This design comes from an exercise in tuning for small area, a short achievable clock period and few clock cycles on the open sky130 flow, not from production work.
At most, simulation tests tie the RTL to the original design; equivalence was not proved.
Not every run is shown, and edits may drop behaviour that the tests do not exercise.
Function not checked in runs 5, 9 and 10: the RTL went through the layout flow alone.

==> design.v <==
module search(
    input clk,                           
    input srstn,
    input start,               
    input [15:0] sram_rdata,             
    output reg [9:0] sram_raddr,             
    output reg scale,  
    output reg [3:0] find_pos,
    output reg [9:0] find_addr,
    output reg finish
);
parameter IDLE = 2'b00, READ = 2'b01, FIND = 2'b10;
reg finish_nxt;
reg scale_nxt;
reg [9:0] sram_raddr_nxt;
reg [3:0] find_pos_nxt;
reg [9:0] find_addr_nxt;
reg [1:0] state, state_nxt;
reg [1:0] read_cnt, read_cnt_nxt;
reg [9:0] read_offset, read_offset_nxt;
reg [63:0] sram_buf, sram_buf_nxt;
wire [24:0] small_pattern;
wire [24:0] large_pattern;
assign small_pattern = 25'b11111_00001_11101_11101_11101;
assign large_pattern = 25'b11111_11111_00011_00011_10011;
always@(posedge clk) begin
    if(~srstn) begin
        read_offset <= 0;
        read_cnt <= 0;
        state <= IDLE;
        finish <= 0;
        sram_buf <= 0;
        sram_raddr <= 0;
        scale <= 0;
        find_addr <= 0;
        find_pos <= 0;
    end
    else begin
        read_offset <= read_offset_nxt;
        read_cnt <= read_cnt_nxt;
        state <= state_nxt;
        finish <= finish_nxt;
        sram_buf <= sram_buf_nxt;
        sram_raddr <= sram_raddr_nxt;
        scale <= scale_nxt;
        find_addr <= find_addr_nxt;
        find_pos <= find_pos_nxt;
    end
end
always @(*) begin
    case(state)
    IDLE: state_nxt = (start) ? READ : IDLE;
    READ: state_nxt = (finish) ? IDLE: (read_cnt == 2'd3) ? FIND : READ;
    FIND: state_nxt = READ;
    default: state_nxt = IDLE;
    endcase
end
always @(*) begin
    read_offset_nxt = (state == IDLE) ? 10'd0 : ((read_cnt == 2'b00) && (sram_rdata == 0)) ? read_offset + 1'b1 : (read_cnt == 2'd3) ? read_offset + 1'b1 : read_offset;
    sram_buf_nxt = (state == READ) ? {sram_rdata, sram_buf[63:16]} : 0;
    read_cnt_nxt = (state == READ) ? ((read_cnt == 2'b00) && (sram_rdata == 0)) ? 0 : read_cnt + 1'b1 : 0;
end
always @(*) begin
    if(state == READ)
        case(read_cnt)
        2'b00: sram_raddr_nxt = read_offset + 1'b1;
        2'b01: sram_raddr_nxt = read_offset + 6'd32;
        2'b10: sram_raddr_nxt = read_offset + 6'd33;
        default: sram_raddr_nxt = read_offset;
        endcase
    else
        sram_raddr_nxt = read_offset;
end
always @(*) begin
    if({sram_buf[16], sram_buf[3:0], sram_buf[20], sram_buf[7:4], sram_buf[24], sram_buf[11:8], sram_buf[28], sram_buf[15:12], sram_buf[48], sram_buf[35:32]} == small_pattern) begin
        scale_nxt = 1;
        find_addr_nxt = sram_raddr;
        find_pos_nxt = 0;
        finish_nxt = 1;
    end
    else if({sram_buf[17:16], sram_buf[3:1], sram_buf[21:20], sram_buf[7:5], sram_buf[25:24], sram_buf[11:9], sram_buf[29:28], sram_buf[15:13], sram_buf[49:48], sram_buf[35:33]} == small_pattern) begin
        scale_nxt = 1;
        find_addr_nxt = sram_raddr;
        find_pos_nxt = 4'd1;
        finish_nxt = 1;
    end
    else if({sram_buf[18:16], sram_buf[3:2], sram_buf[22:20], sram_buf[7:6], sram_buf[26:24], sram_buf[11:10], sram_buf[30:28], sram_buf[15:14], sram_buf[50:48], sram_buf[35:34]} == small_pattern) begin
        scale_nxt = 1;
        find_addr_nxt = sram_raddr;
        find_pos_nxt = 4'd2;
        finish_nxt = 1;
    end
    else if({sram_buf[19:16], sram_buf[3], sram_buf[23:20], sram_buf[7], sram_buf[27:24], sram_buf[11], sram_buf[31:28], sram_buf[15], sram_buf[51:48], sram_buf[35]} == small_pattern) begin
        scale_nxt = 1;
        find_addr_nxt = sram_raddr;
        find_pos_nxt = 4'd3;
        finish_nxt = 1;
    end
    else if({sram_buf[20], sram_buf[7:4], sram_buf[24], sram_buf[11:8], sram_buf[28], sram_buf[15:12], sram_buf[48], sram_buf[35:32], sram_buf[52], sram_buf[39:36]} == small_pattern) begin
        scale_nxt = 1;
        find_addr_nxt = sram_raddr;
        find_pos_nxt = 4'd4;
        finish_nxt = 1;
    end
    else if({sram_buf[21:20], sram_buf[7:5], sram_buf[25:24], sram_buf[11:9], sram_buf[29:28], sram_buf[15:13], sram_buf[49:48], sram_buf[35:33], sram_buf[53:52], sram_buf[39:37]} == small_pattern) begin
        scale_nxt = 1;
        find_addr_nxt = sram_raddr;
        find_pos_nxt = 4'd5;
        finish_nxt = 1;
    end
    else if({sram_buf[22:20], sram_buf[7:6], sram_buf[26:24], sram_buf[11:10], sram_buf[30:28], sram_buf[15:14], sram_buf[50:48], sram_buf[35:34], sram_buf[54:52], sram_buf[39:38]} == small_pattern) begin
        scale_nxt = 1;
        find_addr_nxt = sram_raddr;
        find_pos_nxt = 4'd6;
        finish_nxt = 1;
    end
    else if({sram_buf[23:20], sram_buf[7], sram_buf[27:24], sram_buf[11], sram_buf[31:28], sram_buf[15], sram_buf[51:48], sram_buf[35], sram_buf[55:52], sram_buf[39]} == small_pattern) begin
        scale_nxt = 1;
        find_addr_nxt = sram_raddr;
        find_pos_nxt = 4'd7;
        finish_nxt = 1;
    end
    else if({sram_buf[24], sram_buf[11:8], sram_buf[28], sram_buf[15:12], sram_buf[48], sram_buf[35:32], sram_buf[52], sram_buf[39:36], sram_buf[56], sram_buf[43:40]} == small_pattern) begin
        scale_nxt = 1;
        find_addr_nxt = sram_raddr;
        find_pos_nxt = 4'd8;
        finish_nxt = 1;
    end
    else if({sram_buf[25:24], sram_buf[11:9], sram_buf[29:28], sram_buf[15:13], sram_buf[49:48], sram_buf[35:33], sram_buf[53:52], sram_buf[39:37], sram_buf[57:56], sram_buf[43:41]} == small_pattern) begin
        scale_nxt = 1;
        find_addr_nxt = sram_raddr;
        find_pos_nxt = 4'd9;
        finish_nxt = 1;
    end
    else if({sram_buf[26:24], sram_buf[11:10], sram_buf[30:28], sram_buf[15:14], sram_buf[50:48], sram_buf[35:34], sram_buf[54:52], sram_buf[39:38], sram_buf[58:56], sram_buf[43:42]} == small_pattern) begin
        scale_nxt = 1;
        find_addr_nxt = sram_raddr;
        find_pos_nxt = 4'd10;
        finish_nxt = 1;
    end
    else if({sram_buf[27:24], sram_buf[11], sram_buf[31:28], sram_buf[15], sram_buf[51:48], sram_buf[35], sram_buf[55:52], sram_buf[39], sram_buf[59:56], sram_buf[43]} == small_pattern) begin
        scale_nxt = 1;
        find_addr_nxt = sram_raddr;
        find_pos_nxt = 4'd11;
        finish_nxt = 1;
    end
    else if({sram_buf[28], sram_buf[15:12], sram_buf[48], sram_buf[35:32], sram_buf[52], sram_buf[39:36], sram_buf[56], sram_buf[43:40], sram_buf[60], sram_buf[47:44]} == small_pattern) begin
        scale_nxt = 1;
        find_addr_nxt = sram_raddr;
        find_pos_nxt = 4'd12;
        finish_nxt = 1;
    end
    else if({sram_buf[29:28], sram_buf[15:13], sram_buf[49:48], sram_buf[35:33], sram_buf[53:52], sram_buf[39:37], sram_buf[57:56], sram_buf[43:41], sram_buf[61:60], sram_buf[47:45]} == small_pattern) begin
        scale_nxt = 1;
        find_addr_nxt = sram_raddr;
        find_pos_nxt = 4'd13;
        finish_nxt = 1;
    end
    else if({sram_buf[30:28], sram_buf[15:14], sram_buf[50:48], sram_buf[35:34], sram_buf[54:52], sram_buf[39:38], sram_buf[58:56], sram_buf[43:42], sram_buf[62:60], sram_buf[47:46]} == small_pattern) begin
        scale_nxt = 1;
        find_addr_nxt = sram_raddr;
        find_pos_nxt = 4'd14;
        finish_nxt = 1;
    end
    else if({sram_buf[31:28], sram_buf[15], sram_buf[51:48], sram_buf[35], sram_buf[55:52], sram_buf[39], sram_buf[59:56], sram_buf[43], sram_buf[63:60], sram_buf[47]} == small_pattern) begin
        scale_nxt = 1;
        find_addr_nxt = sram_raddr;
        find_pos_nxt = 4'd15;
        finish_nxt = 1;
    end
    else if({sram_buf[16], sram_buf[3:0], sram_buf[20], sram_buf[7:4], sram_buf[24], sram_buf[11:8], sram_buf[28], sram_buf[15:12], sram_buf[48], sram_buf[35:32]} == large_pattern) begin
        scale_nxt = 0;
        find_addr_nxt = sram_raddr;
        find_pos_nxt = 0;
        finish_nxt = 1;
    end
    else if({sram_buf[17:16], sram_buf[3:1], sram_buf[21:20], sram_buf[7:5], sram_buf[25:24], sram_buf[11:9], sram_buf[29:28], sram_buf[15:13], sram_buf[49:48], sram_buf[35:33]} == large_pattern) begin
        scale_nxt = 0;
        find_addr_nxt = sram_raddr;
        find_pos_nxt = 4'd1;
        finish_nxt = 1;
    end
    else if({sram_buf[18:16], sram_buf[3:2], sram_buf[22:20], sram_buf[7:6], sram_buf[26:24], sram_buf[11:10], sram_buf[30:28], sram_buf[15:14], sram_buf[50:48], sram_buf[35:34]} == large_pattern) begin
        scale_nxt = 0;
        find_addr_nxt = sram_raddr;
        find_pos_nxt = 4'd2;
        finish_nxt = 1;
    end
    else if({sram_buf[19:16], sram_buf[3], sram_buf[23:20], sram_buf[7], sram_buf[27:24], sram_buf[11], sram_buf[31:28], sram_buf[15], sram_buf[51:48], sram_buf[35]} == large_pattern) begin
        scale_nxt = 0;
        find_addr_nxt = sram_raddr;
        find_pos_nxt = 4'd3;
        finish_nxt = 1;
    end
    else if({sram_buf[20], sram_buf[7:4], sram_buf[24], sram_buf[11:8], sram_buf[28], sram_buf[15:12], sram_buf[48], sram_buf[35:32], sram_buf[52], sram_buf[39:36]} == large_pattern) begin
        scale_nxt = 0;
        find_addr_nxt = sram_raddr;
        find_pos_nxt = 4'd4;
        finish_nxt = 1;
    end
    else if({sram_buf[21:20], sram_buf[7:5], sram_buf[25:24], sram_buf[11:9], sram_buf[29:28], sram_buf[15:13], sram_buf[49:48], sram_buf[35:33], sram_buf[53:52], sram_buf[39:37]} == large_pattern) begin
        scale_nxt = 0;
        find_addr_nxt = sram_raddr;
        find_pos_nxt = 4'd5;
        finish_nxt = 1;
    end
    else if({sram_buf[22:20], sram_buf[7:6], sram_buf[26:24], sram_buf[11:10], sram_buf[30:28], sram_buf[15:14], sram_buf[50:48], sram_buf[35:34], sram_buf[54:52], sram_buf[39:38]} == large_pattern) begin
        scale_nxt = 0;
        find_addr_nxt = sram_raddr;
        find_pos_nxt = 4'd6;
        finish_nxt = 1;
    end
    else if({sram_buf[23:20], sram_buf[7], sram_buf[27:24], sram_buf[11], sram_buf[31:28], sram_buf[15], sram_buf[51:48], sram_buf[35], sram_buf[55:52], sram_buf[39]} == large_pattern) begin
        scale_nxt = 0;
        find_addr_nxt = sram_raddr;
        find_pos_nxt = 4'd7;
        finish_nxt = 1;
    end
    else if({sram_buf[24], sram_buf[11:8], sram_buf[28], sram_buf[15:12], sram_buf[48], sram_buf[35:32], sram_buf[52], sram_buf[39:36], sram_buf[56], sram_buf[43:40]} == large_pattern) begin
        scale_nxt = 0;
        find_addr_nxt = sram_raddr;
        find_pos_nxt = 4'd8;
        finish_nxt = 1;
    end
    else if({sram_buf[25:24], sram_buf[11:9], sram_buf[29:28], sram_buf[15:13], sram_buf[49:48], sram_buf[35:33], sram_buf[53:52], sram_buf[39:37], sram_buf[57:56], sram_buf[43:41]} == large_pattern) begin
        scale_nxt = 0;
        find_addr_nxt = sram_raddr;
        find_pos_nxt = 4'd9;
        finish_nxt = 1;
    end
    else if({sram_buf[26:24], sram_buf[11:10], sram_buf[30:28], sram_buf[15:14], sram_buf[50:48], sram_buf[35:34], sram_buf[54:52], sram_buf[39:38], sram_buf[58:56], sram_buf[43:42]} == large_pattern) begin
        scale_nxt = 0;
        find_addr_nxt = sram_raddr;
        find_pos_nxt = 4'd10;
        finish_nxt = 1;
    end
    else if({sram_buf[27:24], sram_buf[11], sram_buf[31:28], sram_buf[15], sram_buf[51:48], sram_buf[35], sram_buf[55:52], sram_buf[39], sram_buf[59:56], sram_buf[43]} == large_pattern) begin
        scale_nxt = 0;
        find_addr_nxt = sram_raddr;
        find_pos_nxt = 4'd11;
        finish_nxt = 1;
    end
    else if({sram_buf[28], sram_buf[15:12], sram_buf[48], sram_buf[35:32], sram_buf[52], sram_buf[39:36], sram_buf[56], sram_buf[43:40], sram_buf[60], sram_buf[47:44]} == large_pattern) begin
        scale_nxt = 0;
        find_addr_nxt = sram_raddr;
        find_pos_nxt = 4'd12;
        finish_nxt = 1;
    end
    else if({sram_buf[29:28], sram_buf[15:13], sram_buf[49:48], sram_buf[35:33], sram_buf[53:52], sram_buf[39:37], sram_buf[57:56], sram_buf[43:41], sram_buf[61:60], sram_buf[47:45]} == large_pattern) begin
        scale_nxt = 0;
        find_addr_nxt = sram_raddr;
        find_pos_nxt = 4'd13;
        finish_nxt = 1;
    end
    else if({sram_buf[30:28], sram_buf[15:14], sram_buf[50:48], sram_buf[35:34], sram_buf[54:52], sram_buf[39:38], sram_buf[58:56], sram_buf[43:42], sram_buf[62:60], sram_buf[47:46]} == large_pattern) begin
        scale_nxt = 0;
        find_addr_nxt = sram_raddr;
        find_pos_nxt = 4'd14;
        finish_nxt = 1;
    end
    else if({sram_buf[31:28], sram_buf[15], sram_buf[51:48], sram_buf[35], sram_buf[55:52], sram_buf[39], sram_buf[59:56], sram_buf[43], sram_buf[63:60], sram_buf[47]} == large_pattern) begin
        scale_nxt = 0;
        find_addr_nxt = sram_raddr;
        find_pos_nxt = 4'd15;
        finish_nxt = 1;
    end
    else begin
        scale_nxt = scale;
        find_addr_nxt = find_addr;
        find_pos_nxt = find_pos;
        finish_nxt = 0;
    end
end
endmodule
module rotate(
    input clk,                           
    input srstn,
    input start,               
    input [15:0] sram_rdata,             
    input scale,
    input [3:0] find_pos,
    input [9:0] find_addr,
    output reg [9:0] sram_raddr,
    output reg [3:0] rotate,           
    output reg [9:0] get_addr,
    output reg [3:0] get_pos,
    output reg finish
);
parameter IDLE=1'b0, FIND_ROTATE=1'b1;
reg [9:0] sram_raddr_nxt;
reg [9:0] get_addr_nxt;
reg [3:0] get_pos_nxt;
reg [3:0] rotate_nxt;  
reg finish_nxt;
reg state, state_nxt;
reg [3:0] find_cnt, find_cnt_nxt;
reg [63:0] sram_buf, sram_buf_nxt;
reg start_buf;
wire [9:0] read_left, read_right, read_diag_right, read_diag_left, read_down;
wire [24:0] small_pattern;
wire [24:0] large_pattern;
assign small_pattern = 25'b11111_00001_11101_11101_11101;
assign large_pattern = 25'b11111_11111_00011_00011_10011;
assign read_left  = (scale) ? (find_pos[1]) ? find_addr-3'd4 : find_addr-3'd5 : find_addr-4'd9;
assign read_right = (scale) ? (find_pos[1]) ? find_addr+3'd5 : find_addr+3'd4 : find_addr+4'd9;
assign read_down = (scale) ? (find_pos[3]) ? find_addr+8'd160 : find_addr+8'd128 : find_addr+9'd288;
assign read_diag_left = read_down+read_left-find_addr;
assign read_diag_right = read_down+read_right-find_addr;
always @(posedge clk) begin
    if(~srstn) begin
        rotate <= 0;
        state <= IDLE;
        find_cnt <= 0;
        start_buf <= 0;
        finish <= 0;
        get_addr <= 0;
        get_pos <= 0;
        sram_raddr <= 0;
    end
    else begin
        rotate <= rotate_nxt;
        state <= state_nxt;
        find_cnt <= find_cnt_nxt;
        start_buf <= start;
        finish <= finish_nxt;
        get_addr <= get_addr_nxt;
        get_pos <= get_pos_nxt;
        sram_raddr <= sram_raddr_nxt;
    end
    sram_buf <= sram_buf_nxt;
end
always @(*) begin
    case(state)
    IDLE: state_nxt = (start_buf) ? FIND_ROTATE : IDLE;
    FIND_ROTATE: state_nxt = (find_cnt == 4'd15) ? IDLE : FIND_ROTATE;
    default: state_nxt = IDLE;
    endcase
end
always @(*) begin
    find_cnt_nxt = (state == FIND_ROTATE) ? find_cnt + 1'b1 : 0;
    sram_buf_nxt = {sram_rdata, sram_buf[63:16]};
    finish_nxt =   (find_cnt == 4'd15) ? 1 : 0; 
    get_addr_nxt = (find_cnt == 4'd15)?(rotate == 4'b1100) ? read_left : find_addr : get_addr;
    get_pos_nxt  = (find_cnt == 4'd15)?(rotate == 4'b1100) ? (scale) ? {find_pos[3:2], ~find_pos[1], find_pos[0]} : find_pos: find_pos : get_pos;
end
always @(*) begin
    if(state == FIND_ROTATE)
        case(find_cnt)
        4'd0: sram_raddr_nxt  = read_diag_left+6'd32;
        4'd1: sram_raddr_nxt  = read_diag_left+6'd33;
        4'd2: sram_raddr_nxt  = read_down;
        4'd3: sram_raddr_nxt  = read_down+1'b1;
        4'd4: sram_raddr_nxt  = read_down+6'd32; 
        4'd5: sram_raddr_nxt  = read_down+6'd33; 
        4'd6: sram_raddr_nxt  = read_diag_right;
        4'd7: sram_raddr_nxt  = read_diag_right+1'b1;
        4'd8: sram_raddr_nxt  = read_diag_right+6'd32;
        4'd9: sram_raddr_nxt  = read_diag_right+6'd33;
        4'd10: sram_raddr_nxt = read_right;
        4'd11: sram_raddr_nxt = read_right+1'b1;
        4'd12: sram_raddr_nxt = read_right+6'd32;
        4'd13: sram_raddr_nxt = read_right+6'd33;
        4'd14: sram_raddr_nxt = read_left;
        4'd15: sram_raddr_nxt = read_left;
        endcase
    else if(start_buf)
        sram_raddr_nxt = read_diag_left+1'b1;
    else
        sram_raddr_nxt = read_diag_left;
end
always @(*) begin
    if(state == FIND_ROTATE)
        case(find_cnt[3:2])
        2'b00: begin  
                case({scale, find_pos})
                5'b00000:   if({sram_buf[16], sram_buf[3:0], sram_buf[20], sram_buf[7:4], sram_buf[24], sram_buf[11:8], sram_buf[28], sram_buf[15:12], sram_buf[48], sram_buf[35:32]} == large_pattern)
                                rotate_nxt = {1'b1, rotate[2:0]};
                            else rotate_nxt = rotate;
                5'b00001:   if({sram_buf[17:16], sram_buf[3:1], sram_buf[21:20], sram_buf[7:5], sram_buf[25:24], sram_buf[11:9], sram_buf[29:28], sram_buf[15:13], sram_buf[49:48], sram_buf[35:33]} == large_pattern)
                                rotate_nxt = {1'b1, rotate[2:0]};
                            else rotate_nxt = rotate;
                5'b00010:   if({sram_buf[18:16], sram_buf[3:2], sram_buf[22:20], sram_buf[7:6], sram_buf[26:24], sram_buf[11:10], sram_buf[30:28], sram_buf[15:14], sram_buf[50:48], sram_buf[35:34]} == large_pattern)
                                rotate_nxt = {1'b1, rotate[2:0]};
                            else rotate_nxt = rotate;
                5'b00011:   if({sram_buf[19:16], sram_buf[3], sram_buf[23:20], sram_buf[7], sram_buf[27:24], sram_buf[11], sram_buf[31:28], sram_buf[15], sram_buf[51:48], sram_buf[35]} == large_pattern)
                                rotate_nxt = {1'b1, rotate[2:0]};
                            else rotate_nxt = rotate;
                5'b00100:   if({sram_buf[20], sram_buf[7:4], sram_buf[24], sram_buf[11:8], sram_buf[28], sram_buf[15:12], sram_buf[48], sram_buf[35:32], sram_buf[52], sram_buf[39:36]} == large_pattern) 
                                rotate_nxt = {1'b1, rotate[2:0]};
                            else rotate_nxt = rotate;
                5'b00101:   if({sram_buf[21:20], sram_buf[7:5], sram_buf[25:24], sram_buf[11:9], sram_buf[29:28], sram_buf[15:13], sram_buf[49:48], sram_buf[35:33], sram_buf[53:52], sram_buf[39:37]} == large_pattern) 
                                rotate_nxt = {1'b1, rotate[2:0]};
                            else rotate_nxt = rotate;
                5'b00110:   if({sram_buf[22:20], sram_buf[7:6], sram_buf[26:24], sram_buf[11:10], sram_buf[30:28], sram_buf[15:14], sram_buf[50:48], sram_buf[35:34], sram_buf[54:52], sram_buf[39:38]} == large_pattern) 
                                rotate_nxt = {1'b1, rotate[2:0]};
                            else rotate_nxt = rotate;
                5'b00111:   if({sram_buf[23:20], sram_buf[7], sram_buf[27:24], sram_buf[11], sram_buf[31:28], sram_buf[15], sram_buf[51:48], sram_buf[35], sram_buf[55:52], sram_buf[39]} == large_pattern) 
                                rotate_nxt = {1'b1, rotate[2:0]};
                            else rotate_nxt = rotate;
                5'b01000:   if({sram_buf[24], sram_buf[11:8], sram_buf[28], sram_buf[15:12], sram_buf[48], sram_buf[35:32], sram_buf[52], sram_buf[39:36], sram_buf[56], sram_buf[43:40]} == large_pattern) 
                                rotate_nxt = {1'b1, rotate[2:0]};
                            else rotate_nxt = rotate;
                5'b01001:   if({sram_buf[25:24], sram_buf[11:9], sram_buf[29:28], sram_buf[15:13], sram_buf[49:48], sram_buf[35:33], sram_buf[53:52], sram_buf[39:37], sram_buf[57:56], sram_buf[43:41]} == large_pattern) 
                                rotate_nxt = {1'b1, rotate[2:0]};
                            else rotate_nxt = rotate;
                5'b01010:   if({sram_buf[26:24], sram_buf[11:10], sram_buf[30:28], sram_buf[15:14], sram_buf[50:48], sram_buf[35:34], sram_buf[54:52], sram_buf[39:38], sram_buf[58:56], sram_buf[43:42]} == large_pattern)
                                rotate_nxt = {1'b1, rotate[2:0]};
                            else rotate_nxt = rotate;
                5'b01011:   if({sram_buf[27:24], sram_buf[11], sram_buf[31:28], sram_buf[15], sram_buf[51:48], sram_buf[35], sram_buf[55:52], sram_buf[39], sram_buf[59:56], sram_buf[43]} == large_pattern) 
                                rotate_nxt = {1'b1, rotate[2:0]};
                            else rotate_nxt = rotate;
                5'b01100:   if({sram_buf[28], sram_buf[15:12], sram_buf[48], sram_buf[35:32], sram_buf[52], sram_buf[39:36], sram_buf[56], sram_buf[43:40], sram_buf[60], sram_buf[47:44]} == large_pattern) 
                                rotate_nxt = {1'b1, rotate[2:0]};
                            else rotate_nxt = rotate;
                5'b01101:   if({sram_buf[29:28], sram_buf[15:13], sram_buf[49:48], sram_buf[35:33], sram_buf[53:52], sram_buf[39:37], sram_buf[57:56], sram_buf[43:41], sram_buf[61:60], sram_buf[47:45]} == large_pattern) 
                                rotate_nxt = {1'b1, rotate[2:0]};
                            else rotate_nxt = rotate;
                5'b01110:   if({sram_buf[30:28], sram_buf[15:14], sram_buf[50:48], sram_buf[35:34], sram_buf[54:52], sram_buf[39:38], sram_buf[58:56], sram_buf[43:42], sram_buf[62:60], sram_buf[47:46]} == large_pattern) 
                                rotate_nxt = {1'b1, rotate[2:0]};
                            else rotate_nxt = rotate;
                5'b01111:   if({sram_buf[31:28], sram_buf[15], sram_buf[51:48], sram_buf[35], sram_buf[55:52], sram_buf[39], sram_buf[59:56], sram_buf[43], sram_buf[63:60], sram_buf[47]} == large_pattern) 
                                rotate_nxt = {1'b1, rotate[2:0]};
                            else rotate_nxt = rotate;
                5'b10000:   if({sram_buf[26:24], sram_buf[11:10], sram_buf[30:28], sram_buf[15:14], sram_buf[50:48], sram_buf[35:34], sram_buf[54:52], sram_buf[39:38], sram_buf[58:56], sram_buf[43:42]} == small_pattern)
                                rotate_nxt = {1'b1, rotate[2:0]};  
                            else rotate_nxt = rotate;
                5'b10001:   if({sram_buf[27:24], sram_buf[11], sram_buf[31:28], sram_buf[15], sram_buf[51:48], sram_buf[35], sram_buf[55:52], sram_buf[39], sram_buf[59:56], sram_buf[43]} == small_pattern)
                                rotate_nxt = {1'b1, rotate[2:0]};  
                            else rotate_nxt = rotate;
                5'b10010:   if({sram_buf[24], sram_buf[11:8], sram_buf[28], sram_buf[15:12], sram_buf[48], sram_buf[35:32], sram_buf[52], sram_buf[39:36], sram_buf[56], sram_buf[43:40]} == small_pattern)
                                rotate_nxt = {1'b1, rotate[2:0]};  
                            else rotate_nxt = rotate;
                5'b10011:   if({sram_buf[25:24], sram_buf[11:9], sram_buf[29:28], sram_buf[15:13], sram_buf[49:48], sram_buf[35:33], sram_buf[53:52], sram_buf[39:37], sram_buf[57:56], sram_buf[43:41]} == small_pattern)
                                rotate_nxt = {1'b1, rotate[2:0]};  
                            else rotate_nxt = rotate;
                5'b10100:   if({sram_buf[30:28], sram_buf[15:14], sram_buf[50:48], sram_buf[35:34], sram_buf[54:52], sram_buf[39:38], sram_buf[58:56], sram_buf[43:42], sram_buf[62:60], sram_buf[47:46]} == small_pattern) 
                                rotate_nxt = {1'b1, rotate[2:0]};  
                            else rotate_nxt = rotate;
                5'b10101:   if({sram_buf[31:28], sram_buf[15], sram_buf[51:48], sram_buf[35], sram_buf[55:52], sram_buf[39], sram_buf[59:56], sram_buf[43], sram_buf[63:60], sram_buf[47]} == small_pattern)
                                rotate_nxt = {1'b1, rotate[2:0]};  
                            else rotate_nxt = rotate;
                5'b10110:   if({sram_buf[28], sram_buf[15:12], sram_buf[48], sram_buf[35:32], sram_buf[52], sram_buf[39:36], sram_buf[56], sram_buf[43:40], sram_buf[60], sram_buf[47:44]} == small_pattern)
                                rotate_nxt = {1'b1, rotate[2:0]};  
                            else rotate_nxt = rotate;
                5'b10111:   if({sram_buf[29:28], sram_buf[15:13], sram_buf[49:48], sram_buf[35:33], sram_buf[53:52], sram_buf[39:37], sram_buf[57:56], sram_buf[43:41], sram_buf[61:60], sram_buf[47:45]} == small_pattern)
                                rotate_nxt = {1'b1, rotate[2:0]};  
                            else rotate_nxt = rotate;
                5'b11000:   if({sram_buf[18:16], sram_buf[3:2], sram_buf[22:20], sram_buf[7:6], sram_buf[26:24], sram_buf[11:10], sram_buf[30:28], sram_buf[15:14], sram_buf[50:48], sram_buf[35:34]} == small_pattern)
                                rotate_nxt = {1'b1, rotate[2:0]};  
                            else rotate_nxt = rotate;
                5'b11001:   if({sram_buf[19:16], sram_buf[3], sram_buf[23:20], sram_buf[7], sram_buf[27:24], sram_buf[11], sram_buf[31:28], sram_buf[15], sram_buf[51:48], sram_buf[35]} == small_pattern)
                                rotate_nxt = {1'b1, rotate[2:0]};  
                            else rotate_nxt = rotate;
                5'b11010:   if({sram_buf[16], sram_buf[3:0], sram_buf[20], sram_buf[7:4], sram_buf[24], sram_buf[11:8], sram_buf[28], sram_buf[15:12], sram_buf[48], sram_buf[35:32]} == small_pattern)
                                rotate_nxt = {1'b1, rotate[2:0]};  
                            else rotate_nxt = rotate;
                5'b11011:   if({sram_buf[17:16], sram_buf[3:1], sram_buf[21:20], sram_buf[7:5], sram_buf[25:24], sram_buf[11:9], sram_buf[29:28], sram_buf[15:13], sram_buf[49:48], sram_buf[35:33]} == small_pattern)
                                rotate_nxt = {1'b1, rotate[2:0]};  
                            else rotate_nxt = rotate;
                5'b11100:   if({sram_buf[22:20], sram_buf[7:6], sram_buf[26:24], sram_buf[11:10], sram_buf[30:28], sram_buf[15:14], sram_buf[50:48], sram_buf[35:34], sram_buf[54:52], sram_buf[39:38]} == small_pattern) 
                                rotate_nxt = {1'b1, rotate[2:0]};  
                            else rotate_nxt = rotate;
                5'b11101:   if({sram_buf[23:20], sram_buf[7], sram_buf[27:24], sram_buf[11], sram_buf[31:28], sram_buf[15], sram_buf[51:48], sram_buf[35], sram_buf[55:52], sram_buf[39]} == small_pattern)
                                rotate_nxt = {1'b1, rotate[2:0]};  
                            else rotate_nxt = rotate;
                5'b11110:   if({sram_buf[20], sram_buf[7:4], sram_buf[24], sram_buf[11:8], sram_buf[28], sram_buf[15:12], sram_buf[48], sram_buf[35:32], sram_buf[52], sram_buf[39:36]} == small_pattern)
                                rotate_nxt = {1'b1, rotate[2:0]};  
                            else rotate_nxt = rotate;
                5'b11111:   if({sram_buf[21:20], sram_buf[7:5], sram_buf[25:24], sram_buf[11:9], sram_buf[29:28], sram_buf[15:13], sram_buf[49:48], sram_buf[35:33], sram_buf[53:52], sram_buf[39:37]} == small_pattern)
                                rotate_nxt = {1'b1, rotate[2:0]};  
                            else rotate_nxt = rotate;
                endcase
        end
        2'b01: begin  
        case({scale, find_pos})
                5'b00000:   if({sram_buf[16], sram_buf[3:0], sram_buf[20], sram_buf[7:4], sram_buf[24], sram_buf[11:8], sram_buf[28], sram_buf[15:12], sram_buf[48], sram_buf[35:32]} == large_pattern)
                                rotate_nxt = {rotate[3], 1'b1, rotate[1:0]};
                            else rotate_nxt = rotate;
                5'b00001:   if({sram_buf[17:16], sram_buf[3:1], sram_buf[21:20], sram_buf[7:5], sram_buf[25:24], sram_buf[11:9], sram_buf[29:28], sram_buf[15:13], sram_buf[49:48], sram_buf[35:33]} == large_pattern)
                                rotate_nxt = {rotate[3], 1'b1, rotate[1:0]};
                            else rotate_nxt = rotate;
                5'b00010:   if({sram_buf[18:16], sram_buf[3:2], sram_buf[22:20], sram_buf[7:6], sram_buf[26:24], sram_buf[11:10], sram_buf[30:28], sram_buf[15:14], sram_buf[50:48], sram_buf[35:34]} == large_pattern)
                                rotate_nxt = {rotate[3], 1'b1, rotate[1:0]};
                            else rotate_nxt = rotate;
                5'b00011:   if({sram_buf[19:16], sram_buf[3], sram_buf[23:20], sram_buf[7], sram_buf[27:24], sram_buf[11], sram_buf[31:28], sram_buf[15], sram_buf[51:48], sram_buf[35]} == large_pattern)
                                rotate_nxt = {rotate[3], 1'b1, rotate[1:0]};
                            else rotate_nxt = rotate;
                5'b00100:   if({sram_buf[20], sram_buf[7:4], sram_buf[24], sram_buf[11:8], sram_buf[28], sram_buf[15:12], sram_buf[48], sram_buf[35:32], sram_buf[52], sram_buf[39:36]} == large_pattern) 
                                rotate_nxt = {rotate[3], 1'b1, rotate[1:0]};
                            else rotate_nxt = rotate;
                5'b00101:   if({sram_buf[21:20], sram_buf[7:5], sram_buf[25:24], sram_buf[11:9], sram_buf[29:28], sram_buf[15:13], sram_buf[49:48], sram_buf[35:33], sram_buf[53:52], sram_buf[39:37]} == large_pattern) 
                                rotate_nxt = {rotate[3], 1'b1, rotate[1:0]};
                            else rotate_nxt = rotate;
                5'b00110:   if({sram_buf[22:20], sram_buf[7:6], sram_buf[26:24], sram_buf[11:10], sram_buf[30:28], sram_buf[15:14], sram_buf[50:48], sram_buf[35:34], sram_buf[54:52], sram_buf[39:38]} == large_pattern) 
                                rotate_nxt = {rotate[3], 1'b1, rotate[1:0]};
                            else rotate_nxt = rotate;
                5'b00111:   if({sram_buf[23:20], sram_buf[7], sram_buf[27:24], sram_buf[11], sram_buf[31:28], sram_buf[15], sram_buf[51:48], sram_buf[35], sram_buf[55:52], sram_buf[39]} == large_pattern) 
                                rotate_nxt = {rotate[3], 1'b1, rotate[1:0]};
                            else rotate_nxt = rotate;
                5'b01000:   if({sram_buf[24], sram_buf[11:8], sram_buf[28], sram_buf[15:12], sram_buf[48], sram_buf[35:32], sram_buf[52], sram_buf[39:36], sram_buf[56], sram_buf[43:40]} == large_pattern) 
                                rotate_nxt = {rotate[3], 1'b1, rotate[1:0]};
                            else rotate_nxt = rotate;
                5'b01001:   if({sram_buf[25:24], sram_buf[11:9], sram_buf[29:28], sram_buf[15:13], sram_buf[49:48], sram_buf[35:33], sram_buf[53:52], sram_buf[39:37], sram_buf[57:56], sram_buf[43:41]} == large_pattern) 
                                rotate_nxt = {rotate[3], 1'b1, rotate[1:0]};
                            else rotate_nxt = rotate;
                5'b01010:   if({sram_buf[26:24], sram_buf[11:10], sram_buf[30:28], sram_buf[15:14], sram_buf[50:48], sram_buf[35:34], sram_buf[54:52], sram_buf[39:38], sram_buf[58:56], sram_buf[43:42]} == large_pattern)
                                rotate_nxt = {rotate[3], 1'b1, rotate[1:0]};
                            else rotate_nxt = rotate;
                5'b01011:   if({sram_buf[27:24], sram_buf[11], sram_buf[31:28], sram_buf[15], sram_buf[51:48], sram_buf[35], sram_buf[55:52], sram_buf[39], sram_buf[59:56], sram_buf[43]} == large_pattern) 
                                rotate_nxt = {rotate[3], 1'b1, rotate[1:0]};
                            else rotate_nxt = rotate;
                5'b01100:   if({sram_buf[28], sram_buf[15:12], sram_buf[48], sram_buf[35:32], sram_buf[52], sram_buf[39:36], sram_buf[56], sram_buf[43:40], sram_buf[60], sram_buf[47:44]} == large_pattern) 
                                rotate_nxt = {rotate[3], 1'b1, rotate[1:0]};
                            else rotate_nxt = rotate;
                5'b01101:   if({sram_buf[29:28], sram_buf[15:13], sram_buf[49:48], sram_buf[35:33], sram_buf[53:52], sram_buf[39:37], sram_buf[57:56], sram_buf[43:41], sram_buf[61:60], sram_buf[47:45]} == large_pattern) 
                                rotate_nxt = {rotate[3], 1'b1, rotate[1:0]};
                            else rotate_nxt = rotate;
                5'b01110:   if({sram_buf[30:28], sram_buf[15:14], sram_buf[50:48], sram_buf[35:34], sram_buf[54:52], sram_buf[39:38], sram_buf[58:56], sram_buf[43:42], sram_buf[62:60], sram_buf[47:46]} == large_pattern) 
                                rotate_nxt = {rotate[3], 1'b1, rotate[1:0]};
                            else rotate_nxt = rotate;
                5'b01111:   if({sram_buf[31:28], sram_buf[15], sram_buf[51:48], sram_buf[35], sram_buf[55:52], sram_buf[39], sram_buf[59:56], sram_buf[43], sram_buf[63:60], sram_buf[47]} == large_pattern) 
                                rotate_nxt = {rotate[3], 1'b1, rotate[1:0]};
                            else rotate_nxt = rotate;
                5'b10000:   if({sram_buf[24], sram_buf[11:8], sram_buf[28], sram_buf[15:12], sram_buf[48], sram_buf[35:32], sram_buf[52], sram_buf[39:36], sram_buf[56], sram_buf[43:40]} == small_pattern)
                                rotate_nxt = {rotate[3], 1'b1, rotate[1:0]};  
                            else rotate_nxt = rotate;
                5'b10001:   if({sram_buf[25:24], sram_buf[11:9], sram_buf[29:28], sram_buf[15:13], sram_buf[49:48], sram_buf[35:33], sram_buf[53:52], sram_buf[39:37], sram_buf[57:56], sram_buf[43:41]} == small_pattern)
                                rotate_nxt = {rotate[3], 1'b1, rotate[1:0]};  
                            else rotate_nxt = rotate;
                5'b10010:   if({sram_buf[26:24], sram_buf[11:10], sram_buf[30:28], sram_buf[15:14], sram_buf[50:48], sram_buf[35:34], sram_buf[54:52], sram_buf[39:38], sram_buf[58:56], sram_buf[43:42]} == small_pattern)
                                rotate_nxt = {rotate[3], 1'b1, rotate[1:0]};  
                            else rotate_nxt = rotate;
                5'b10011:   if({sram_buf[27:24], sram_buf[11], sram_buf[31:28], sram_buf[15], sram_buf[51:48], sram_buf[35], sram_buf[55:52], sram_buf[39], sram_buf[59:56], sram_buf[43]} == small_pattern)
                                rotate_nxt = {rotate[3], 1'b1, rotate[1:0]};  
                            else rotate_nxt = rotate;
                5'b10100:   if({sram_buf[28], sram_buf[15:12], sram_buf[48], sram_buf[35:32], sram_buf[52], sram_buf[39:36], sram_buf[56], sram_buf[43:40], sram_buf[60], sram_buf[47:44]} == small_pattern)
                                rotate_nxt = {rotate[3], 1'b1, rotate[1:0]};  
                            else rotate_nxt = rotate;
                5'b10101:   if({sram_buf[29:28], sram_buf[15:13], sram_buf[49:48], sram_buf[35:33], sram_buf[53:52], sram_buf[39:37], sram_buf[57:56], sram_buf[43:41], sram_buf[61:60], sram_buf[47:45]} == small_pattern)
                                rotate_nxt = {rotate[3], 1'b1, rotate[1:0]};  
                            else rotate_nxt = rotate;
                5'b10110:   if({sram_buf[30:28], sram_buf[15:14], sram_buf[50:48], sram_buf[35:34], sram_buf[54:52], sram_buf[39:38], sram_buf[58:56], sram_buf[43:42], sram_buf[62:60], sram_buf[47:46]} == small_pattern)
                                rotate_nxt = {rotate[3], 1'b1, rotate[1:0]};  
                            else rotate_nxt = rotate;
                5'b10111:    if({sram_buf[31:28], sram_buf[15], sram_buf[51:48], sram_buf[35], sram_buf[55:52], sram_buf[39], sram_buf[59:56], sram_buf[43], sram_buf[63:60], sram_buf[47]} == small_pattern)
                                rotate_nxt = {rotate[3], 1'b1, rotate[1:0]};  
                            else rotate_nxt = rotate;
                5'b11000:   if({sram_buf[16], sram_buf[3:0], sram_buf[20], sram_buf[7:4], sram_buf[24], sram_buf[11:8], sram_buf[28], sram_buf[15:12], sram_buf[48], sram_buf[35:32]} == small_pattern)
                                rotate_nxt = {rotate[3], 1'b1, rotate[1:0]};  
                            else rotate_nxt = rotate;
                5'b11001:   if({sram_buf[17:16], sram_buf[3:1], sram_buf[21:20], sram_buf[7:5], sram_buf[25:24], sram_buf[11:9], sram_buf[29:28], sram_buf[15:13], sram_buf[49:48], sram_buf[35:33]} == small_pattern)
                                rotate_nxt = {rotate[3], 1'b1, rotate[1:0]};  
                            else rotate_nxt = rotate;
                5'b11010:   if({sram_buf[18:16], sram_buf[3:2], sram_buf[22:20], sram_buf[7:6], sram_buf[26:24], sram_buf[11:10], sram_buf[30:28], sram_buf[15:14], sram_buf[50:48], sram_buf[35:34]} == small_pattern)
                                rotate_nxt = {rotate[3], 1'b1, rotate[1:0]};  
                            else rotate_nxt = rotate;
                5'b11011:   if({sram_buf[19:16], sram_buf[3], sram_buf[23:20], sram_buf[7], sram_buf[27:24], sram_buf[11], sram_buf[31:28], sram_buf[15], sram_buf[51:48], sram_buf[35]} == small_pattern)
                                rotate_nxt = {rotate[3], 1'b1, rotate[1:0]};  
                            else rotate_nxt = rotate;
                5'b11100:   if({sram_buf[20], sram_buf[7:4], sram_buf[24], sram_buf[11:8], sram_buf[28], sram_buf[15:12], sram_buf[48], sram_buf[35:32], sram_buf[52], sram_buf[39:36]} == small_pattern) 
                                rotate_nxt = {rotate[3], 1'b1, rotate[1:0]};  
                            else rotate_nxt = rotate;
                5'b11101:   if({sram_buf[21:20], sram_buf[7:5], sram_buf[25:24], sram_buf[11:9], sram_buf[29:28], sram_buf[15:13], sram_buf[49:48], sram_buf[35:33], sram_buf[53:52], sram_buf[39:37]} == small_pattern)
                                rotate_nxt = {rotate[3], 1'b1, rotate[1:0]};  
                            else rotate_nxt = rotate;
                5'b11110:   if({sram_buf[22:20], sram_buf[7:6], sram_buf[26:24], sram_buf[11:10], sram_buf[30:28], sram_buf[15:14], sram_buf[50:48], sram_buf[35:34], sram_buf[54:52], sram_buf[39:38]} == small_pattern)
                                rotate_nxt = {rotate[3], 1'b1, rotate[1:0]};  
                            else rotate_nxt = rotate;
                5'b11111:   if({sram_buf[23:20], sram_buf[7], sram_buf[27:24], sram_buf[11], sram_buf[31:28], sram_buf[15], sram_buf[51:48], sram_buf[35], sram_buf[55:52], sram_buf[39]} == small_pattern)
                                rotate_nxt = {rotate[3], 1'b1, rotate[1:0]};  
                            else rotate_nxt = rotate;
                endcase
        end
        2'b10: begin  
        case({scale, find_pos})
                5'b00000:   if({sram_buf[16], sram_buf[3:0], sram_buf[20], sram_buf[7:4], sram_buf[24], sram_buf[11:8], sram_buf[28], sram_buf[15:12], sram_buf[48], sram_buf[35:32]} == large_pattern)
                                rotate_nxt = {rotate[3:2], 1'b1, rotate[0]};
                            else rotate_nxt = rotate;
                5'b00001:   if({sram_buf[17:16], sram_buf[3:1], sram_buf[21:20], sram_buf[7:5], sram_buf[25:24], sram_buf[11:9], sram_buf[29:28], sram_buf[15:13], sram_buf[49:48], sram_buf[35:33]} == large_pattern)
                                rotate_nxt = {rotate[3:2], 1'b1, rotate[0]};
                            else rotate_nxt = rotate;
                5'b00010:   if({sram_buf[18:16], sram_buf[3:2], sram_buf[22:20], sram_buf[7:6], sram_buf[26:24], sram_buf[11:10], sram_buf[30:28], sram_buf[15:14], sram_buf[50:48], sram_buf[35:34]} == large_pattern)
                                rotate_nxt = {rotate[3:2], 1'b1, rotate[0]};
                            else rotate_nxt = rotate;
                5'b00011:   if({sram_buf[19:16], sram_buf[3], sram_buf[23:20], sram_buf[7], sram_buf[27:24], sram_buf[11], sram_buf[31:28], sram_buf[15], sram_buf[51:48], sram_buf[35]} == large_pattern)
                                rotate_nxt = {rotate[3:2], 1'b1, rotate[0]};
                            else rotate_nxt = rotate;
                5'b00100:   if({sram_buf[20], sram_buf[7:4], sram_buf[24], sram_buf[11:8], sram_buf[28], sram_buf[15:12], sram_buf[48], sram_buf[35:32], sram_buf[52], sram_buf[39:36]} == large_pattern) 
                                rotate_nxt = {rotate[3:2], 1'b1, rotate[0]};
                            else rotate_nxt = rotate;
                5'b00101:   if({sram_buf[21:20], sram_buf[7:5], sram_buf[25:24], sram_buf[11:9], sram_buf[29:28], sram_buf[15:13], sram_buf[49:48], sram_buf[35:33], sram_buf[53:52], sram_buf[39:37]} == large_pattern) 
                                rotate_nxt = {rotate[3:2], 1'b1, rotate[0]};
                            else rotate_nxt = rotate;
                5'b00110:   if({sram_buf[22:20], sram_buf[7:6], sram_buf[26:24], sram_buf[11:10], sram_buf[30:28], sram_buf[15:14], sram_buf[50:48], sram_buf[35:34], sram_buf[54:52], sram_buf[39:38]} == large_pattern) 
                                rotate_nxt = {rotate[3:2], 1'b1, rotate[0]};
                            else rotate_nxt = rotate;
                5'b00111:   if({sram_buf[23:20], sram_buf[7], sram_buf[27:24], sram_buf[11], sram_buf[31:28], sram_buf[15], sram_buf[51:48], sram_buf[35], sram_buf[55:52], sram_buf[39]} == large_pattern) 
                                rotate_nxt = {rotate[3:2], 1'b1, rotate[0]};
                            else rotate_nxt = rotate;
                5'b01000:   if({sram_buf[24], sram_buf[11:8], sram_buf[28], sram_buf[15:12], sram_buf[48], sram_buf[35:32], sram_buf[52], sram_buf[39:36], sram_buf[56], sram_buf[43:40]} == large_pattern) 
                                rotate_nxt = {rotate[3:2], 1'b1, rotate[0]};
                            else rotate_nxt = rotate;
                5'b01001:   if({sram_buf[25:24], sram_buf[11:9], sram_buf[29:28], sram_buf[15:13], sram_buf[49:48], sram_buf[35:33], sram_buf[53:52], sram_buf[39:37], sram_buf[57:56], sram_buf[43:41]} == large_pattern) 
                                rotate_nxt = {rotate[3:2], 1'b1, rotate[0]};
                            else rotate_nxt = rotate;
                5'b01010:   if({sram_buf[26:24], sram_buf[11:10], sram_buf[30:28], sram_buf[15:14], sram_buf[50:48], sram_buf[35:34], sram_buf[54:52], sram_buf[39:38], sram_buf[58:56], sram_buf[43:42]} == large_pattern)
                                rotate_nxt = {rotate[3:2], 1'b1, rotate[0]};
                            else rotate_nxt = rotate;
                5'b01011:   if({sram_buf[27:24], sram_buf[11], sram_buf[31:28], sram_buf[15], sram_buf[51:48], sram_buf[35], sram_buf[55:52], sram_buf[39], sram_buf[59:56], sram_buf[43]} == large_pattern) 
                                rotate_nxt = {rotate[3:2], 1'b1, rotate[0]};
                            else rotate_nxt = rotate;
                5'b01100:   if({sram_buf[28], sram_buf[15:12], sram_buf[48], sram_buf[35:32], sram_buf[52], sram_buf[39:36], sram_buf[56], sram_buf[43:40], sram_buf[60], sram_buf[47:44]} == large_pattern) 
                                rotate_nxt = {rotate[3:2], 1'b1, rotate[0]};
                            else rotate_nxt = rotate;
                5'b01101:   if({sram_buf[29:28], sram_buf[15:13], sram_buf[49:48], sram_buf[35:33], sram_buf[53:52], sram_buf[39:37], sram_buf[57:56], sram_buf[43:41], sram_buf[61:60], sram_buf[47:45]} == large_pattern) 
                                rotate_nxt = {rotate[3:2], 1'b1, rotate[0]};
                            else rotate_nxt = rotate;
                5'b01110:   if({sram_buf[30:28], sram_buf[15:14], sram_buf[50:48], sram_buf[35:34], sram_buf[54:52], sram_buf[39:38], sram_buf[58:56], sram_buf[43:42], sram_buf[62:60], sram_buf[47:46]} == large_pattern) 
                                rotate_nxt = {rotate[3:2], 1'b1, rotate[0]};
                            else rotate_nxt = rotate;
                5'b01111:   if({sram_buf[31:28], sram_buf[15], sram_buf[51:48], sram_buf[35], sram_buf[55:52], sram_buf[39], sram_buf[59:56], sram_buf[43], sram_buf[63:60], sram_buf[47]} == large_pattern) 
                                rotate_nxt = {rotate[3:2], 1'b1, rotate[0]};
                            else rotate_nxt = rotate;
                5'b10000:   if({sram_buf[26:24], sram_buf[11:10], sram_buf[30:28], sram_buf[15:14], sram_buf[50:48], sram_buf[35:34], sram_buf[54:52], sram_buf[39:38], sram_buf[58:56], sram_buf[43:42]} == small_pattern)
                                rotate_nxt = {rotate[3:2], 1'b1, rotate[0]};  
                            else rotate_nxt = rotate;
                5'b10001:   if({sram_buf[27:24], sram_buf[11], sram_buf[31:28], sram_buf[15], sram_buf[51:48], sram_buf[35], sram_buf[55:52], sram_buf[39], sram_buf[59:56], sram_buf[43]} == small_pattern)
                                rotate_nxt = {rotate[3:2], 1'b1, rotate[0]};  
                            else rotate_nxt = rotate;
                5'b10010:   if({sram_buf[24], sram_buf[11:8], sram_buf[28], sram_buf[15:12], sram_buf[48], sram_buf[35:32], sram_buf[52], sram_buf[39:36], sram_buf[56], sram_buf[43:40]} == small_pattern)
                                rotate_nxt = {rotate[3:2], 1'b1, rotate[0]};  
                            else rotate_nxt = rotate;
                5'b10011:   if({sram_buf[25:24], sram_buf[11:9], sram_buf[29:28], sram_buf[15:13], sram_buf[49:48], sram_buf[35:33], sram_buf[53:52], sram_buf[39:37], sram_buf[57:56], sram_buf[43:41]} == small_pattern)
                                rotate_nxt = {rotate[3:2], 1'b1, rotate[0]};  
                            else rotate_nxt = rotate;
                5'b10100:   if({sram_buf[30:28], sram_buf[15:14], sram_buf[50:48], sram_buf[35:34], sram_buf[54:52], sram_buf[39:38], sram_buf[58:56], sram_buf[43:42], sram_buf[62:60], sram_buf[47:46]} == small_pattern) 
                                rotate_nxt = {rotate[3:2], 1'b1, rotate[0]};  
                            else rotate_nxt = rotate;
                5'b10101:   if({sram_buf[31:28], sram_buf[15], sram_buf[51:48], sram_buf[35], sram_buf[55:52], sram_buf[39], sram_buf[59:56], sram_buf[43], sram_buf[63:60], sram_buf[47]} == small_pattern)
                                rotate_nxt = {rotate[3:2], 1'b1, rotate[0]};  
                            else rotate_nxt = rotate;
                5'b10110:   if({sram_buf[28], sram_buf[15:12], sram_buf[48], sram_buf[35:32], sram_buf[52], sram_buf[39:36], sram_buf[56], sram_buf[43:40], sram_buf[60], sram_buf[47:44]} == small_pattern)
                                rotate_nxt = {rotate[3:2], 1'b1, rotate[0]};  
                            else rotate_nxt = rotate;
                5'b10111:   if({sram_buf[29:28], sram_buf[15:13], sram_buf[49:48], sram_buf[35:33], sram_buf[53:52], sram_buf[39:37], sram_buf[57:56], sram_buf[43:41], sram_buf[61:60], sram_buf[47:45]} == small_pattern)
                                rotate_nxt = {rotate[3:2], 1'b1, rotate[0]};  
                            else rotate_nxt = rotate;
                5'b11000:   if({sram_buf[18:16], sram_buf[3:2], sram_buf[22:20], sram_buf[7:6], sram_buf[26:24], sram_buf[11:10], sram_buf[30:28], sram_buf[15:14], sram_buf[50:48], sram_buf[35:34]} == small_pattern)
                                rotate_nxt = {rotate[3:2], 1'b1, rotate[0]};  
                            else rotate_nxt = rotate;
                5'b11001:   if({sram_buf[19:16], sram_buf[3], sram_buf[23:20], sram_buf[7], sram_buf[27:24], sram_buf[11], sram_buf[31:28], sram_buf[15], sram_buf[51:48], sram_buf[35]} == small_pattern)
                                rotate_nxt = {rotate[3:2], 1'b1, rotate[0]};  
                            else rotate_nxt = rotate;
                5'b11010:   if({sram_buf[16], sram_buf[3:0], sram_buf[20], sram_buf[7:4], sram_buf[24], sram_buf[11:8], sram_buf[28], sram_buf[15:12], sram_buf[48], sram_buf[35:32]} == small_pattern)
                                rotate_nxt = {rotate[3:2], 1'b1, rotate[0]};  
                            else rotate_nxt = rotate;
                5'b11011:   if({sram_buf[17:16], sram_buf[3:1], sram_buf[21:20], sram_buf[7:5], sram_buf[25:24], sram_buf[11:9], sram_buf[29:28], sram_buf[15:13], sram_buf[49:48], sram_buf[35:33]} == small_pattern)
                                rotate_nxt = {rotate[3:2], 1'b1, rotate[0]};  
                            else rotate_nxt = rotate;
                5'b11100:   if({sram_buf[22:20], sram_buf[7:6], sram_buf[26:24], sram_buf[11:10], sram_buf[30:28], sram_buf[15:14], sram_buf[50:48], sram_buf[35:34], sram_buf[54:52], sram_buf[39:38]} == small_pattern) 
                                rotate_nxt = {rotate[3:2], 1'b1, rotate[0]};  
                            else rotate_nxt = rotate;
                5'b11101:   if({sram_buf[23:20], sram_buf[7], sram_buf[27:24], sram_buf[11], sram_buf[31:28], sram_buf[15], sram_buf[51:48], sram_buf[35], sram_buf[55:52], sram_buf[39]} == small_pattern)
                                rotate_nxt = {rotate[3:2], 1'b1, rotate[0]};  
                            else rotate_nxt = rotate;
                5'b11110:   if({sram_buf[20], sram_buf[7:4], sram_buf[24], sram_buf[11:8], sram_buf[28], sram_buf[15:12], sram_buf[48], sram_buf[35:32], sram_buf[52], sram_buf[39:36]} == small_pattern)
                                rotate_nxt = {rotate[3:2], 1'b1, rotate[0]};  
                            else rotate_nxt = rotate;
                5'b11111:   if({sram_buf[21:20], sram_buf[7:5], sram_buf[25:24], sram_buf[11:9], sram_buf[29:28], sram_buf[15:13], sram_buf[49:48], sram_buf[35:33], sram_buf[53:52], sram_buf[39:37]} == small_pattern)
                                rotate_nxt = {rotate[3:2], 1'b1, rotate[0]};  
                            else rotate_nxt = rotate;
                endcase
        end
        2'b11: begin  
                case({scale, find_pos})
                5'b00000:   if({sram_buf[16], sram_buf[3:0], sram_buf[20], sram_buf[7:4], sram_buf[24], sram_buf[11:8], sram_buf[28], sram_buf[15:12], sram_buf[48], sram_buf[35:32]} == large_pattern)
                                rotate_nxt = {rotate[3:1], 1'b1};
                            else rotate_nxt = rotate;
                5'b00001:   if({sram_buf[17:16], sram_buf[3:1], sram_buf[21:20], sram_buf[7:5], sram_buf[25:24], sram_buf[11:9], sram_buf[29:28], sram_buf[15:13], sram_buf[49:48], sram_buf[35:33]} == large_pattern)
                                rotate_nxt = {rotate[3:1], 1'b1};
                            else rotate_nxt = rotate;
                5'b00010:   if({sram_buf[18:16], sram_buf[3:2], sram_buf[22:20], sram_buf[7:6], sram_buf[26:24], sram_buf[11:10], sram_buf[30:28], sram_buf[15:14], sram_buf[50:48], sram_buf[35:34]} == large_pattern)
                                rotate_nxt = {rotate[3:1], 1'b1};
                            else rotate_nxt = rotate;
                5'b00011:   if({sram_buf[19:16], sram_buf[3], sram_buf[23:20], sram_buf[7], sram_buf[27:24], sram_buf[11], sram_buf[31:28], sram_buf[15], sram_buf[51:48], sram_buf[35]} == large_pattern)
                                rotate_nxt = {rotate[3:1], 1'b1};
                            else rotate_nxt = rotate;
                5'b00100:   if({sram_buf[20], sram_buf[7:4], sram_buf[24], sram_buf[11:8], sram_buf[28], sram_buf[15:12], sram_buf[48], sram_buf[35:32], sram_buf[52], sram_buf[39:36]} == large_pattern) 
                                rotate_nxt = {rotate[3:1], 1'b1};
                            else rotate_nxt = rotate;
                5'b00101:   if({sram_buf[21:20], sram_buf[7:5], sram_buf[25:24], sram_buf[11:9], sram_buf[29:28], sram_buf[15:13], sram_buf[49:48], sram_buf[35:33], sram_buf[53:52], sram_buf[39:37]} == large_pattern) 
                                rotate_nxt = {rotate[3:1], 1'b1};
                            else rotate_nxt = rotate;
                5'b00110:   if({sram_buf[22:20], sram_buf[7:6], sram_buf[26:24], sram_buf[11:10], sram_buf[30:28], sram_buf[15:14], sram_buf[50:48], sram_buf[35:34], sram_buf[54:52], sram_buf[39:38]} == large_pattern) 
                                rotate_nxt = {rotate[3:1], 1'b1};
                            else rotate_nxt = rotate;
                5'b00111:   if({sram_buf[23:20], sram_buf[7], sram_buf[27:24], sram_buf[11], sram_buf[31:28], sram_buf[15], sram_buf[51:48], sram_buf[35], sram_buf[55:52], sram_buf[39]} == large_pattern) 
                                rotate_nxt = {rotate[3:1], 1'b1};
                            else rotate_nxt = rotate;
                5'b01000:   if({sram_buf[24], sram_buf[11:8], sram_buf[28], sram_buf[15:12], sram_buf[48], sram_buf[35:32], sram_buf[52], sram_buf[39:36], sram_buf[56], sram_buf[43:40]} == large_pattern) 
                                rotate_nxt = {rotate[3:1], 1'b1};
                            else rotate_nxt = rotate;
                5'b01001:   if({sram_buf[25:24], sram_buf[11:9], sram_buf[29:28], sram_buf[15:13], sram_buf[49:48], sram_buf[35:33], sram_buf[53:52], sram_buf[39:37], sram_buf[57:56], sram_buf[43:41]} == large_pattern) 
                                rotate_nxt = {rotate[3:1], 1'b1};
                            else rotate_nxt = rotate;
                5'b01010:   if({sram_buf[26:24], sram_buf[11:10], sram_buf[30:28], sram_buf[15:14], sram_buf[50:48], sram_buf[35:34], sram_buf[54:52], sram_buf[39:38], sram_buf[58:56], sram_buf[43:42]} == large_pattern)
                                rotate_nxt = {rotate[3:1], 1'b1};
                            else rotate_nxt = rotate;
                5'b01011:   if({sram_buf[27:24], sram_buf[11], sram_buf[31:28], sram_buf[15], sram_buf[51:48], sram_buf[35], sram_buf[55:52], sram_buf[39], sram_buf[59:56], sram_buf[43]} == large_pattern) 
                                rotate_nxt = {rotate[3:1], 1'b1};
                            else rotate_nxt = rotate;
                5'b01100:   if({sram_buf[28], sram_buf[15:12], sram_buf[48], sram_buf[35:32], sram_buf[52], sram_buf[39:36], sram_buf[56], sram_buf[43:40], sram_buf[60], sram_buf[47:44]} == large_pattern) 
                                rotate_nxt = {rotate[3:1], 1'b1};
                            else rotate_nxt = rotate;
                5'b01101:   if({sram_buf[29:28], sram_buf[15:13], sram_buf[49:48], sram_buf[35:33], sram_buf[53:52], sram_buf[39:37], sram_buf[57:56], sram_buf[43:41], sram_buf[61:60], sram_buf[47:45]} == large_pattern) 
                                rotate_nxt = {rotate[3:1], 1'b1};
                            else rotate_nxt = rotate;
                5'b01110:   if({sram_buf[30:28], sram_buf[15:14], sram_buf[50:48], sram_buf[35:34], sram_buf[54:52], sram_buf[39:38], sram_buf[58:56], sram_buf[43:42], sram_buf[62:60], sram_buf[47:46]} == large_pattern) 
                                rotate_nxt = {rotate[3:1], 1'b1};
                            else rotate_nxt = rotate;
                5'b01111:   if({sram_buf[31:28], sram_buf[15], sram_buf[51:48], sram_buf[35], sram_buf[55:52], sram_buf[39], sram_buf[59:56], sram_buf[43], sram_buf[63:60], sram_buf[47]} == large_pattern) 
                                rotate_nxt = {rotate[3:1], 1'b1};
                            else rotate_nxt = rotate;
                5'b10000:   if({sram_buf[18:16], sram_buf[3:2], sram_buf[22:20], sram_buf[7:6], sram_buf[26:24], sram_buf[11:10], sram_buf[30:28], sram_buf[15:14], sram_buf[50:48], sram_buf[35:34]} == small_pattern)
                                rotate_nxt = {rotate[3:1], 1'b1};  
                            else rotate_nxt = rotate;
                5'b10001:   if({sram_buf[19:16], sram_buf[3], sram_buf[23:20], sram_buf[7], sram_buf[27:24], sram_buf[11], sram_buf[31:28], sram_buf[15], sram_buf[51:48], sram_buf[35]} == small_pattern)
                                rotate_nxt = {rotate[3:1], 1'b1};  
                            else rotate_nxt = rotate;
                5'b10010:   if({sram_buf[16], sram_buf[3:0], sram_buf[20], sram_buf[7:4], sram_buf[24], sram_buf[11:8], sram_buf[28], sram_buf[15:12], sram_buf[48], sram_buf[35:32]} == small_pattern)
                                rotate_nxt = {rotate[3:1], 1'b1};  
                            else rotate_nxt = rotate;
                5'b10011:   if({sram_buf[17:16], sram_buf[3:1], sram_buf[21:20], sram_buf[7:5], sram_buf[25:24], sram_buf[11:9], sram_buf[29:28], sram_buf[15:13], sram_buf[49:48], sram_buf[35:33]} == small_pattern)
                                rotate_nxt = {rotate[3:1], 1'b1};  
                            else rotate_nxt = rotate;
                5'b10100:   if({sram_buf[22:20], sram_buf[7:6], sram_buf[26:24], sram_buf[11:10], sram_buf[30:28], sram_buf[15:14], sram_buf[50:48], sram_buf[35:34], sram_buf[54:52], sram_buf[39:38]} == small_pattern) 
                                rotate_nxt = {rotate[3:1], 1'b1};  
                            else rotate_nxt = rotate;
                5'b10101:   if({sram_buf[23:20], sram_buf[7], sram_buf[27:24], sram_buf[11], sram_buf[31:28], sram_buf[15], sram_buf[51:48], sram_buf[35], sram_buf[55:52], sram_buf[39]} == small_pattern)
                                rotate_nxt = {rotate[3:1], 1'b1};  
                            else rotate_nxt = rotate;
                5'b10110:   if({sram_buf[20], sram_buf[7:4], sram_buf[24], sram_buf[11:8], sram_buf[28], sram_buf[15:12], sram_buf[48], sram_buf[35:32], sram_buf[52], sram_buf[39:36]} == small_pattern)
                                rotate_nxt = {rotate[3:1], 1'b1};  
                            else rotate_nxt = rotate;
                5'b10111:   if({sram_buf[21:20], sram_buf[7:5], sram_buf[25:24], sram_buf[11:9], sram_buf[29:28], sram_buf[15:13], sram_buf[49:48], sram_buf[35:33], sram_buf[53:52], sram_buf[39:37]} == small_pattern)
                                rotate_nxt = {rotate[3:1], 1'b1};  
                            else rotate_nxt = rotate;
                5'b11000:   if({sram_buf[26:24], sram_buf[11:10], sram_buf[30:28], sram_buf[15:14], sram_buf[50:48], sram_buf[35:34], sram_buf[54:52], sram_buf[39:38], sram_buf[58:56], sram_buf[43:42]} == small_pattern)
                                rotate_nxt = {rotate[3:1], 1'b1};  
                            else rotate_nxt = rotate;
                5'b11001:   if({sram_buf[27:24], sram_buf[11], sram_buf[31:28], sram_buf[15], sram_buf[51:48], sram_buf[35], sram_buf[55:52], sram_buf[39], sram_buf[59:56], sram_buf[43]} == small_pattern)
                                rotate_nxt = {rotate[3:1], 1'b1};  
                            else rotate_nxt = rotate;
                5'b11010:   if({sram_buf[24], sram_buf[11:8], sram_buf[28], sram_buf[15:12], sram_buf[48], sram_buf[35:32], sram_buf[52], sram_buf[39:36], sram_buf[56], sram_buf[43:40]} == small_pattern)
                                rotate_nxt = {rotate[3:1], 1'b1};  
                            else rotate_nxt = rotate;
                5'b11011:   if({sram_buf[25:24], sram_buf[11:9], sram_buf[29:28], sram_buf[15:13], sram_buf[49:48], sram_buf[35:33], sram_buf[53:52], sram_buf[39:37], sram_buf[57:56], sram_buf[43:41]} == small_pattern)
                                rotate_nxt = {rotate[3:1], 1'b1};  
                            else rotate_nxt = rotate;
                5'b11100:   if({sram_buf[30:28], sram_buf[15:14], sram_buf[50:48], sram_buf[35:34], sram_buf[54:52], sram_buf[39:38], sram_buf[58:56], sram_buf[43:42], sram_buf[62:60], sram_buf[47:46]} == small_pattern) 
                                rotate_nxt = {rotate[3:1], 1'b1};  
                            else rotate_nxt = rotate;
                5'b11101:   if({sram_buf[31:28], sram_buf[15], sram_buf[51:48], sram_buf[35], sram_buf[55:52], sram_buf[39], sram_buf[59:56], sram_buf[43], sram_buf[63:60], sram_buf[47]} == small_pattern)
                                rotate_nxt = {rotate[3:1], 1'b1};  
                            else rotate_nxt = rotate;
                5'b11110:   if({sram_buf[28], sram_buf[15:12], sram_buf[48], sram_buf[35:32], sram_buf[52], sram_buf[39:36], sram_buf[56], sram_buf[43:40], sram_buf[60], sram_buf[47:44]} == small_pattern)
                                rotate_nxt = {rotate[3:1], 1'b1};  
                            else rotate_nxt = rotate;
                5'b11111:   if({sram_buf[29:28], sram_buf[15:13], sram_buf[49:48], sram_buf[35:33], sram_buf[53:52], sram_buf[39:37], sram_buf[57:56], sram_buf[43:41], sram_buf[61:60], sram_buf[47:45]} == small_pattern)
                                rotate_nxt = {rotate[3:1], 1'b1};  
                            else rotate_nxt = rotate;
                endcase
        end
        endcase
    else if(start_buf)
        rotate_nxt = 0;
    else
        rotate_nxt = rotate;
end
endmodule
module getcode(
    input clk,                           
    input srstn,
    input start,
    input [3:0] rotate,               
    input scale,
    input [3:0] get_pos,
    input [9:0] get_addr,
    input [15:0] sram_rdata,             
    output reg [9:0] sram_raddr,
    output reg load_finish,
    output reg [624:0] out          
);
parameter IDLE=1'b0, READ=1'b1;
reg [9:0] sram_raddr_nxt;
reg load_finish_nxt;
reg start_buf;
reg state, state_nxt;
reg [8:0] read_block_cnt, read_block_cnt_nxt;
reg [1:0] read_row_cnt, read_row_cnt_nxt;
reg [3:0] data;
reg [624:0] sram_buf, sram_buf_nxt;
wire small_last, small_init, large_last, large_init;
assign small_last = (read_block_cnt == 7'd6) | (read_block_cnt == 7'd13) | (read_block_cnt == 7'd20) | (read_block_cnt == 7'd27) | (read_block_cnt == 7'd34) | (read_block_cnt == 7'd41) | (read_block_cnt == 7'd48);
assign large_last = (read_block_cnt == 9'd12) | (read_block_cnt == 9'd25) | (read_block_cnt == 9'd38) | (read_block_cnt == 9'd51) | (read_block_cnt == 9'd64) | (read_block_cnt == 9'd77) | (read_block_cnt == 9'd90) | (read_block_cnt == 9'd103) | (read_block_cnt == 9'd116)| (read_block_cnt == 9'd129)| (read_block_cnt == 9'd142)| (read_block_cnt == 9'd155)| (read_block_cnt == 9'd168);
assign small_init = (read_block_cnt == 7'd0) | (read_block_cnt == 7'd7) | (read_block_cnt == 7'd14) | (read_block_cnt == 7'd21) | (read_block_cnt == 7'd28) | (read_block_cnt == 7'd35) | (read_block_cnt == 7'd42);
assign large_init = (read_block_cnt == 9'd0) | (read_block_cnt == 9'd13) | (read_block_cnt == 9'd26) | (read_block_cnt == 9'd39) | (read_block_cnt == 9'd52) | (read_block_cnt == 9'd65) | (read_block_cnt == 9'd78) | (read_block_cnt == 9'd91) | (read_block_cnt == 9'd104)| (read_block_cnt == 9'd117)| (read_block_cnt == 9'd130)| (read_block_cnt == 9'd143)| (read_block_cnt == 9'd156);
always @(posedge clk) begin
    if(~srstn) begin
        state <= IDLE;
        read_block_cnt <= 0;
        start_buf <= 0;
        load_finish <= 0;
        sram_raddr <= 0;
        read_row_cnt <= 0;
    end
    else begin
        state <= state_nxt;
        read_block_cnt <= read_block_cnt_nxt;
        start_buf <= start;
        load_finish <= load_finish_nxt;
        sram_raddr <= sram_raddr_nxt;
        read_row_cnt <= read_row_cnt_nxt;
    end
    sram_buf <= sram_buf_nxt;
end
always @(*) begin
    case(state)
    IDLE: state_nxt = (start_buf) ? READ : IDLE;
    READ : state_nxt = (load_finish) ? IDLE : READ;
    default: state_nxt = IDLE;
    endcase
end
always @(*) begin
    sram_raddr_nxt = (state == IDLE) ? (start) ? sram_raddr+1'b1 : get_addr : (scale) ? 
                     (small_last)? (read_row_cnt == 2'd3) ? sram_raddr+6'd26 : sram_raddr-3'd6 : sram_raddr + 1'b1 :
                     (large_last)? (read_row_cnt[1]) ? sram_raddr+7'd20 : sram_raddr-4'd12 : sram_raddr + 1'b1;
    read_block_cnt_nxt = (state == READ) ? (scale) ? 
                         (small_last)? (read_row_cnt == 2'd3) ? read_block_cnt + 1'b1 : read_block_cnt-3'd6 : read_block_cnt + 1'b1 :
                         (large_last)? (read_row_cnt[1]) ? read_block_cnt + 1'b1 : read_block_cnt-4'd12 : read_block_cnt + 1'b1 : 0;
    read_row_cnt_nxt   = (state == READ) ? (scale) ? 
                         (small_last)? read_row_cnt + 1'b1 : read_row_cnt : 
                         (large_last)? read_row_cnt + 2'd2 : read_row_cnt : get_pos[3:2];
    load_finish_nxt = (scale) ? (read_block_cnt == 7'd48) ? (get_pos[3:2] == read_row_cnt) ? 1 : 0 : 0 : 
                                (read_block_cnt == 9'd168) ? (get_pos[3:2] == read_row_cnt) ? 1 : 0 : 0;                         
end
always @(*) begin
    case(read_row_cnt)
    2'b00: data = {sram_rdata[0], sram_rdata[1], sram_rdata[2], sram_rdata[3]};
    2'b01: data = {sram_rdata[4], sram_rdata[5], sram_rdata[6], sram_rdata[7]};
    2'b10: data = {sram_rdata[8], sram_rdata[9], sram_rdata[10], sram_rdata[11]};
    2'b11: data = {sram_rdata[12], sram_rdata[13], sram_rdata[14], sram_rdata[15]};
    endcase
end
always @(*) begin
        case({scale, get_pos[1:0]})
        3'b100:  if(small_last)
                    sram_buf_nxt = {sram_buf[623:0], data[3]};
                else
                    sram_buf_nxt = {sram_buf[620:0], data};
        3'b101:  if(small_init)
                    sram_buf_nxt = {sram_buf[621:0], data[2:0]};
                else if(small_last)
                    sram_buf_nxt = {sram_buf[622:0], data[3:2]};
                else
                    sram_buf_nxt = {sram_buf[620:0], data};
        3'b110:  if(small_init)
                    sram_buf_nxt = {sram_buf[622:0], data[1:0]};
                else if(small_last)
                    sram_buf_nxt = {sram_buf[621:0], data[3:1]};
                else
                    sram_buf_nxt = {sram_buf[620:0], data};
        3'b111:  if(small_init)
                    sram_buf_nxt = {sram_buf[623:0], data[0]};
                else
                    sram_buf_nxt = {sram_buf[620:0], data};
        3'b000:  if(large_last)
                    sram_buf_nxt = {sram_buf[623:0], data[3]};
                else
                    sram_buf_nxt = {sram_buf[622:0], data[3], data[1]};
        3'b001:  if(large_last)
                    sram_buf_nxt = {sram_buf[623:0], data[2]};
                else
                    sram_buf_nxt = {sram_buf[622:0], data[2], data[0]};
        3'b010:  if(large_init)
                    sram_buf_nxt = {sram_buf[623:0], data[1]};
                else if(large_last)
                    sram_buf_nxt = {sram_buf[622:0], data[3], data[1]};
                else
                    sram_buf_nxt = {sram_buf[622:0], data[3], data[1]};
        3'b011:  if(large_init)
                    sram_buf_nxt = {sram_buf[623:0], data[0]};
                else if(large_last)
                    sram_buf_nxt = {sram_buf[622:0], data[2], data[0]};
                else
                    sram_buf_nxt = {sram_buf[622:0], data[2], data[0]};
        endcase
end
always @(*) begin
    if(load_finish)
        case(rotate)
        4'b0101: out = sram_buf;
        4'b0110: out = {sram_buf[24], sram_buf[49], sram_buf[74], sram_buf[99], sram_buf[124], sram_buf[149], sram_buf[174], sram_buf[199], sram_buf[224], sram_buf[249], sram_buf[274], sram_buf[299], sram_buf[324], sram_buf[349], sram_buf[374], sram_buf[399], sram_buf[424], sram_buf[449], sram_buf[474], sram_buf[499], sram_buf[524], sram_buf[549], sram_buf[574], sram_buf[599], sram_buf[624], 
                            sram_buf[23], sram_buf[48], sram_buf[73], sram_buf[98], sram_buf[123], sram_buf[148], sram_buf[173], sram_buf[198], sram_buf[223], sram_buf[248], sram_buf[273], sram_buf[298], sram_buf[323], sram_buf[348], sram_buf[373], sram_buf[398], sram_buf[423], sram_buf[448], sram_buf[473], sram_buf[498], sram_buf[523], sram_buf[548], sram_buf[573], sram_buf[598], sram_buf[623], 
                            sram_buf[22], sram_buf[47], sram_buf[72], sram_buf[97], sram_buf[122], sram_buf[147], sram_buf[172], sram_buf[197], sram_buf[222], sram_buf[247], sram_buf[272], sram_buf[297], sram_buf[322], sram_buf[347], sram_buf[372], sram_buf[397], sram_buf[422], sram_buf[447], sram_buf[472], sram_buf[497], sram_buf[522], sram_buf[547], sram_buf[572], sram_buf[597], sram_buf[622], 
                            sram_buf[21], sram_buf[46], sram_buf[71], sram_buf[96], sram_buf[121], sram_buf[146], sram_buf[171], sram_buf[196], sram_buf[221], sram_buf[246], sram_buf[271], sram_buf[296], sram_buf[321], sram_buf[346], sram_buf[371], sram_buf[396], sram_buf[421], sram_buf[446], sram_buf[471], sram_buf[496], sram_buf[521], sram_buf[546], sram_buf[571], sram_buf[596], sram_buf[621], 
                            sram_buf[20], sram_buf[45], sram_buf[70], sram_buf[95], sram_buf[120], sram_buf[145], sram_buf[170], sram_buf[195], sram_buf[220], sram_buf[245], sram_buf[270], sram_buf[295], sram_buf[320], sram_buf[345], sram_buf[370], sram_buf[395], sram_buf[420], sram_buf[445], sram_buf[470], sram_buf[495], sram_buf[520], sram_buf[545], sram_buf[570], sram_buf[595], sram_buf[620], 
                            sram_buf[19], sram_buf[44], sram_buf[69], sram_buf[94], sram_buf[119], sram_buf[144], sram_buf[169], sram_buf[194], sram_buf[219], sram_buf[244], sram_buf[269], sram_buf[294], sram_buf[319], sram_buf[344], sram_buf[369], sram_buf[394], sram_buf[419], sram_buf[444], sram_buf[469], sram_buf[494], sram_buf[519], sram_buf[544], sram_buf[569], sram_buf[594], sram_buf[619], 
                            sram_buf[18], sram_buf[43], sram_buf[68], sram_buf[93], sram_buf[118], sram_buf[143], sram_buf[168], sram_buf[193], sram_buf[218], sram_buf[243], sram_buf[268], sram_buf[293], sram_buf[318], sram_buf[343], sram_buf[368], sram_buf[393], sram_buf[418], sram_buf[443], sram_buf[468], sram_buf[493], sram_buf[518], sram_buf[543], sram_buf[568], sram_buf[593], sram_buf[618], 
                            sram_buf[17], sram_buf[42], sram_buf[67], sram_buf[92], sram_buf[117], sram_buf[142], sram_buf[167], sram_buf[192], sram_buf[217], sram_buf[242], sram_buf[267], sram_buf[292], sram_buf[317], sram_buf[342], sram_buf[367], sram_buf[392], sram_buf[417], sram_buf[442], sram_buf[467], sram_buf[492], sram_buf[517], sram_buf[542], sram_buf[567], sram_buf[592], sram_buf[617], 
                            sram_buf[16], sram_buf[41], sram_buf[66], sram_buf[91], sram_buf[116], sram_buf[141], sram_buf[166], sram_buf[191], sram_buf[216], sram_buf[241], sram_buf[266], sram_buf[291], sram_buf[316], sram_buf[341], sram_buf[366], sram_buf[391], sram_buf[416], sram_buf[441], sram_buf[466], sram_buf[491], sram_buf[516], sram_buf[541], sram_buf[566], sram_buf[591], sram_buf[616], 
                            sram_buf[15], sram_buf[40], sram_buf[65], sram_buf[90], sram_buf[115], sram_buf[140], sram_buf[165], sram_buf[190], sram_buf[215], sram_buf[240], sram_buf[265], sram_buf[290], sram_buf[315], sram_buf[340], sram_buf[365], sram_buf[390], sram_buf[415], sram_buf[440], sram_buf[465], sram_buf[490], sram_buf[515], sram_buf[540], sram_buf[565], sram_buf[590], sram_buf[615], 
                            sram_buf[14], sram_buf[39], sram_buf[64], sram_buf[89], sram_buf[114], sram_buf[139], sram_buf[164], sram_buf[189], sram_buf[214], sram_buf[239], sram_buf[264], sram_buf[289], sram_buf[314], sram_buf[339], sram_buf[364], sram_buf[389], sram_buf[414], sram_buf[439], sram_buf[464], sram_buf[489], sram_buf[514], sram_buf[539], sram_buf[564], sram_buf[589], sram_buf[614], 
                            sram_buf[13], sram_buf[38], sram_buf[63], sram_buf[88], sram_buf[113], sram_buf[138], sram_buf[163], sram_buf[188], sram_buf[213], sram_buf[238], sram_buf[263], sram_buf[288], sram_buf[313], sram_buf[338], sram_buf[363], sram_buf[388], sram_buf[413], sram_buf[438], sram_buf[463], sram_buf[488], sram_buf[513], sram_buf[538], sram_buf[563], sram_buf[588], sram_buf[613], 
                            sram_buf[12], sram_buf[37], sram_buf[62], sram_buf[87], sram_buf[112], sram_buf[137], sram_buf[162], sram_buf[187], sram_buf[212], sram_buf[237], sram_buf[262], sram_buf[287], sram_buf[312], sram_buf[337], sram_buf[362], sram_buf[387], sram_buf[412], sram_buf[437], sram_buf[462], sram_buf[487], sram_buf[512], sram_buf[537], sram_buf[562], sram_buf[587], sram_buf[612], 
                            sram_buf[11], sram_buf[36], sram_buf[61], sram_buf[86], sram_buf[111], sram_buf[136], sram_buf[161], sram_buf[186], sram_buf[211], sram_buf[236], sram_buf[261], sram_buf[286], sram_buf[311], sram_buf[336], sram_buf[361], sram_buf[386], sram_buf[411], sram_buf[436], sram_buf[461], sram_buf[486], sram_buf[511], sram_buf[536], sram_buf[561], sram_buf[586], sram_buf[611], 
                            sram_buf[10], sram_buf[35], sram_buf[60], sram_buf[85], sram_buf[110], sram_buf[135], sram_buf[160], sram_buf[185], sram_buf[210], sram_buf[235], sram_buf[260], sram_buf[285], sram_buf[310], sram_buf[335], sram_buf[360], sram_buf[385], sram_buf[410], sram_buf[435], sram_buf[460], sram_buf[485], sram_buf[510], sram_buf[535], sram_buf[560], sram_buf[585], sram_buf[610], 
                            sram_buf[9], sram_buf[34], sram_buf[59], sram_buf[84], sram_buf[109], sram_buf[134], sram_buf[159], sram_buf[184], sram_buf[209], sram_buf[234], sram_buf[259], sram_buf[284], sram_buf[309], sram_buf[334], sram_buf[359], sram_buf[384], sram_buf[409], sram_buf[434], sram_buf[459], sram_buf[484], sram_buf[509], sram_buf[534], sram_buf[559], sram_buf[584], sram_buf[609], 
                            sram_buf[8], sram_buf[33], sram_buf[58], sram_buf[83], sram_buf[108], sram_buf[133], sram_buf[158], sram_buf[183], sram_buf[208], sram_buf[233], sram_buf[258], sram_buf[283], sram_buf[308], sram_buf[333], sram_buf[358], sram_buf[383], sram_buf[408], sram_buf[433], sram_buf[458], sram_buf[483], sram_buf[508], sram_buf[533], sram_buf[558], sram_buf[583], sram_buf[608], 
                            sram_buf[7], sram_buf[32], sram_buf[57], sram_buf[82], sram_buf[107], sram_buf[132], sram_buf[157], sram_buf[182], sram_buf[207], sram_buf[232], sram_buf[257], sram_buf[282], sram_buf[307], sram_buf[332], sram_buf[357], sram_buf[382], sram_buf[407], sram_buf[432], sram_buf[457], sram_buf[482], sram_buf[507], sram_buf[532], sram_buf[557], sram_buf[582], sram_buf[607], 
                            sram_buf[6], sram_buf[31], sram_buf[56], sram_buf[81], sram_buf[106], sram_buf[131], sram_buf[156], sram_buf[181], sram_buf[206], sram_buf[231], sram_buf[256], sram_buf[281], sram_buf[306], sram_buf[331], sram_buf[356], sram_buf[381], sram_buf[406], sram_buf[431], sram_buf[456], sram_buf[481], sram_buf[506], sram_buf[531], sram_buf[556], sram_buf[581], sram_buf[606], 
                            sram_buf[5], sram_buf[30], sram_buf[55], sram_buf[80], sram_buf[105], sram_buf[130], sram_buf[155], sram_buf[180], sram_buf[205], sram_buf[230], sram_buf[255], sram_buf[280], sram_buf[305], sram_buf[330], sram_buf[355], sram_buf[380], sram_buf[405], sram_buf[430], sram_buf[455], sram_buf[480], sram_buf[505], sram_buf[530], sram_buf[555], sram_buf[580], sram_buf[605], 
                            sram_buf[4], sram_buf[29], sram_buf[54], sram_buf[79], sram_buf[104], sram_buf[129], sram_buf[154], sram_buf[179], sram_buf[204], sram_buf[229], sram_buf[254], sram_buf[279], sram_buf[304], sram_buf[329], sram_buf[354], sram_buf[379], sram_buf[404], sram_buf[429], sram_buf[454], sram_buf[479], sram_buf[504], sram_buf[529], sram_buf[554], sram_buf[579], sram_buf[604], 
                            sram_buf[3], sram_buf[28], sram_buf[53], sram_buf[78], sram_buf[103], sram_buf[128], sram_buf[153], sram_buf[178], sram_buf[203], sram_buf[228], sram_buf[253], sram_buf[278], sram_buf[303], sram_buf[328], sram_buf[353], sram_buf[378], sram_buf[403], sram_buf[428], sram_buf[453], sram_buf[478], sram_buf[503], sram_buf[528], sram_buf[553], sram_buf[578], sram_buf[603], 
                            sram_buf[2], sram_buf[27], sram_buf[52], sram_buf[77], sram_buf[102], sram_buf[127], sram_buf[152], sram_buf[177], sram_buf[202], sram_buf[227], sram_buf[252], sram_buf[277], sram_buf[302], sram_buf[327], sram_buf[352], sram_buf[377], sram_buf[402], sram_buf[427], sram_buf[452], sram_buf[477], sram_buf[502], sram_buf[527], sram_buf[552], sram_buf[577], sram_buf[602], 
                            sram_buf[1], sram_buf[26], sram_buf[51], sram_buf[76], sram_buf[101], sram_buf[126], sram_buf[151], sram_buf[176], sram_buf[201], sram_buf[226], sram_buf[251], sram_buf[276], sram_buf[301], sram_buf[326], sram_buf[351], sram_buf[376], sram_buf[401], sram_buf[426], sram_buf[451], sram_buf[476], sram_buf[501], sram_buf[526], sram_buf[551], sram_buf[576], sram_buf[601], 
                            sram_buf[0], sram_buf[25], sram_buf[50], sram_buf[75], sram_buf[100], sram_buf[125], sram_buf[150], sram_buf[175], sram_buf[200], sram_buf[225], sram_buf[250], sram_buf[275], sram_buf[300], sram_buf[325], sram_buf[350], sram_buf[375], sram_buf[400], sram_buf[425], sram_buf[450], sram_buf[475], sram_buf[500], sram_buf[525], sram_buf[550], sram_buf[575], sram_buf[600]};
        4'b1100: out = {sram_buf[0], sram_buf[1], sram_buf[2], sram_buf[3], sram_buf[4], sram_buf[5], sram_buf[6], sram_buf[7], sram_buf[8], sram_buf[9], sram_buf[10], sram_buf[11], sram_buf[12], sram_buf[13], sram_buf[14], sram_buf[15], sram_buf[16], sram_buf[17], sram_buf[18], sram_buf[19], sram_buf[20], sram_buf[21], sram_buf[22], sram_buf[23], sram_buf[24], 
                            sram_buf[25], sram_buf[26], sram_buf[27], sram_buf[28], sram_buf[29], sram_buf[30], sram_buf[31], sram_buf[32], sram_buf[33], sram_buf[34], sram_buf[35], sram_buf[36], sram_buf[37], sram_buf[38], sram_buf[39], sram_buf[40], sram_buf[41], sram_buf[42], sram_buf[43], sram_buf[44], sram_buf[45], sram_buf[46], sram_buf[47], sram_buf[48], sram_buf[49], 
                            sram_buf[50], sram_buf[51], sram_buf[52], sram_buf[53], sram_buf[54], sram_buf[55], sram_buf[56], sram_buf[57], sram_buf[58], sram_buf[59], sram_buf[60], sram_buf[61], sram_buf[62], sram_buf[63], sram_buf[64], sram_buf[65], sram_buf[66], sram_buf[67], sram_buf[68], sram_buf[69], sram_buf[70], sram_buf[71], sram_buf[72], sram_buf[73], sram_buf[74], 
                            sram_buf[75], sram_buf[76], sram_buf[77], sram_buf[78], sram_buf[79], sram_buf[80], sram_buf[81], sram_buf[82], sram_buf[83], sram_buf[84], sram_buf[85], sram_buf[86], sram_buf[87], sram_buf[88], sram_buf[89], sram_buf[90], sram_buf[91], sram_buf[92], sram_buf[93], sram_buf[94], sram_buf[95], sram_buf[96], sram_buf[97], sram_buf[98], sram_buf[99], 
                            sram_buf[100], sram_buf[101], sram_buf[102], sram_buf[103], sram_buf[104], sram_buf[105], sram_buf[106], sram_buf[107], sram_buf[108], sram_buf[109], sram_buf[110], sram_buf[111], sram_buf[112], sram_buf[113], sram_buf[114], sram_buf[115], sram_buf[116], sram_buf[117], sram_buf[118], sram_buf[119], sram_buf[120], sram_buf[121], sram_buf[122], sram_buf[123], sram_buf[124], 
                            sram_buf[125], sram_buf[126], sram_buf[127], sram_buf[128], sram_buf[129], sram_buf[130], sram_buf[131], sram_buf[132], sram_buf[133], sram_buf[134], sram_buf[135], sram_buf[136], sram_buf[137], sram_buf[138], sram_buf[139], sram_buf[140], sram_buf[141], sram_buf[142], sram_buf[143], sram_buf[144], sram_buf[145], sram_buf[146], sram_buf[147], sram_buf[148], sram_buf[149], 
                            sram_buf[150], sram_buf[151], sram_buf[152], sram_buf[153], sram_buf[154], sram_buf[155], sram_buf[156], sram_buf[157], sram_buf[158], sram_buf[159], sram_buf[160], sram_buf[161], sram_buf[162], sram_buf[163], sram_buf[164], sram_buf[165], sram_buf[166], sram_buf[167], sram_buf[168], sram_buf[169], sram_buf[170], sram_buf[171], sram_buf[172], sram_buf[173], sram_buf[174], 
                            sram_buf[175], sram_buf[176], sram_buf[177], sram_buf[178], sram_buf[179], sram_buf[180], sram_buf[181], sram_buf[182], sram_buf[183], sram_buf[184], sram_buf[185], sram_buf[186], sram_buf[187], sram_buf[188], sram_buf[189], sram_buf[190], sram_buf[191], sram_buf[192], sram_buf[193], sram_buf[194], sram_buf[195], sram_buf[196], sram_buf[197], sram_buf[198], sram_buf[199], 
                            sram_buf[200], sram_buf[201], sram_buf[202], sram_buf[203], sram_buf[204], sram_buf[205], sram_buf[206], sram_buf[207], sram_buf[208], sram_buf[209], sram_buf[210], sram_buf[211], sram_buf[212], sram_buf[213], sram_buf[214], sram_buf[215], sram_buf[216], sram_buf[217], sram_buf[218], sram_buf[219], sram_buf[220], sram_buf[221], sram_buf[222], sram_buf[223], sram_buf[224], 
                            sram_buf[225], sram_buf[226], sram_buf[227], sram_buf[228], sram_buf[229], sram_buf[230], sram_buf[231], sram_buf[232], sram_buf[233], sram_buf[234], sram_buf[235], sram_buf[236], sram_buf[237], sram_buf[238], sram_buf[239], sram_buf[240], sram_buf[241], sram_buf[242], sram_buf[243], sram_buf[244], sram_buf[245], sram_buf[246], sram_buf[247], sram_buf[248], sram_buf[249], 
                            sram_buf[250], sram_buf[251], sram_buf[252], sram_buf[253], sram_buf[254], sram_buf[255], sram_buf[256], sram_buf[257], sram_buf[258], sram_buf[259], sram_buf[260], sram_buf[261], sram_buf[262], sram_buf[263], sram_buf[264], sram_buf[265], sram_buf[266], sram_buf[267], sram_buf[268], sram_buf[269], sram_buf[270], sram_buf[271], sram_buf[272], sram_buf[273], sram_buf[274], 
                            sram_buf[275], sram_buf[276], sram_buf[277], sram_buf[278], sram_buf[279], sram_buf[280], sram_buf[281], sram_buf[282], sram_buf[283], sram_buf[284], sram_buf[285], sram_buf[286], sram_buf[287], sram_buf[288], sram_buf[289], sram_buf[290], sram_buf[291], sram_buf[292], sram_buf[293], sram_buf[294], sram_buf[295], sram_buf[296], sram_buf[297], sram_buf[298], sram_buf[299], 
                            sram_buf[300], sram_buf[301], sram_buf[302], sram_buf[303], sram_buf[304], sram_buf[305], sram_buf[306], sram_buf[307], sram_buf[308], sram_buf[309], sram_buf[310], sram_buf[311], sram_buf[312], sram_buf[313], sram_buf[314], sram_buf[315], sram_buf[316], sram_buf[317], sram_buf[318], sram_buf[319], sram_buf[320], sram_buf[321], sram_buf[322], sram_buf[323], sram_buf[324], 
                            sram_buf[325], sram_buf[326], sram_buf[327], sram_buf[328], sram_buf[329], sram_buf[330], sram_buf[331], sram_buf[332], sram_buf[333], sram_buf[334], sram_buf[335], sram_buf[336], sram_buf[337], sram_buf[338], sram_buf[339], sram_buf[340], sram_buf[341], sram_buf[342], sram_buf[343], sram_buf[344], sram_buf[345], sram_buf[346], sram_buf[347], sram_buf[348], sram_buf[349], 
                            sram_buf[350], sram_buf[351], sram_buf[352], sram_buf[353], sram_buf[354], sram_buf[355], sram_buf[356], sram_buf[357], sram_buf[358], sram_buf[359], sram_buf[360], sram_buf[361], sram_buf[362], sram_buf[363], sram_buf[364], sram_buf[365], sram_buf[366], sram_buf[367], sram_buf[368], sram_buf[369], sram_buf[370], sram_buf[371], sram_buf[372], sram_buf[373], sram_buf[374], 
                            sram_buf[375], sram_buf[376], sram_buf[377], sram_buf[378], sram_buf[379], sram_buf[380], sram_buf[381], sram_buf[382], sram_buf[383], sram_buf[384], sram_buf[385], sram_buf[386], sram_buf[387], sram_buf[388], sram_buf[389], sram_buf[390], sram_buf[391], sram_buf[392], sram_buf[393], sram_buf[394], sram_buf[395], sram_buf[396], sram_buf[397], sram_buf[398], sram_buf[399], 
                            sram_buf[400], sram_buf[401], sram_buf[402], sram_buf[403], sram_buf[404], sram_buf[405], sram_buf[406], sram_buf[407], sram_buf[408], sram_buf[409], sram_buf[410], sram_buf[411], sram_buf[412], sram_buf[413], sram_buf[414], sram_buf[415], sram_buf[416], sram_buf[417], sram_buf[418], sram_buf[419], sram_buf[420], sram_buf[421], sram_buf[422], sram_buf[423], sram_buf[424], 
                            sram_buf[425], sram_buf[426], sram_buf[427], sram_buf[428], sram_buf[429], sram_buf[430], sram_buf[431], sram_buf[432], sram_buf[433], sram_buf[434], sram_buf[435], sram_buf[436], sram_buf[437], sram_buf[438], sram_buf[439], sram_buf[440], sram_buf[441], sram_buf[442], sram_buf[443], sram_buf[444], sram_buf[445], sram_buf[446], sram_buf[447], sram_buf[448], sram_buf[449], 
                            sram_buf[450], sram_buf[451], sram_buf[452], sram_buf[453], sram_buf[454], sram_buf[455], sram_buf[456], sram_buf[457], sram_buf[458], sram_buf[459], sram_buf[460], sram_buf[461], sram_buf[462], sram_buf[463], sram_buf[464], sram_buf[465], sram_buf[466], sram_buf[467], sram_buf[468], sram_buf[469], sram_buf[470], sram_buf[471], sram_buf[472], sram_buf[473], sram_buf[474], 
                            sram_buf[475], sram_buf[476], sram_buf[477], sram_buf[478], sram_buf[479], sram_buf[480], sram_buf[481], sram_buf[482], sram_buf[483], sram_buf[484], sram_buf[485], sram_buf[486], sram_buf[487], sram_buf[488], sram_buf[489], sram_buf[490], sram_buf[491], sram_buf[492], sram_buf[493], sram_buf[494], sram_buf[495], sram_buf[496], sram_buf[497], sram_buf[498], sram_buf[499], 
                            sram_buf[500], sram_buf[501], sram_buf[502], sram_buf[503], sram_buf[504], sram_buf[505], sram_buf[506], sram_buf[507], sram_buf[508], sram_buf[509], sram_buf[510], sram_buf[511], sram_buf[512], sram_buf[513], sram_buf[514], sram_buf[515], sram_buf[516], sram_buf[517], sram_buf[518], sram_buf[519], sram_buf[520], sram_buf[521], sram_buf[522], sram_buf[523], sram_buf[524], 
                            sram_buf[525], sram_buf[526], sram_buf[527], sram_buf[528], sram_buf[529], sram_buf[530], sram_buf[531], sram_buf[532], sram_buf[533], sram_buf[534], sram_buf[535], sram_buf[536], sram_buf[537], sram_buf[538], sram_buf[539], sram_buf[540], sram_buf[541], sram_buf[542], sram_buf[543], sram_buf[544], sram_buf[545], sram_buf[546], sram_buf[547], sram_buf[548], sram_buf[549], 
                            sram_buf[550], sram_buf[551], sram_buf[552], sram_buf[553], sram_buf[554], sram_buf[555], sram_buf[556], sram_buf[557], sram_buf[558], sram_buf[559], sram_buf[560], sram_buf[561], sram_buf[562], sram_buf[563], sram_buf[564], sram_buf[565], sram_buf[566], sram_buf[567], sram_buf[568], sram_buf[569], sram_buf[570], sram_buf[571], sram_buf[572], sram_buf[573], sram_buf[574], 
                            sram_buf[575], sram_buf[576], sram_buf[577], sram_buf[578], sram_buf[579], sram_buf[580], sram_buf[581], sram_buf[582], sram_buf[583], sram_buf[584], sram_buf[585], sram_buf[586], sram_buf[587], sram_buf[588], sram_buf[589], sram_buf[590], sram_buf[591], sram_buf[592], sram_buf[593], sram_buf[594], sram_buf[595], sram_buf[596], sram_buf[597], sram_buf[598], sram_buf[599], 
                            sram_buf[600], sram_buf[601], sram_buf[602], sram_buf[603], sram_buf[604], sram_buf[605], sram_buf[606], sram_buf[607], sram_buf[608], sram_buf[609], sram_buf[610], sram_buf[611], sram_buf[612], sram_buf[613], sram_buf[614], sram_buf[615], sram_buf[616], sram_buf[617], sram_buf[618], sram_buf[619], sram_buf[620], sram_buf[621], sram_buf[622], sram_buf[623], sram_buf[624]};
        4'b0111: out = {sram_buf[0], sram_buf[1], sram_buf[2], sram_buf[3], sram_buf[4], sram_buf[5], sram_buf[6], sram_buf[7], sram_buf[8], sram_buf[9], sram_buf[10], sram_buf[11], sram_buf[12], sram_buf[13], sram_buf[14], sram_buf[15], sram_buf[16], sram_buf[17], sram_buf[18], sram_buf[19], sram_buf[20], sram_buf[21], sram_buf[22], sram_buf[23], sram_buf[24], 
                            sram_buf[25], sram_buf[26], sram_buf[27], sram_buf[28], sram_buf[29], sram_buf[30], sram_buf[31], sram_buf[32], sram_buf[33], sram_buf[34], sram_buf[35], sram_buf[36], sram_buf[37], sram_buf[38], sram_buf[39], sram_buf[40], sram_buf[41], sram_buf[42], sram_buf[43], sram_buf[44], sram_buf[45], sram_buf[46], sram_buf[47], sram_buf[48], sram_buf[49], 
                            sram_buf[50], sram_buf[51], sram_buf[52], sram_buf[53], sram_buf[54], sram_buf[55], sram_buf[56], sram_buf[57], sram_buf[58], sram_buf[59], sram_buf[60], sram_buf[61], sram_buf[62], sram_buf[63], sram_buf[64], sram_buf[65], sram_buf[66], sram_buf[67], sram_buf[68], sram_buf[69], sram_buf[70], sram_buf[71], sram_buf[72], sram_buf[73], sram_buf[74], 
                            sram_buf[75], sram_buf[76], sram_buf[77], sram_buf[78], sram_buf[79], sram_buf[80], sram_buf[81], sram_buf[82], sram_buf[83], sram_buf[84], sram_buf[85], sram_buf[86], sram_buf[87], sram_buf[88], sram_buf[89], sram_buf[90], sram_buf[91], sram_buf[92], sram_buf[93], sram_buf[94], sram_buf[95], sram_buf[96], sram_buf[97], sram_buf[98], sram_buf[99], 
                            sram_buf[100], sram_buf[101], sram_buf[102], sram_buf[103], sram_buf[104], sram_buf[105], sram_buf[106], sram_buf[107], sram_buf[108], sram_buf[109], sram_buf[110], sram_buf[111], sram_buf[112], sram_buf[113], sram_buf[114], sram_buf[115], sram_buf[116], sram_buf[117], sram_buf[118], sram_buf[119], sram_buf[120], sram_buf[121], sram_buf[122], sram_buf[123], sram_buf[124], 
                            sram_buf[125], sram_buf[126], sram_buf[127], sram_buf[128], sram_buf[129], sram_buf[130], sram_buf[131], sram_buf[132], sram_buf[133], sram_buf[134], sram_buf[135], sram_buf[136], sram_buf[137], sram_buf[138], sram_buf[139], sram_buf[140], sram_buf[141], sram_buf[142], sram_buf[143], sram_buf[144], sram_buf[145], sram_buf[146], sram_buf[147], sram_buf[148], sram_buf[149], 
                            sram_buf[150], sram_buf[151], sram_buf[152], sram_buf[153], sram_buf[154], sram_buf[155], sram_buf[156], sram_buf[157], sram_buf[158], sram_buf[159], sram_buf[160], sram_buf[161], sram_buf[162], sram_buf[163], sram_buf[164], sram_buf[165], sram_buf[166], sram_buf[167], sram_buf[168], sram_buf[169], sram_buf[170], sram_buf[171], sram_buf[172], sram_buf[173], sram_buf[174], 
                            sram_buf[175], sram_buf[176], sram_buf[177], sram_buf[178], sram_buf[179], sram_buf[180], sram_buf[181], sram_buf[182], sram_buf[183], sram_buf[184], sram_buf[185], sram_buf[186], sram_buf[187], sram_buf[188], sram_buf[189], sram_buf[190], sram_buf[191], sram_buf[192], sram_buf[193], sram_buf[194], sram_buf[195], sram_buf[196], sram_buf[197], sram_buf[198], sram_buf[199], 
                            sram_buf[200], sram_buf[201], sram_buf[202], sram_buf[203], sram_buf[204], sram_buf[205], sram_buf[206], sram_buf[207], sram_buf[208], sram_buf[209], sram_buf[210], sram_buf[211], sram_buf[212], sram_buf[213], sram_buf[214], sram_buf[215], sram_buf[216], sram_buf[217], sram_buf[218], sram_buf[219], sram_buf[220], sram_buf[221], sram_buf[222], sram_buf[223], sram_buf[224], 
                            sram_buf[225], sram_buf[226], sram_buf[227], sram_buf[228], sram_buf[229], sram_buf[230], sram_buf[231], sram_buf[232], sram_buf[233], sram_buf[234], sram_buf[235], sram_buf[236], sram_buf[237], sram_buf[238], sram_buf[239], sram_buf[240], sram_buf[241], sram_buf[242], sram_buf[243], sram_buf[244], sram_buf[245], sram_buf[246], sram_buf[247], sram_buf[248], sram_buf[249], 
                            sram_buf[250], sram_buf[251], sram_buf[252], sram_buf[253], sram_buf[254], sram_buf[255], sram_buf[256], sram_buf[257], sram_buf[258], sram_buf[259], sram_buf[260], sram_buf[261], sram_buf[262], sram_buf[263], sram_buf[264], sram_buf[265], sram_buf[266], sram_buf[267], sram_buf[268], sram_buf[269], sram_buf[270], sram_buf[271], sram_buf[272], sram_buf[273], sram_buf[274], 
                            sram_buf[275], sram_buf[276], sram_buf[277], sram_buf[278], sram_buf[279], sram_buf[280], sram_buf[281], sram_buf[282], sram_buf[283], sram_buf[284], sram_buf[285], sram_buf[286], sram_buf[287], sram_buf[288], sram_buf[289], sram_buf[290], sram_buf[291], sram_buf[292], sram_buf[293], sram_buf[294], sram_buf[295], sram_buf[296], sram_buf[297], sram_buf[298], sram_buf[299], 
                            sram_buf[300], sram_buf[301], sram_buf[302], sram_buf[303], sram_buf[304], sram_buf[305], sram_buf[306], sram_buf[307], sram_buf[308], sram_buf[309], sram_buf[310], sram_buf[311], sram_buf[312], sram_buf[313], sram_buf[314], sram_buf[315], sram_buf[316], sram_buf[317], sram_buf[318], sram_buf[319], sram_buf[320], sram_buf[321], sram_buf[322], sram_buf[323], sram_buf[324], 
                            sram_buf[325], sram_buf[326], sram_buf[327], sram_buf[328], sram_buf[329], sram_buf[330], sram_buf[331], sram_buf[332], sram_buf[333], sram_buf[334], sram_buf[335], sram_buf[336], sram_buf[337], sram_buf[338], sram_buf[339], sram_buf[340], sram_buf[341], sram_buf[342], sram_buf[343], sram_buf[344], sram_buf[345], sram_buf[346], sram_buf[347], sram_buf[348], sram_buf[349], 
                            sram_buf[350], sram_buf[351], sram_buf[352], sram_buf[353], sram_buf[354], sram_buf[355], sram_buf[356], sram_buf[357], sram_buf[358], sram_buf[359], sram_buf[360], sram_buf[361], sram_buf[362], sram_buf[363], sram_buf[364], sram_buf[365], sram_buf[366], sram_buf[367], sram_buf[368], sram_buf[369], sram_buf[370], sram_buf[371], sram_buf[372], sram_buf[373], sram_buf[374], 
                            sram_buf[375], sram_buf[376], sram_buf[377], sram_buf[378], sram_buf[379], sram_buf[380], sram_buf[381], sram_buf[382], sram_buf[383], sram_buf[384], sram_buf[385], sram_buf[386], sram_buf[387], sram_buf[388], sram_buf[389], sram_buf[390], sram_buf[391], sram_buf[392], sram_buf[393], sram_buf[394], sram_buf[395], sram_buf[396], sram_buf[397], sram_buf[398], sram_buf[399], 
                            sram_buf[400], sram_buf[401], sram_buf[402], sram_buf[403], sram_buf[404], sram_buf[405], sram_buf[406], sram_buf[407], sram_buf[408], sram_buf[409], sram_buf[410], sram_buf[411], sram_buf[412], sram_buf[413], sram_buf[414], sram_buf[415], sram_buf[416], sram_buf[417], sram_buf[418], sram_buf[419], sram_buf[420], sram_buf[421], sram_buf[422], sram_buf[423], sram_buf[424], 
                            sram_buf[425], sram_buf[426], sram_buf[427], sram_buf[428], sram_buf[429], sram_buf[430], sram_buf[431], sram_buf[432], sram_buf[433], sram_buf[434], sram_buf[435], sram_buf[436], sram_buf[437], sram_buf[438], sram_buf[439], sram_buf[440], sram_buf[441], sram_buf[442], sram_buf[443], sram_buf[444], sram_buf[445], sram_buf[446], sram_buf[447], sram_buf[448], sram_buf[449], 
                            sram_buf[450], sram_buf[451], sram_buf[452], sram_buf[453], sram_buf[454], sram_buf[455], sram_buf[456], sram_buf[457], sram_buf[458], sram_buf[459], sram_buf[460], sram_buf[461], sram_buf[462], sram_buf[463], sram_buf[464], sram_buf[465], sram_buf[466], sram_buf[467], sram_buf[468], sram_buf[469], sram_buf[470], sram_buf[471], sram_buf[472], sram_buf[473], sram_buf[474], 
                            sram_buf[475], sram_buf[476], sram_buf[477], sram_buf[478], sram_buf[479], sram_buf[480], sram_buf[481], sram_buf[482], sram_buf[483], sram_buf[484], sram_buf[485], sram_buf[486], sram_buf[487], sram_buf[488], sram_buf[489], sram_buf[490], sram_buf[491], sram_buf[492], sram_buf[493], sram_buf[494], sram_buf[495], sram_buf[496], sram_buf[497], sram_buf[498], sram_buf[499], 
                            sram_buf[500], sram_buf[501], sram_buf[502], sram_buf[503], sram_buf[504], sram_buf[505], sram_buf[506], sram_buf[507], sram_buf[508], sram_buf[509], sram_buf[510], sram_buf[511], sram_buf[512], sram_buf[513], sram_buf[514], sram_buf[515], sram_buf[516], sram_buf[517], sram_buf[518], sram_buf[519], sram_buf[520], sram_buf[521], sram_buf[522], sram_buf[523], sram_buf[524], 
                            sram_buf[525], sram_buf[526], sram_buf[527], sram_buf[528], sram_buf[529], sram_buf[530], sram_buf[531], sram_buf[532], sram_buf[533], sram_buf[534], sram_buf[535], sram_buf[536], sram_buf[537], sram_buf[538], sram_buf[539], sram_buf[540], sram_buf[541], sram_buf[542], sram_buf[543], sram_buf[544], sram_buf[545], sram_buf[546], sram_buf[547], sram_buf[548], sram_buf[549], 
                            sram_buf[550], sram_buf[551], sram_buf[552], sram_buf[553], sram_buf[554], sram_buf[555], sram_buf[556], sram_buf[557], sram_buf[558], sram_buf[559], sram_buf[560], sram_buf[561], sram_buf[562], sram_buf[563], sram_buf[564], sram_buf[565], sram_buf[566], sram_buf[567], sram_buf[568], sram_buf[569], sram_buf[570], sram_buf[571], sram_buf[572], sram_buf[573], sram_buf[574], 
                            sram_buf[575], sram_buf[576], sram_buf[577], sram_buf[578], sram_buf[579], sram_buf[580], sram_buf[581], sram_buf[582], sram_buf[583], sram_buf[584], sram_buf[585], sram_buf[586], sram_buf[587], sram_buf[588], sram_buf[589], sram_buf[590], sram_buf[591], sram_buf[592], sram_buf[593], sram_buf[594], sram_buf[595], sram_buf[596], sram_buf[597], sram_buf[598], sram_buf[599], 
                            sram_buf[600], sram_buf[601], sram_buf[602], sram_buf[603], sram_buf[604], sram_buf[605], sram_buf[606], sram_buf[607], sram_buf[608], sram_buf[609], sram_buf[610], sram_buf[611], sram_buf[612], sram_buf[613], sram_buf[614], sram_buf[615], sram_buf[616], sram_buf[617], sram_buf[618], sram_buf[619], sram_buf[620], sram_buf[621], sram_buf[622], sram_buf[623], sram_buf[624]};
        4'b0011: out = {sram_buf[600], sram_buf[575], sram_buf[550], sram_buf[525], sram_buf[500], sram_buf[475], sram_buf[450], sram_buf[425], sram_buf[400], sram_buf[375], sram_buf[350], sram_buf[325], sram_buf[300], sram_buf[275], sram_buf[250], sram_buf[225], sram_buf[200], sram_buf[175], sram_buf[150], sram_buf[125], sram_buf[100], sram_buf[75], sram_buf[50], sram_buf[25], sram_buf[0], 
                            sram_buf[601], sram_buf[576], sram_buf[551], sram_buf[526], sram_buf[501], sram_buf[476], sram_buf[451], sram_buf[426], sram_buf[401], sram_buf[376], sram_buf[351], sram_buf[326], sram_buf[301], sram_buf[276], sram_buf[251], sram_buf[226], sram_buf[201], sram_buf[176], sram_buf[151], sram_buf[126], sram_buf[101], sram_buf[76], sram_buf[51], sram_buf[26], sram_buf[1], 
                            sram_buf[602], sram_buf[577], sram_buf[552], sram_buf[527], sram_buf[502], sram_buf[477], sram_buf[452], sram_buf[427], sram_buf[402], sram_buf[377], sram_buf[352], sram_buf[327], sram_buf[302], sram_buf[277], sram_buf[252], sram_buf[227], sram_buf[202], sram_buf[177], sram_buf[152], sram_buf[127], sram_buf[102], sram_buf[77], sram_buf[52], sram_buf[27], sram_buf[2], 
                            sram_buf[603], sram_buf[578], sram_buf[553], sram_buf[528], sram_buf[503], sram_buf[478], sram_buf[453], sram_buf[428], sram_buf[403], sram_buf[378], sram_buf[353], sram_buf[328], sram_buf[303], sram_buf[278], sram_buf[253], sram_buf[228], sram_buf[203], sram_buf[178], sram_buf[153], sram_buf[128], sram_buf[103], sram_buf[78], sram_buf[53], sram_buf[28], sram_buf[3], 
                            sram_buf[604], sram_buf[579], sram_buf[554], sram_buf[529], sram_buf[504], sram_buf[479], sram_buf[454], sram_buf[429], sram_buf[404], sram_buf[379], sram_buf[354], sram_buf[329], sram_buf[304], sram_buf[279], sram_buf[254], sram_buf[229], sram_buf[204], sram_buf[179], sram_buf[154], sram_buf[129], sram_buf[104], sram_buf[79], sram_buf[54], sram_buf[29], sram_buf[4], 
                            sram_buf[605], sram_buf[580], sram_buf[555], sram_buf[530], sram_buf[505], sram_buf[480], sram_buf[455], sram_buf[430], sram_buf[405], sram_buf[380], sram_buf[355], sram_buf[330], sram_buf[305], sram_buf[280], sram_buf[255], sram_buf[230], sram_buf[205], sram_buf[180], sram_buf[155], sram_buf[130], sram_buf[105], sram_buf[80], sram_buf[55], sram_buf[30], sram_buf[5], 
                            sram_buf[606], sram_buf[581], sram_buf[556], sram_buf[531], sram_buf[506], sram_buf[481], sram_buf[456], sram_buf[431], sram_buf[406], sram_buf[381], sram_buf[356], sram_buf[331], sram_buf[306], sram_buf[281], sram_buf[256], sram_buf[231], sram_buf[206], sram_buf[181], sram_buf[156], sram_buf[131], sram_buf[106], sram_buf[81], sram_buf[56], sram_buf[31], sram_buf[6], 
                            sram_buf[607], sram_buf[582], sram_buf[557], sram_buf[532], sram_buf[507], sram_buf[482], sram_buf[457], sram_buf[432], sram_buf[407], sram_buf[382], sram_buf[357], sram_buf[332], sram_buf[307], sram_buf[282], sram_buf[257], sram_buf[232], sram_buf[207], sram_buf[182], sram_buf[157], sram_buf[132], sram_buf[107], sram_buf[82], sram_buf[57], sram_buf[32], sram_buf[7], 
                            sram_buf[608], sram_buf[583], sram_buf[558], sram_buf[533], sram_buf[508], sram_buf[483], sram_buf[458], sram_buf[433], sram_buf[408], sram_buf[383], sram_buf[358], sram_buf[333], sram_buf[308], sram_buf[283], sram_buf[258], sram_buf[233], sram_buf[208], sram_buf[183], sram_buf[158], sram_buf[133], sram_buf[108], sram_buf[83], sram_buf[58], sram_buf[33], sram_buf[8], 
                            sram_buf[609], sram_buf[584], sram_buf[559], sram_buf[534], sram_buf[509], sram_buf[484], sram_buf[459], sram_buf[434], sram_buf[409], sram_buf[384], sram_buf[359], sram_buf[334], sram_buf[309], sram_buf[284], sram_buf[259], sram_buf[234], sram_buf[209], sram_buf[184], sram_buf[159], sram_buf[134], sram_buf[109], sram_buf[84], sram_buf[59], sram_buf[34], sram_buf[9], 
                            sram_buf[610], sram_buf[585], sram_buf[560], sram_buf[535], sram_buf[510], sram_buf[485], sram_buf[460], sram_buf[435], sram_buf[410], sram_buf[385], sram_buf[360], sram_buf[335], sram_buf[310], sram_buf[285], sram_buf[260], sram_buf[235], sram_buf[210], sram_buf[185], sram_buf[160], sram_buf[135], sram_buf[110], sram_buf[85], sram_buf[60], sram_buf[35], sram_buf[10], 
                            sram_buf[611], sram_buf[586], sram_buf[561], sram_buf[536], sram_buf[511], sram_buf[486], sram_buf[461], sram_buf[436], sram_buf[411], sram_buf[386], sram_buf[361], sram_buf[336], sram_buf[311], sram_buf[286], sram_buf[261], sram_buf[236], sram_buf[211], sram_buf[186], sram_buf[161], sram_buf[136], sram_buf[111], sram_buf[86], sram_buf[61], sram_buf[36], sram_buf[11], 
                            sram_buf[612], sram_buf[587], sram_buf[562], sram_buf[537], sram_buf[512], sram_buf[487], sram_buf[462], sram_buf[437], sram_buf[412], sram_buf[387], sram_buf[362], sram_buf[337], sram_buf[312], sram_buf[287], sram_buf[262], sram_buf[237], sram_buf[212], sram_buf[187], sram_buf[162], sram_buf[137], sram_buf[112], sram_buf[87], sram_buf[62], sram_buf[37], sram_buf[12], 
                            sram_buf[613], sram_buf[588], sram_buf[563], sram_buf[538], sram_buf[513], sram_buf[488], sram_buf[463], sram_buf[438], sram_buf[413], sram_buf[388], sram_buf[363], sram_buf[338], sram_buf[313], sram_buf[288], sram_buf[263], sram_buf[238], sram_buf[213], sram_buf[188], sram_buf[163], sram_buf[138], sram_buf[113], sram_buf[88], sram_buf[63], sram_buf[38], sram_buf[13], 
                            sram_buf[614], sram_buf[589], sram_buf[564], sram_buf[539], sram_buf[514], sram_buf[489], sram_buf[464], sram_buf[439], sram_buf[414], sram_buf[389], sram_buf[364], sram_buf[339], sram_buf[314], sram_buf[289], sram_buf[264], sram_buf[239], sram_buf[214], sram_buf[189], sram_buf[164], sram_buf[139], sram_buf[114], sram_buf[89], sram_buf[64], sram_buf[39], sram_buf[14], 
                            sram_buf[615], sram_buf[590], sram_buf[565], sram_buf[540], sram_buf[515], sram_buf[490], sram_buf[465], sram_buf[440], sram_buf[415], sram_buf[390], sram_buf[365], sram_buf[340], sram_buf[315], sram_buf[290], sram_buf[265], sram_buf[240], sram_buf[215], sram_buf[190], sram_buf[165], sram_buf[140], sram_buf[115], sram_buf[90], sram_buf[65], sram_buf[40], sram_buf[15], 
                            sram_buf[616], sram_buf[591], sram_buf[566], sram_buf[541], sram_buf[516], sram_buf[491], sram_buf[466], sram_buf[441], sram_buf[416], sram_buf[391], sram_buf[366], sram_buf[341], sram_buf[316], sram_buf[291], sram_buf[266], sram_buf[241], sram_buf[216], sram_buf[191], sram_buf[166], sram_buf[141], sram_buf[116], sram_buf[91], sram_buf[66], sram_buf[41], sram_buf[16], 
                            sram_buf[617], sram_buf[592], sram_buf[567], sram_buf[542], sram_buf[517], sram_buf[492], sram_buf[467], sram_buf[442], sram_buf[417], sram_buf[392], sram_buf[367], sram_buf[342], sram_buf[317], sram_buf[292], sram_buf[267], sram_buf[242], sram_buf[217], sram_buf[192], sram_buf[167], sram_buf[142], sram_buf[117], sram_buf[92], sram_buf[67], sram_buf[42], sram_buf[17], 
                            sram_buf[618], sram_buf[593], sram_buf[568], sram_buf[543], sram_buf[518], sram_buf[493], sram_buf[468], sram_buf[443], sram_buf[418], sram_buf[393], sram_buf[368], sram_buf[343], sram_buf[318], sram_buf[293], sram_buf[268], sram_buf[243], sram_buf[218], sram_buf[193], sram_buf[168], sram_buf[143], sram_buf[118], sram_buf[93], sram_buf[68], sram_buf[43], sram_buf[18], 
                            sram_buf[619], sram_buf[594], sram_buf[569], sram_buf[544], sram_buf[519], sram_buf[494], sram_buf[469], sram_buf[444], sram_buf[419], sram_buf[394], sram_buf[369], sram_buf[344], sram_buf[319], sram_buf[294], sram_buf[269], sram_buf[244], sram_buf[219], sram_buf[194], sram_buf[169], sram_buf[144], sram_buf[119], sram_buf[94], sram_buf[69], sram_buf[44], sram_buf[19], 
                            sram_buf[620], sram_buf[595], sram_buf[570], sram_buf[545], sram_buf[520], sram_buf[495], sram_buf[470], sram_buf[445], sram_buf[420], sram_buf[395], sram_buf[370], sram_buf[345], sram_buf[320], sram_buf[295], sram_buf[270], sram_buf[245], sram_buf[220], sram_buf[195], sram_buf[170], sram_buf[145], sram_buf[120], sram_buf[95], sram_buf[70], sram_buf[45], sram_buf[20], 
                            sram_buf[621], sram_buf[596], sram_buf[571], sram_buf[546], sram_buf[521], sram_buf[496], sram_buf[471], sram_buf[446], sram_buf[421], sram_buf[396], sram_buf[371], sram_buf[346], sram_buf[321], sram_buf[296], sram_buf[271], sram_buf[246], sram_buf[221], sram_buf[196], sram_buf[171], sram_buf[146], sram_buf[121], sram_buf[96], sram_buf[71], sram_buf[46], sram_buf[21], 
                            sram_buf[622], sram_buf[597], sram_buf[572], sram_buf[547], sram_buf[522], sram_buf[497], sram_buf[472], sram_buf[447], sram_buf[422], sram_buf[397], sram_buf[372], sram_buf[347], sram_buf[322], sram_buf[297], sram_buf[272], sram_buf[247], sram_buf[222], sram_buf[197], sram_buf[172], sram_buf[147], sram_buf[122], sram_buf[97], sram_buf[72], sram_buf[47], sram_buf[22], 
                            sram_buf[623], sram_buf[598], sram_buf[573], sram_buf[548], sram_buf[523], sram_buf[498], sram_buf[473], sram_buf[448], sram_buf[423], sram_buf[398], sram_buf[373], sram_buf[348], sram_buf[323], sram_buf[298], sram_buf[273], sram_buf[248], sram_buf[223], sram_buf[198], sram_buf[173], sram_buf[148], sram_buf[123], sram_buf[98], sram_buf[73], sram_buf[48], sram_buf[23], 
                            sram_buf[624], sram_buf[599], sram_buf[574], sram_buf[549], sram_buf[524], sram_buf[499], sram_buf[474], sram_buf[449], sram_buf[424], sram_buf[399], sram_buf[374], sram_buf[349], sram_buf[324], sram_buf[299], sram_buf[274], sram_buf[249], sram_buf[224], sram_buf[199], sram_buf[174], sram_buf[149], sram_buf[124], sram_buf[99], sram_buf[74], sram_buf[49], sram_buf[24]};
        default: out = 0;
        endcase
    else
        out = 0;
end
endmodule
module demask(
    input clk,
    input srstn,
    input start,
    input [624:0] in,
    output reg finish,
    output reg [223:0] demask_out
);
parameter IDLE = 1'b0, OUT = 1'b1;
reg state, state_nxt;
reg [624:0] pattern, pattern_nxt;
reg [2:0] label;
always @(posedge clk) begin
    if(~srstn) state <= IDLE;
    else state <= state_nxt;
    pattern <= pattern_nxt;
end
always @(*) begin
    case(state)
    IDLE: state_nxt= (start) ? OUT : IDLE;
    OUT: state_nxt = IDLE;
    default: state_nxt = IDLE;
    endcase
end
always @(*) begin
    pattern_nxt = (start) ? in : pattern;
    label = {~pattern[422], pattern[421], ~pattern[420]};
    finish = (state) ? 1 : 0;
end
always @(*) begin
    case(label)
    3'b000: demask_out = {~pattern[0], pattern[1], pattern[25], ~pattern[26], ~pattern[50], pattern[51], pattern[75], ~pattern[76],
                          ~pattern[100], pattern[101], pattern[125], ~pattern[126], ~pattern[150], pattern[151], pattern[175], ~pattern[176],
                          ~pattern[200], pattern[201], pattern[225], ~pattern[226], ~pattern[250], pattern[251], pattern[275], ~pattern[276],
                          ~pattern[300], pattern[301], pattern[325], ~pattern[326], ~pattern[350], pattern[351], pattern[375], ~pattern[376],
                          pattern[377], ~pattern[378], ~pattern[352], pattern[353], pattern[327], ~pattern[328], ~pattern[302], pattern[303],
                          pattern[277], ~pattern[278], ~pattern[252], pattern[253], pattern[227], ~pattern[228], ~pattern[202], pattern[203],
                          pattern[177], ~pattern[178], ~pattern[152], pattern[153], pattern[127], ~pattern[128], ~pattern[102], pattern[103],
                          pattern[77],  ~pattern[78],  ~pattern[52],  pattern[53],  pattern[27],  ~pattern[28],  ~pattern[2],   pattern[3],
                          ~pattern[4], pattern[5], pattern[29], ~pattern[30], ~pattern[54], pattern[55], pattern[79], ~pattern[80],
                          pattern[229], ~pattern[230], ~pattern[254], pattern[255], pattern[279], ~pattern[280], ~pattern[304], pattern[305],
                          pattern[329], ~pattern[330], ~pattern[354], pattern[355], pattern[379], ~pattern[380], pattern[381], ~pattern[382],
                          ~pattern[356], pattern[357], pattern[331], ~pattern[332], ~pattern[306], pattern[307], pattern[281], ~pattern[282],
                          ~pattern[256], pattern[257], pattern[231], ~pattern[232], pattern[81], ~pattern[82], ~pattern[56], pattern[57],
                          pattern[31], ~pattern[32], ~pattern[6], pattern[7], ~pattern[8], pattern[9], pattern[33], ~pattern[34],
                          ~pattern[58], pattern[59], pattern[83], ~pattern[84], pattern[109], ~pattern[134], pattern[159], ~pattern[184],
                          pattern[209], pattern[233], ~pattern[234], ~pattern[258], pattern[259], pattern[283], ~pattern[284], ~pattern[308],
                          pattern[309], pattern[333], ~pattern[334], ~pattern[358], pattern[359], pattern[383], ~pattern[384], ~pattern[408],
                          pattern[409], pattern[433], ~pattern[434], pattern[483], ~pattern[484], ~pattern[508], pattern[509], pattern[533],
                          ~pattern[534], ~pattern[558], pattern[559], pattern[583], ~pattern[584], ~pattern[608], pattern[609], ~pattern[610],
                          pattern[611], pattern[585], ~pattern[586], ~pattern[560], pattern[561], pattern[535], ~pattern[536], ~pattern[510],
                          pattern[511], pattern[485], ~pattern[486], pattern[435], ~pattern[436], ~pattern[410], pattern[411], pattern[385],
                          ~pattern[386], ~pattern[360], pattern[361], pattern[335], ~pattern[336], ~pattern[310], pattern[311], pattern[285],
                          ~pattern[286], ~pattern[260], pattern[261], pattern[235], ~pattern[236], ~pattern[210], pattern[211], pattern[185],
                          ~pattern[186], ~pattern[160], pattern[161], pattern[135], ~pattern[136], ~pattern[110], pattern[111], pattern[85],
                          ~pattern[86], ~pattern[60], pattern[61], pattern[35], ~pattern[36], ~pattern[10], pattern[11], ~pattern[12],
                          pattern[13], pattern[37], ~pattern[38], ~pattern[62], pattern[63], pattern[87], ~pattern[88], ~pattern[112],
                          pattern[113], pattern[137], ~pattern[138], ~pattern[162], pattern[163], pattern[187], ~pattern[188], ~pattern[212],
                          pattern[213], pattern[237], ~pattern[238], ~pattern[262], pattern[263], pattern[287], ~pattern[288], ~pattern[312]};
    3'b001: demask_out = {~pattern[0], ~pattern[1], pattern[25], pattern[26], ~pattern[50], ~pattern[51], pattern[75], pattern[76],
                          ~pattern[100], ~pattern[101], pattern[125], pattern[126], ~pattern[150], ~pattern[151], pattern[175], pattern[176],
                          ~pattern[200], ~pattern[201], pattern[225], pattern[226], ~pattern[250], ~pattern[251], pattern[275], pattern[276],
                          ~pattern[300], ~pattern[301], pattern[325], pattern[326], ~pattern[350], ~pattern[351], pattern[375], pattern[376],
                          pattern[377], pattern[378], ~pattern[352], ~pattern[353], pattern[327], pattern[328], ~pattern[302], ~pattern[303],
                          pattern[277], pattern[278], ~pattern[252], ~pattern[253], pattern[227], pattern[228], ~pattern[202], ~pattern[203],
                          pattern[177], pattern[178], ~pattern[152], ~pattern[153], pattern[127], pattern[128], ~pattern[102], ~pattern[103],
                          pattern[77],  pattern[78],  ~pattern[52],  ~pattern[53],  pattern[27],  pattern[28],  ~pattern[2],   ~pattern[3],
                          ~pattern[4], ~pattern[5], pattern[29], pattern[30], ~pattern[54], ~pattern[55], pattern[79], pattern[80],
                          pattern[229], pattern[230], ~pattern[254], ~pattern[255], pattern[279], pattern[280], ~pattern[304], ~pattern[305],
                          pattern[329], pattern[330], ~pattern[354], ~pattern[355], pattern[379], pattern[380], pattern[381], pattern[382],
                          ~pattern[356], ~pattern[357], pattern[331], pattern[332], ~pattern[306], ~pattern[307], pattern[281], pattern[282],
                          ~pattern[256], ~pattern[257], pattern[231], pattern[232], pattern[81], pattern[82], ~pattern[56], ~pattern[57],
                          pattern[31], pattern[32], ~pattern[6], ~pattern[7], ~pattern[8], ~pattern[9], pattern[33], pattern[34],
                          ~pattern[58], ~pattern[59], pattern[83], pattern[84], ~pattern[109], pattern[134], ~pattern[159], pattern[184],
                          ~pattern[209], pattern[233], pattern[234], ~pattern[258], ~pattern[259], pattern[283], pattern[284], ~pattern[308],
                          ~pattern[309], pattern[333], pattern[334], ~pattern[358], ~pattern[359], pattern[383], pattern[384], ~pattern[408],
                          ~pattern[409], pattern[433], pattern[434], pattern[483], pattern[484], ~pattern[508], ~pattern[509], pattern[533],
                          pattern[534], ~pattern[558], ~pattern[559], pattern[583], pattern[584], ~pattern[608], ~pattern[609], ~pattern[610],
                          ~pattern[611], pattern[585], pattern[586], ~pattern[560], ~pattern[561], pattern[535], pattern[536], ~pattern[510],
                          ~pattern[511], pattern[485], pattern[486], pattern[435], pattern[436], ~pattern[410], ~pattern[411], pattern[385],
                          pattern[386], ~pattern[360], ~pattern[361], pattern[335], pattern[336], ~pattern[310], ~pattern[311], pattern[285],
                          pattern[286], ~pattern[260], ~pattern[261], pattern[235], pattern[236], ~pattern[210], ~pattern[211], pattern[185],
                          pattern[186], ~pattern[160], ~pattern[161], pattern[135], pattern[136], ~pattern[110], ~pattern[111], pattern[85],
                          pattern[86], ~pattern[60], ~pattern[61], pattern[35], pattern[36], ~pattern[10], ~pattern[11], ~pattern[12],
                          ~pattern[13], pattern[37], pattern[38], ~pattern[62], ~pattern[63], pattern[87], pattern[88], ~pattern[112],
                          ~pattern[113], pattern[137], pattern[138], ~pattern[162], ~pattern[163], pattern[187], pattern[188], ~pattern[212],
                          ~pattern[213], pattern[237], pattern[238], ~pattern[262], ~pattern[263], pattern[287], pattern[288], ~pattern[312]};
    3'b010: demask_out = {~pattern[0],   pattern[1],   ~pattern[25],  pattern[26],  ~pattern[50],  pattern[51],  ~pattern[75],  pattern[76],
                          ~pattern[100], pattern[101], ~pattern[125], pattern[126], ~pattern[150], pattern[151], ~pattern[175], pattern[176],
                          ~pattern[200], pattern[201], ~pattern[225], pattern[226], ~pattern[250], pattern[251], ~pattern[275], pattern[276],
                          ~pattern[300], pattern[301], ~pattern[325], pattern[326], ~pattern[350], pattern[351], ~pattern[375], pattern[376],
                          pattern[377], ~pattern[378], pattern[352], ~pattern[353], pattern[327], ~pattern[328], pattern[302], ~pattern[303],
                          pattern[277], ~pattern[278], pattern[252], ~pattern[253], pattern[227], ~pattern[228], pattern[202], ~pattern[203],
                          pattern[177], ~pattern[178], pattern[152], ~pattern[153], pattern[127], ~pattern[128], pattern[102], ~pattern[103],
                          pattern[77],  ~pattern[78],  pattern[52],  ~pattern[53],  pattern[27],  ~pattern[28],  pattern[2],   ~pattern[3],
                          pattern[4],   pattern[5],   pattern[29],  pattern[30],  pattern[54],  pattern[55],  pattern[79],  pattern[80],
                          pattern[229], pattern[230], pattern[254], pattern[255], pattern[279], pattern[280], pattern[304], pattern[305],
                          pattern[329], pattern[330], pattern[354], pattern[355], pattern[379], pattern[380], ~pattern[381], pattern[382],
                          ~pattern[356], pattern[357], ~pattern[331], pattern[332], ~pattern[306], pattern[307], ~pattern[281], pattern[282],
                          ~pattern[256], pattern[257], ~pattern[231], pattern[232], ~pattern[81],  pattern[82],  ~pattern[56],  pattern[57],
                          ~pattern[31],  pattern[32],  ~pattern[6],   pattern[7],   pattern[8],   ~pattern[9],   pattern[33],  ~pattern[34],
                          pattern[58],  ~pattern[59],  pattern[83],  ~pattern[84],  ~pattern[109], ~pattern[134], ~pattern[159], ~pattern[184],
                          ~pattern[209], pattern[233], ~pattern[234], pattern[258], ~pattern[259], pattern[283], ~pattern[284], pattern[308],
                          ~pattern[309], pattern[333], ~pattern[334], pattern[358], ~pattern[359], pattern[383], ~pattern[384], pattern[408],
                          ~pattern[409], pattern[433],~pattern[434], pattern[483], ~pattern[484], pattern[508], ~pattern[509], pattern[533],
                          ~pattern[534], pattern[558], ~pattern[559], pattern[583], ~pattern[584], pattern[608], ~pattern[609], pattern[610],
                          pattern[611], pattern[585], pattern[586], pattern[560], pattern[561], pattern[535], pattern[536], pattern[510],
                          pattern[511], pattern[485], pattern[486], pattern[435], pattern[436], pattern[410], pattern[411], pattern[385],
                          pattern[386], pattern[360], pattern[361], pattern[335], pattern[336], pattern[310], pattern[311], pattern[285],
                          pattern[286], pattern[260], pattern[261], pattern[235], pattern[236], pattern[210], pattern[211], pattern[185],
                          pattern[186], pattern[160], pattern[161], pattern[135], pattern[136], pattern[110], pattern[111], pattern[85],
                          pattern[86],  pattern[60],  pattern[61],  pattern[35],  pattern[36],  pattern[10],  pattern[11],  ~pattern[12],
                          pattern[13],  ~pattern[37],  pattern[38],  ~pattern[62],  pattern[63],  ~pattern[87],  pattern[88],  ~pattern[112],
                          pattern[113], ~pattern[137], pattern[138], ~pattern[162], pattern[163], ~pattern[187], pattern[188], ~pattern[212],
                          pattern[213], ~pattern[237], pattern[238], ~pattern[262], pattern[263],~pattern[287], pattern[288], ~pattern[312]};
    3'b011: demask_out = {~pattern[0],   pattern[1],   pattern[25],  pattern[26],  pattern[50], ~pattern[51], ~pattern[75],  pattern[76],
                          pattern[100], pattern[101], pattern[125], ~pattern[126], ~pattern[150], pattern[151], pattern[175], pattern[176],
                          pattern[200], ~pattern[201], ~pattern[225], pattern[226], pattern[250], pattern[251], pattern[275], ~pattern[276],
                          ~pattern[300], pattern[301], pattern[325], pattern[326], pattern[350], ~pattern[351], ~pattern[375], pattern[376],
                          pattern[377], ~pattern[378], pattern[352], pattern[353], ~pattern[327], pattern[328], pattern[302], ~pattern[303],
                          pattern[277], pattern[278], ~pattern[252], pattern[253], pattern[227], ~pattern[228], pattern[202], pattern[203],
                          ~pattern[177], pattern[178], pattern[152], ~pattern[153], pattern[127], pattern[128], ~pattern[102], pattern[103],
                          pattern[77],  ~pattern[78],  pattern[52],  pattern[53],  ~pattern[27],  pattern[28],  pattern[2],   ~pattern[3],
                          pattern[4],   pattern[5],   pattern[29],  ~pattern[30], ~pattern[54],  pattern[55],  pattern[79],  pattern[80],
                          pattern[229], pattern[230], pattern[254], ~pattern[255], ~pattern[279], pattern[280], pattern[304], pattern[305],
                          pattern[329], ~pattern[330], ~pattern[354], pattern[355], pattern[379], pattern[380], ~pattern[381], pattern[382],
                          pattern[356], ~pattern[357], pattern[331], pattern[332], ~pattern[306], pattern[307], pattern[281], ~pattern[282],
                          pattern[256], pattern[257], ~pattern[231], pattern[232], ~pattern[81],  pattern[82],  pattern[56],  ~pattern[57],
                          pattern[31],  pattern[32],  ~pattern[6],   pattern[7],   pattern[8],  ~pattern[9],  ~pattern[33],  pattern[34],
                          pattern[58],  pattern[59],  pattern[83],  ~pattern[84],  pattern[109], pattern[134], ~pattern[159], pattern[184],
                          pattern[209], pattern[233], ~pattern[234], ~pattern[258], pattern[259], pattern[283], pattern[284], pattern[308],
                          ~pattern[309], ~pattern[333], pattern[334], pattern[358], pattern[359], pattern[383], ~pattern[384], ~pattern[408],
                          pattern[409], pattern[433], pattern[434], ~pattern[483], pattern[484], pattern[508], pattern[509], pattern[533],
                          ~pattern[534], ~pattern[558], pattern[559], pattern[583], pattern[584], pattern[608], ~pattern[609], pattern[610],
                          pattern[611], ~pattern[585], pattern[586], pattern[560], ~pattern[561], pattern[535], pattern[536], ~pattern[510],
                          pattern[511], pattern[485], ~pattern[486], ~pattern[435], pattern[436], pattern[410], ~pattern[411], pattern[385],
                          pattern[386], ~pattern[360], pattern[361], pattern[335], ~pattern[336], pattern[310], pattern[311], ~pattern[285],
                          pattern[286], pattern[260], ~pattern[261], pattern[235], pattern[236], ~pattern[210], pattern[211], pattern[185],
                          ~pattern[186], pattern[160], pattern[161], ~pattern[135], pattern[136], pattern[110], ~pattern[111], pattern[85],
                          pattern[86],  ~pattern[60],  pattern[61],  pattern[35],  ~pattern[36],  pattern[10],  pattern[11],  ~pattern[12],
                          pattern[13],  pattern[37],  pattern[38],  pattern[62],  ~pattern[63], ~pattern[87],  pattern[88],  pattern[112],
                          pattern[113], pattern[137], ~pattern[138], ~pattern[162], pattern[163], pattern[187], pattern[188], pattern[212],
                          ~pattern[213], ~pattern[237], pattern[238], pattern[262], pattern[263], pattern[287], ~pattern[288], ~pattern[312]};
    3'b100: demask_out = {~pattern[0],   pattern[1],   pattern[25],  ~pattern[26],  pattern[50],  ~pattern[51],  ~pattern[75],  pattern[76],
                          ~pattern[100], pattern[101], pattern[125], ~pattern[126], pattern[150], ~pattern[151], ~pattern[175], pattern[176],
                          ~pattern[200], pattern[201], pattern[225], ~pattern[226], pattern[250], ~pattern[251], ~pattern[275], pattern[276],
                          ~pattern[300], pattern[301], pattern[325], ~pattern[326], pattern[350], ~pattern[351], ~pattern[375], pattern[376],
                          pattern[377], pattern[378], ~pattern[352], ~pattern[353], ~pattern[327], ~pattern[328], pattern[302], pattern[303],
                          pattern[277], pattern[278], ~pattern[252], ~pattern[253], ~pattern[227], ~pattern[228], pattern[202], pattern[203],
                          pattern[177], pattern[178], ~pattern[152], ~pattern[153], ~pattern[127], ~pattern[128], pattern[102], pattern[103],
                          pattern[77],  pattern[78],  ~pattern[52],  ~pattern[53],  ~pattern[27],  ~pattern[28],  pattern[2],   pattern[3],
                          ~pattern[4],   ~pattern[5],   pattern[29],  pattern[30],  pattern[54],  pattern[55],  ~pattern[79],  ~pattern[80],
                          pattern[229], pattern[230], pattern[254], pattern[255], ~pattern[279], ~pattern[280], ~pattern[304], ~pattern[305],
                          pattern[329], pattern[330], pattern[354], pattern[355], ~pattern[379], ~pattern[380], ~pattern[381], pattern[382],
                          pattern[356], ~pattern[357], pattern[331], ~pattern[332], ~pattern[306], pattern[307], ~pattern[281], pattern[282],
                          pattern[256], ~pattern[257], pattern[231], ~pattern[232], ~pattern[81],  pattern[82],  pattern[56],  ~pattern[57],
                          pattern[31],  ~pattern[32],  ~pattern[6],   pattern[7],   pattern[8],   pattern[9],   ~pattern[33],  ~pattern[34],
                          ~pattern[58],  ~pattern[59],  pattern[83],  pattern[84],  pattern[109], ~pattern[134], ~pattern[159], pattern[184],
                          pattern[209], ~pattern[233], ~pattern[234], ~pattern[258], ~pattern[259], pattern[283], pattern[284], pattern[308],
                          pattern[309], ~pattern[333], ~pattern[334], ~pattern[358], ~pattern[359], pattern[383], pattern[384], pattern[408],
                          pattern[409], ~pattern[433], ~pattern[434], pattern[483], pattern[484], pattern[508], pattern[509], ~pattern[533],
                          ~pattern[534], ~pattern[558], ~pattern[559], pattern[583], pattern[584], pattern[608], pattern[609], ~pattern[610],
                          ~pattern[611], ~pattern[585], ~pattern[586], pattern[560], pattern[561], pattern[535], pattern[536], ~pattern[510],
                          ~pattern[511], ~pattern[485], ~pattern[486], pattern[435], pattern[436], ~pattern[410], ~pattern[411], ~pattern[385],
                          ~pattern[386], pattern[360], pattern[361], pattern[335], pattern[336], ~pattern[310], ~pattern[311], ~pattern[285],
                          ~pattern[286], pattern[260], pattern[261], pattern[235], pattern[236], ~pattern[210], ~pattern[211], ~pattern[185],
                          ~pattern[186], pattern[160], pattern[161], pattern[135], pattern[136], ~pattern[110], ~pattern[111], ~pattern[85],
                          ~pattern[86],  pattern[60],  pattern[61],  pattern[35],  pattern[36],  ~pattern[10],  ~pattern[11],  ~pattern[12],
                          pattern[13],  pattern[37],  ~pattern[38],  pattern[62],  ~pattern[63],  ~pattern[87],  pattern[88],  ~pattern[112],
                          pattern[113], pattern[137], ~pattern[138], pattern[162], ~pattern[163], ~pattern[187], pattern[188], ~pattern[212],
                          pattern[213], pattern[237], ~pattern[238], pattern[262], ~pattern[263], ~pattern[287], pattern[288], ~pattern[312]};
    3'b101: demask_out = {~pattern[0],   ~pattern[1],   ~pattern[25],  pattern[26],  ~pattern[50],  pattern[51],  ~pattern[75],  pattern[76],
                          ~pattern[100], pattern[101], ~pattern[125], pattern[126], ~pattern[150], ~pattern[151], ~pattern[175], pattern[176],
                          ~pattern[200], pattern[201], ~pattern[225], pattern[226], ~pattern[250], pattern[251], ~pattern[275], pattern[276],
                          ~pattern[300], ~pattern[301], ~pattern[325], pattern[326], ~pattern[350], pattern[351], ~pattern[375], pattern[376],
                          ~pattern[377], pattern[378], pattern[352], ~pattern[353], pattern[327], pattern[328], ~pattern[302], ~pattern[303],
                          pattern[277], pattern[278], pattern[252], ~pattern[253], ~pattern[227], pattern[228], pattern[202], ~pattern[203],
                          pattern[177], pattern[178], ~pattern[152], ~pattern[153], pattern[127], pattern[128], pattern[102], ~pattern[103],
                          ~pattern[77],  pattern[78],  pattern[52],  ~pattern[53],  pattern[27],  pattern[28],  ~pattern[2],   ~pattern[3],
                          ~pattern[4],   ~pattern[5],   pattern[29],  pattern[30],  pattern[54],  pattern[55],  ~pattern[79],  pattern[80],
                          ~pattern[229], pattern[230], pattern[254], pattern[255], pattern[279], pattern[280], ~pattern[304], ~pattern[305],
                          pattern[329], pattern[330], pattern[354], pattern[355], ~pattern[379], pattern[380], ~pattern[381], pattern[382],
                          ~pattern[356], pattern[357], ~pattern[331], pattern[332], ~pattern[306], ~pattern[307], ~pattern[281], pattern[282],
                          ~pattern[256], pattern[257], ~pattern[231], pattern[232], ~pattern[81],  pattern[82],  ~pattern[56],  pattern[57],
                          ~pattern[31],  pattern[32],  ~pattern[6],   ~pattern[7],   ~pattern[8],   ~pattern[9],   pattern[33],  pattern[34],
                          pattern[58],  ~pattern[59],  ~pattern[83],  pattern[84],  ~pattern[109], pattern[134], ~pattern[159], pattern[184],
                          ~pattern[209], ~pattern[233], pattern[234], pattern[258], ~pattern[259], pattern[283], pattern[284], ~pattern[308],
                          ~pattern[309], pattern[333], pattern[334], pattern[358], ~pattern[359], ~pattern[383], pattern[384], pattern[408],
                          ~pattern[409], pattern[433], pattern[434], pattern[483], pattern[484], pattern[508], ~pattern[509], ~pattern[533],
                          pattern[534], pattern[558], ~pattern[559], pattern[583], pattern[584], ~pattern[608], ~pattern[609], ~pattern[610],
                          ~pattern[611], pattern[585], pattern[586], pattern[560], pattern[561], ~pattern[535], pattern[536], pattern[510],
                          pattern[511], pattern[485], pattern[486], pattern[435], pattern[436], pattern[410], pattern[411], ~pattern[385],
                          pattern[386], pattern[360], pattern[361], pattern[335], pattern[336], ~pattern[310], ~pattern[311], pattern[285],
                          pattern[286], pattern[260], pattern[261], ~pattern[235], pattern[236], pattern[210], pattern[211], pattern[185],
                          pattern[186], ~pattern[160], ~pattern[161], pattern[135], pattern[136], pattern[110], pattern[111], ~pattern[85],
                          pattern[86],  pattern[60],  pattern[61],  pattern[35],  pattern[36],  ~pattern[10],  ~pattern[11],  ~pattern[12],
                          ~pattern[13],  ~pattern[37],  pattern[38],  ~pattern[62],  pattern[63],  ~pattern[87],  pattern[88],  ~pattern[112],
                          pattern[113], ~pattern[137], pattern[138], ~pattern[162], ~pattern[163], ~pattern[187], pattern[188], ~pattern[212],
                          pattern[213], ~pattern[237], pattern[238], ~pattern[262], pattern[263], ~pattern[287], pattern[288], ~pattern[312]};
    3'b110: demask_out = {~pattern[0],   ~pattern[1],   ~pattern[25],  ~pattern[26],  ~pattern[50],  ~pattern[51],  ~pattern[75],  pattern[76],
                          ~pattern[100], pattern[101], ~pattern[125], pattern[126], ~pattern[150], ~pattern[151], ~pattern[175], ~pattern[176],
                          ~pattern[200], ~pattern[201], ~pattern[225], pattern[226], ~pattern[250], pattern[251], ~pattern[275], pattern[276],
                          ~pattern[300], ~pattern[301], ~pattern[325], ~pattern[326], ~pattern[350], ~pattern[351], ~pattern[375], pattern[376],
                          ~pattern[377], pattern[378], pattern[352], ~pattern[353], ~pattern[327], pattern[328], ~pattern[302], ~pattern[303],
                          pattern[277], pattern[278], ~pattern[252], ~pattern[253], ~pattern[227], pattern[228], pattern[202], ~pattern[203],
                          ~pattern[177], pattern[178], ~pattern[152], ~pattern[153], pattern[127], pattern[128], ~pattern[102], ~pattern[103],
                          ~pattern[77],  pattern[78],  pattern[52],  ~pattern[53],  ~pattern[27],  pattern[28],  ~pattern[2],   ~pattern[3],
                          ~pattern[4],   ~pattern[5],   pattern[29],  pattern[30],  ~pattern[54],  pattern[55],  ~pattern[79],  pattern[80],
                          ~pattern[229], pattern[230], pattern[254], ~pattern[255], ~pattern[279], ~pattern[280], ~pattern[304], ~pattern[305],
                          pattern[329], pattern[330], ~pattern[354], pattern[355], ~pattern[379], pattern[380], ~pattern[381], pattern[382],
                          ~pattern[356], ~pattern[357], ~pattern[331], ~pattern[332], ~pattern[306], ~pattern[307], ~pattern[281], pattern[282],
                          ~pattern[256], pattern[257], ~pattern[231], pattern[232], ~pattern[81],  pattern[82],  ~pattern[56],  ~pattern[57],
                          ~pattern[31],  ~pattern[32],  ~pattern[6],   ~pattern[7],   ~pattern[8],   ~pattern[9],   ~pattern[33],  pattern[34],
                          pattern[58],  ~pattern[59],  ~pattern[83],  pattern[84],  ~pattern[109], pattern[134], ~pattern[159], pattern[184],
                          ~pattern[209], ~pattern[233], pattern[234], ~pattern[258], ~pattern[259], pattern[283], pattern[284], ~pattern[308],
                          ~pattern[309], ~pattern[333], pattern[334], pattern[358], ~pattern[359], ~pattern[383], pattern[384], ~pattern[408],
                          ~pattern[409], pattern[433], pattern[434], ~pattern[483], pattern[484], pattern[508], ~pattern[509], ~pattern[533],
                          pattern[534], ~pattern[558], ~pattern[559], pattern[583], pattern[584], ~pattern[608], ~pattern[609], ~pattern[610],
                          ~pattern[611], ~pattern[585], ~pattern[586], pattern[560], ~pattern[561], ~pattern[535], pattern[536], ~pattern[510],
                          pattern[511], pattern[485], pattern[486], ~pattern[435], ~pattern[436], pattern[410], ~pattern[411], ~pattern[385],
                          pattern[386], ~pattern[360], pattern[361], pattern[335], pattern[336], ~pattern[310], ~pattern[311], ~pattern[285],
                          ~pattern[286], pattern[260], ~pattern[261], ~pattern[235], pattern[236], ~pattern[210], pattern[211], pattern[185],
                          pattern[186], ~pattern[160], ~pattern[161], ~pattern[135], ~pattern[136], pattern[110], ~pattern[111], ~pattern[85],
                          pattern[86],  ~pattern[60],  pattern[61],  pattern[35],  pattern[36],  ~pattern[10],  ~pattern[11],  ~pattern[12],
                          ~pattern[13],  ~pattern[37],  ~pattern[38],  ~pattern[62],  ~pattern[63],  ~pattern[87],  pattern[88],  ~pattern[112],
                          pattern[113], ~pattern[137], pattern[138], ~pattern[162], ~pattern[163], ~pattern[187], ~pattern[188], ~pattern[212],
                          ~pattern[213], ~pattern[237], pattern[238], ~pattern[262], pattern[263], ~pattern[287], pattern[288], ~pattern[312]};
    3'b111: demask_out = {~pattern[0],   pattern[1],   pattern[25],  pattern[26],  ~pattern[50],  pattern[51],  pattern[75],  ~pattern[76],
                          ~pattern[100], ~pattern[101], pattern[125], ~pattern[126], ~pattern[150], pattern[151], pattern[175], pattern[176],
                          ~pattern[200], pattern[201], pattern[225], ~pattern[226], ~pattern[250], ~pattern[251], pattern[275], ~pattern[276],
                          ~pattern[300], pattern[301], pattern[325], pattern[326], ~pattern[350], pattern[351], pattern[375], ~pattern[376],
                          pattern[377], ~pattern[378], pattern[352], pattern[353], pattern[327], ~pattern[328], ~pattern[302], pattern[303],
                          ~pattern[277], ~pattern[278], ~pattern[252], pattern[253], pattern[227], ~pattern[228], pattern[202], pattern[203],
                          pattern[177], ~pattern[178], ~pattern[152], pattern[153], ~pattern[127], ~pattern[128], ~pattern[102], pattern[103],
                          pattern[77],  ~pattern[78],  pattern[52],  pattern[53],  pattern[27],  ~pattern[28],  ~pattern[2],   pattern[3],
                          ~pattern[4],   pattern[5],   ~pattern[29],  ~pattern[30],  ~pattern[54],  ~pattern[55],  pattern[79],  ~pattern[80],
                          pattern[229], ~pattern[230], pattern[254], pattern[255], pattern[279], pattern[280], ~pattern[304], pattern[305],
                          ~pattern[329], ~pattern[330], ~pattern[354], ~pattern[355], pattern[379], ~pattern[380], pattern[381], ~pattern[382],
                          ~pattern[356], pattern[357], pattern[331], pattern[332], ~pattern[306], pattern[307], pattern[281], ~pattern[282],
                          ~pattern[256], ~pattern[257], pattern[231], ~pattern[232], pattern[81],  ~pattern[82],  ~pattern[56],  pattern[57],
                          pattern[31],  pattern[32],  ~pattern[6],   pattern[7],   ~pattern[8],   pattern[9],   pattern[33],  ~pattern[34],
                          pattern[58],  pattern[59],  pattern[83],  ~pattern[84],  pattern[109], ~pattern[134], pattern[159], ~pattern[184],
                          pattern[209], pattern[233], ~pattern[234], ~pattern[258], pattern[259], ~pattern[283], ~pattern[284], ~pattern[308],
                          pattern[309], pattern[333], ~pattern[334], pattern[358], pattern[359], pattern[383], ~pattern[384], ~pattern[408],
                          pattern[409], ~pattern[433], ~pattern[434], pattern[483], ~pattern[484], pattern[508], pattern[509], pattern[533],
                          ~pattern[534], ~pattern[558], pattern[559], ~pattern[583], ~pattern[584], ~pattern[608], pattern[609], ~pattern[610],
                          pattern[611], pattern[585], pattern[586], pattern[560], pattern[561], pattern[535], ~pattern[536], ~pattern[510],
                          ~pattern[511], ~pattern[485], ~pattern[486], pattern[435], pattern[436], pattern[410], pattern[411], pattern[385],
                          ~pattern[386], ~pattern[360], ~pattern[361], ~pattern[335], ~pattern[336], ~pattern[310], pattern[311], pattern[285],
                          pattern[286], pattern[260], pattern[261], pattern[235], ~pattern[236], ~pattern[210], ~pattern[211], ~pattern[185],
                          ~pattern[186], ~pattern[160], pattern[161], pattern[135], pattern[136], pattern[110], pattern[111], pattern[85],
                          ~pattern[86],  ~pattern[60],  ~pattern[61],  ~pattern[35],  ~pattern[36],  ~pattern[10],  pattern[11],  ~pattern[12],
                          pattern[13],  pattern[37],  pattern[38],  ~pattern[62],  pattern[63],  pattern[87],  ~pattern[88],  ~pattern[112],
                          ~pattern[113], pattern[137], ~pattern[138], ~pattern[162], pattern[163], pattern[187], pattern[188], ~pattern[212],
                          pattern[213], pattern[237], ~pattern[238], ~pattern[262], ~pattern[263], pattern[287], ~pattern[288], ~pattern[312]};     
    endcase
end
endmodule
module decode(
    input clk,
    input srstn,
    input start,
    input [223:0] in,
    output reg [7:0] code_out,
    output reg valid,
    output reg finish
);
parameter IDLE = 2'b00, DECODE = 2'b01, FIN = 2'b10;
reg [1:0] state, state_nxt;
reg [211:0] code_buf, code_buf_nxt;
reg [4:0] cnt, cnt_nxt;
wire [7:0] wordnum;
assign wordnum = in[219:212];
always @(posedge clk) begin
    if(~srstn) begin
        state <= IDLE;
        cnt <= 0;
    end
    else begin
        state <= state_nxt;
        cnt <= cnt_nxt;
    end
    code_buf <= code_buf_nxt;
end
always @(*) begin
    case(state)
    IDLE: state_nxt = (start) ? DECODE : IDLE;
    DECODE: state_nxt = (cnt == wordnum-1) ? FIN : DECODE;
    FIN: state_nxt = IDLE;
    default: state_nxt = IDLE;
    endcase
end
always @(*) begin
    code_buf_nxt = (start) ? in[211:0] : (state == DECODE) ? {code_buf[203:0], code_buf[211:204]} : 0;
    cnt_nxt = (state == DECODE) ? (cnt == wordnum-1) ? 0 : cnt+1'b1 : 0;
    code_out = (state == DECODE) ? code_buf[211:204] : 0;
    finish = (state == FIN) ? 1 : 0 ;
    valid = (state == DECODE) ? 1 : 0;
end
endmodule
module qr_decode(
    input clk,                           
    input srstn,                         
    input qr_decode_start,               
    input [15:0] sram_rdata,             
    output reg [9:0] sram_raddr,             
    output decode_valid,                 
    output [7:0] decode_jis8_code,       
    output qr_decode_finish              
);
parameter IDLE=2'b00, SEARCH=2'b01, ROTATE=2'b10, GETCODE=2'b11;
wire search_rotate;
wire rotate_getcode;
wire getcode_demask;
wire demask_decode;
wire [9:0] search_raddr, rotate_raddr, getcode_raddr;
wire [624:0] search_out;
wire scale;
wire [3:0] rotate;
wire [3:0] find_pos;
wire [9:0] find_addr;
wire [3:0] get_pos;
wire [9:0] get_addr;
wire[624:0] qrcode;
wire [223:0] demask_out;
reg [1:0] state, state_nxt;
always @(posedge clk) begin
    if(~srstn) state <= IDLE;
    else state <= state_nxt;
end
always @(*) begin
    case(state)
    IDLE: state_nxt = (qr_decode_start) ? SEARCH:IDLE;
    SEARCH: state_nxt = (search_rotate) ? ROTATE:SEARCH;
    ROTATE: state_nxt = (rotate_getcode) ? GETCODE:ROTATE;
    GETCODE: state_nxt = (getcode_demask) ? IDLE : GETCODE;
    default: state_nxt = IDLE;
    endcase
end
always @(*) begin
    case(state)
    IDLE: sram_raddr=0;
    SEARCH: sram_raddr = search_raddr;
    ROTATE: sram_raddr = rotate_raddr;
    GETCODE: sram_raddr = getcode_raddr;
    endcase
end
search search(
    .clk(clk),                         
    .srstn(srstn),
    .start(qr_decode_start),              
    .sram_rdata(sram_rdata),          
    .sram_raddr(search_raddr),            
    .scale(scale),
    .find_pos(find_pos),
    .find_addr(find_addr),
    .finish(search_rotate)
);
rotate rotate_m(
    .clk(clk),                          
    .srstn(srstn),
    .start(search_rotate),            
    .sram_rdata(sram_rdata),            
    .scale(scale),
    .find_pos(find_pos),
    .find_addr(find_addr),
    .sram_raddr(rotate_raddr),
    .rotate(rotate),         
    .get_addr(get_addr),
    .get_pos(get_pos),
    .finish(rotate_getcode)
);
getcode getcode(
    .clk(clk),
    .srstn(srstn),                        
    .start(rotate_getcode),
    .rotate(rotate),              
    .scale(scale),
    .get_pos(get_pos),
    .get_addr(get_addr),
    .sram_rdata(sram_rdata),           
    .sram_raddr(getcode_raddr),
    .load_finish(getcode_demask),
    .out(qrcode)  
);
demask demask(
    .clk(clk),
    .srstn(srstn),
    .start(getcode_demask),
    .in(qrcode),
    .finish(demask_decode),
    .demask_out(demask_out)
);
decode decode(
    .clk(clk),
    .srstn(srstn),
    .start(demask_decode),
    .in(demask_out),
    .code_out(decode_jis8_code),
    .valid(decode_valid),
    .finish(qr_decode_finish)
);
endmodule
==> run.sh <==
#!/bin/bash
# synth_recipe.tcl (not shown) runs the flow's synth.tcl, then flattens the netlist and writes it again
# the make line also repeats each setting of config.mk as NAME=value (left out here)
make -C /OpenROAD-flow-scripts/flow DESIGN_CONFIG=/design/flow/config.mk WORK_HOME=/design/flow/orfs CLKGATE_MAP_FILE= SYNTH_SCRIPT=/design/flow/synth_recipe.tcl finish
==> config.mk <==
export PLATFORM = sky130hd
export DESIGN_NAME = qr_decode
export DESIGN_NICKNAME = qr_decode
export VERILOG_FILES = /design/flow/design.v
export SDC_FILE = /design/flow/constraint.sdc
export NUM_CORES = 8
export LEC_CHECK = 0
export CAP_MARGIN = 20
export CORE_MARGIN = 2
export CORE_UTILIZATION = 40
export SLEW_MARGIN = 20
==> constraint.sdc <==
create_clock -name core_clock -period 8.0 [get_ports {clk}]
set_input_delay 1.6000 -clock core_clock [delete_from_list [all_inputs] [get_ports {clk}]]
set_output_delay 1.6000 -clock core_clock [all_outputs]
set_load 0.01 [all_outputs]
==> results.json, run 1 <==
{
  "hold_path_startpoint": "rotate_m.sram_buf[18]$_DFF_P_",
  "wl_met3_microns": 51300,
  "nMultiInputCombCells": 14000,
  "root_buffer": "clkbuf_16",
  "vias": 129000,
  "grt_pass1_vias": 116000,
  "reg2reg_slack_ns": 1.85,
  "arrival_ns": 6.84,
  "nNonClkInverters": 83,
  "nFlopsAndLatches": 1295,
  "status": "finished clean",
  "synthFlopType": "dfxtp_1",
  "largest_reg_flops": 623,
  "cts_tree": "done",
  "final_common_cell": "nand2_1",
  "fill_cells": 29100,
  "synth_cell_types": 92,
  "synth-async-reset-ratio_pct": 0,
  "nNetsFinal": 15900,
  "multi_input_area_share_pct": 64.5,
  "path_delay_family": "compound AO/OA/AOI/OAI gates",
  "syn_inst": 17600,
  "synth_edf_count": 223,
  "crit_chain": "inv_1, ha_1, a211oi_1, a211o_1, o21ai_0, or3_1, or3_1, xnor2_1, fa_1, inv_1, ha_1, inv_1, nor3_1, a221o_1, nor3b_1, o22ai_1, a21oi_1, xor2_1, a221oi_1, a221oi_1",
  "largest_class": "multi-input combinational cells",
  "synth_common_cells": "nand2_1, a21oi_1, clkbuf_1, dfxtp_1, o21ai_0",
  "seq_share_pct": 24.0,
  "post_cts_buffers": 0,
  "die_h_microns": 534,
  "cts_sinks": 1295,
  "r2r-end": "rotate_m.sram_raddr[8]$_SDFF_PN0_",
  "synthTopCellsByArea": "dfxtp_1, nand2_1, a21oi_1, clkbuf_1, edfxtp_1",
  "fin_crit_ns": 6.15,
  "path_depth": 20,
  "multiInputGateArea_sq_um": 75700,
  "tightestPinTransition_ns": 1.43,
  "reg2regPathDepth": 20,
  "drive_above_1_share_pct": 3.49,
  "buf_share_pct": 2.44,
  "yosys.area_share.simple_pct": 28.6,
  "grt_overflow_total": 0,
  "stdcell_area_sq_um": 117000,
  "cp-end-kind": "flop",
  "clock_latency_ns": 0.94,
  "antenna_found_initial": 17,
  "wirelength_microns": 479000,
  "grt_use_total_pct": 31.6,
  "worstPathMaxFanout": 17,
  "grt_max_degree": 243,
  "yosys_warnings": 6,
  "cpPeakStageDelay_ns": 0.67,
  "syn_to_final_growth_pct": 4.47
}
Testbench counts for the RTL of run 1, summed over its fixed seeds: cycles 164,456.
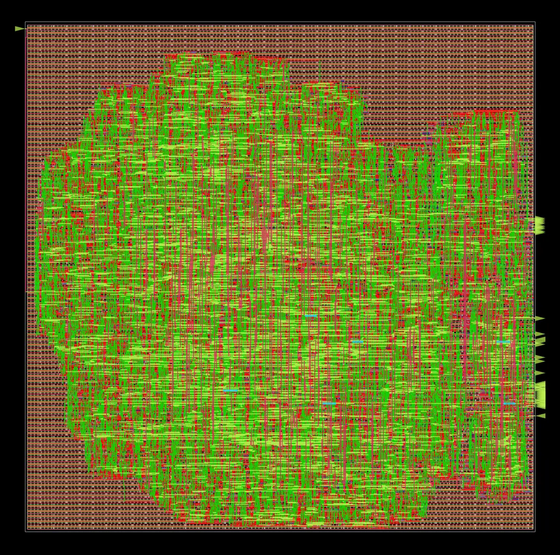
run_1/final_routing.png
WL/cell: 24.3 microns
Met1 Wirelength: 195000 microns

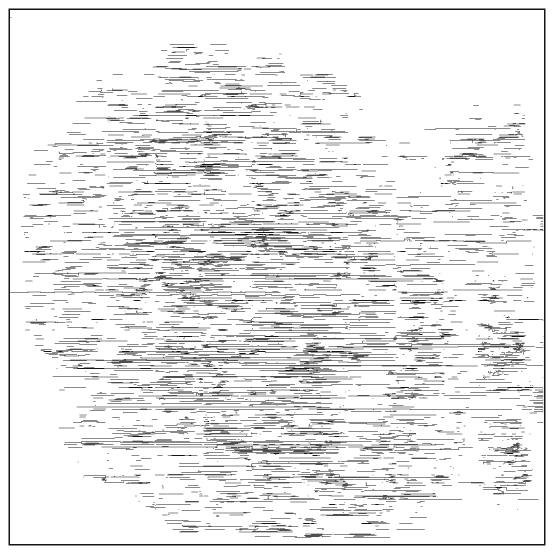
run_1/met3.png
(1 px per micron)
longest straight run	240 microns
wire length on this layer	51.3 mm
nets with wire on the layer	1495

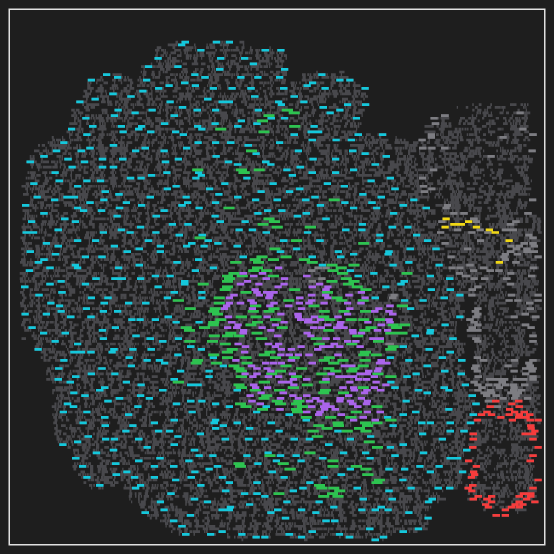
run_1/registers.png
(1 px per micron) Other sequential cells in the stronger grey, the rest of the logic in the fainter grey.
colour	signal	flops
purple	decode.code_buf	212
cyan	getcode.sram_buf	623
yellow	rotate_m.get_addr	10
green	demask.pattern	223
red	search.sram_buf	64

## Run 2: files that changed since run 1, shown whole
==> design.v <==
module qr_decode(
    input clk,
    input srstn,
    input qr_decode_start,
    input [15:0] sram_rdata,
    output reg [9:0] sram_raddr,
    output reg decode_valid,
    output reg [7:0] decode_jis8_code,
    output reg qr_decode_finish
);
localparam S_IDLE = 4'd0, S_SCAN = 4'd1, S_RIGHT = 4'd2, S_BLK = 4'd3,
           S_RING0 = 4'd4, S_RING1 = 4'd5, S_DEC = 4'd6, S_PROBE = 4'd7,
           S_ROT = 4'd8, S_BUB = 4'd9, S_DATA = 4'd10;
localparam [9:0] ADDR0 = {5'd2, 5'd2};
reg [3:0] state, state_n;
reg [9:0] raddr_n;
reg [3:0] bsel, bsel_n;         
reg [3:0] bselL, bselL_n;       
reg oor, oor_n;                 
reg strad, strad_n;             
reg [4:0] hR, hR_n, hC, hC_n, hC2, hC2_n;
reg [2:0] cnt, cnt_n;
reg [7:0] colacc, colacc_n, rowacc, rowacc_n;
reg [6:0] xa, xa_n, ya, ya_n, xb, xb_n, yb, yb_n;
reg sL, sL_n, sR, sR_n;
reg tl, tl_n;                   
reg [1:0] rot, rot_n;
reg [2:0] m, m_n;
reg [4:0] cR, cR_n, rr, rr_n;
reg half, half_n;
reg [8:0] acc, acc_n;
reg [3:0] nacc, nacc_n;
reg [4:0] nn, nn_n, nb, nb_n;
reg gotn, gotn_n;
reg valid_n, fin_n;
reg [7:0] code_n;
wire nz = |sram_rdata;
wire pbit = sram_rdata[bsel] & ~oor;
wire lbit = sram_rdata[bselL];
wire [3:0] wcol = sram_rdata[3:0] | sram_rdata[7:4] | sram_rdata[11:8] | sram_rdata[15:12];
wire [3:0] wrow = {|sram_rdata[15:12], |sram_rdata[11:8], |sram_rdata[7:4], |sram_rdata[3:0]};
function [2:0] ffs8;   
    input [7:0] v;
    casez (v)
        8'b???????1: ffs8 = 3'd0;
        8'b??????10: ffs8 = 3'd1;
        8'b?????100: ffs8 = 3'd2;
        8'b????1000: ffs8 = 3'd3;
        8'b???10000: ffs8 = 3'd4;
        8'b??100000: ffs8 = 3'd5;
        8'b?1000000: ffs8 = 3'd6;
        default:     ffs8 = 3'd7;
    endcase
endfunction
function [2:0] fls8;   
    input [7:0] v;
    casez (v)
        8'b1???????: fls8 = 3'd7;
        8'b01??????: fls8 = 3'd6;
        8'b001?????: fls8 = 3'd5;
        8'b0001????: fls8 = 3'd4;
        8'b00001???: fls8 = 3'd3;
        8'b000001??: fls8 = 3'd2;
        8'b0000001?: fls8 = 3'd1;
        default:     fls8 = 3'd0;
    endcase
endfunction
function mbit;
    input [2:0] mk;
    input [4:0] r, c;
    reg [1:0] r3, c3, rc3, p3;
    reg rc2;
    begin
        r3 = r % 3;
        c3 = c % 3;
        rc3 = (r3 * c3) % 3;
        p3 = (r3 + c3) % 3;
        rc2 = r[0] & c[0];
        case (mk)
            3'd0: mbit = ~(r[0] ^ c[0]);
            3'd1: mbit = ~r[0];
            3'd2: mbit = (c3 == 2'd0);
            3'd3: mbit = (p3 == 2'd0);
            3'd4: mbit = ~(r[1] ^ ((c / 3) & 1'b1));
            3'd5: mbit = ~rc2 & (rc3 == 2'd0);
            3'd6: mbit = ~(rc2 ^ rc3[0]);
            default: mbit = ~((r[0] ^ c[0]) ^ rc3[0]);
        endcase
    end
endfunction
wire [6:0] xL_c = {hC - 5'd1, 2'b00} + {4'd0, ffs8(colacc)};
wire [6:0] yL_c = {hR - 5'd1, 2'b00} + {4'd0, ffs8(rowacc)};
wire [6:0] xR_c = {hC2, 2'b00} + {4'd0, fls8(colacc)};
wire [6:0] yR_c = {hR - 5'd1, 2'b00} + {4'd0, ffs8(rowacc)};
wire [6:0] y0_c = (ya < yb) ? ya : yb;
wire [6:0] dspan = xb - xa;
reg [4:0] ncR, nrr;
always @(*) begin
    ncR = cR;
    nrr = rr;
    if (cR == 5'd4) begin
        ncR = 5'd3; nrr = 5'd8;
    end else if (cR == 5'd3) begin
        ncR = 5'd24; nrr = 5'd22;
    end else if (~cR[1]) begin  
        if (rr == 5'd9 && (cR == 5'd24 || cR == 5'd20)) begin
            ncR = cR - 5'd2; nrr = 5'd9;
        end else if (rr == 5'd0) begin
            ncR = cR - 5'd2; nrr = 5'd0;
        end else if (cR == 5'd20 && rr == 5'd21)
            nrr = 5'd15;
        else if (rr == 5'd7)
            nrr = 5'd5;
        else
            nrr = rr - 5'd1;
    end else begin              
        if (rr == 5'd24) begin
            ncR = cR - 5'd2; nrr = 5'd24;
        end else if (cR == 5'd18 && rr == 5'd15)
            nrr = 5'd21;
        else if (cR == 5'd14 && rr == 5'd5)
            nrr = 5'd7;
        else
            nrr = rr + 5'd1;
    end
end
function lonly;
    input [4:0] c, r;
    lonly = (c == 5'd3) || (c == 5'd16 && r >= 5'd16 && r <= 5'd20);
endfunction
reg [8:0] bx, by, ox, oy;       
wire [8:0] px = bx + ox;
wire [8:0] py = by + oy;
reg [4:0] mc, mr;               
reg [4:0] Cp, Rp;               
wire sv2 = sL;                  
always @(*) begin
    case (rot)
        2'd0: begin Cp = mc;          Rp = mr;          end
        2'd1: begin Cp = 5'd24 - mr;  Rp = mc;          end
        2'd2: begin Cp = 5'd24 - mc;  Rp = 5'd24 - mr;  end
        default: begin Cp = mr;       Rp = 5'd24 - mc;  end
    endcase
end
wire [1:0] svv = sv2 ? 2'd2 : 2'd1;
reg [1:0] lx, ly;
reg lstr;
always @(*) begin
    lx = px[1:0];
    ly = py[1:0];
    lstr = 1'b0;
    case (rot)
        2'd0: begin lx = px[1:0] - svv; lstr = px[1:0] < svv; end
        2'd2: begin lx = px[1:0] + svv; lstr = ({1'b0, px[1:0]} + {1'b0, svv}) > 3'd3; end
        2'd1: begin ly = py[1:0] - svv; lstr = py[1:0] < svv; end
        default: begin ly = py[1:0] + svv; lstr = ({1'b0, py[1:0]} + {1'b0, svv}) > 3'd3; end
    endcase
end
reg nbits2, nbits1;
reg b1, b2;
reg [3:0] tot;
reg usegen;
reg [4:0] ncol;
reg [8:0] accs;
always @(*) begin
    state_n = state;
    raddr_n = sram_raddr;
    bsel_n = bsel;
    bselL_n = bselL;
    oor_n = 1'b0;
    strad_n = strad;
    hR_n = hR; hC_n = hC; hC2_n = hC2;
    cnt_n = cnt;
    colacc_n = colacc; rowacc_n = rowacc;
    xa_n = xa; ya_n = ya; xb_n = xb; yb_n = yb;
    sL_n = sL; sR_n = sR; tl_n = tl;
    rot_n = rot; m_n = m;
    cR_n = cR; rr_n = rr; half_n = half;
    acc_n = acc; nacc_n = nacc; nn_n = nn; nb_n = nb; gotn_n = gotn;
    valid_n = 1'b0; fin_n = 1'b0;
    code_n = decode_jis8_code;
    bx = 9'd0; by = 9'd0; ox = 9'd0; oy = 9'd0;
    mc = 5'd0; mr = 5'd0;
    usegen = 1'b0;
    nbits1 = 1'b0; nbits2 = 1'b0; b1 = 1'b0; b2 = 1'b0;
    tot = 4'd0; ncol = 5'd0; accs = acc;
    case (state)
    S_IDLE, S_SCAN: begin
        if (state == S_SCAN || qr_decode_start) begin
            if (nz) begin
                hR_n = sram_raddr[9:5];
                hC_n = sram_raddr[4:0];
                if (sram_raddr[4:0] == 5'd30) begin
                    hC2_n = 5'd30;
                    state_n = S_BLK;
                    cnt_n = 3'd0;
                    raddr_n = {sram_raddr[9:5] - 5'd1, 5'd29};
                end else begin
                    state_n = S_RIGHT;
                    raddr_n = {sram_raddr[9:5], (sram_raddr[4:0] >= 5'd18) ? 5'd30 : sram_raddr[4:0] + 5'd12};
                end
            end else begin
                state_n = S_SCAN;
                if (sram_raddr[4:0] == 5'd30)
                    raddr_n = {(sram_raddr[9:5] == 5'd30) ? 5'd2 : sram_raddr[9:5] + 5'd2, 5'd2};
                else
                    raddr_n = {sram_raddr[9:5], sram_raddr[4:0] + 5'd2};
            end
        end
    end
    S_RIGHT: begin
        if (nz || sram_raddr[4:0] == hC + 5'd2) begin
            ncol = nz ? sram_raddr[4:0] : hC;
            hC2_n = ncol;
            state_n = S_BLK;
            cnt_n = 3'd0;
            raddr_n = {hR - 5'd1, hC - 5'd1};
        end else
            raddr_n = {sram_raddr[9:5], sram_raddr[4:0] - 5'd2};
    end
    S_BLK: begin
        cnt_n = cnt + 3'd1;
        if (cnt == 3'd0 || cnt == 3'd4) begin
            colacc_n = cnt[0] ? {wcol, 4'd0} : {4'd0, wcol};
            rowacc_n = cnt[1] ? {wrow, 4'd0} : {4'd0, wrow};
        end else begin
            colacc_n = colacc | (cnt[0] ? {wcol, 4'd0} : {4'd0, wcol});
            rowacc_n = rowacc | (cnt[1] ? {wrow, 4'd0} : {4'd0, wrow});
        end
        if (cnt == 3'd4) begin
            xa_n = xL_c;
            ya_n = yL_c;
        end
        case (cnt)
            3'd0: raddr_n = {hR - 5'd1, hC};
            3'd1: raddr_n = {hR, hC - 5'd1};
            3'd2: raddr_n = {hR, hC};
            3'd3: raddr_n = {hR - 5'd1, hC2};
            3'd4: raddr_n = {hR - 5'd1, hC2 + 5'd1};
            3'd5: raddr_n = {hR, hC2};
            3'd6: raddr_n = {hR, hC2 + 5'd1};
            default: raddr_n = sram_raddr;
        endcase
        if (cnt == 3'd7) begin
            state_n = S_RING0;
            usegen = 1'b1;
            bx = {2'b0, xa}; ox = 9'd1;
            by = {2'b0, ya}; oy = 9'd1;
        end
    end
    S_RING0: begin
        sL_n = pbit;
        xb_n = xR_c;
        yb_n = yR_c;
        state_n = S_RING1;
        usegen = 1'b1;
        bx = {2'b0, xR_c}; ox = 9'h1FF;
        by = {2'b0, yR_c}; oy = 9'd1;
    end
    S_RING1: begin
        sR_n = pbit;
        state_n = S_DEC;
    end
    S_DEC: begin
        ya_n = y0_c;
        usegen = 1'b1;
        by = {2'b0, y0_c};
        if (sL == sR && dspan == (sL ? 7'd49 : 7'd24)) begin
            state_n = S_ROT;
            cnt_n = 3'd0;
            bx = {2'b0, xa};
            ox = sL ? 9'd10 : 9'd5;
            oy = sL ? 9'd8 : 9'd4;
        end else if (sL && !sR) begin
            state_n = S_PROBE;
            tl_n = 1'b1;
            xb_n = xb - 7'd24;           
            bx = {2'b0, xa}; ox = 9'd49;
            oy = 9'd49;
        end else begin
            state_n = S_PROBE;
            tl_n = 1'b0;
            xa_n = xb - (sR ? 7'd49 : 7'd24);
            xb_n = xa;
            sL_n = sR;
            sR_n = sL;
            bx = {2'b0, xb}; ox = sR ? 9'h1CF : 9'h1E8;    
            oy = sR ? 9'd49 : 9'd24;
        end
    end
    S_PROBE: begin
        if (pbit)
            rot_n = tl ? 2'd3 : 2'd2;
        else begin
            rot_n = tl ? 2'd2 : 2'd3;
            xa_n = xb;
            sL_n = sR;
        end
        state_n = S_BUB;
    end
    S_ROT: begin
        cnt_n = cnt + 3'd1;
        usegen = 1'b1;
        bx = {2'b0, xa};
        by = {2'b0, ya};
        if (cnt == 3'd0) begin
            rot_n = 2'd0;
            if (pbit) begin rot_n = 2'd2; cnt_n = 3'd3; end
            ox = sL ? 9'd38 : 9'd19;
            oy = sL ? 9'd8 : 9'd4;
        end else if (cnt == 3'd1) begin
            if (pbit) begin rot_n = 2'd3; cnt_n = 3'd3; end
            ox = sL ? 9'd10 : 9'd5;
            oy = sL ? 9'd40 : 9'd20;
        end else if (cnt == 3'd2) begin
            if (pbit) rot_n = 2'd1;
        end
        if (cnt_n == 3'd3) begin
            state_n = S_BUB;
            usegen = 1'b0;
        end
    end
    S_BUB: begin
        state_n = S_DATA;
        cR_n = 5'd4; rr_n = 5'd8; half_n = 1'b0;
        nacc_n = 4'd0; gotn_n = 1'b0; nb_n = 5'd0;
    end
    S_DATA: begin
        if (half) begin
            nbits1 = 1'b1; b1 = pbit;
        end else if (strad) begin
            nbits1 = 1'b1; b1 = pbit;
        end else begin
            nbits2 = 1'b1; b1 = pbit; b2 = lbit;
        end
        if (cR == 5'd4) begin
            if (!half) m_n[0] = ~b1;
            if (half || nbits2) m_n[1] = half ? b1 : b2;
        end else if (cR == 5'd3) begin
            m_n[2] = ~b1;
        end else begin
            if (half)
                b1 = b1 ^ mbit(m, rr, cR - 5'd1);
            else begin
                b1 = b1 ^ mbit(m, rr, cR);
                b2 = b2 ^ mbit(m, rr, cR - 5'd1);
            end
            accs = nbits2 ? {acc[6:0], b1, b2} : {acc[7:0], b1};
            acc_n = accs;
            tot = nacc + (nbits2 ? 4'd2 : 4'd1);
            nacc_n = tot;
            if (tot[3]) begin
                nacc_n = {3'b000, tot[0]};
                code_n = tot[0] ? accs[8:1] : accs[7:0];
                if (!gotn) begin
                    gotn_n = 1'b1;
                    nn_n = code_n[4:0];
                end else begin
                    valid_n = 1'b1;
                    nb_n = nb + 5'd1;
                    if (nb + 5'd1 == nn) fin_n = 1'b1;
                end
            end
        end
        if (!half && strad) begin
            half_n = 1'b1;
        end else begin
            cR_n = ncR;
            rr_n = nrr;
            half_n = lonly(ncR, nrr);
        end
        if (fin_n) begin
            state_n = S_IDLE;
        end
    end
    default: state_n = S_IDLE;
    endcase
    if (state_n == S_DATA) begin
        usegen = 1'b1;
        mc = half_n ? cR_n - 5'd1 : cR_n;
        mr = rr_n;
        bx = {2'b0, xa};
        by = {2'b0, ya};
        ox = {3'b0, sL ? {Cp, 1'b0} : {1'b0, Cp}};
        oy = {3'b0, sL ? {Rp, 1'b0} : {1'b0, Rp}};
    end
    if (usegen) begin
        raddr_n = {py[6:2], px[6:2]};
        bsel_n = {py[1:0], px[1:0]};
        bselL_n = {ly, lx};
        strad_n = lstr;
        oor_n = (px[8:7] != 2'b00) || (py[8:7] != 2'b00);
    end
    if (state_n == S_IDLE)
        raddr_n = ADDR0;
end
always @(posedge clk) begin
    if (~srstn) begin
        state <= S_IDLE;
        sram_raddr <= ADDR0;
        decode_valid <= 1'b0;
        qr_decode_finish <= 1'b0;
    end else begin
        state <= state_n;
        sram_raddr <= raddr_n;
        decode_valid <= valid_n;
        qr_decode_finish <= fin_n;
    end
end
always @(posedge clk) begin
    bsel <= bsel_n; bselL <= bselL_n; oor <= oor_n; strad <= strad_n;
    hR <= hR_n; hC <= hC_n; hC2 <= hC2_n; cnt <= cnt_n;
    colacc <= colacc_n; rowacc <= rowacc_n;
    xa <= xa_n; ya <= ya_n; xb <= xb_n; yb <= yb_n;
    sL <= sL_n; sR <= sR_n; tl <= tl_n;
    rot <= rot_n; m <= m_n;
    cR <= cR_n; rr <= rr_n; half <= half_n;
    acc <= acc_n; nacc <= nacc_n; nn <= nn_n; nb <= nb_n; gotn <= gotn_n;
    decode_jis8_code <= code_n;
end
endmodule
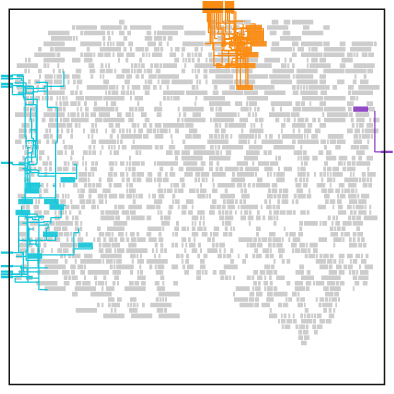
run_2/port_nets.png
(2 px per micron)
colour	port	direction	edge	end cells	buffers	wire
purple	decode_valid	output	east	1	1	25.6 microns
orange	sram_rdata	input	north	16	16	766 microns
cyan	sram_raddr	output	west	10	10	938 microns

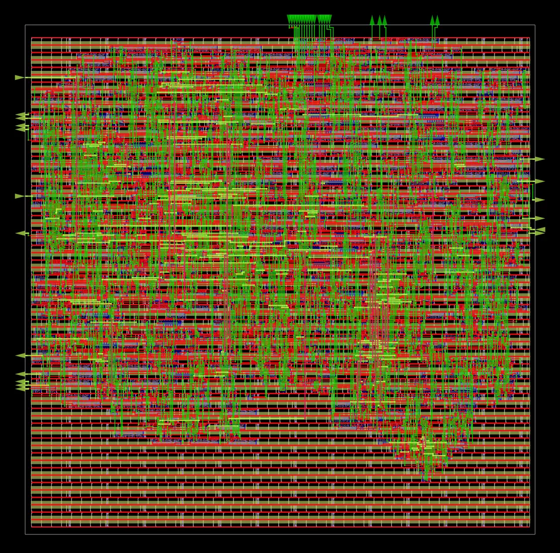
run_2/final_routing.png
met3 wire len: 1630 microns
GRT Util Overall: 21.6%

==> run 2 against run 1 <==
Global-route usage shrank 10 points; hold slack gained 0.23 ns; highest routed layer is now met4; cell count shrank 90%; non-clock buffer count shrank 181; synthesized cell count shrank 91%; via count shrank 91%; still clean; fmax shrank 17%; clock skew shrank 0.12 ns.
==> results.json, run 2 <==
{
  "cpPeakStageDelay_ns": 0.34,
  "path_depth": 36,
  "path_delay_family": "compound AO/OA/AOI/OAI gates",
  "fin_crit_ns": 7.41,
  "synth_cell_types": 105,
  "fill_cells": 3257,
  "status": "finished clean",
  "cp-end-kind": "flop",
  "largest_class": "multi-input combinational cells",
  "cts_sinks": 136,
  "largest_reg_flops": 10,
  "reg2reg_slack_ns": 0.59,
  "reg2regPathDepth": 36,
  "multi_input_area_share_pct": 59.4,
  "synth_common_cells": "nor2_1, inv_1, nand2_1, ha_1, edfxtp_1",
  "root_buffer": "clkbuf_16",
  "final_common_cell": "nor2_1",
  "synthTopCellsByArea": "edfxtp_1, ha_1, dfxtp_1, nor2_1, o21ai_0",
  "synthFlopType": "edfxtp_1",
  "cts_tree": "done",
  "vias": 12000,
  "die_h_microns": 187,
  "clock_latency_ns": 0.44,
  "wirelength_met1_microns": 17100,
  "grt_max_degree": 39,
  "antenna_found_initial": 0,
  "hold_path_startpoint": "sram_raddr[6]$_SDFFE_PP1P_",
  "yosys_warnings": 1,
  "tightestPinTransition_ns": 1.00,
  "buf_share_pct": 3.93,
  "seq_share_pct": 25.5,
  "grt_pass1_vias": 11600,
  "wirelength_microns": 38600,
  "drive_above_1_share_pct": 8.01,
  "synth_edf_count": 108,
  "arrival_ns": 7.57,
  "syn_to_final_growth_pct": 11.6,
  "nMultiInputCombCells": 1219,
  "syn_inst": 1555,
  "yosys.area_share.simple_pct": 19.6
}
Testbench counts for the RTL of run 2, summed over its fixed seeds: cycles 44,252.
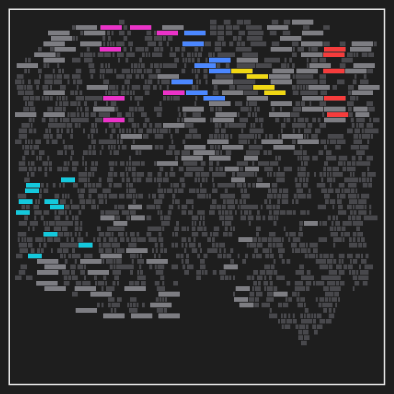
run_2/registers.png
(2 px per micron) Other sequential cells in the stronger grey, the rest of the logic in the fainter grey.
colour	signal	flops
blue	colacc	8
cyan	sram_raddr	10
red	nn	5
magenta	xb	7
yellow	bselL	4
not coloured	102

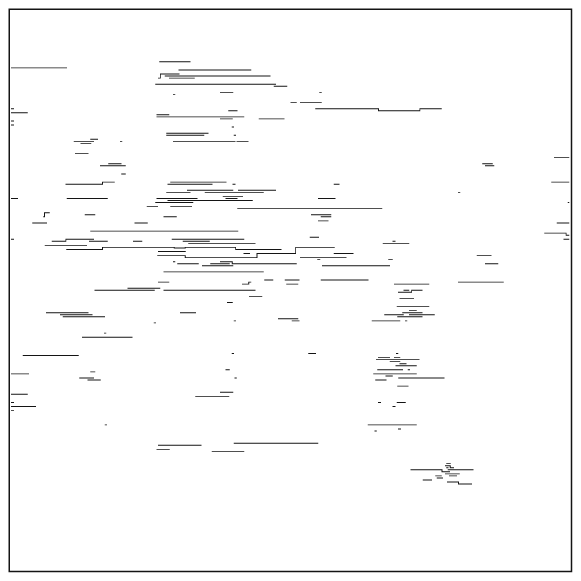
run_2/met3.png
(3 px per micron)
nets with wire on the layer	134
longest straight run	49.0 microns

--- run 3 (changed files replaced; the others as in run 2) ---
==> design.v <==
module qr_decode(
    input clk,
    input srstn,
    input qr_decode_start,
    input [15:0] sram_rdata,
    output reg [9:0] sram_raddr,
    output reg decode_valid,
    output [7:0] decode_jis8_code,
    output reg qr_decode_finish
);
localparam S_IDLE = 4'd0, S_SCANA = 4'd1, S_SCANB = 4'd2, S_RIGHT = 4'd3,
           S_BLK = 4'd4, S_RING0 = 4'd5, S_RING1 = 4'd6, S_DEC2 = 4'd7,
           S_PROBE = 4'd8, S_ROT = 4'd9, S_DATA = 4'd10;
localparam [9:0] ADDR0 = {5'd1, 5'd2};
reg [3:0] state, state_n;
reg [9:0] raddr_n;
reg [3:0] bsel, bsel_n;         
reg [3:0] bselL, bselL_n;       
reg oor, oor_n;                 
reg [3:0] hA, hA_n;             
reg [3:0] hR, hR_n, hC, hC_n, hC2, hC2_n;    
reg [2:0] cnt, cnt_n;
reg [7:0] colacc, colacc_n, rowacc, rowacc_n;
reg [6:0] xa, xa_n, ya, ya_n, xb, xb_n;
reg sL, sL_n, sR, sR_n;
reg tl, tl_n, pneg, pneg_n;
reg [1:0] rot, rot_n;
reg [2:0] m, m_n;
reg first, first_n;
reg strA, strA_n, strB, strB_n;    
reg [6:0] OX, OX_n, OY, OY_n;      
reg pv1, pv1_n, two1, two1_n, mR1, mR1_n, mL1, mL1_n;
reg [1:0] ft1, ft1_n, tg1, tg1_n;
reg pv, pv_n, two, two_n, mR, mR_n, mL, mL_n;
reg [1:0] ft, ft_n, tg, tg_n;      
reg [4:0] nc, nc_n, nr, nr_n;
reg nh, nh_n;
reg [1:0] late, late_n;
reg [8:0] acc, acc_n;
reg [2:0] nacc, nacc_n;
reg [4:0] rem, rem_n;
reg gotn, gotn_n, capn, capn_n;
reg valid_n, fin_n;
function [15:0] dec16;
    input [3:0] v;
    dec16 = 16'd1 << v;
endfunction
wire nz = |sram_rdata;
wire pbit = |(sram_rdata & dec16(bsel)) & ~oor;
wire lbit = |(sram_rdata & dec16(bselL));
wire [3:0] wcol = sram_rdata[3:0] | sram_rdata[7:4] | sram_rdata[11:8] | sram_rdata[15:12];
wire [3:0] wrow = {|sram_rdata[15:12], |sram_rdata[11:8], |sram_rdata[7:4], |sram_rdata[3:0]};
assign decode_jis8_code = nacc[0] ? acc[8:1] : acc[7:0];
function [2:0] ffs8;   
    input [7:0] v;
    casez (v)
        8'b???????1: ffs8 = 3'd0;
        8'b??????10: ffs8 = 3'd1;
        8'b?????100: ffs8 = 3'd2;
        8'b????1000: ffs8 = 3'd3;
        8'b???10000: ffs8 = 3'd4;
        8'b??100000: ffs8 = 3'd5;
        8'b?1000000: ffs8 = 3'd6;
        default:     ffs8 = 3'd7;
    endcase
endfunction
function [2:0] fls8;   
    input [7:0] v;
    casez (v)
        8'b1???????: fls8 = 3'd7;
        8'b01??????: fls8 = 3'd6;
        8'b001?????: fls8 = 3'd5;
        8'b0001????: fls8 = 3'd4;
        8'b00001???: fls8 = 3'd3;
        8'b000001??: fls8 = 3'd2;
        8'b0000001?: fls8 = 3'd1;
        default:     fls8 = 3'd0;
    endcase
endfunction
function [1:0] mod3;
    input [4:0] v;
    case (v)
        5'd0, 5'd3, 5'd6, 5'd9, 5'd12, 5'd15, 5'd18, 5'd21, 5'd24, 5'd27, 5'd30: mod3 = 2'd0;
        5'd1, 5'd4, 5'd7, 5'd10, 5'd13, 5'd16, 5'd19, 5'd22, 5'd25, 5'd28, 5'd31: mod3 = 2'd1;
        default: mod3 = 2'd2;
    endcase
endfunction
function div3odd;      
    input [4:0] v;
    case (v)
        5'd3, 5'd4, 5'd5, 5'd9, 5'd10, 5'd11, 5'd15, 5'd16, 5'd17,
        5'd21, 5'd22, 5'd23, 5'd27, 5'd28, 5'd29: div3odd = 1'b1;
        default: div3odd = 1'b0;
    endcase
endfunction
function mbit;
    input [2:0] mk;
    input [4:0] r, c;
    reg [1:0] r3, c3;
    reg z3, o3, s3, rc2;
    begin
        r3 = mod3(r);
        c3 = mod3(c);
        z3 = (r3 == 2'd0) || (c3 == 2'd0);
        o3 = (r3 == c3) && !z3;
        s3 = (r3 == 2'd0 && c3 == 2'd0) || (r3[0] && c3[1]) || (r3[1] && c3[0]);
        rc2 = r[0] & c[0];
        case (mk)
            3'd0: mbit = ~(r[0] ^ c[0]);
            3'd1: mbit = ~r[0];
            3'd2: mbit = (c3 == 2'd0);
            3'd3: mbit = s3;
            3'd4: mbit = ~(r[1] ^ div3odd(c));
            3'd5: mbit = ~rc2 & z3;
            3'd6: mbit = ~(rc2 ^ o3);
            default: mbit = ~((r[0] ^ c[0]) ^ o3);
        endcase
    end
endfunction
wire [2:0] fcol = ffs8(colacc);
wire [2:0] lcol = fls8(colacc);
wire [2:0] frow = ffs8(rowacc);
wire [4:0] hRm1 = {hR, 1'b0} - 5'd1;
wire [4:0] hCm1 = {hC, 1'b0} - 5'd1;
wire [6:0] xL_c = {hCm1, 2'b00} + {4'd0, fcol};
wire [6:0] yB_c = {hRm1, 2'b00} + {4'd0, frow};
wire [6:0] xR_c = {hC2, 3'b000} + {4'd0, lcol};
wire [6:0] xa1 = xa + 7'd1;
wire [6:0] ya1 = ya + 7'd1;
wire [6:0] xR1 = xR_c - 7'd1;
wire [6:0] yB1 = yB_c + 7'd1;
wire [6:0] y0_c = (ya < yB_c) ? ya : yB_c;
wire [6:0] dspan = xb - xa;
wire d49 = (dspan == 7'd49);
wire d24 = (dspan == 7'd24);
wire [6:0] xbm24 = xb - 7'd24;
wire [6:0] xbm49 = xb - 7'd49;
wire [4:0] c1 = {hA, 1'b0};
wire [4:0] wlo = (c1 <= 5'd14) ? 5'd2 : c1 - 5'd12;
wire [4:0] whi = (c1 >= 5'd18) ? 5'd30 : c1 + 5'd12;
wire [4:0] arow = sram_raddr[9:5];
wire [4:0] acol = sram_raddr[4:0];
wire [4:0] aRow1 = arow + 5'd1;
wire [9:0] sa_miss = (acol >= 5'd23) ? {aRow1, (aRow1[1:0] == 2'd0) ? 5'd8 : {2'b00, aRow1[1:0], 1'b0}}
                                      : {arow, acol + 5'd8};
wire [4:0] sbrow = (arow <= 5'd6) ? 5'd2 : arow - 5'd4 + {4'd0, arow[0]};
wire [9:0] sa_hit = {sbrow, (acol <= 5'd14) ? 5'd2 : acol - 5'd12};
wire [9:0] sb_miss = (acol == whi) ? {arow + 5'd2, wlo} : {arow, acol + 5'd2};
wire [9:0] sb_hit = (acol == 5'd30) ? {arow - 5'd1, 5'd29}
                                    : {arow, (acol >= 5'd18) ? 5'd30 : acol + 5'd12};
wire rdone = (acol[4:1] == hC + 4'd1);
wire [9:0] blk0 = {hRm1, hCm1};
wire [9:0] rt_miss = {arow, acol - 5'd2};
reg [4:0] ncR, nrr;
always @(*) begin
    ncR = nc;
    nrr = nr;
    if (~nc[1]) begin           
        if (nr == 5'd9 && (nc == 5'd24 || nc == 5'd20)) begin
            ncR = nc - 5'd2; nrr = 5'd9;
        end else if (nr == 5'd0) begin
            ncR = nc - 5'd2; nrr = 5'd0;
        end else if (nc == 5'd20 && nr == 5'd21)
            nrr = 5'd15;
        else if (nr == 5'd7)
            nrr = 5'd5;
        else
            nrr = nr - 5'd1;
    end else begin              
        if (nr == 5'd24) begin
            ncR = nc - 5'd2; nrr = 5'd24;
        end else if (nc == 5'd18 && nr == 5'd15)
            nrr = 5'd21;
        else if (nc == 5'd14 && nr == 5'd5)
            nrr = 5'd7;
        else
            nrr = nr + 5'd1;
    end
end
wire lonext = (nc == 5'd16) && (nr >= 5'd17) && (nr <= 5'd21);
wire [1:0] svv = sL ? 2'd2 : 2'd1;    
wire fmt = (nc <= 5'd4);
wire nstr = nc[1] ? strB : strA;
wire [4:0] mc = (nh && !fmt) ? nc - 5'd1 : nc;
wire [4:0] ax = rot[0] ? nr : mc;
wire [4:0] ay = rot[0] ? mc : nr;
wire negx = rot[0] ^ rot[1];
wire negy = rot[1];
wire [5:0] vx = sL ? {ax, 1'b0} : {1'b0, ax};
wire [5:0] vy = sL ? {ay, 1'b0} : {1'b0, ay};
wire [6:0] mOX = negx ? ~{1'b0, vx} : {1'b0, vx};
wire [6:0] mOY = negy ? ~{1'b0, vy} : {1'b0, vy};
wire [6:0] pbase = rot[0] ? ya : xa;
wire oc = sL & (pbase[1:0] == (rot[1] ? 2'd3 : 2'd1));
wire [6:0] k24 = sL ? 7'd48 : 7'd24;
wire [6:0] Ox = xa + (negx ? k24 : 7'd0) + {6'd0, oc & ~rot[0]};
wire [6:0] Oy = ya + (negy ? k24 : 7'd0) + {6'd0, oc & rot[0]};
wire [1:0] plow = pbase[1:0] + {1'b0, oc};
wire [1:0] plowB = sL ? plow : plow + 2'd2;
wire fA = rot[1] ? ({1'b0, plow} + {1'b0, svv}) > 3'd3 : plow < svv;
wire fB = rot[1] ? ({1'b0, plowB} + {1'b0, svv}) > 3'd3 : plowB < svv;
wire cinx = (state == S_DATA) & negx;
wire ciny = (state == S_DATA) & negy;
wire [8:0] px = {2'b00, xa} + {{2{OX[6]}}, OX} + {8'd0, cinx};
wire [8:0] py = {2'b00, ya} + {{2{OY[6]}}, OY} + {8'd0, ciny};
reg [1:0] lx, ly;
always @(*) begin
    lx = px[1:0];
    ly = py[1:0];
    case (rot)
        2'd0: lx = px[1:0] - svv;
        2'd2: lx = px[1:0] + svv;
        2'd1: ly = py[1:0] - svv;
        default: ly = py[1:0] + svv;
    endcase
end
reg mRl, mLl;
always @(*) begin
    case (tg)
        2'd1: begin mRl = mbit(m, 5'd22, 5'd24); mLl = mbit(m, 5'd22, 5'd23); end
        2'd2: begin mRl = mbit(m, 5'd21, 5'd24); mLl = mbit(m, 5'd21, 5'd23); end
        2'd3: begin mRl = mbit(m, 5'd22, 5'd23); mLl = 1'b0; end
        default: begin mRl = mR; mLl = mL; end
    endcase
end
reg b1, b2;
reg [3:0] tot;
reg [8:0] accs;
reg stage2, issue;
always @(*) begin
    state_n = state;
    raddr_n = sram_raddr;
    bsel_n = bsel;
    bselL_n = bselL;
    oor_n = 1'b0;
    hA_n = hA; hR_n = hR; hC_n = hC; hC2_n = hC2;
    cnt_n = cnt;
    colacc_n = colacc; rowacc_n = rowacc;
    xa_n = xa; ya_n = ya; xb_n = xb;
    sL_n = sL; sR_n = sR; tl_n = tl; pneg_n = pneg;
    rot_n = rot; m_n = m; first_n = 1'b0;
    strA_n = strA; strB_n = strB;
    OX_n = OX; OY_n = OY;
    pv1_n = 1'b0; two1_n = two1; ft1_n = ft1; mR1_n = mR1; mL1_n = mL1; tg1_n = tg1;
    pv_n = 1'b0; two_n = two; ft_n = ft; mR_n = mR; mL_n = mL; tg_n = tg;
    nc_n = nc; nr_n = nr; nh_n = nh; late_n = late;
    acc_n = acc; nacc_n = nacc; rem_n = rem; gotn_n = gotn; capn_n = 1'b0;
    valid_n = 1'b0; fin_n = 1'b0;
    b1 = 1'b0; b2 = 1'b0; tot = 4'd0; accs = acc;
    stage2 = 1'b0; issue = 1'b0;
    case (state)
    S_IDLE, S_SCANA: begin
        if (state == S_SCANA || qr_decode_start) begin
            hA_n = acol[4:1];
            state_n = nz ? S_SCANB : S_SCANA;
            raddr_n = nz ? sa_hit : sa_miss;
        end
    end
    S_SCANB: begin
        hR_n = arow[4:1];
        hC_n = acol[4:1];
        hC2_n = 4'd15;
        cnt_n = 3'd0;
        if (nz)
            state_n = (acol == 5'd30) ? S_BLK : S_RIGHT;
        raddr_n = nz ? sb_hit : sb_miss;
    end
    S_RIGHT: begin
        hC2_n = nz ? acol[4:1] : hC;
        cnt_n = 3'd0;
        if (nz || rdone)
            state_n = S_BLK;
        raddr_n = (nz || rdone) ? blk0 : rt_miss;
    end
    S_BLK: begin
        cnt_n = cnt + 3'd1;
        if (cnt == 3'd0 || cnt == 3'd4) begin
            colacc_n = cnt[0] ? {wcol, 4'd0} : {4'd0, wcol};
            rowacc_n = cnt[1] ? {wrow, 4'd0} : {4'd0, wrow};
        end else begin
            colacc_n = colacc | (cnt[0] ? {wcol, 4'd0} : {4'd0, wcol});
            rowacc_n = rowacc | (cnt[1] ? {wrow, 4'd0} : {4'd0, wrow});
        end
        if (cnt == 3'd4) begin
            xa_n = xL_c;
            ya_n = yB_c;
        end
        case (cnt)
            3'd0: raddr_n = {hRm1, hC, 1'b0};
            3'd1: raddr_n = {hR, 1'b0, hCm1};
            3'd2: raddr_n = {hR, 1'b0, hC, 1'b0};
            3'd3: raddr_n = {hRm1, hC2, 1'b0};
            3'd4: raddr_n = {hRm1, hC2, 1'b1};
            3'd5: raddr_n = {hR, 1'b0, hC2, 1'b0};
            3'd6: raddr_n = {hR, 1'b0, hC2, 1'b1};
            default: begin
                raddr_n = {ya1[6:2], xa1[6:2]};
                bsel_n = {ya1[1:0], xa1[1:0]};
                state_n = S_RING0;
            end
        endcase
    end
    S_RING0: begin
        sL_n = pbit;
        xb_n = xR_c;
        ya_n = y0_c;
        raddr_n = {yB1[6:2], xR1[6:2]};
        bsel_n = {yB1[1:0], xR1[1:0]};
        state_n = S_RING1;
    end
    S_RING1: begin
        state_n = S_DEC2;
        sR_n = pbit;
        pneg_n = 1'b0;
        if (pbit ? (sL & d49) : (~sL & d24)) begin
            cnt_n = 3'd0;
            OX_n = sL ? 7'd10 : 7'd5;
            OY_n = sL ? 7'd8 : 7'd4;
        end else if (sL & ~pbit) begin
            tl_n = 1'b1;
            cnt_n = 3'd4;
            xb_n = xbm24;
            OX_n = 7'd49;
            OY_n = 7'd49;
        end else begin
            tl_n = 1'b0;
            cnt_n = 3'd4;
            xa_n = pbit ? xbm49 : xbm24;
            pneg_n = pbit ? (xb < 7'd49) : (xb < 7'd24);
            xb_n = xa;
            sL_n = pbit;
            sR_n = sL;
            OX_n = 7'd0;
            OY_n = pbit ? 7'd49 : 7'd24;
        end
    end
    S_DEC2: begin
        stage2 = 1'b1;
        if (cnt[2])
            state_n = S_PROBE;
        else begin
            state_n = S_ROT;
            OX_n = sL ? 7'd38 : 7'd19;
            OY_n = sL ? 7'd8 : 7'd4;
        end
    end
    S_PROBE: begin
        if (pbit & ~pneg)
            rot_n = tl ? 2'd3 : 2'd2;
        else begin
            rot_n = tl ? 2'd2 : 2'd3;
            xa_n = xb;
            sL_n = sR;
        end
        state_n = S_DATA;
    end
    S_ROT: begin
        cnt_n = cnt + 3'd1;
        stage2 = 1'b1;
        OX_n = sL ? 7'd10 : 7'd5;
        OY_n = sL ? 7'd40 : 7'd20;
        if (cnt == 3'd0) begin
            rot_n = 2'd2;
            if (pbit) state_n = S_DATA;
        end else if (cnt == 3'd1) begin
            rot_n = 2'd3;
            if (pbit) state_n = S_DATA;
        end else begin
            rot_n = pbit ? 2'd1 : 2'd0;
            state_n = S_DATA;
        end
    end
    S_DATA: begin
        stage2 = 1'b1;
        issue = 1'b1;
        if (first) begin
            xa_n = Ox;
            ya_n = Oy;
            strA_n = fA;
            strB_n = fB;
        end
        if (pv) begin
            b1 = pbit;
            b2 = lbit;
            if (ft == 2'd1) begin
                m_n[0] = ~b1;
            end else if (ft == 2'd2) begin
                m_n[1] = b1;
            end else if (ft == 2'd3) begin
                m_n[2] = ~b1;
            end else begin
                b1 = b1 ^ mRl;
                b2 = b2 ^ mLl;
                accs = two ? {acc[6:0], b1, b2} : {acc[7:0], b1};
                acc_n = accs;
                tot = {1'b0, nacc} + (two ? 4'd2 : 4'd1);
                nacc_n = tot[2:0];
                if (tot[3]) begin
                    nacc_n = {2'b00, tot[0]};
                    if (!gotn) begin
                        gotn_n = 1'b1;
                        capn_n = 1'b1;
                    end else begin
                        valid_n = 1'b1;
                        rem_n = rem - 5'd1;
                        if (rem == 5'd1) fin_n = 1'b1;
                    end
                end
            end
        end
        if (capn) rem_n = decode_jis8_code[4:0];
        if (fin_n) state_n = S_IDLE;
    end
    default: state_n = S_IDLE;
    endcase
    if (state_n == S_DATA && state != S_DATA) begin
        first_n = 1'b1;
        nc_n = 5'd4; nr_n = 5'd8; nh_n = 1'b0; late_n = 2'd0;
        nacc_n = 3'd0; gotn_n = 1'b0;
    end
    if (issue) begin
        pv1_n = 1'b1;
        OX_n = mOX;
        OY_n = mOY;
        two1_n = !fmt && !nh && !nstr;
        ft1_n = !fmt ? 2'd0 : (nc == 5'd4) ? 2'd1 : (nc == 5'd3) ? 2'd2 : 2'd3;
        mR1_n = mbit(m, nr, mc);
        mL1_n = mbit(m, nr, nc - 5'd1);
        tg1_n = (late == 2'd0) ? 2'd0 : nh ? 2'd3 : (nr == 5'd22) ? 2'd1 : 2'd2;
        if (late != 2'd0) late_n = late - 2'd1;
        if (fmt) begin
            if (nc == 5'd2) begin
                nc_n = 5'd24; nr_n = 5'd22; nh_n = 1'b0;
                late_n = 2'd2;
            end else
                nc_n = nc - 5'd1;
        end else if (!nh && nstr) begin
            nh_n = 1'b1;
        end else begin
            nc_n = ncR;
            nr_n = nrr;
            nh_n = lonext;
        end
    end
    if (stage2) begin
        raddr_n = {py[6:2], px[6:2]};
        bsel_n = {py[1:0], px[1:0]};
        bselL_n = {ly, lx};
        oor_n = (px[8:7] != 2'b00) || (py[8:7] != 2'b00);
        pv_n = pv1; two_n = two1; ft_n = ft1; mR_n = mR1; mL_n = mL1; tg_n = tg1;
    end
    if (state_n == S_IDLE)
        raddr_n = ADDR0;
end
always @(posedge clk) begin
    if (~srstn) begin
        state <= S_IDLE;
        sram_raddr <= ADDR0;
        decode_valid <= 1'b0;
        qr_decode_finish <= 1'b0;
    end else begin
        state <= state_n;
        sram_raddr <= raddr_n;
        decode_valid <= valid_n;
        qr_decode_finish <= fin_n;
    end
end
always @(posedge clk) begin
    bsel <= bsel_n; bselL <= bselL_n; oor <= oor_n;
    hA <= hA_n; hR <= hR_n; hC <= hC_n; hC2 <= hC2_n; cnt <= cnt_n;
    colacc <= colacc_n; rowacc <= rowacc_n;
    xa <= xa_n; ya <= ya_n; xb <= xb_n;
    sL <= sL_n; sR <= sR_n; tl <= tl_n; pneg <= pneg_n;
    rot <= rot_n; m <= m_n; first <= first_n;
    strA <= strA_n; strB <= strB_n;
    OX <= OX_n; OY <= OY_n;
    pv1 <= pv1_n; two1 <= two1_n; ft1 <= ft1_n; mR1 <= mR1_n; mL1 <= mL1_n; tg1 <= tg1_n;
    pv <= pv_n; two <= two_n; ft <= ft_n; mR <= mR_n; mL <= mL_n; tg <= tg_n;
    nc <= nc_n; nr <= nr_n; nh <= nh_n; late <= late_n;
    acc <= acc_n; nacc <= nacc_n; rem <= rem_n; gotn <= gotn_n; capn <= capn_n;
end
endmodule
==> config.mk <==
export PLATFORM = sky130hd
export DESIGN_NAME = qr_decode
export DESIGN_NICKNAME = qr_decode
export VERILOG_FILES = /design/flow/design.v
export SDC_FILE = /design/flow/constraint.sdc
export NUM_CORES = 8
export LEC_CHECK = 0
export ABC_CLOCK_PERIOD_IN_PS = 4000
export CAP_MARGIN = 20
export CORE_MARGIN = 2
export CORE_UTILIZATION = 40
export SETUP_SLACK_MARGIN = 4
export SLEW_MARGIN = 20
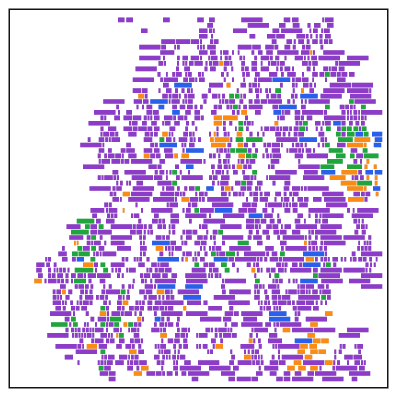
run_3/drive_strength.png
(2 px per micron)
colour	size	cells	most used
purple	drive 1 or less	1441	nand2_1
orange	drive 2	84	mux2_2
green	drive 3 to 4	83	buf_4
blue	drive 6 and up	38	clkbuf_16

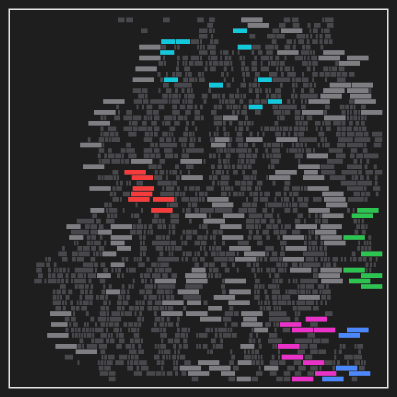
run_3/registers.png
(2 px per micron) Other sequential cells in the stronger grey, the rest of the logic in the fainter grey.
colour	signal	flops
blue	rem	5
green	colacc	8
cyan	sram_raddr	10
magenta	acc	9
red	OY	7
not coloured	117

==> run 3 against run 2 <==
Still clean; sequential share of layout area rose by 2.4 points; wire length rose by 4.5%; clock skew rose by 0.0030 ns; register-to-register slack improved by 3.6 ns; flip-flop and latch count rose by 20; fmax rose by 86%; global-route usage rose by 1.0 points; synthesized cell count rose by 2.1%; non-clock buffer count rose by 35.
==> results.json, run 3 <==
{
  "status": "finished clean",
  "antenna_found_initial": 0,
  "nNetsFinal": 1773,
  "reg2reg_slack_ns": 4.16,
  "cts_tree": "done",
  "drive_above_1_share_pct": 12.5,
  "yosys.area.top_type": "edfxtp_1",
  "buf_share_pct": 5.53,
  "largest_class": "multi-input combinational cells",
  "synth-async-reset-ratio_pct": 0,
  "clock_latency_ns": 0.45,
  "final_common_cell": "nand2_1",
  "ys_seq_elements": 156,
  "wirelength_met1_microns": 18100,
  "top_layer_used": "met4",
  "yosys_warnings": 1,
  "hold_path_startpoint": "mR1$_DFFE_PP_",
  "path_depth": 13,
  "synth_common_cells": "nand2_1, nor2_1, edfxtp_1, inv_1, ha_1",
  "stdcell_area_sq_um": 15600,
  "grt_pass1_vias": 11700,
  "vias": 12200,
  "arrival_ns": 4.38,
  "syn_inst": 1588,
  "multi_input_area_share_pct": 56.1,
  "whs_path_depth": 0,
  "nNonClkInverters": 123,
  "drt-wirelength-per-cell_microns": 19.3,
  "synthTopCellsByArea": "edfxtp_1, ha_1, dfxtp_1, xnor2_1, nand2_1",
  "cp-end-kind": "flop",
  "die_h_microns": 189,
  "pre_cts_slack_ns": 2.36,
  "cpPeakStageDelay_ns": 0.50,
  "seq_share_pct": 27.9,
  "synth_edf_count": 120,
  "nMultiInputCombCells": 1235,
  "syn_to_final_growth_pct": 14.2,
  "yosys.area_share.simple_pct": 18.1,
  "crit_chain": "buf_2, mux4_2, a211oi_4, a211oi_4, o21ai_2, nor2b_4, clkinv_4, o21ai_4, nand3_4, ha_4, mux2i_1, a222oi_1, o21a_1",
  "root_buffer": "clkbuf_16",
  "wl_met3_microns": 2520,
  "nFlopsAndLatches": 156,
  "tightestPinTransition_ns": 0.946,
  "r2r-end": "mR1$_DFFE_PP_",
  "grt_max_degree": 46,
  "post_cts_buffers": 32,
  "multiInputGateArea_sq_um": 8720,
  "wirelength_microns": 40400,
  "path_delay_family": "compound AO/OA/AOI/OAI gates",
  "fin_crit_ns": 3.99,
  "grt_use_total_pct": 22.6,
  "synthFlopType": "edfxtp_1",
  "postRouteAntennaNets": 0,
  "cts_sinks": 156
}
Testbench counts for the RTL of run 3, summed over its fixed seeds: cycles 39,409.
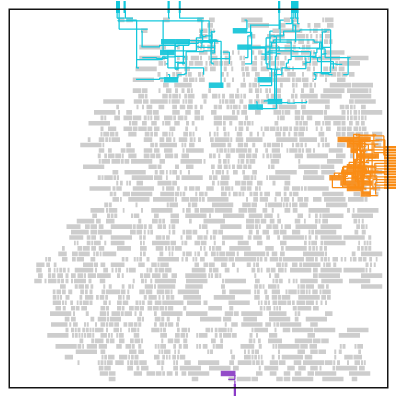
run_3/port_nets.png
(2 px per micron)
colour	port	direction	edge	end cells	buffers	wire
orange	sram_rdata	input	east	20	17	728 microns
cyan	sram_raddr	output	north	10	10	1180 microns
purple	decode_valid	output	south	1	1	8.20 microns

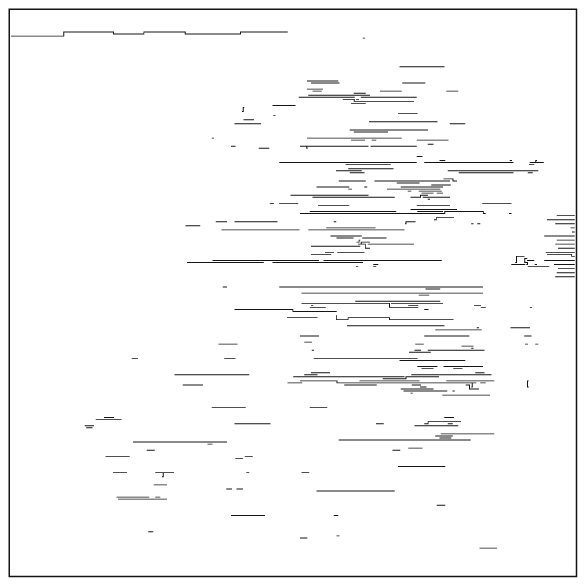
run_3/met3.png
(3 px per micron)
main direction	horizontal
longest straight run	67.6 microns
nets with wire on the layer	163
wire length on this layer	2520 microns

==> inputs of run 4 (changes only) <==
--- a/design.v
+++ b/design.v
@@ -126,6 +126,4 @@
 wire [6:0] yB_c = {hRm1, 2'b00} + {4'd0, frow};
 wire [6:0] xR_c = {hC2, 3'b000} + {4'd0, lcol};
-wire [6:0] xa1 = xa + 7'd1;
-wire [6:0] ya1 = ya + 7'd1;
 wire [6:0] xR1 = xR_c - 7'd1;
 wire [6:0] yB1 = yB_c + 7'd1;
@@ -230,19 +228,36 @@
 always @(*) begin
     state_n = state;
-    raddr_n = sram_raddr;
-    bsel_n = bsel;
-    bselL_n = bselL;
-    oor_n = 1'b0;
+    raddr_n = {py[6:2], px[6:2]};
+    bsel_n = {py[1:0], px[1:0]};
+    bselL_n = {ly, lx};
+    oor_n = (px[8:7] != 2'b00) || (py[8:7] != 2'b00);
     hA_n = hA; hR_n = hR; hC_n = hC; hC2_n = hC2;
     cnt_n = cnt;
-    colacc_n = colacc; rowacc_n = rowacc;
+    colacc_n = ((cnt == 3'd0 || cnt == 3'd4) ? 8'd0 : colacc) | (cnt[0] ? {wcol, 4'd0} : {4'd0, wcol});
+    rowacc_n = ((cnt == 3'd0 || cnt == 3'd4) ? 8'd0 : rowacc) | (cnt[1] ? {wrow, 4'd0} : {4'd0, wrow});
     xa_n = xa; ya_n = ya; xb_n = xb;
     sL_n = sL; sR_n = sR; tl_n = tl; pneg_n = pneg;
     rot_n = rot; m_n = m; first_n = 1'b0;
     strA_n = strA; strB_n = strB;
-    OX_n = OX; OY_n = OY;
-    pv1_n = 1'b0; two1_n = two1; ft1_n = ft1; mR1_n = mR1; mL1_n = mL1; tg1_n = tg1;
-    pv_n = 1'b0; two_n = two; ft_n = ft; mR_n = mR; mL_n = mL; tg_n = tg;
-    nc_n = nc; nr_n = nr; nh_n = nh; late_n = late;
+    OX_n = mOX; OY_n = mOY;
+    pv1_n = 1'b0;
+    two1_n = !fmt && !nh && !nstr;
+    ft1_n = !fmt ? 2'd0 : (nc == 5'd4) ? 2'd1 : (nc == 5'd3) ? 2'd2 : 2'd3;
+    mR1_n = mbit(m, nr, mc);
+    mL1_n = mbit(m, nr, nc - 5'd1);
+    tg1_n = (late == 2'd0) ? 2'd0 : nh ? 2'd3 : (nr == 5'd22) ? 2'd1 : 2'd2;
+    pv_n = 1'b0; two_n = two1; ft_n = ft1; mR_n = mR1; mL_n = mL1; tg_n = tg1;
+    late_n = (late != 2'd0) ? late - 2'd1 : 2'd0;
+    nc_n = ncR; nr_n = nrr; nh_n = lonext;
+    if (fmt) begin
+        nr_n = nr; nh_n = 1'b0;
+        if (nc == 5'd2) begin
+            nc_n = 5'd24; nr_n = 5'd22;
+            late_n = 2'd2;
+        end else
+            nc_n = nc - 5'd1;
+    end else if (!nh && nstr) begin
+        nc_n = nc; nr_n = nr; nh_n = 1'b1;
+    end
     acc_n = acc; nacc_n = nacc; rem_n = rem; gotn_n = gotn; capn_n = 1'b0;
     valid_n = 1'b0; fin_n = 1'b0;
@@ -275,11 +290,4 @@
     S_BLK: begin
         cnt_n = cnt + 3'd1;
-        if (cnt == 3'd0 || cnt == 3'd4) begin
-            colacc_n = cnt[0] ? {wcol, 4'd0} : {4'd0, wcol};
-            rowacc_n = cnt[1] ? {wrow, 4'd0} : {4'd0, wrow};
-        end else begin
-            colacc_n = colacc | (cnt[0] ? {wcol, 4'd0} : {4'd0, wcol});
-            rowacc_n = rowacc | (cnt[1] ? {wrow, 4'd0} : {4'd0, wrow});
-        end
         if (cnt == 3'd4) begin
             xa_n = xL_c;
@@ -293,8 +301,11 @@
             3'd4: raddr_n = {hRm1, hC2, 1'b1};
             3'd5: raddr_n = {hR, 1'b0, hC2, 1'b0};
-            3'd6: raddr_n = {hR, 1'b0, hC2, 1'b1};
+            3'd6: begin
+                raddr_n = {hR, 1'b0, hC2, 1'b1};
+                OX_n = 7'd1;
+                OY_n = 7'd1;
+            end
             default: begin
-                raddr_n = {ya1[6:2], xa1[6:2]};
-                bsel_n = {ya1[1:0], xa1[1:0]};
+                stage2 = 1'b1;
                 state_n = S_RING0;
             end
@@ -307,4 +318,5 @@
         raddr_n = {yB1[6:2], xR1[6:2]};
         bsel_n = {yB1[1:0], xR1[1:0]};
+        oor_n = 1'b0;
         state_n = S_RING1;
     end
@@ -312,25 +324,42 @@
         state_n = S_DEC2;
         sR_n = pbit;
-        pneg_n = 1'b0;
-        if (pbit ? (sL & d49) : (~sL & d24)) begin
-            cnt_n = 3'd0;
-            OX_n = sL ? 7'd10 : 7'd5;
-            OY_n = sL ? 7'd8 : 7'd4;
-        end else if (sL & ~pbit) begin
-            tl_n = 1'b1;
-            cnt_n = 3'd4;
-            xb_n = xbm24;
-            OX_n = 7'd49;
-            OY_n = 7'd49;
+        if (pbit) begin
+            if (sL & d49) begin
+                cnt_n = 3'd0;
+                OX_n = 7'd10;
+                OY_n = 7'd8;
+                pneg_n = 1'b0;
+            end else begin
+                tl_n = 1'b0;
+                cnt_n = 3'd4;
+                xa_n = xbm49;
+                pneg_n = xb < 7'd49;
+                xb_n = xa;
+                sL_n = 1'b1;
+                sR_n = sL;
+                OX_n = 7'd0;
+                OY_n = 7'd49;
+            end
         end else begin
-            tl_n = 1'b0;
-            cnt_n = 3'd4;
-            xa_n = pbit ? xbm49 : xbm24;
-            pneg_n = pbit ? (xb < 7'd49) : (xb < 7'd24);
-            xb_n = xa;
-            sL_n = pbit;
-            sR_n = sL;
-            OX_n = 7'd0;
-            OY_n = pbit ? 7'd49 : 7'd24;
+            pneg_n = 1'b0;
+            if (~sL & d24) begin
+                cnt_n = 3'd0;
+                OX_n = 7'd5;
+                OY_n = 7'd4;
+            end else if (sL) begin
+                tl_n = 1'b1;
+                cnt_n = 3'd4;
+                xb_n = xbm24;
+                OX_n = 7'd49;
+                OY_n = 7'd49;
+            end else begin
+                tl_n = 1'b0;
+                cnt_n = 3'd4;
+                xa_n = xbm24;
+                pneg_n = xb < 7'd24;
+                xb_n = xa;
+                OX_n = 7'd0;
+                OY_n = 7'd24;
+            end
         end
     end
@@ -360,14 +389,6 @@
         OX_n = sL ? 7'd10 : 7'd5;
         OY_n = sL ? 7'd40 : 7'd20;
-        if (cnt == 3'd0) begin
-            rot_n = 2'd2;
-            if (pbit) state_n = S_DATA;
-        end else if (cnt == 3'd1) begin
-            rot_n = 2'd3;
-            if (pbit) state_n = S_DATA;
-        end else begin
-            rot_n = pbit ? 2'd1 : 2'd0;
-            state_n = S_DATA;
-        end
+        rot_n = (cnt == 3'd0) ? 2'd2 : (cnt == 3'd1) ? 2'd3 : {1'b0, pbit};
+        state_n = (pbit || cnt == 3'd2) ? S_DATA : S_ROT;
     end
     S_DATA: begin
@@ -412,43 +433,19 @@
         if (fin_n) state_n = S_IDLE;
     end
-    default: state_n = S_IDLE;
+    default: begin
+        state_n = S_IDLE;
+        raddr_n = ADDR0;
+    end
     endcase
-    if (state_n == S_DATA && state != S_DATA) begin
+    if (state == S_PROBE || state == S_ROT) begin
         first_n = 1'b1;
         nc_n = 5'd4; nr_n = 5'd8; nh_n = 1'b0; late_n = 2'd0;
         nacc_n = 3'd0; gotn_n = 1'b0;
     end
-    if (issue) begin
+    if (issue)
         pv1_n = 1'b1;
-        OX_n = mOX;
-        OY_n = mOY;
-        two1_n = !fmt && !nh && !nstr;
-        ft1_n = !fmt ? 2'd0 : (nc == 5'd4) ? 2'd1 : (nc == 5'd3) ? 2'd2 : 2'd3;
-        mR1_n = mbit(m, nr, mc);
-        mL1_n = mbit(m, nr, nc - 5'd1);
-        tg1_n = (late == 2'd0) ? 2'd0 : nh ? 2'd3 : (nr == 5'd22) ? 2'd1 : 2'd2;
-        if (late != 2'd0) late_n = late - 2'd1;
-        if (fmt) begin
-            if (nc == 5'd2) begin
-                nc_n = 5'd24; nr_n = 5'd22; nh_n = 1'b0;
-                late_n = 2'd2;
-            end else
-                nc_n = nc - 5'd1;
-        end else if (!nh && nstr) begin
-            nh_n = 1'b1;
-        end else begin
-            nc_n = ncR;
-            nr_n = nrr;
-            nh_n = lonext;
-        end
-    end
-    if (stage2) begin
-        raddr_n = {py[6:2], px[6:2]};
-        bsel_n = {py[1:0], px[1:0]};
-        bselL_n = {ly, lx};
-        oor_n = (px[8:7] != 2'b00) || (py[8:7] != 2'b00);
-        pv_n = pv1; two_n = two1; ft_n = ft1; mR_n = mR1; mL_n = mL1; tg_n = tg1;
-    end
-    if (state_n == S_IDLE)
+    if (stage2)
+        pv_n = pv1;
+    if (fin_n || (state == S_IDLE && !qr_decode_start))
         raddr_n = ADDR0;
 end
--- a/config.mk
+++ b/config.mk
@@ -6,8 +6,9 @@
 export NUM_CORES = 8
 export LEC_CHECK = 0
-export ABC_CLOCK_PERIOD_IN_PS = 4000
+export ABC_AREA = 1
+export ABC_CLOCK_PERIOD_IN_PS = 3000
 export CAP_MARGIN = 20
 export CORE_MARGIN = 2
 export CORE_UTILIZATION = 40
-export SETUP_SLACK_MARGIN = 4
+export SETUP_SLACK_MARGIN = 5
 export SLEW_MARGIN = 20
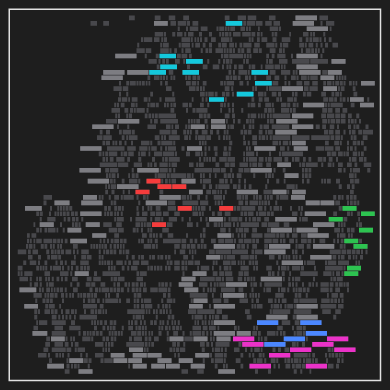
run_4/registers.png
(2 px per micron) Other sequential cells in the stronger grey, the rest of the logic in the fainter grey.
colour	signal	flops	where
green	colacc	8	east
cyan	sram_raddr	10	north
red	OY	7	centre
magenta	acc	9	south-east
blue	rem	5	south-east
not coloured	117

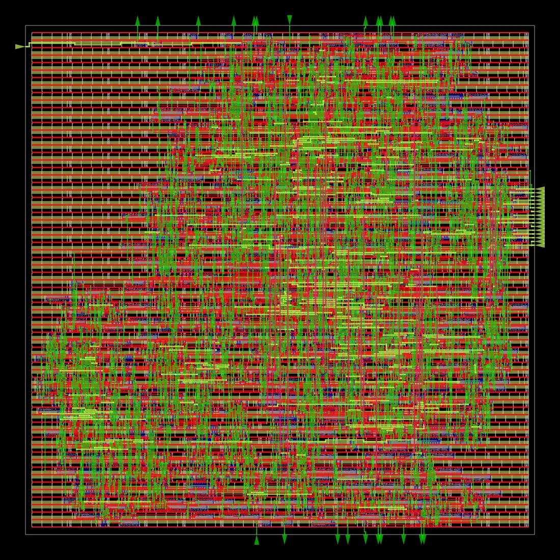
run_4/final_routing.png
total routed wirelength: 43400 microns
via count: 13500
Met1 Wirelength: 19200 microns
WL/cell: 17.5 microns

==> run 4 against run 3 <==
Still clean; clock-buffer cell count grew 4; synthesized cell count grew 19%; clock skew shrank 0.0035 ns; via count grew 10%; cell area grew 2.7%; first-iteration DRC count grew 3.5%; area after synthesis shrank 4.0%; wire length grew 7.4%; highest routed layer unchanged.
==> results.json, run 4 <==
{
  "grt_use_total_pct": 25.3,
  "muxShareOfSynthArea_pct": 0.0765,
  "seq_share_pct": 24.0,
  "cp-end-kind": "flop",
  "clock_latency_ns": 0.44,
  "root_buffer": "clkbuf_16",
  "antenna_found_initial": 0,
  "yosys_warnings": 1,
  "synth_fa_ha_area_share_pct": 11.4,
  "synth_top_family_by_area": "simple AND/OR/NAND/NOR gates",
  "status": "finished clean",
  "yosys.area_share.simple_pct": 27.5,
  "synthTopCellsByArea": "edfxtp_1, dfxtp_1, nand2_1, ha_1, inv_1",
  "cts_sinks": 156,
  "nFlopsAndLatches": 156,
  "nMultiInputCombCells": 1380,
  "pre_cts_slack_ns": 3.71,
  "tightestPinTransition_ns": 1.22,
  "synth_cell_types": 63,
  "syn_inst": 1883,
  "buf_share_pct": 7.97,
  "wl_met3_microns": 2540,
  "postRouteAntennaNets": 0,
  "synth_edf_count": 65,
  "nNetsFinal": 2157,
  "path_delay_family": "adder cells",
  "fill_cells": 3221,
  "multiInputGateArea_sq_um": 8540,
  "hold_path_startpoint": "mL1$_DFF_P_",
  "synthFlopType": "dfxtp_1",
  "holdPathEnd": "mL$_DFF_P_",
  "arrival_ns": 3.39,
  "largest_reg_flops": 10,
  "worstPathMaxFanout": 5,
  "reg2reg_slack_ns": 4.95,
  "syn_to_final_growth_pct": 22.1,
  "reg2regPathDepth": 16,
  "multi_input_area_share_pct": 53.5,
  "stdcell_area_sq_um": 16000,
  "cpPeakStageDelay_ns": 0.43,
  "nNonClkInverters": 307,
  "r2r-end": "sram_raddr[2]$_SDFFE_PP0N_",
  "ys_seq_elements": 156,
  "cts_tree": "done",
  "largest_class": "multi-input combinational cells",
  "whs_path_depth": 0,
  "synth_common_cells": "nand2_1, inv_1, nor2_1, o21ai_0, nand3_1",
  "synth-async-reset-ratio_pct": 0,
  "yosys.area.top_type": "edfxtp_1",
  "final_common_cell": "nand2_1"
}
Testbench counts for the RTL of run 4, summed over its fixed seeds: cycles 39,409.
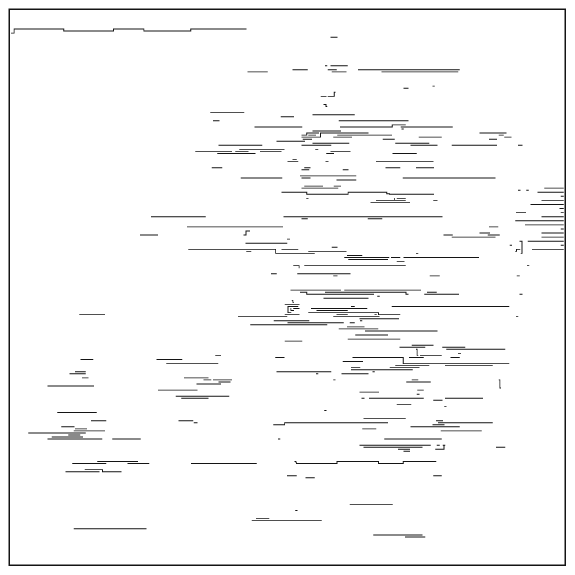
run_4/met3.png
(3 px per micron)
main direction	horizontal
nets with wire on the layer	199
share of all routed wire	5.9%
longest straight run	52.7 microns

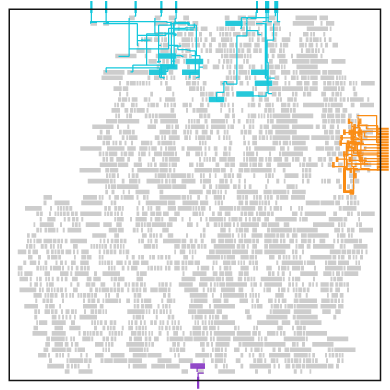
run_4/port_nets.png
(2 px per micron)
colour	port	direction	edge	end cells	buffers	wire
purple	decode_valid	output	south	1	1	11.4 microns
orange	sram_rdata	input	east	24	16	499 microns
cyan	sram_raddr	output	north	10	10	753 microns

==> inputs of run 5 (changes only) <==
--- a/design.v
+++ b/design.v
@@ -24,5 +24,5 @@
 reg [6:0] xa, xa_n, ya, ya_n, xb, xb_n;
 reg sL, sL_n, sR, sR_n;
-reg tl, tl_n, pneg, pneg_n;
+reg tl, tl_n;
 reg [1:0] rot, rot_n;
 reg [2:0] m, m_n;
@@ -128,10 +128,6 @@
 wire [6:0] xR1 = xR_c - 7'd1;
 wire [6:0] yB1 = yB_c + 7'd1;
-wire [6:0] y0_c = (ya < yB_c) ? ya : yB_c;
-wire [6:0] dspan = xb - xa;
-wire d49 = (dspan == 7'd49);
-wire d24 = (dspan == 7'd24);
-wire [6:0] xbm24 = xb - 7'd24;
-wire [6:0] xbm49 = xb - 7'd49;
+wire [2:0] yLo = {ya[2] ^ hRm1[0], ya[1:0]};
+wire [6:0] y0_c = (yLo < frow) ? ya : yB_c;
 wire [4:0] c1 = {hA, 1'b0};
 wire [4:0] wlo = (c1 <= 5'd14) ? 5'd2 : c1 - 5'd12;
@@ -200,5 +196,7 @@
 wire cinx = (state == S_DATA) & negx;
 wire ciny = (state == S_DATA) & negy;
-wire [8:0] px = {2'b00, xa} + {{2{OX[6]}}, OX} + {8'd0, cinx};
+wire bsx = (state == S_DEC2 && !tl) || (state == S_PROBE && tl);
+wire [8:0] px = {2'b00, bsx ? xb : xa} + {{2{OX[6]}}, OX} + {8'd0, cinx};
+wire spaneq = (px[7:0] == {1'b0, xb});
 wire [8:0] py = {2'b00, ya} + {{2{OY[6]}}, OY} + {8'd0, ciny};
 reg [1:0] lx, ly;
@@ -237,5 +235,5 @@
     rowacc_n = ((cnt == 3'd0 || cnt == 3'd4) ? 8'd0 : rowacc) | (cnt[1] ? {wrow, 4'd0} : {4'd0, wrow});
     xa_n = xa; ya_n = ya; xb_n = xb;
-    sL_n = sL; sR_n = sR; tl_n = tl; pneg_n = pneg;
+    sL_n = sL; sR_n = sR; tl_n = tl;
     rot_n = rot; m_n = m; first_n = 1'b0;
     strA_n = strA; strB_n = strB;
@@ -316,4 +314,5 @@
         xb_n = xR_c;
         ya_n = y0_c;
+        OX_n = pbit ? 7'd49 : 7'd24;
         raddr_n = {yB1[6:2], xR1[6:2]};
         bsel_n = {yB1[1:0], xR1[1:0]};
@@ -324,49 +323,33 @@
         state_n = S_DEC2;
         sR_n = pbit;
-        if (pbit) begin
-            if (sL & d49) begin
-                cnt_n = 3'd0;
-                OX_n = 7'd10;
-                OY_n = 7'd8;
-                pneg_n = 1'b0;
-            end else begin
-                tl_n = 1'b0;
-                cnt_n = 3'd4;
-                xa_n = xbm49;
-                pneg_n = xb < 7'd49;
-                xb_n = xa;
-                sL_n = 1'b1;
-                sR_n = sL;
-                OX_n = 7'd0;
-                OY_n = 7'd49;
-            end
+        if (pbit == sL && spaneq) begin
+            cnt_n = 3'd0;
+            tl_n = 1'b1;
+            OX_n = sL ? 7'd10 : 7'd5;
+            OY_n = sL ? 7'd8 : 7'd4;
+        end else if (sL & ~pbit) begin
+            tl_n = 1'b1;
+            cnt_n = 3'd4;
+            OX_n = 7'd49;
+            OY_n = 7'd49;
         end else begin
-            pneg_n = 1'b0;
-            if (~sL & d24) begin
-                cnt_n = 3'd0;
-                OX_n = 7'd5;
-                OY_n = 7'd4;
-            end else if (sL) begin
-                tl_n = 1'b1;
-                cnt_n = 3'd4;
-                xb_n = xbm24;
-                OX_n = 7'd49;
-                OY_n = 7'd49;
-            end else begin
-                tl_n = 1'b0;
-                cnt_n = 3'd4;
-                xa_n = xbm24;
-                pneg_n = xb < 7'd24;
-                xb_n = xa;
-                OX_n = 7'd0;
-                OY_n = 7'd24;
-            end
+            tl_n = 1'b0;
+            cnt_n = 3'd4;
+            sL_n = pbit;
+            sR_n = sL;
+            OX_n = pbit ? 7'h4F : 7'h68;       
+            OY_n = pbit ? 7'd49 : 7'd24;
         end
     end
     S_DEC2: begin
         stage2 = 1'b1;
-        if (cnt[2])
+        if (cnt[2]) begin
             state_n = S_PROBE;
-        else begin
+            OX_n = 7'h68;                       
+            if (!tl) begin
+                xa_n = px[6:0];
+                xb_n = xa;
+            end
+        end else begin
             state_n = S_ROT;
             OX_n = sL ? 7'd38 : 7'd19;
@@ -375,9 +358,9 @@
     end
     S_PROBE: begin
-        if (pbit & ~pneg)
+        if (pbit)
             rot_n = tl ? 2'd3 : 2'd2;
         else begin
             rot_n = tl ? 2'd2 : 2'd3;
-            xa_n = xb;
+            xa_n = tl ? px[6:0] : xb;
             sL_n = sR;
         end
@@ -468,5 +451,5 @@
     colacc <= colacc_n; rowacc <= rowacc_n;
     xa <= xa_n; ya <= ya_n; xb <= xb_n;
-    sL <= sL_n; sR <= sR_n; tl <= tl_n; pneg <= pneg_n;
+    sL <= sL_n; sR <= sR_n; tl <= tl_n;
     rot <= rot_n; m <= m_n; first <= first_n;
     strA <= strA_n; strB <= strB_n;
==> flow/run.sh (new file) <==
#!/bin/bash
# Layout flow: the standard flow, except that after the standard synthesis
# the combinational logic is mapped again without the adder cells (half and
# full adders), which are slower and larger here than plain gates. Every
# flip-flop instance of the standard synthesis is kept as it is (blackboxed
# during the remap), so the registers keep their names and cell types.
set -euo pipefail
P=${FLOW_PLATFORM:-sky130hd}
R=orfs/results/$P/qr_decode/base
L=orfs/logs/$P/qr_decode/base
YOSYS=${YOSYS_EXE:-$(command -v yosys || echo "$FLOW_HOME/../tools/install/yosys/bin/yosys")}
LIB=$FLOW_HOME/platforms/$P/lib/sky130_fd_sc_hd__tt_025C_1v80.lib

# 1. standard synthesis
bash standard.sh synth > flow_1_synth.log 2>&1

# 2. remap the combinational logic with the same abc command the synthesis used
cp "$R/1_2_yosys.v" flow_std_netlist.v
ABCLINE=$(grep -m1 '^abc -script' "$L/1_2_yosys.log")
{
  echo "read_liberty -ignore_miss_func $LIB"
  echo "read_verilog flow_std_netlist.v"
  echo "hierarchy -top $FLOW_TOP"
  grep -oE 'sky130_fd_sc_hd__[a-z0-9_]+' flow_std_netlist.v | sort -u | grep -E '__(e?dfx|df|dl|sdf|conb)' | sed 's/^/blackbox /'
  echo "flatten"
  echo "opt_clean"
  echo "$ABCLINE"
  echo "rename -hide w:*.*"
  echo "opt_clean -purge"
  echo "hilomap -singleton -hicell sky130_fd_sc_hd__conb_1 HI -locell sky130_fd_sc_hd__conb_1 LO"
  echo "insbuf -buf sky130_fd_sc_hd__buf_4 A X"
  echo "tee -o flow_remap_stat.txt stat -liberty $LIB"
  echo "write_verilog -noattr -nohex -nodec flow_remapped.v"
} > flow_remap.ys
"$YOSYS" -s flow_remap.ys > flow_2_remap.log 2>&1
# the written netlist, read back against the cell library, must be clean
"$YOSYS" -p "read_liberty -lib $LIB; read_verilog flow_remapped.v; hierarchy -top $FLOW_TOP; check -assert" > flow_2_check.log 2>&1

grep -oE 'sky130_fd_sc_hd__e?dfx[a-z]*_[0-9]+ [^ ]+' flow_std_netlist.v | sort > flow_ff_std.txt
grep -oE 'sky130_fd_sc_hd__e?dfx[a-z]*_[0-9]+ [^ ]+' flow_remapped.v | sort > flow_ff_new.txt
cmp flow_ff_std.txt flow_ff_new.txt

# 3. the rest of the standard flow from the remapped netlist
cp flow_remapped.v "$R/1_2_yosys.v"
touch "$R/1_2_yosys.v"
bash standard.sh > flow_3_layout.log 2>&1
==> standard.sh (new file) <==
#!/bin/bash
# synth_recipe.tcl (not shown) runs the flow's synth.tcl, then flattens the netlist and writes it again
# the make line also repeats each setting of config.mk as NAME=value (left out here)
make -C /OpenROAD-flow-scripts/flow DESIGN_CONFIG=/design/flow/config.mk WORK_HOME=/design/flow/orfs CLKGATE_MAP_FILE= SYNTH_SCRIPT=/design/flow/synth_recipe.tcl "${@:-finish}"
removed: run.sh
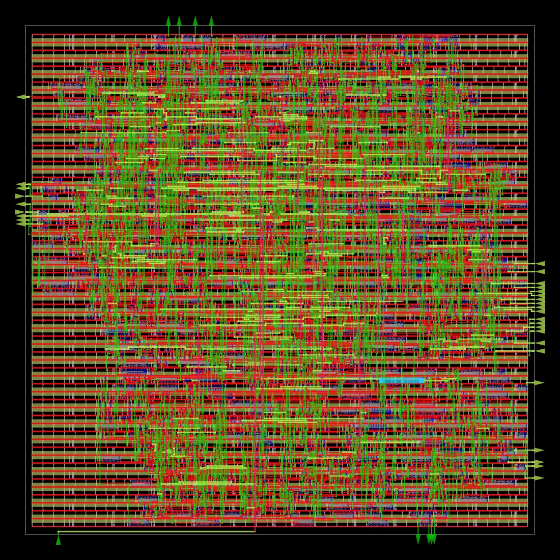
run_5/final_routing.png
via count: 12700
highest routed metal layer: met5

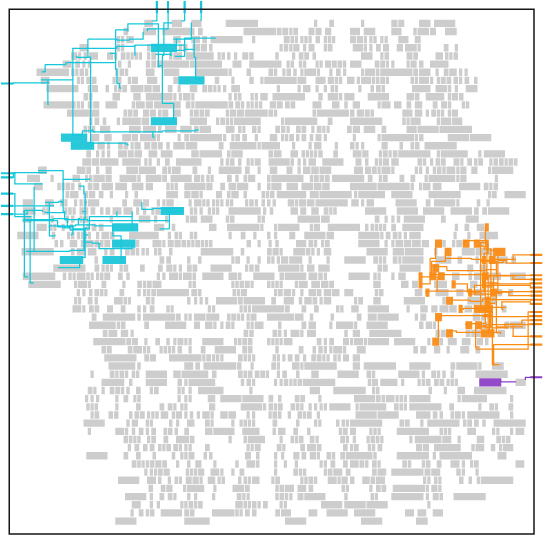
run_5/port_nets.png
(3 px per micron)
colour	port	direction	edge	end cells	buffers	wire
purple	decode_valid	output	east	1	1	8.80 microns
cyan	sram_raddr	output	6 west, 4 north	10	10	906 microns
orange	sram_rdata	input	east	32	17	763 microns

==> run 5 against run 4 <==
Fmax down 0.59%; highest routed layer is now met5; synthesized cell count down 4.4%; first-iteration DRC count up 14%; via count down 5.9%; critical path depth down 6; still clean; wire length down 8.7%; register-to-register slack better by 0.13 ns.
==> results.json, run 5 <==
{
  "nNonClkInverters": 287,
  "cts_sinks": 155,
  "wirelength_microns": 39600,
  "root_buffer": "clkbuf_16",
  "syn_to_final_growth_pct": 22.4,
  "stdcell_area_sq_um": 14200,
  "multiInputGateArea_sq_um": 7180,
  "tightestPinTransition_ns": 1.08,
  "gp_congestion": 0.928,
  "cp-end-kind": "flop",
  "fill_cells": 2881,
  "path_depth": 10,
  "path_delay_family": "simple AND/OR/NAND/NOR gates",
  "postRouteAntennaNets": 0,
  "nFlopsAndLatches": 155,
  "wirelength_met1_microns": 17900,
  "final_common_cell": "nand2_1",
  "seq_share_pct": 26.6,
  "reg2regPathDepth": 6,
  "die_h_microns": 174,
  "arrival_ns": 3.36,
  "drt-wirelength-per-cell_microns": 17.2,
  "grt_overflow_total": 0,
  "fin_util_pct": 49.7,
  "antenna_cells": 0,
  "grt_max_degree": 21,
  "core-area_sq_um": 28600,
  "cts_tree": "done",
  "pre_cts_slack_ns": 3.90,
  "multi_input_area_share_pct": 50.5,
  "clock_latency_ns": 0.46,
  "r2r-end": "ya[4]$_DFFE_PP_",
  "post_cts_buffers": 53,
  "largest_class": "multi-input combinational cells",
  "crit_chain": "buf_8, nand4_1, nand2_1, nor4_2, o2111ai_2, nand3_4, buf_4, clkinvlp_4, a211oi_2, o211ai_1",
  "drive_above_1_share_pct": 18.3,
  "finalSetupViolCount": 0,
  "yosys_warnings": 1,
  "grt_use_total_pct": 25.8,
  "reg2reg_slack_ns": 5.08,
  "worstPathMaxFanout": 6,
  "status": "finished clean",
  "fin_crit_ns": 3.07,
  "syn_inst": 1800,
  "hold_path_startpoint": "two1$_DFF_P_",
  "nNetsFinal": 1922,
  "wl_met3_microns": 2900,
  "grt_pass1_vias": 11700,
  "hold_viol_final": 0,
  "holdPathEnd": "two$_DFF_P_",
  "whs_path_depth": 0
}
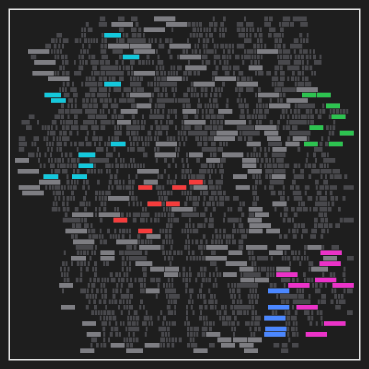
run_5/registers.png
(2 px per micron) Other sequential cells in the stronger grey, the rest of the logic in the fainter grey.
colour	signal	flops
red	OY	7
green	colacc	8
cyan	sram_raddr	10
blue	rem	5
magenta	acc	9
not coloured	116

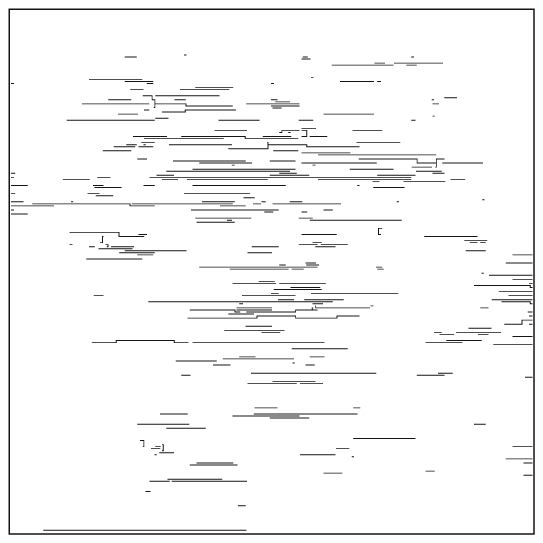
run_5/met3.png
(3 px per micron)
longest straight run	86.9 microns
wire length on this layer	2900 microns
nets with wire on the layer	208
share of all routed wire	7.3%

==> inputs of run 6 (changes only) <==
--- a/design.v
+++ b/design.v
@@ -326,6 +326,6 @@
             cnt_n = 3'd0;
             tl_n = 1'b1;
-            OX_n = sL ? 7'd10 : 7'd5;
-            OY_n = sL ? 7'd8 : 7'd4;
+            OX_n = sL ? 7'd10 : 7'd5;      
+            OY_n = sL ? 7'd40 : 7'd20;
         end else if (sL & ~pbit) begin
             tl_n = 1'b1;
@@ -353,6 +353,6 @@
         end else begin
             state_n = S_ROT;
-            OX_n = sL ? 7'd38 : 7'd19;
-            OY_n = sL ? 7'd8 : 7'd4;
+            OX_n = sL ? 7'd38 : 7'd19;     
+            OY_n = sL ? 7'd40 : 7'd20;
         end
     end
@@ -370,7 +370,7 @@
         cnt_n = cnt + 3'd1;
         stage2 = 1'b1;
-        OX_n = sL ? 7'd10 : 7'd5;
-        OY_n = sL ? 7'd40 : 7'd20;
-        rot_n = (cnt == 3'd0) ? 2'd2 : (cnt == 3'd1) ? 2'd3 : {1'b0, pbit};
+        OX_n = sL ? 7'd10 : 7'd5;          
+        OY_n = sL ? 7'd8 : 7'd4;
+        rot_n = (cnt == 3'd0) ? 2'd1 : (cnt == 3'd1) ? 2'd0 : {1'b1, ~pbit};
         state_n = (pbit || cnt == 3'd2) ? S_DATA : S_ROT;
     end
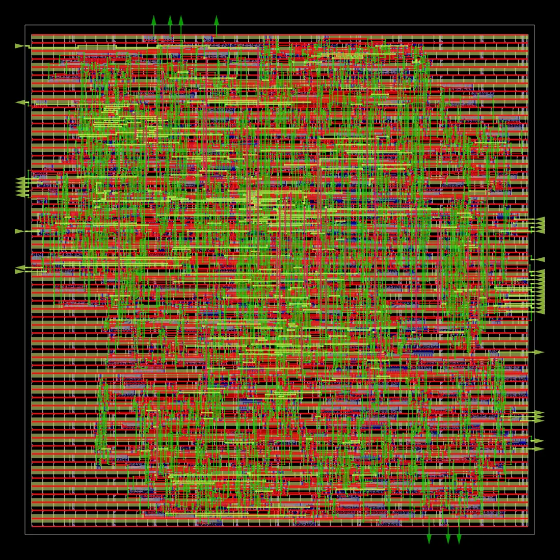
run_6/final_routing.png
highest routed metal layer: met4
total routed wirelength: 39100 microns
WL/cell: 17.2 microns
metal2 WL: 17600 microns

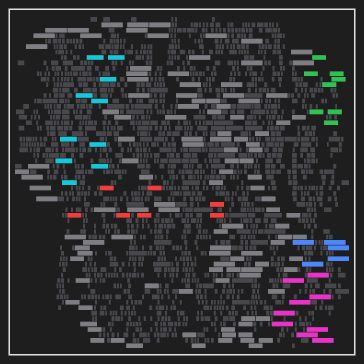
run_6/registers.png
(2 px per micron) Other sequential cells in the stronger grey, the rest of the logic in the fainter grey.
colour	signal	flops
red	OY	7
magenta	acc	9
green	colacc	8
cyan	sram_raddr	10
blue	rem	5
not coloured	116

==> run 6 against run 5 <==
Still clean on timing, DRC and antenna; hold slack about the same; first-iteration DRC count decreased by 16%; die area decreased by 2.8%; global-route usage increased by 0.16 points; setup slack got worse by 0.067 ns; critical endpoint is now sL$_DFFE_PP_; largest cell class unchanged.
==> results.json, run 6 <==
{
  "post_cts_buffers": 65,
  "reg2reg_slack_ns": 5.01,
  "arrival_ns": 3.28,
  "path_depth": 13,
  "syn_inst": 1761,
  "holdBufCountCts": 0,
  "postRouteAntennaNets": 0,
  "rows": 61,
  "yosys_warnings": 1,
  "status": "finished clean",
  "drive_above_1_share_pct": 19.7,
  "seq_share_pct": 26.9,
  "tightestPinTransition_ns": 1.27,
  "largest_class": "multi-input combinational cells",
  "grt_use_total_pct": 26.0,
  "die_h_microns": 172,
  "whs_path_depth": 0,
  "finalSetupViolCount": 0,
  "root_buffer": "clkbuf_16",
  "r2r-end": "OX[0]$_DFF_P_",
  "clock_latency_ns": 0.45,
  "grt_max_degree": 23,
  "antenna_found_initial": 0,
  "core-area_sq_um": 27800,
  "buf_share_pct": 8.83,
  "fin_crit_ns": 3.13,
  "wl_met3_microns": 2800,
  "wirelength_met1_microns": 17800,
  "nNonClkInverters": 260,
  "grt_overflow_total": 0,
  "pre_cts_slack_ns": 3.43,
  "hold_viol_final": 0,
  "cpPeakStageDelay_ns": 0.28,
  "stdcell_area_sq_um": 14100,
  "multi_input_area_share_pct": 49.3,
  "hold_path_startpoint": "mL1$_DFF_P_",
  "grt_pass1_vias": 11200,
  "nMultiInputCombCells": 1304,
  "reg2regPathDepth": 21,
  "syn_to_final_growth_pct": 25.2,
  "path_delay_family": "simple AND/OR/NAND/NOR gates",
  "fill_cells": 2834,
  "largest_reg_flops": 10,
  "holdPathEnd": "mL$_DFF_P_",
  "drcViolationCount": 0,
  "nFlopsAndLatches": 155,
  "crit_chain": "buf_2, inv_2, nor4_1, nor4_2, nand4_1, nand3_4, buf_12, nand2_4, inv_2, or2_4, nand3_4, nand3_4, a21oi_2",
  "cp-end-kind": "flop",
  "clk_pin_slew_ns": 0.08
}
Testbench counts for the RTL of run 6, summed over its fixed seeds: cycles 39,330.
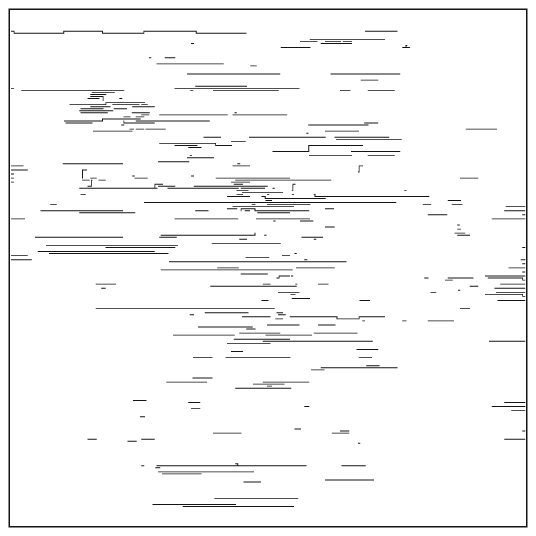
run_6/met3.png
(3 px per micron)
share of all routed wire	7.2%
longest straight run	83.7 microns

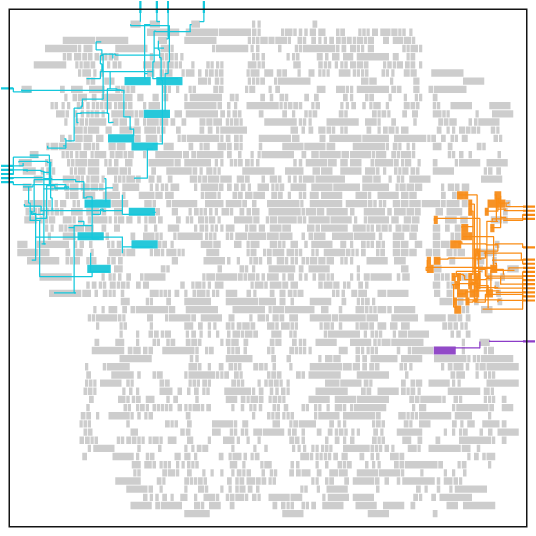
run_6/port_nets.png
(3 px per micron)
colour	port	direction	edge	end cells	buffers	wire
orange	sram_rdata	input	east	33	17	641 microns
cyan	sram_raddr	output	6 west, 4 north	10	10	878 microns
purple	decode_valid	output	east	1	1	22.2 microns

==> inputs of run 7 (changes only) <==
--- a/flow/run.sh
+++ b/flow/run.sh
@@ -17,5 +17,5 @@
 # 2. remap the combinational logic with the same abc command the synthesis used
 cp "$R/1_2_yosys.v" flow_std_netlist.v
-ABCLINE=$(grep -m1 '^abc -script' "$L/1_2_yosys.log")
+ABCLINE=$(grep -m1 '^abc -script' "$L/1_2_yosys.log" | sed 's/abc_area.script/abc_speed.script/')
 {
   echo "read_liberty -ignore_miss_func $LIB"
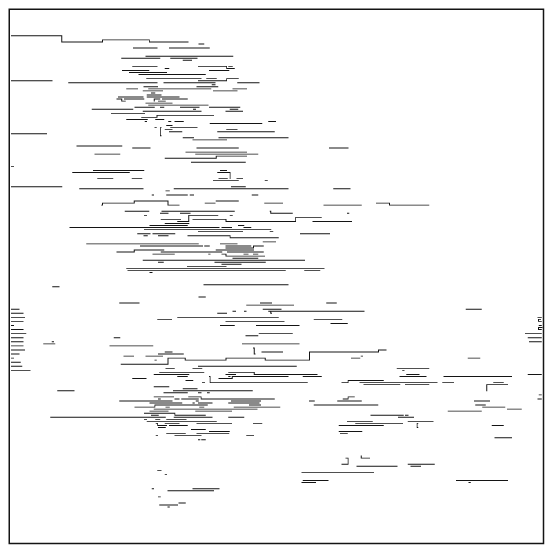
run_7/met3.png
(3 px per micron)
longest straight run	65.8 microns
share of all routed wire	7.8%
main direction	horizontal
wire length on this layer	3230 microns
nets with wire on the layer	233

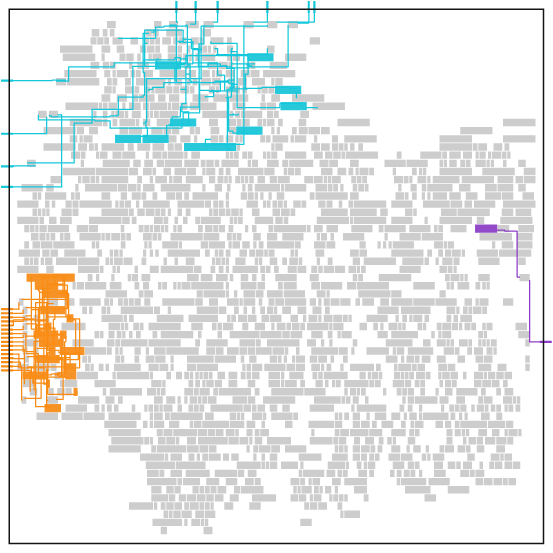
run_7/port_nets.png
(3 px per micron)
colour	port	direction	edge	end cells	buffers	wire
orange	sram_rdata	input	west	19	19	787 microns
cyan	sram_raddr	output	6 north, 4 west	10	10	1170 microns
purple	decode_valid	output	east	1	1	47.9 microns

==> run 7 against run 6 <==
Still clean on timing, DRC and antenna; largest cell class unchanged; non-clock buffer count increased by 38; via count is essentially flat; area after synthesis rose by 6.8%; first-iteration DRC count increased by 22%; global-route usage decreased by 0.19 points; fmax fell by 5.7%; cell count fell by 11%; synthesized cell count is 12% lower; die area rose by 6.6%.
==> results.json, run 7 <==
{
  "wirelength_microns": 41700,
  "fin_crit_ns": 3.32,
  "cts_sinks": 155,
  "post_cts_buffers": 91,
  "cpPeakStageDelay_ns": 0.29,
  "arrival_ns": 3.47,
  "grt_max_degree": 32,
  "status": "finished clean",
  "nMultiInputCombCells": 1218,
  "hold_viol_final": 0,
  "fill_cells": 2785,
  "crit_chain": "buf_8, mux2_4, nand2_2, o21ai_1, a22oi_1, o31ai_2, o211ai_1, buf_6, clkinvlp_4, a211oi_4, buf_6",
  "drive_above_1_share_pct": 25.3,
  "grt_overflow_total": 0,
  "holdBufCountCts": 0,
  "worstPathMaxFanout": 6,
  "largest_reg_flops": 10,
  "die_h_microns": 178,
  "r2r-end": "tl$_SDFFCE_PP1P_",
  "pre_cts_slack_ns": 3.36,
  "grt_use_total_pct": 25.8,
  "cp-end-kind": "flop",
  "gp_congestion": 0.901,
  "cts_tree": "done",
  "yosys_warnings": 1,
  "vias": 12500,
  "wirelength_met1_microns": 17400,
  "seq_share_pct": 24.9,
  "drcViolationCount": 0,
  "multi_input_area_share_pct": 55.7,
  "antenna_cells": 0
}
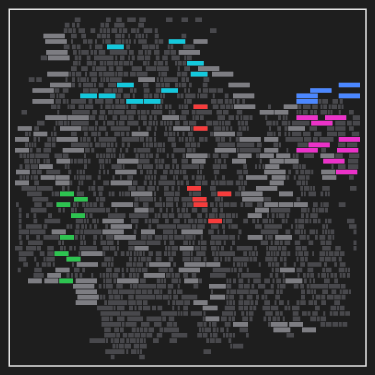
run_7/registers.png
(2 px per micron) Other sequential cells in the stronger grey, the rest of the logic in the fainter grey.
colour	signal	flops
red	OY	7
magenta	acc	9
green	colacc	8
cyan	sram_raddr	10
blue	rem	5
not coloured	116

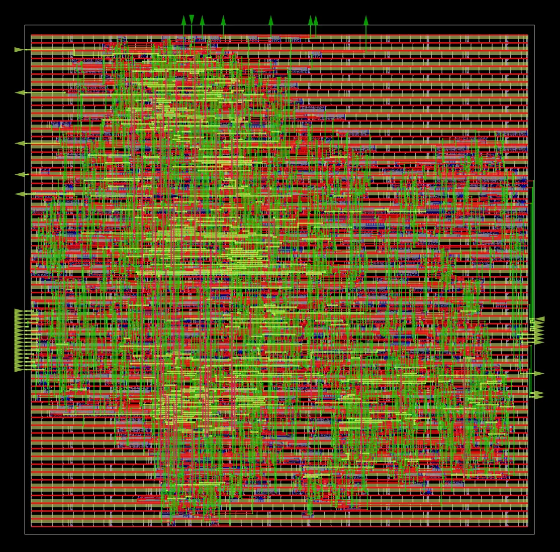
run_7/final_routing.png
met3 wire len: 3230 microns
WL/cell: 20.5 microns

==> inputs of run 8 (changes only) <==
--- a/flow/run.sh
+++ b/flow/run.sh
@@ -13,9 +13,9 @@
 
 # 1. standard synthesis
-bash standard.sh synth > flow_1_synth.log 2>&1
+bash standard.sh SETUP_SLACK_MARGIN=5.4 synth > flow_1_synth.log 2>&1
 
 # 2. remap the combinational logic with the same abc command the synthesis used
 cp "$R/1_2_yosys.v" flow_std_netlist.v
-ABCLINE=$(grep -m1 '^abc -script' "$L/1_2_yosys.log" | sed 's/abc_area.script/abc_speed.script/')
+ABCLINE=$(grep -m1 '^abc -script' "$L/1_2_yosys.log")
 {
   echo "read_liberty -ignore_miss_func $LIB"
@@ -44,3 +44,3 @@
 cp flow_remapped.v "$R/1_2_yosys.v"
 touch "$R/1_2_yosys.v"
-bash standard.sh > flow_3_layout.log 2>&1
+bash standard.sh SETUP_SLACK_MARGIN=5.4 finish > flow_3_layout.log 2>&1
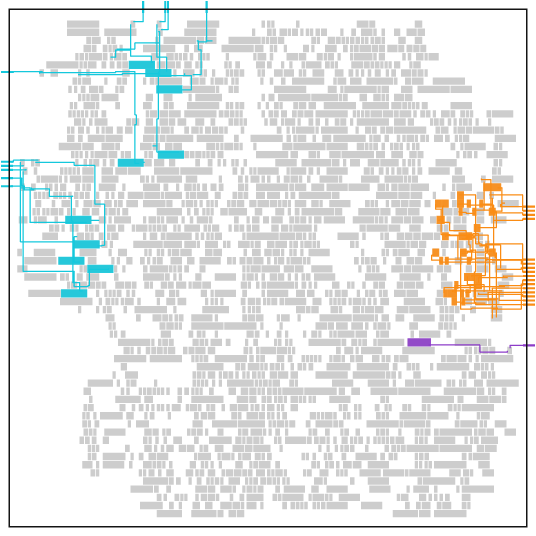
run_8/port_nets.png
(3 px per micron)
colour	port	direction	edge	end cells	buffers	wire
purple	decode_valid	output	east	1	1	34.6 microns
cyan	sram_raddr	output	6 west, 4 north	10	11	594 microns
orange	sram_rdata	input	east	33	17	733 microns

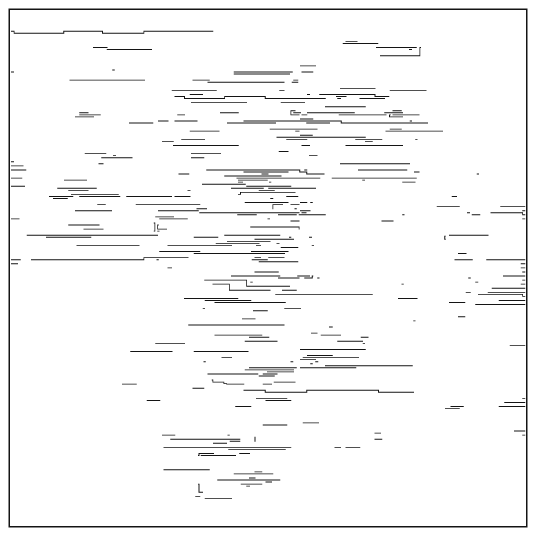
run_8/met3.png
(3 px per micron)
share of all routed wire	6.7%
nets with wire on the layer	219
main direction	horizontal

==> run 8 against run 7 <==
Clock skew up 0.0070 ns; fmax up 8.3%; wire length down 2.7%; non-clock buffer count up 32; sequential share of layout area up 0.17 points; first-iteration DRC count down 9.4%; via count up 3.8%; cell count up 15%; cell area down 0.56%; register-to-register slack better by 0.35 ns; critical path depth unchanged.
==> results.json, run 8 <==
{
  "arrival_ns": 3.21,
  "stdcell_area_sq_um": 15300,
  "postRouteAntennaNets": 0,
  "die_h_microns": 172,
  "hold_path_startpoint": "mL1$_DFF_P_",
  "largest_reg_flops": 10,
  "yosys_warnings": 1,
  "worstPathMaxFanout": 4,
  "buf_share_pct": 11.8,
  "holdPathEnd": "mL$_DFF_P_",
  "multiInputGateArea_sq_um": 7510,
  "status": "finished clean",
  "cp-end-kind": "flop",
  "grt_overflow_total": 0,
  "drt-wirelength-per-cell_microns": 17.3,
  "root_buffer": "clkbuf_16",
  "nFlopsAndLatches": 155,
  "cts_sinks": 155,
  "wirelength_met1_microns": 18200,
  "grt_pass1_vias": 11500,
  "gp_congestion": 0.950,
  "whs_path_depth": 0,
  "clock_latency_ns": 0.44,
  "cpPeakStageDelay_ns": 0.32
}
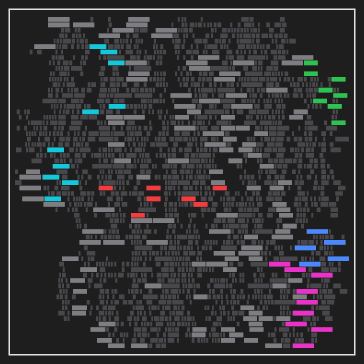
run_8/registers.png
(2 px per micron) Other sequential cells in the stronger grey, the rest of the logic in the fainter grey.
colour	signal	flops
magenta	acc	9
blue	rem	5
red	OY	7
cyan	sram_raddr	10
green	colacc	8

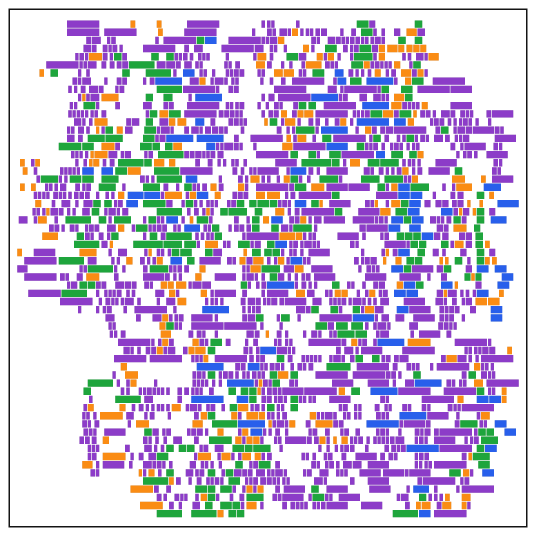
run_8/drive_strength.png
(3 px per micron)
colour	size	cells	most used
purple	drive 1 or less	1407	nand2_1
green	drive 3 to 4	243	buf_4
blue	drive 6 and up	86	buf_6
orange	drive 2	228	nand2_2

==> inputs of run 9 (changes only) <==
--- a/design.v
+++ b/design.v
@@ -18,8 +18,16 @@
 reg [3:0] bselL, bselL_n;       
 reg oor, oor_n;                 
-reg [3:0] hA, hA_n;             
-reg [3:0] hR, hR_n, hC, hC_n, hC2, hC2_n;    
+reg [15:0] SA;
+reg [14:0] SB;
+wire srch = (state <= 4'd5);
+wire [3:0] hA = SA[15:12];       
+wire [3:0] hR = SA[11:8];        
+wire [3:0] hC = SA[7:4];         
+wire [3:0] hC2 = SA[3:0];
+reg [3:0] hA_n, hR_n, hC_n, hC2_n;
 reg [2:0] cnt, cnt_n;
-reg [7:0] colacc, colacc_n, rowacc, rowacc_n;
+wire [7:0] colacc = SB[14:7];
+wire [7:0] rowacc = {1'b0, SB[6:0]};
+reg [7:0] colacc_n, rowacc_n;
 reg [6:0] xa, xa_n, ya, ya_n, xb, xb_n;
 reg sL, sL_n, sR, sR_n;
@@ -34,11 +42,19 @@
 reg pv, pv_n, two, two_n, mR, mR_n, mL, mL_n;
 reg [1:0] ft, ft_n, tg, tg_n;      
-reg [4:0] nc, nc_n, nr, nr_n;
-reg nh, nh_n;
-reg [1:0] late, late_n;
-reg [8:0] acc, acc_n;
-reg [2:0] nacc, nacc_n;
-reg [4:0] rem, rem_n;
-reg gotn, gotn_n, capn, capn_n;
+wire [4:0] nc = SA[15:11];
+wire [4:0] nr = SA[10:6];
+wire nh = SA[5];
+wire [1:0] late = SA[4:3];
+reg [4:0] nc_n, nr_n;
+reg nh_n;
+reg [1:0] late_n;
+wire [8:0] acc = SB[14:6];
+wire [2:0] nacc = SA[2:0];
+wire [4:0] rem = SB[5:1];
+wire gotn = SB[0];
+reg [8:0] acc_n;
+reg [2:0] nacc_n;
+reg [4:0] rem_n;
+reg gotn_n, capn, capn_n;
 reg valid_n, fin_n;
 function [15:0] dec16;
@@ -448,6 +464,7 @@
 always @(posedge clk) begin
     bsel <= bsel_n; bselL <= bselL_n; oor <= oor_n;
-    hA <= hA_n; hR <= hR_n; hC <= hC_n; hC2 <= hC2_n; cnt <= cnt_n;
-    colacc <= colacc_n; rowacc <= rowacc_n;
+    cnt <= cnt_n;
+    SA <= srch ? {hA_n, hR_n, hC_n, hC2_n} : {nc_n, nr_n, nh_n, late_n, nacc_n};
+    SB <= srch ? {colacc_n, rowacc_n[6:0]} : {acc_n, rem_n, gotn_n};
     xa <= xa_n; ya <= ya_n; xb <= xb_n;
     sL <= sL_n; sR <= sR_n; tl <= tl_n;
@@ -457,6 +474,5 @@
     pv1 <= pv1_n; two1 <= two1_n; ft1 <= ft1_n; mR1 <= mR1_n; mL1 <= mL1_n; tg1 <= tg1_n;
     pv <= pv_n; two <= two_n; ft <= ft_n; mR <= mR_n; mL <= mL_n; tg <= tg_n;
-    nc <= nc_n; nr <= nr_n; nh <= nh_n; late <= late_n;
-    acc <= acc_n; nacc <= nacc_n; rem <= rem_n; gotn <= gotn_n; capn <= capn_n;
+    capn <= capn_n;
 end
 endmodule
--- a/flow/run.sh
+++ b/flow/run.sh
@@ -13,5 +13,5 @@
 
 # 1. standard synthesis
-bash standard.sh SETUP_SLACK_MARGIN=5.4 synth > flow_1_synth.log 2>&1
+bash standard.sh synth > flow_1_synth.log 2>&1
 
 # 2. remap the combinational logic with the same abc command the synthesis used
@@ -44,3 +44,3 @@
 cp flow_remapped.v "$R/1_2_yosys.v"
 touch "$R/1_2_yosys.v"
-bash standard.sh SETUP_SLACK_MARGIN=5.4 finish > flow_3_layout.log 2>&1
+bash standard.sh > flow_3_layout.log 2>&1
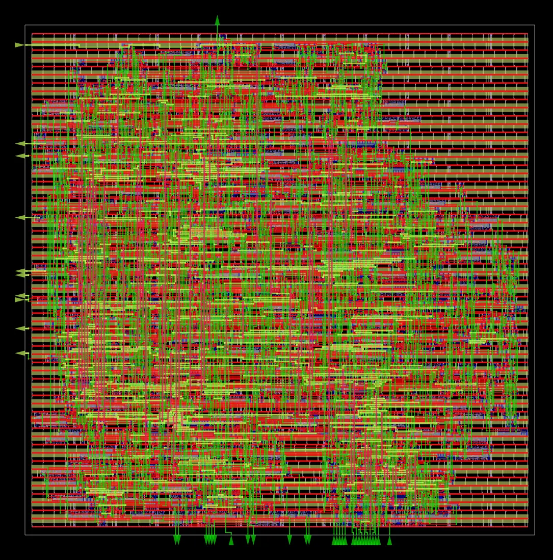
run_9/final_routing.png
via count: 13300
met3 wire len: 4470 microns
GRT Util Overall: 31.5%
Met1 Wirelength: 19600 microns
total routed wirelength: 45700 microns

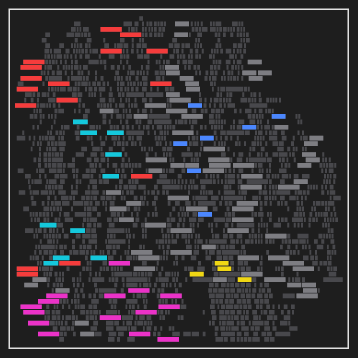
run_9/registers.png
(2 px per micron) Other sequential cells in the stronger grey, the rest of the logic in the fainter grey.
colour	signal	flops
cyan	sram_raddr	10
blue	OY	7
magenta	SB	15
yellow	bselL	4
red	SA	16
not coloured	72

==> run 9 against run 8 <==
Still clean on timing, DRC and antenna; clock skew decreased by 0.0025 ns; critical path depth decreased by 8; global-route usage increased by 5.2 points; register-to-register slack got worse by 0.06 ns; synthesized cell count decreased by 0.62%; setup slack got worse by 0.077 ns; cell count decreased by 4.1%; clock-buffer cell count unchanged; via count increased by 2.8%; critical path type is now flop to output port.
==> results.json, run 9 <==
{
  "root_buffer": "clkbuf_16",
  "clock_latency_ns": 0.44,
  "path_depth": 3,
  "stdcell_area_sq_um": 13900,
  "status": "finished clean",
  "seq_share_pct": 22.9,
  "reg2regPathDepth": 11,
  "grt_overflow_total": 0,
  "nFlopsAndLatches": 124,
  "postRouteAntennaNets": 0,
  "largest_class": "multi-input combinational cells",
  "syn_inst": 1750,
  "reg2reg_slack_ns": 4.98,
  "cts_tree": "done",
  "grt_pass1_vias": 12100,
  "worstPathMaxFanout": 17,
  "dr_wl_met2_microns": 19400,
  "drt-wirelength-per-cell_microns": 20.3,
  "drcViolationCount": 0,
  "multi_input_area_share_pct": 50.9,
  "holdBufCountCts": 0,
  "fill_cells": 2660,
  "hold_viol_final": 0,
  "die_h_microns": 169,
  "gp_congestion": 0.978,
  "cts_sinks": 124,
  "largest_reg_flops": 16,
  "arrival_ns": 1.54,
  "fin_crit_ns": 3.14,
  "cp-end-kind": "output port",
  "drive_above_1_share_pct": 20.3,
  "pre_cts_slack_ns": 3.63,
  "grt_max_degree": 24,
  "crit_chain": "buf_12, o21ai_4, clkdlybuf4s15_2",
  "r2r-end": "state[1]$_SDFFE_PN0P_",
  "syn_to_final_growth_pct": 27.5,
  "antenna_cells": 0,
  "post_cts_buffers": 93,
  "buf_share_pct": 10.7,
  "clk_pin_slew_ns": 0.07,
  "hold_path_startpoint": "mR1$_DFF_P_",
  "rows": 60,
  "yosys_warnings": 1,
  "holdPathEnd": "mR$_DFF_P_",
  "cpPeakStageDelay_ns": 0.45,
  "top_layer_used": "met4",
  "nNonClkInverters": 275,
  "antenna_found_initial": 0,
  "tightestPinTransition_ns": 1.05
}
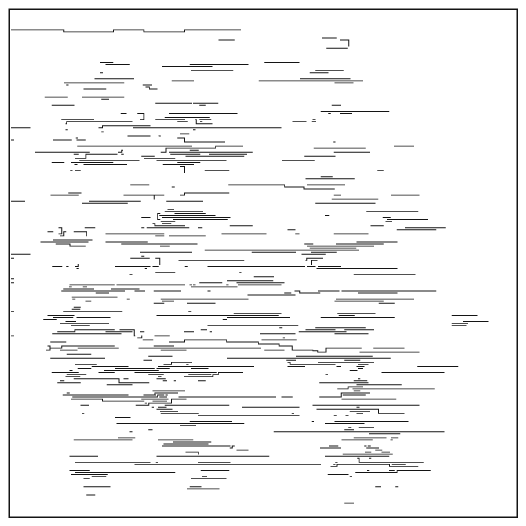
run_9/met3.png
(3 px per micron)
share of all routed wire	9.8%
longest straight run	61.9 microns
wire length on this layer	4470 microns
nets with wire on the layer	303
main direction	horizontal

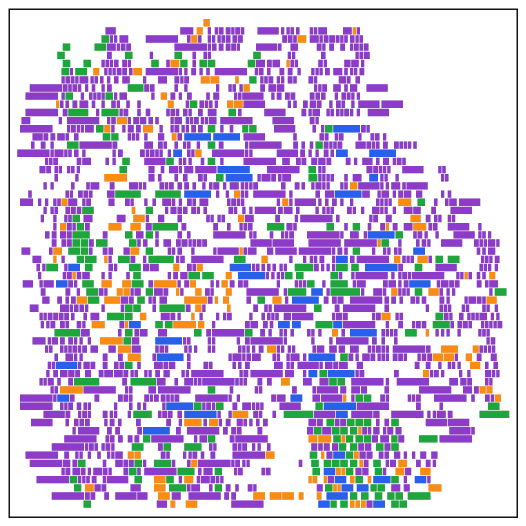
run_9/drive_strength.png
(3 px per micron)
colour	size	cells	most used
blue	drive 6 and up	50	clkbuf_16
orange	drive 2	142	inv_2
green	drive 3 to 4	195	buf_4
purple	drive 1 or less	1518	nand2_1

==> inputs of run 10 (changes only) <==
--- a/design.v
+++ b/design.v
@@ -210,4 +210,37 @@
 wire fA = rot[1] ? ({1'b0, plow} + {1'b0, svv}) > 3'd3 : plow < svv;
 wire fB = rot[1] ? ({1'b0, plowB} + {1'b0, svv}) > 3'd3 : plowB < svv;
+reg [1:0] cR3, cL3;
+reg cRd, cLd;
+always @(*) begin
+    case (nc[4:1])
+        4'd12: begin cR3 = 2'd0; cRd = 1'b0; cL3 = 2'd2; cLd = 1'b1; end    
+        4'd11: begin cR3 = 2'd1; cRd = 1'b1; cL3 = 2'd0; cLd = 1'b1; end    
+        4'd10: begin cR3 = 2'd2; cRd = 1'b0; cL3 = 2'd1; cLd = 1'b0; end    
+        4'd9:  begin cR3 = 2'd0; cRd = 1'b0; cL3 = 2'd2; cLd = 1'b1; end    
+        4'd8:  begin cR3 = 2'd1; cRd = 1'b1; cL3 = 2'd0; cLd = 1'b1; end    
+        4'd7:  begin cR3 = 2'd2; cRd = 1'b0; cL3 = 2'd1; cLd = 1'b0; end    
+        default: begin cR3 = 2'd0; cRd = 1'b0; cL3 = 2'd2; cLd = 1'b1; end  
+    endcase
+end
+wire [1:0] r3 = mod3(nr);
+wire zR = (r3 == 2'd0) || (cR3 == 2'd0);
+wire zL = (r3 == 2'd0) || (cL3 == 2'd0);
+wire oR = (r3 == cR3) && !zR;
+wire oL = (r3 == cL3) && !zL;
+wire sR3 = (r3 == 2'd0 && cR3 == 2'd0) || (r3[0] && cR3[1]) || (r3[1] && cR3[0]);
+wire sL3 = (r3 == 2'd0 && cL3 == 2'd0) || (r3[0] && cL3[1]) || (r3[1] && cL3[0]);
+reg mRc, mLc;
+always @(*) begin
+    case (m)     
+        3'd0: begin mRc = ~nr[0];             mLc = nr[0]; end
+        3'd1: begin mRc = ~nr[0];             mLc = ~nr[0]; end
+        3'd2: begin mRc = (cR3 == 2'd0);      mLc = (cL3 == 2'd0); end
+        3'd3: begin mRc = sR3;                mLc = sL3; end
+        3'd4: begin mRc = ~(nr[1] ^ cRd);     mLc = ~(nr[1] ^ cLd); end
+        3'd5: begin mRc = zR;                 mLc = ~nr[0] & zL; end
+        3'd6: begin mRc = ~oR;                mLc = ~(nr[0] ^ oL); end
+        default: begin mRc = ~(nr[0] ^ oR);   mLc = nr[0] ^ oL; end
+    endcase
+end
 wire cinx = (state == S_DATA) & negx;
 wire ciny = (state == S_DATA) & negy;
@@ -258,6 +291,6 @@
     two1_n = !fmt && !nh && !nstr;
     ft1_n = !fmt ? 2'd0 : (nc == 5'd4) ? 2'd1 : (nc == 5'd3) ? 2'd2 : 2'd3;
-    mR1_n = mbit(m, nr, mc);
-    mL1_n = mbit(m, nr, nc - 5'd1);
+    mR1_n = nh ? mLc : mRc;
+    mL1_n = mLc;
     tg1_n = (late == 2'd0) ? 2'd0 : nh ? 2'd3 : (nr == 5'd22) ? 2'd1 : 2'd2;
     pv_n = 1'b0; two_n = two1; ft_n = ft1; mR_n = mR1; mL_n = mL1; tg_n = tg1;
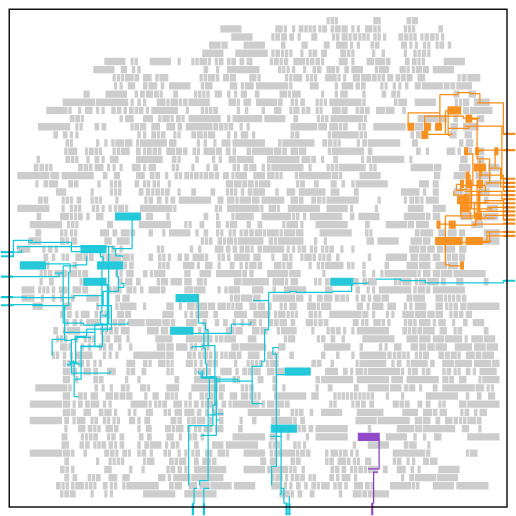
run_10/port_nets.png
(3 px per micron)
colour	port	direction	edge	end cells	buffers	wire
orange	sram_rdata	input	east	24	19	543 microns
purple	decode_valid	output	south	1	1	26.4 microns
cyan	sram_raddr	output	5 west, 4 south, 1 east	10	10	1000 microns

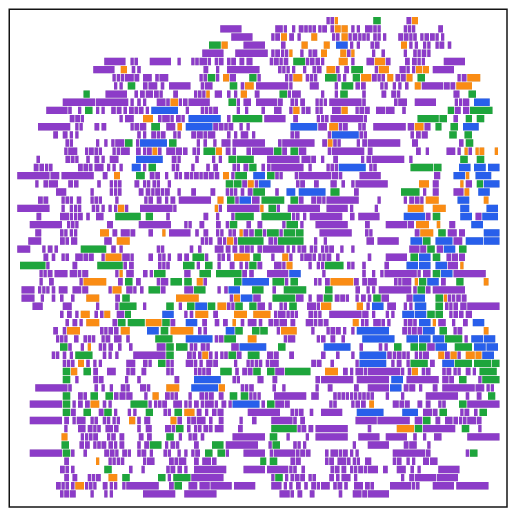
run_10/drive_strength.png
(3 px per micron)
colour	size	cells	most used
purple	drive 1 or less	1454	nand2_1
green	drive 3 to 4	197	buf_4
orange	drive 2	128	nand2_2
blue	drive 6 and up	84	buf_6

==> run 10 against run 9 <==
Via count decreased by 4.5%; critical path type is now primary input to flop; critical endpoint is now sram_raddr[7]$_SDFFE_PP0P_.
==> results.json, run 10 <==
{
  "status": "finished clean",
  "buf_share_pct": 12.4,
  "fin_crit_ns": 3.15,
  "holdPathEnd": "ft[0]$_DFF_P_",
  "multi_input_area_share_pct": 49.0,
  "antenna_cells": 0,
  "grt_overflow_total": 0,
  "clk_pin_slew_ns": 0.06,
  "holdBufCountCts": 0,
  "syn_to_final_growth_pct": 32.8,
  "top_layer_used": "met4",
  "nNetsFinal": 1869,
  "gp_congestion": 0.959,
  "whs_path_depth": 0,
  "stdcell_area_sq_um": 13800,
  "hold_path_startpoint": "ft1[0]$_SDFF_PP0_",
  "root_buffer": "clkbuf_16",
  "largest_class": "multi-input combinational cells",
  "wirelength_met1_microns": 18300,
  "cp-end-kind": "flop",
  "cts_tree": "done",
  "rows": 59,
  "pre_cts_slack_ns": 3.37,
  "crit_chain": "buf_8, inv_12, nand4_1, inv_2, nand4_1, buf_6, buf_4, a31oi_4, nor2_4, a31oi_1, o21ai_1, a21oi_1, o211ai_1, nand2_1, inv_1",
  "arrival_ns": 3.48,
  "die_h_microns": 165,
  "finalSetupViolCount": 0,
  "multiInputGateArea_sq_um": 6780,
  "largest_reg_flops": 16,
  "drcViolationCount": 0,
  "yosys_warnings": 1,
  "tightestPinTransition_ns": 1.08,
  "seq_share_pct": 22.9,
  "fill_cells": 2588,
  "path_depth": 15,
  "core-area_sq_um": 25800
}
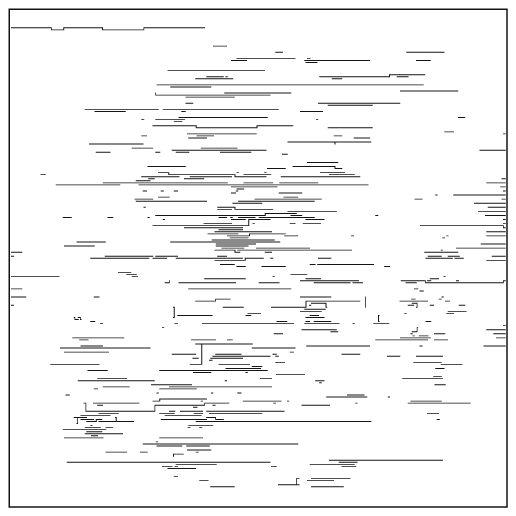
run_10/met3.png
(3 px per micron)
main direction	horizontal
share of all routed wire	8.5%
wire length on this layer	3770 microns
nets with wire on the layer	276

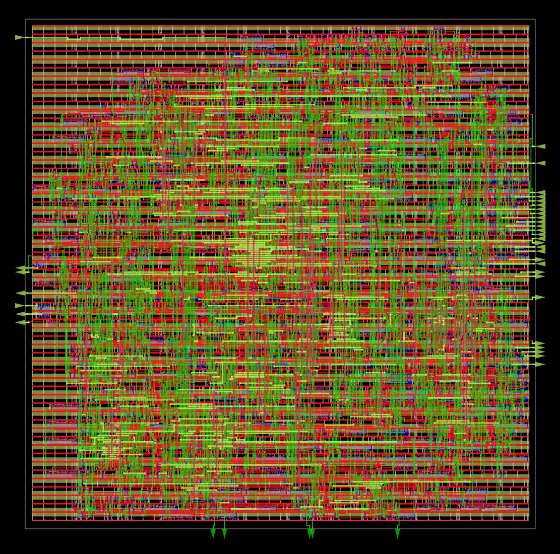
run_10/final_routing.png
via count: 12700
total routed wirelength: 44600 microns


==> layout pictures side by side <==
Cell sizes after repair.
(a)
(2 px per micron)
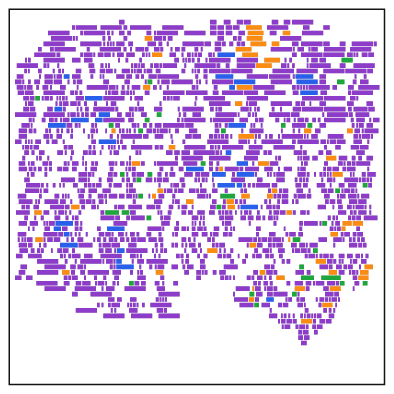
(b)
(3 px per micron)
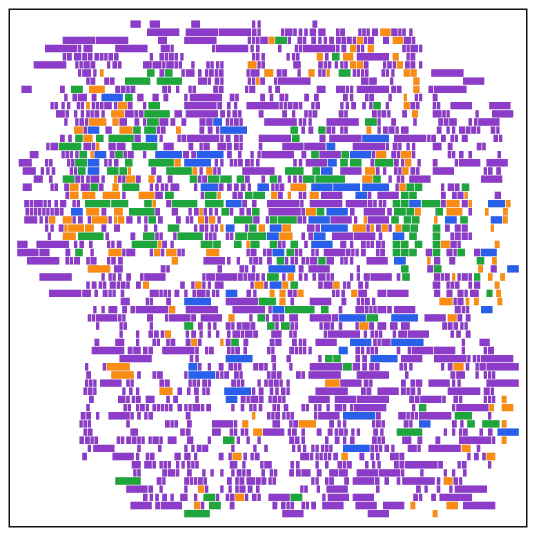
(c)
(3 px per micron)
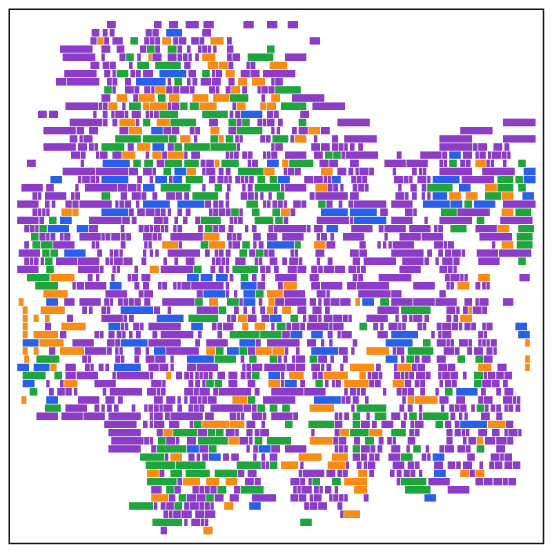
(d)
(3 px per micron)
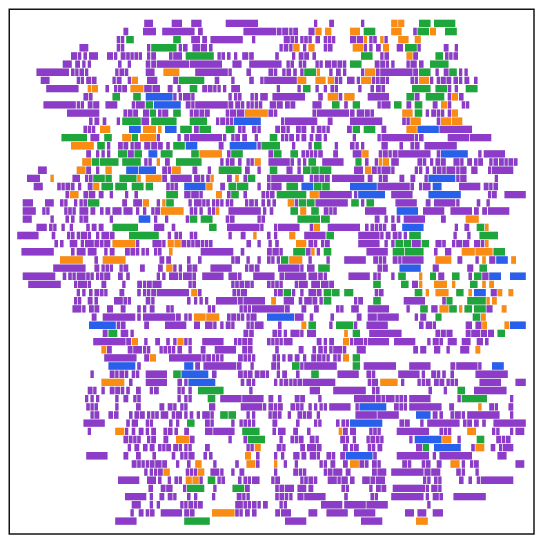
(e)
(2 px per micron)
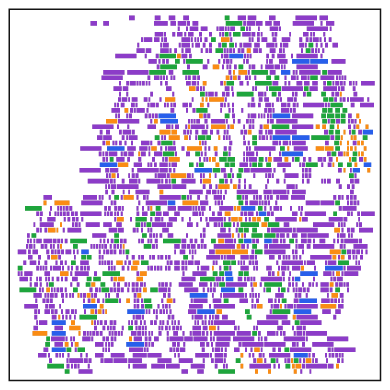
- (c) = run 7
- (d) = run 5
- (b) = run 6
- (a) = run 2
- (e) = run 4

Key to (d):
colour	size	cells	most used
blue	drive 6 and up	41	clkbuf_16
purple	drive 1 or less	1565	nand2_1
green	drive 3 to 4	163	buf_4
orange	drive 2	147	inv_2

==> separate check: timing with driven ports <==
In the flow no input, the clock included, has a driving cell. The finished layouts below were timed again as built, in two steps. Step 1, drivers: a clkbuf_16 drives clk and a buf_2 each remaining input, both assumed. Step 2 also shifts input and output timing later by t, the mid clock arrival at the registers, as if the neighbouring blocks saw the same clock. Three values: ideal ports, drivers, drivers and shift; two values: the first two.
| run | t (ns) | slack for setup (ns) | worst register clock-pin slew, ns | worst data-port slew with drivers (ns) | cell pins on the clock port's net |
|---|---|---|---|---|---|
| run 1 | 0.978 | 1.851 / 1.851 / 1.851 | 0.07 / 0.07 | 0.04 | 1 |
| run 2 | 0.483 | 0.586 / 0.586 / 0.586 | 0.07 / 0.07 | 0.04 | 1 |
| run 3 | 0.494 | 4.010 / 4.034 / 3.540 | 0.07 / 0.07 | 0.06 | 1 |
| run 4 | 0.488 | 4.951 / 4.951 / 4.538 | 0.07 / 0.07 | 0.05 | 1 |
| run 5 | 0.490 | 4.932 / 4.937 / 4.447 | 0.08 / 0.08 | 0.05 | 1 |
| run 6 | 0.487 | 4.866 / 4.886 / 4.399 | 0.08 / 0.08 | 0.05 | 1 |
| run 7 | 0.484 | 4.676 / 4.689 / 4.204 | 0.07 / 0.07 | 0.05 | 1 |
| run 8 | 0.483 | 4.933 / 4.952 / 4.469 | 0.07 / 0.07 | 0.06 | 1 |
| run 9 | 0.483 | 4.856 / 4.805 / 4.430 | 0.07 / 0.07 | 0.06 | 1 |
| run 10 | 0.475 | 4.845 / 4.856 / 4.381 | 0.07 / 0.07 | 0.06 | 1 |
After both steps setup and hold are still met in every run listed. For run 5, which loses most, drivers alone change the setup slack by +0.005 ns; drivers and shift together by -0.485 ns.
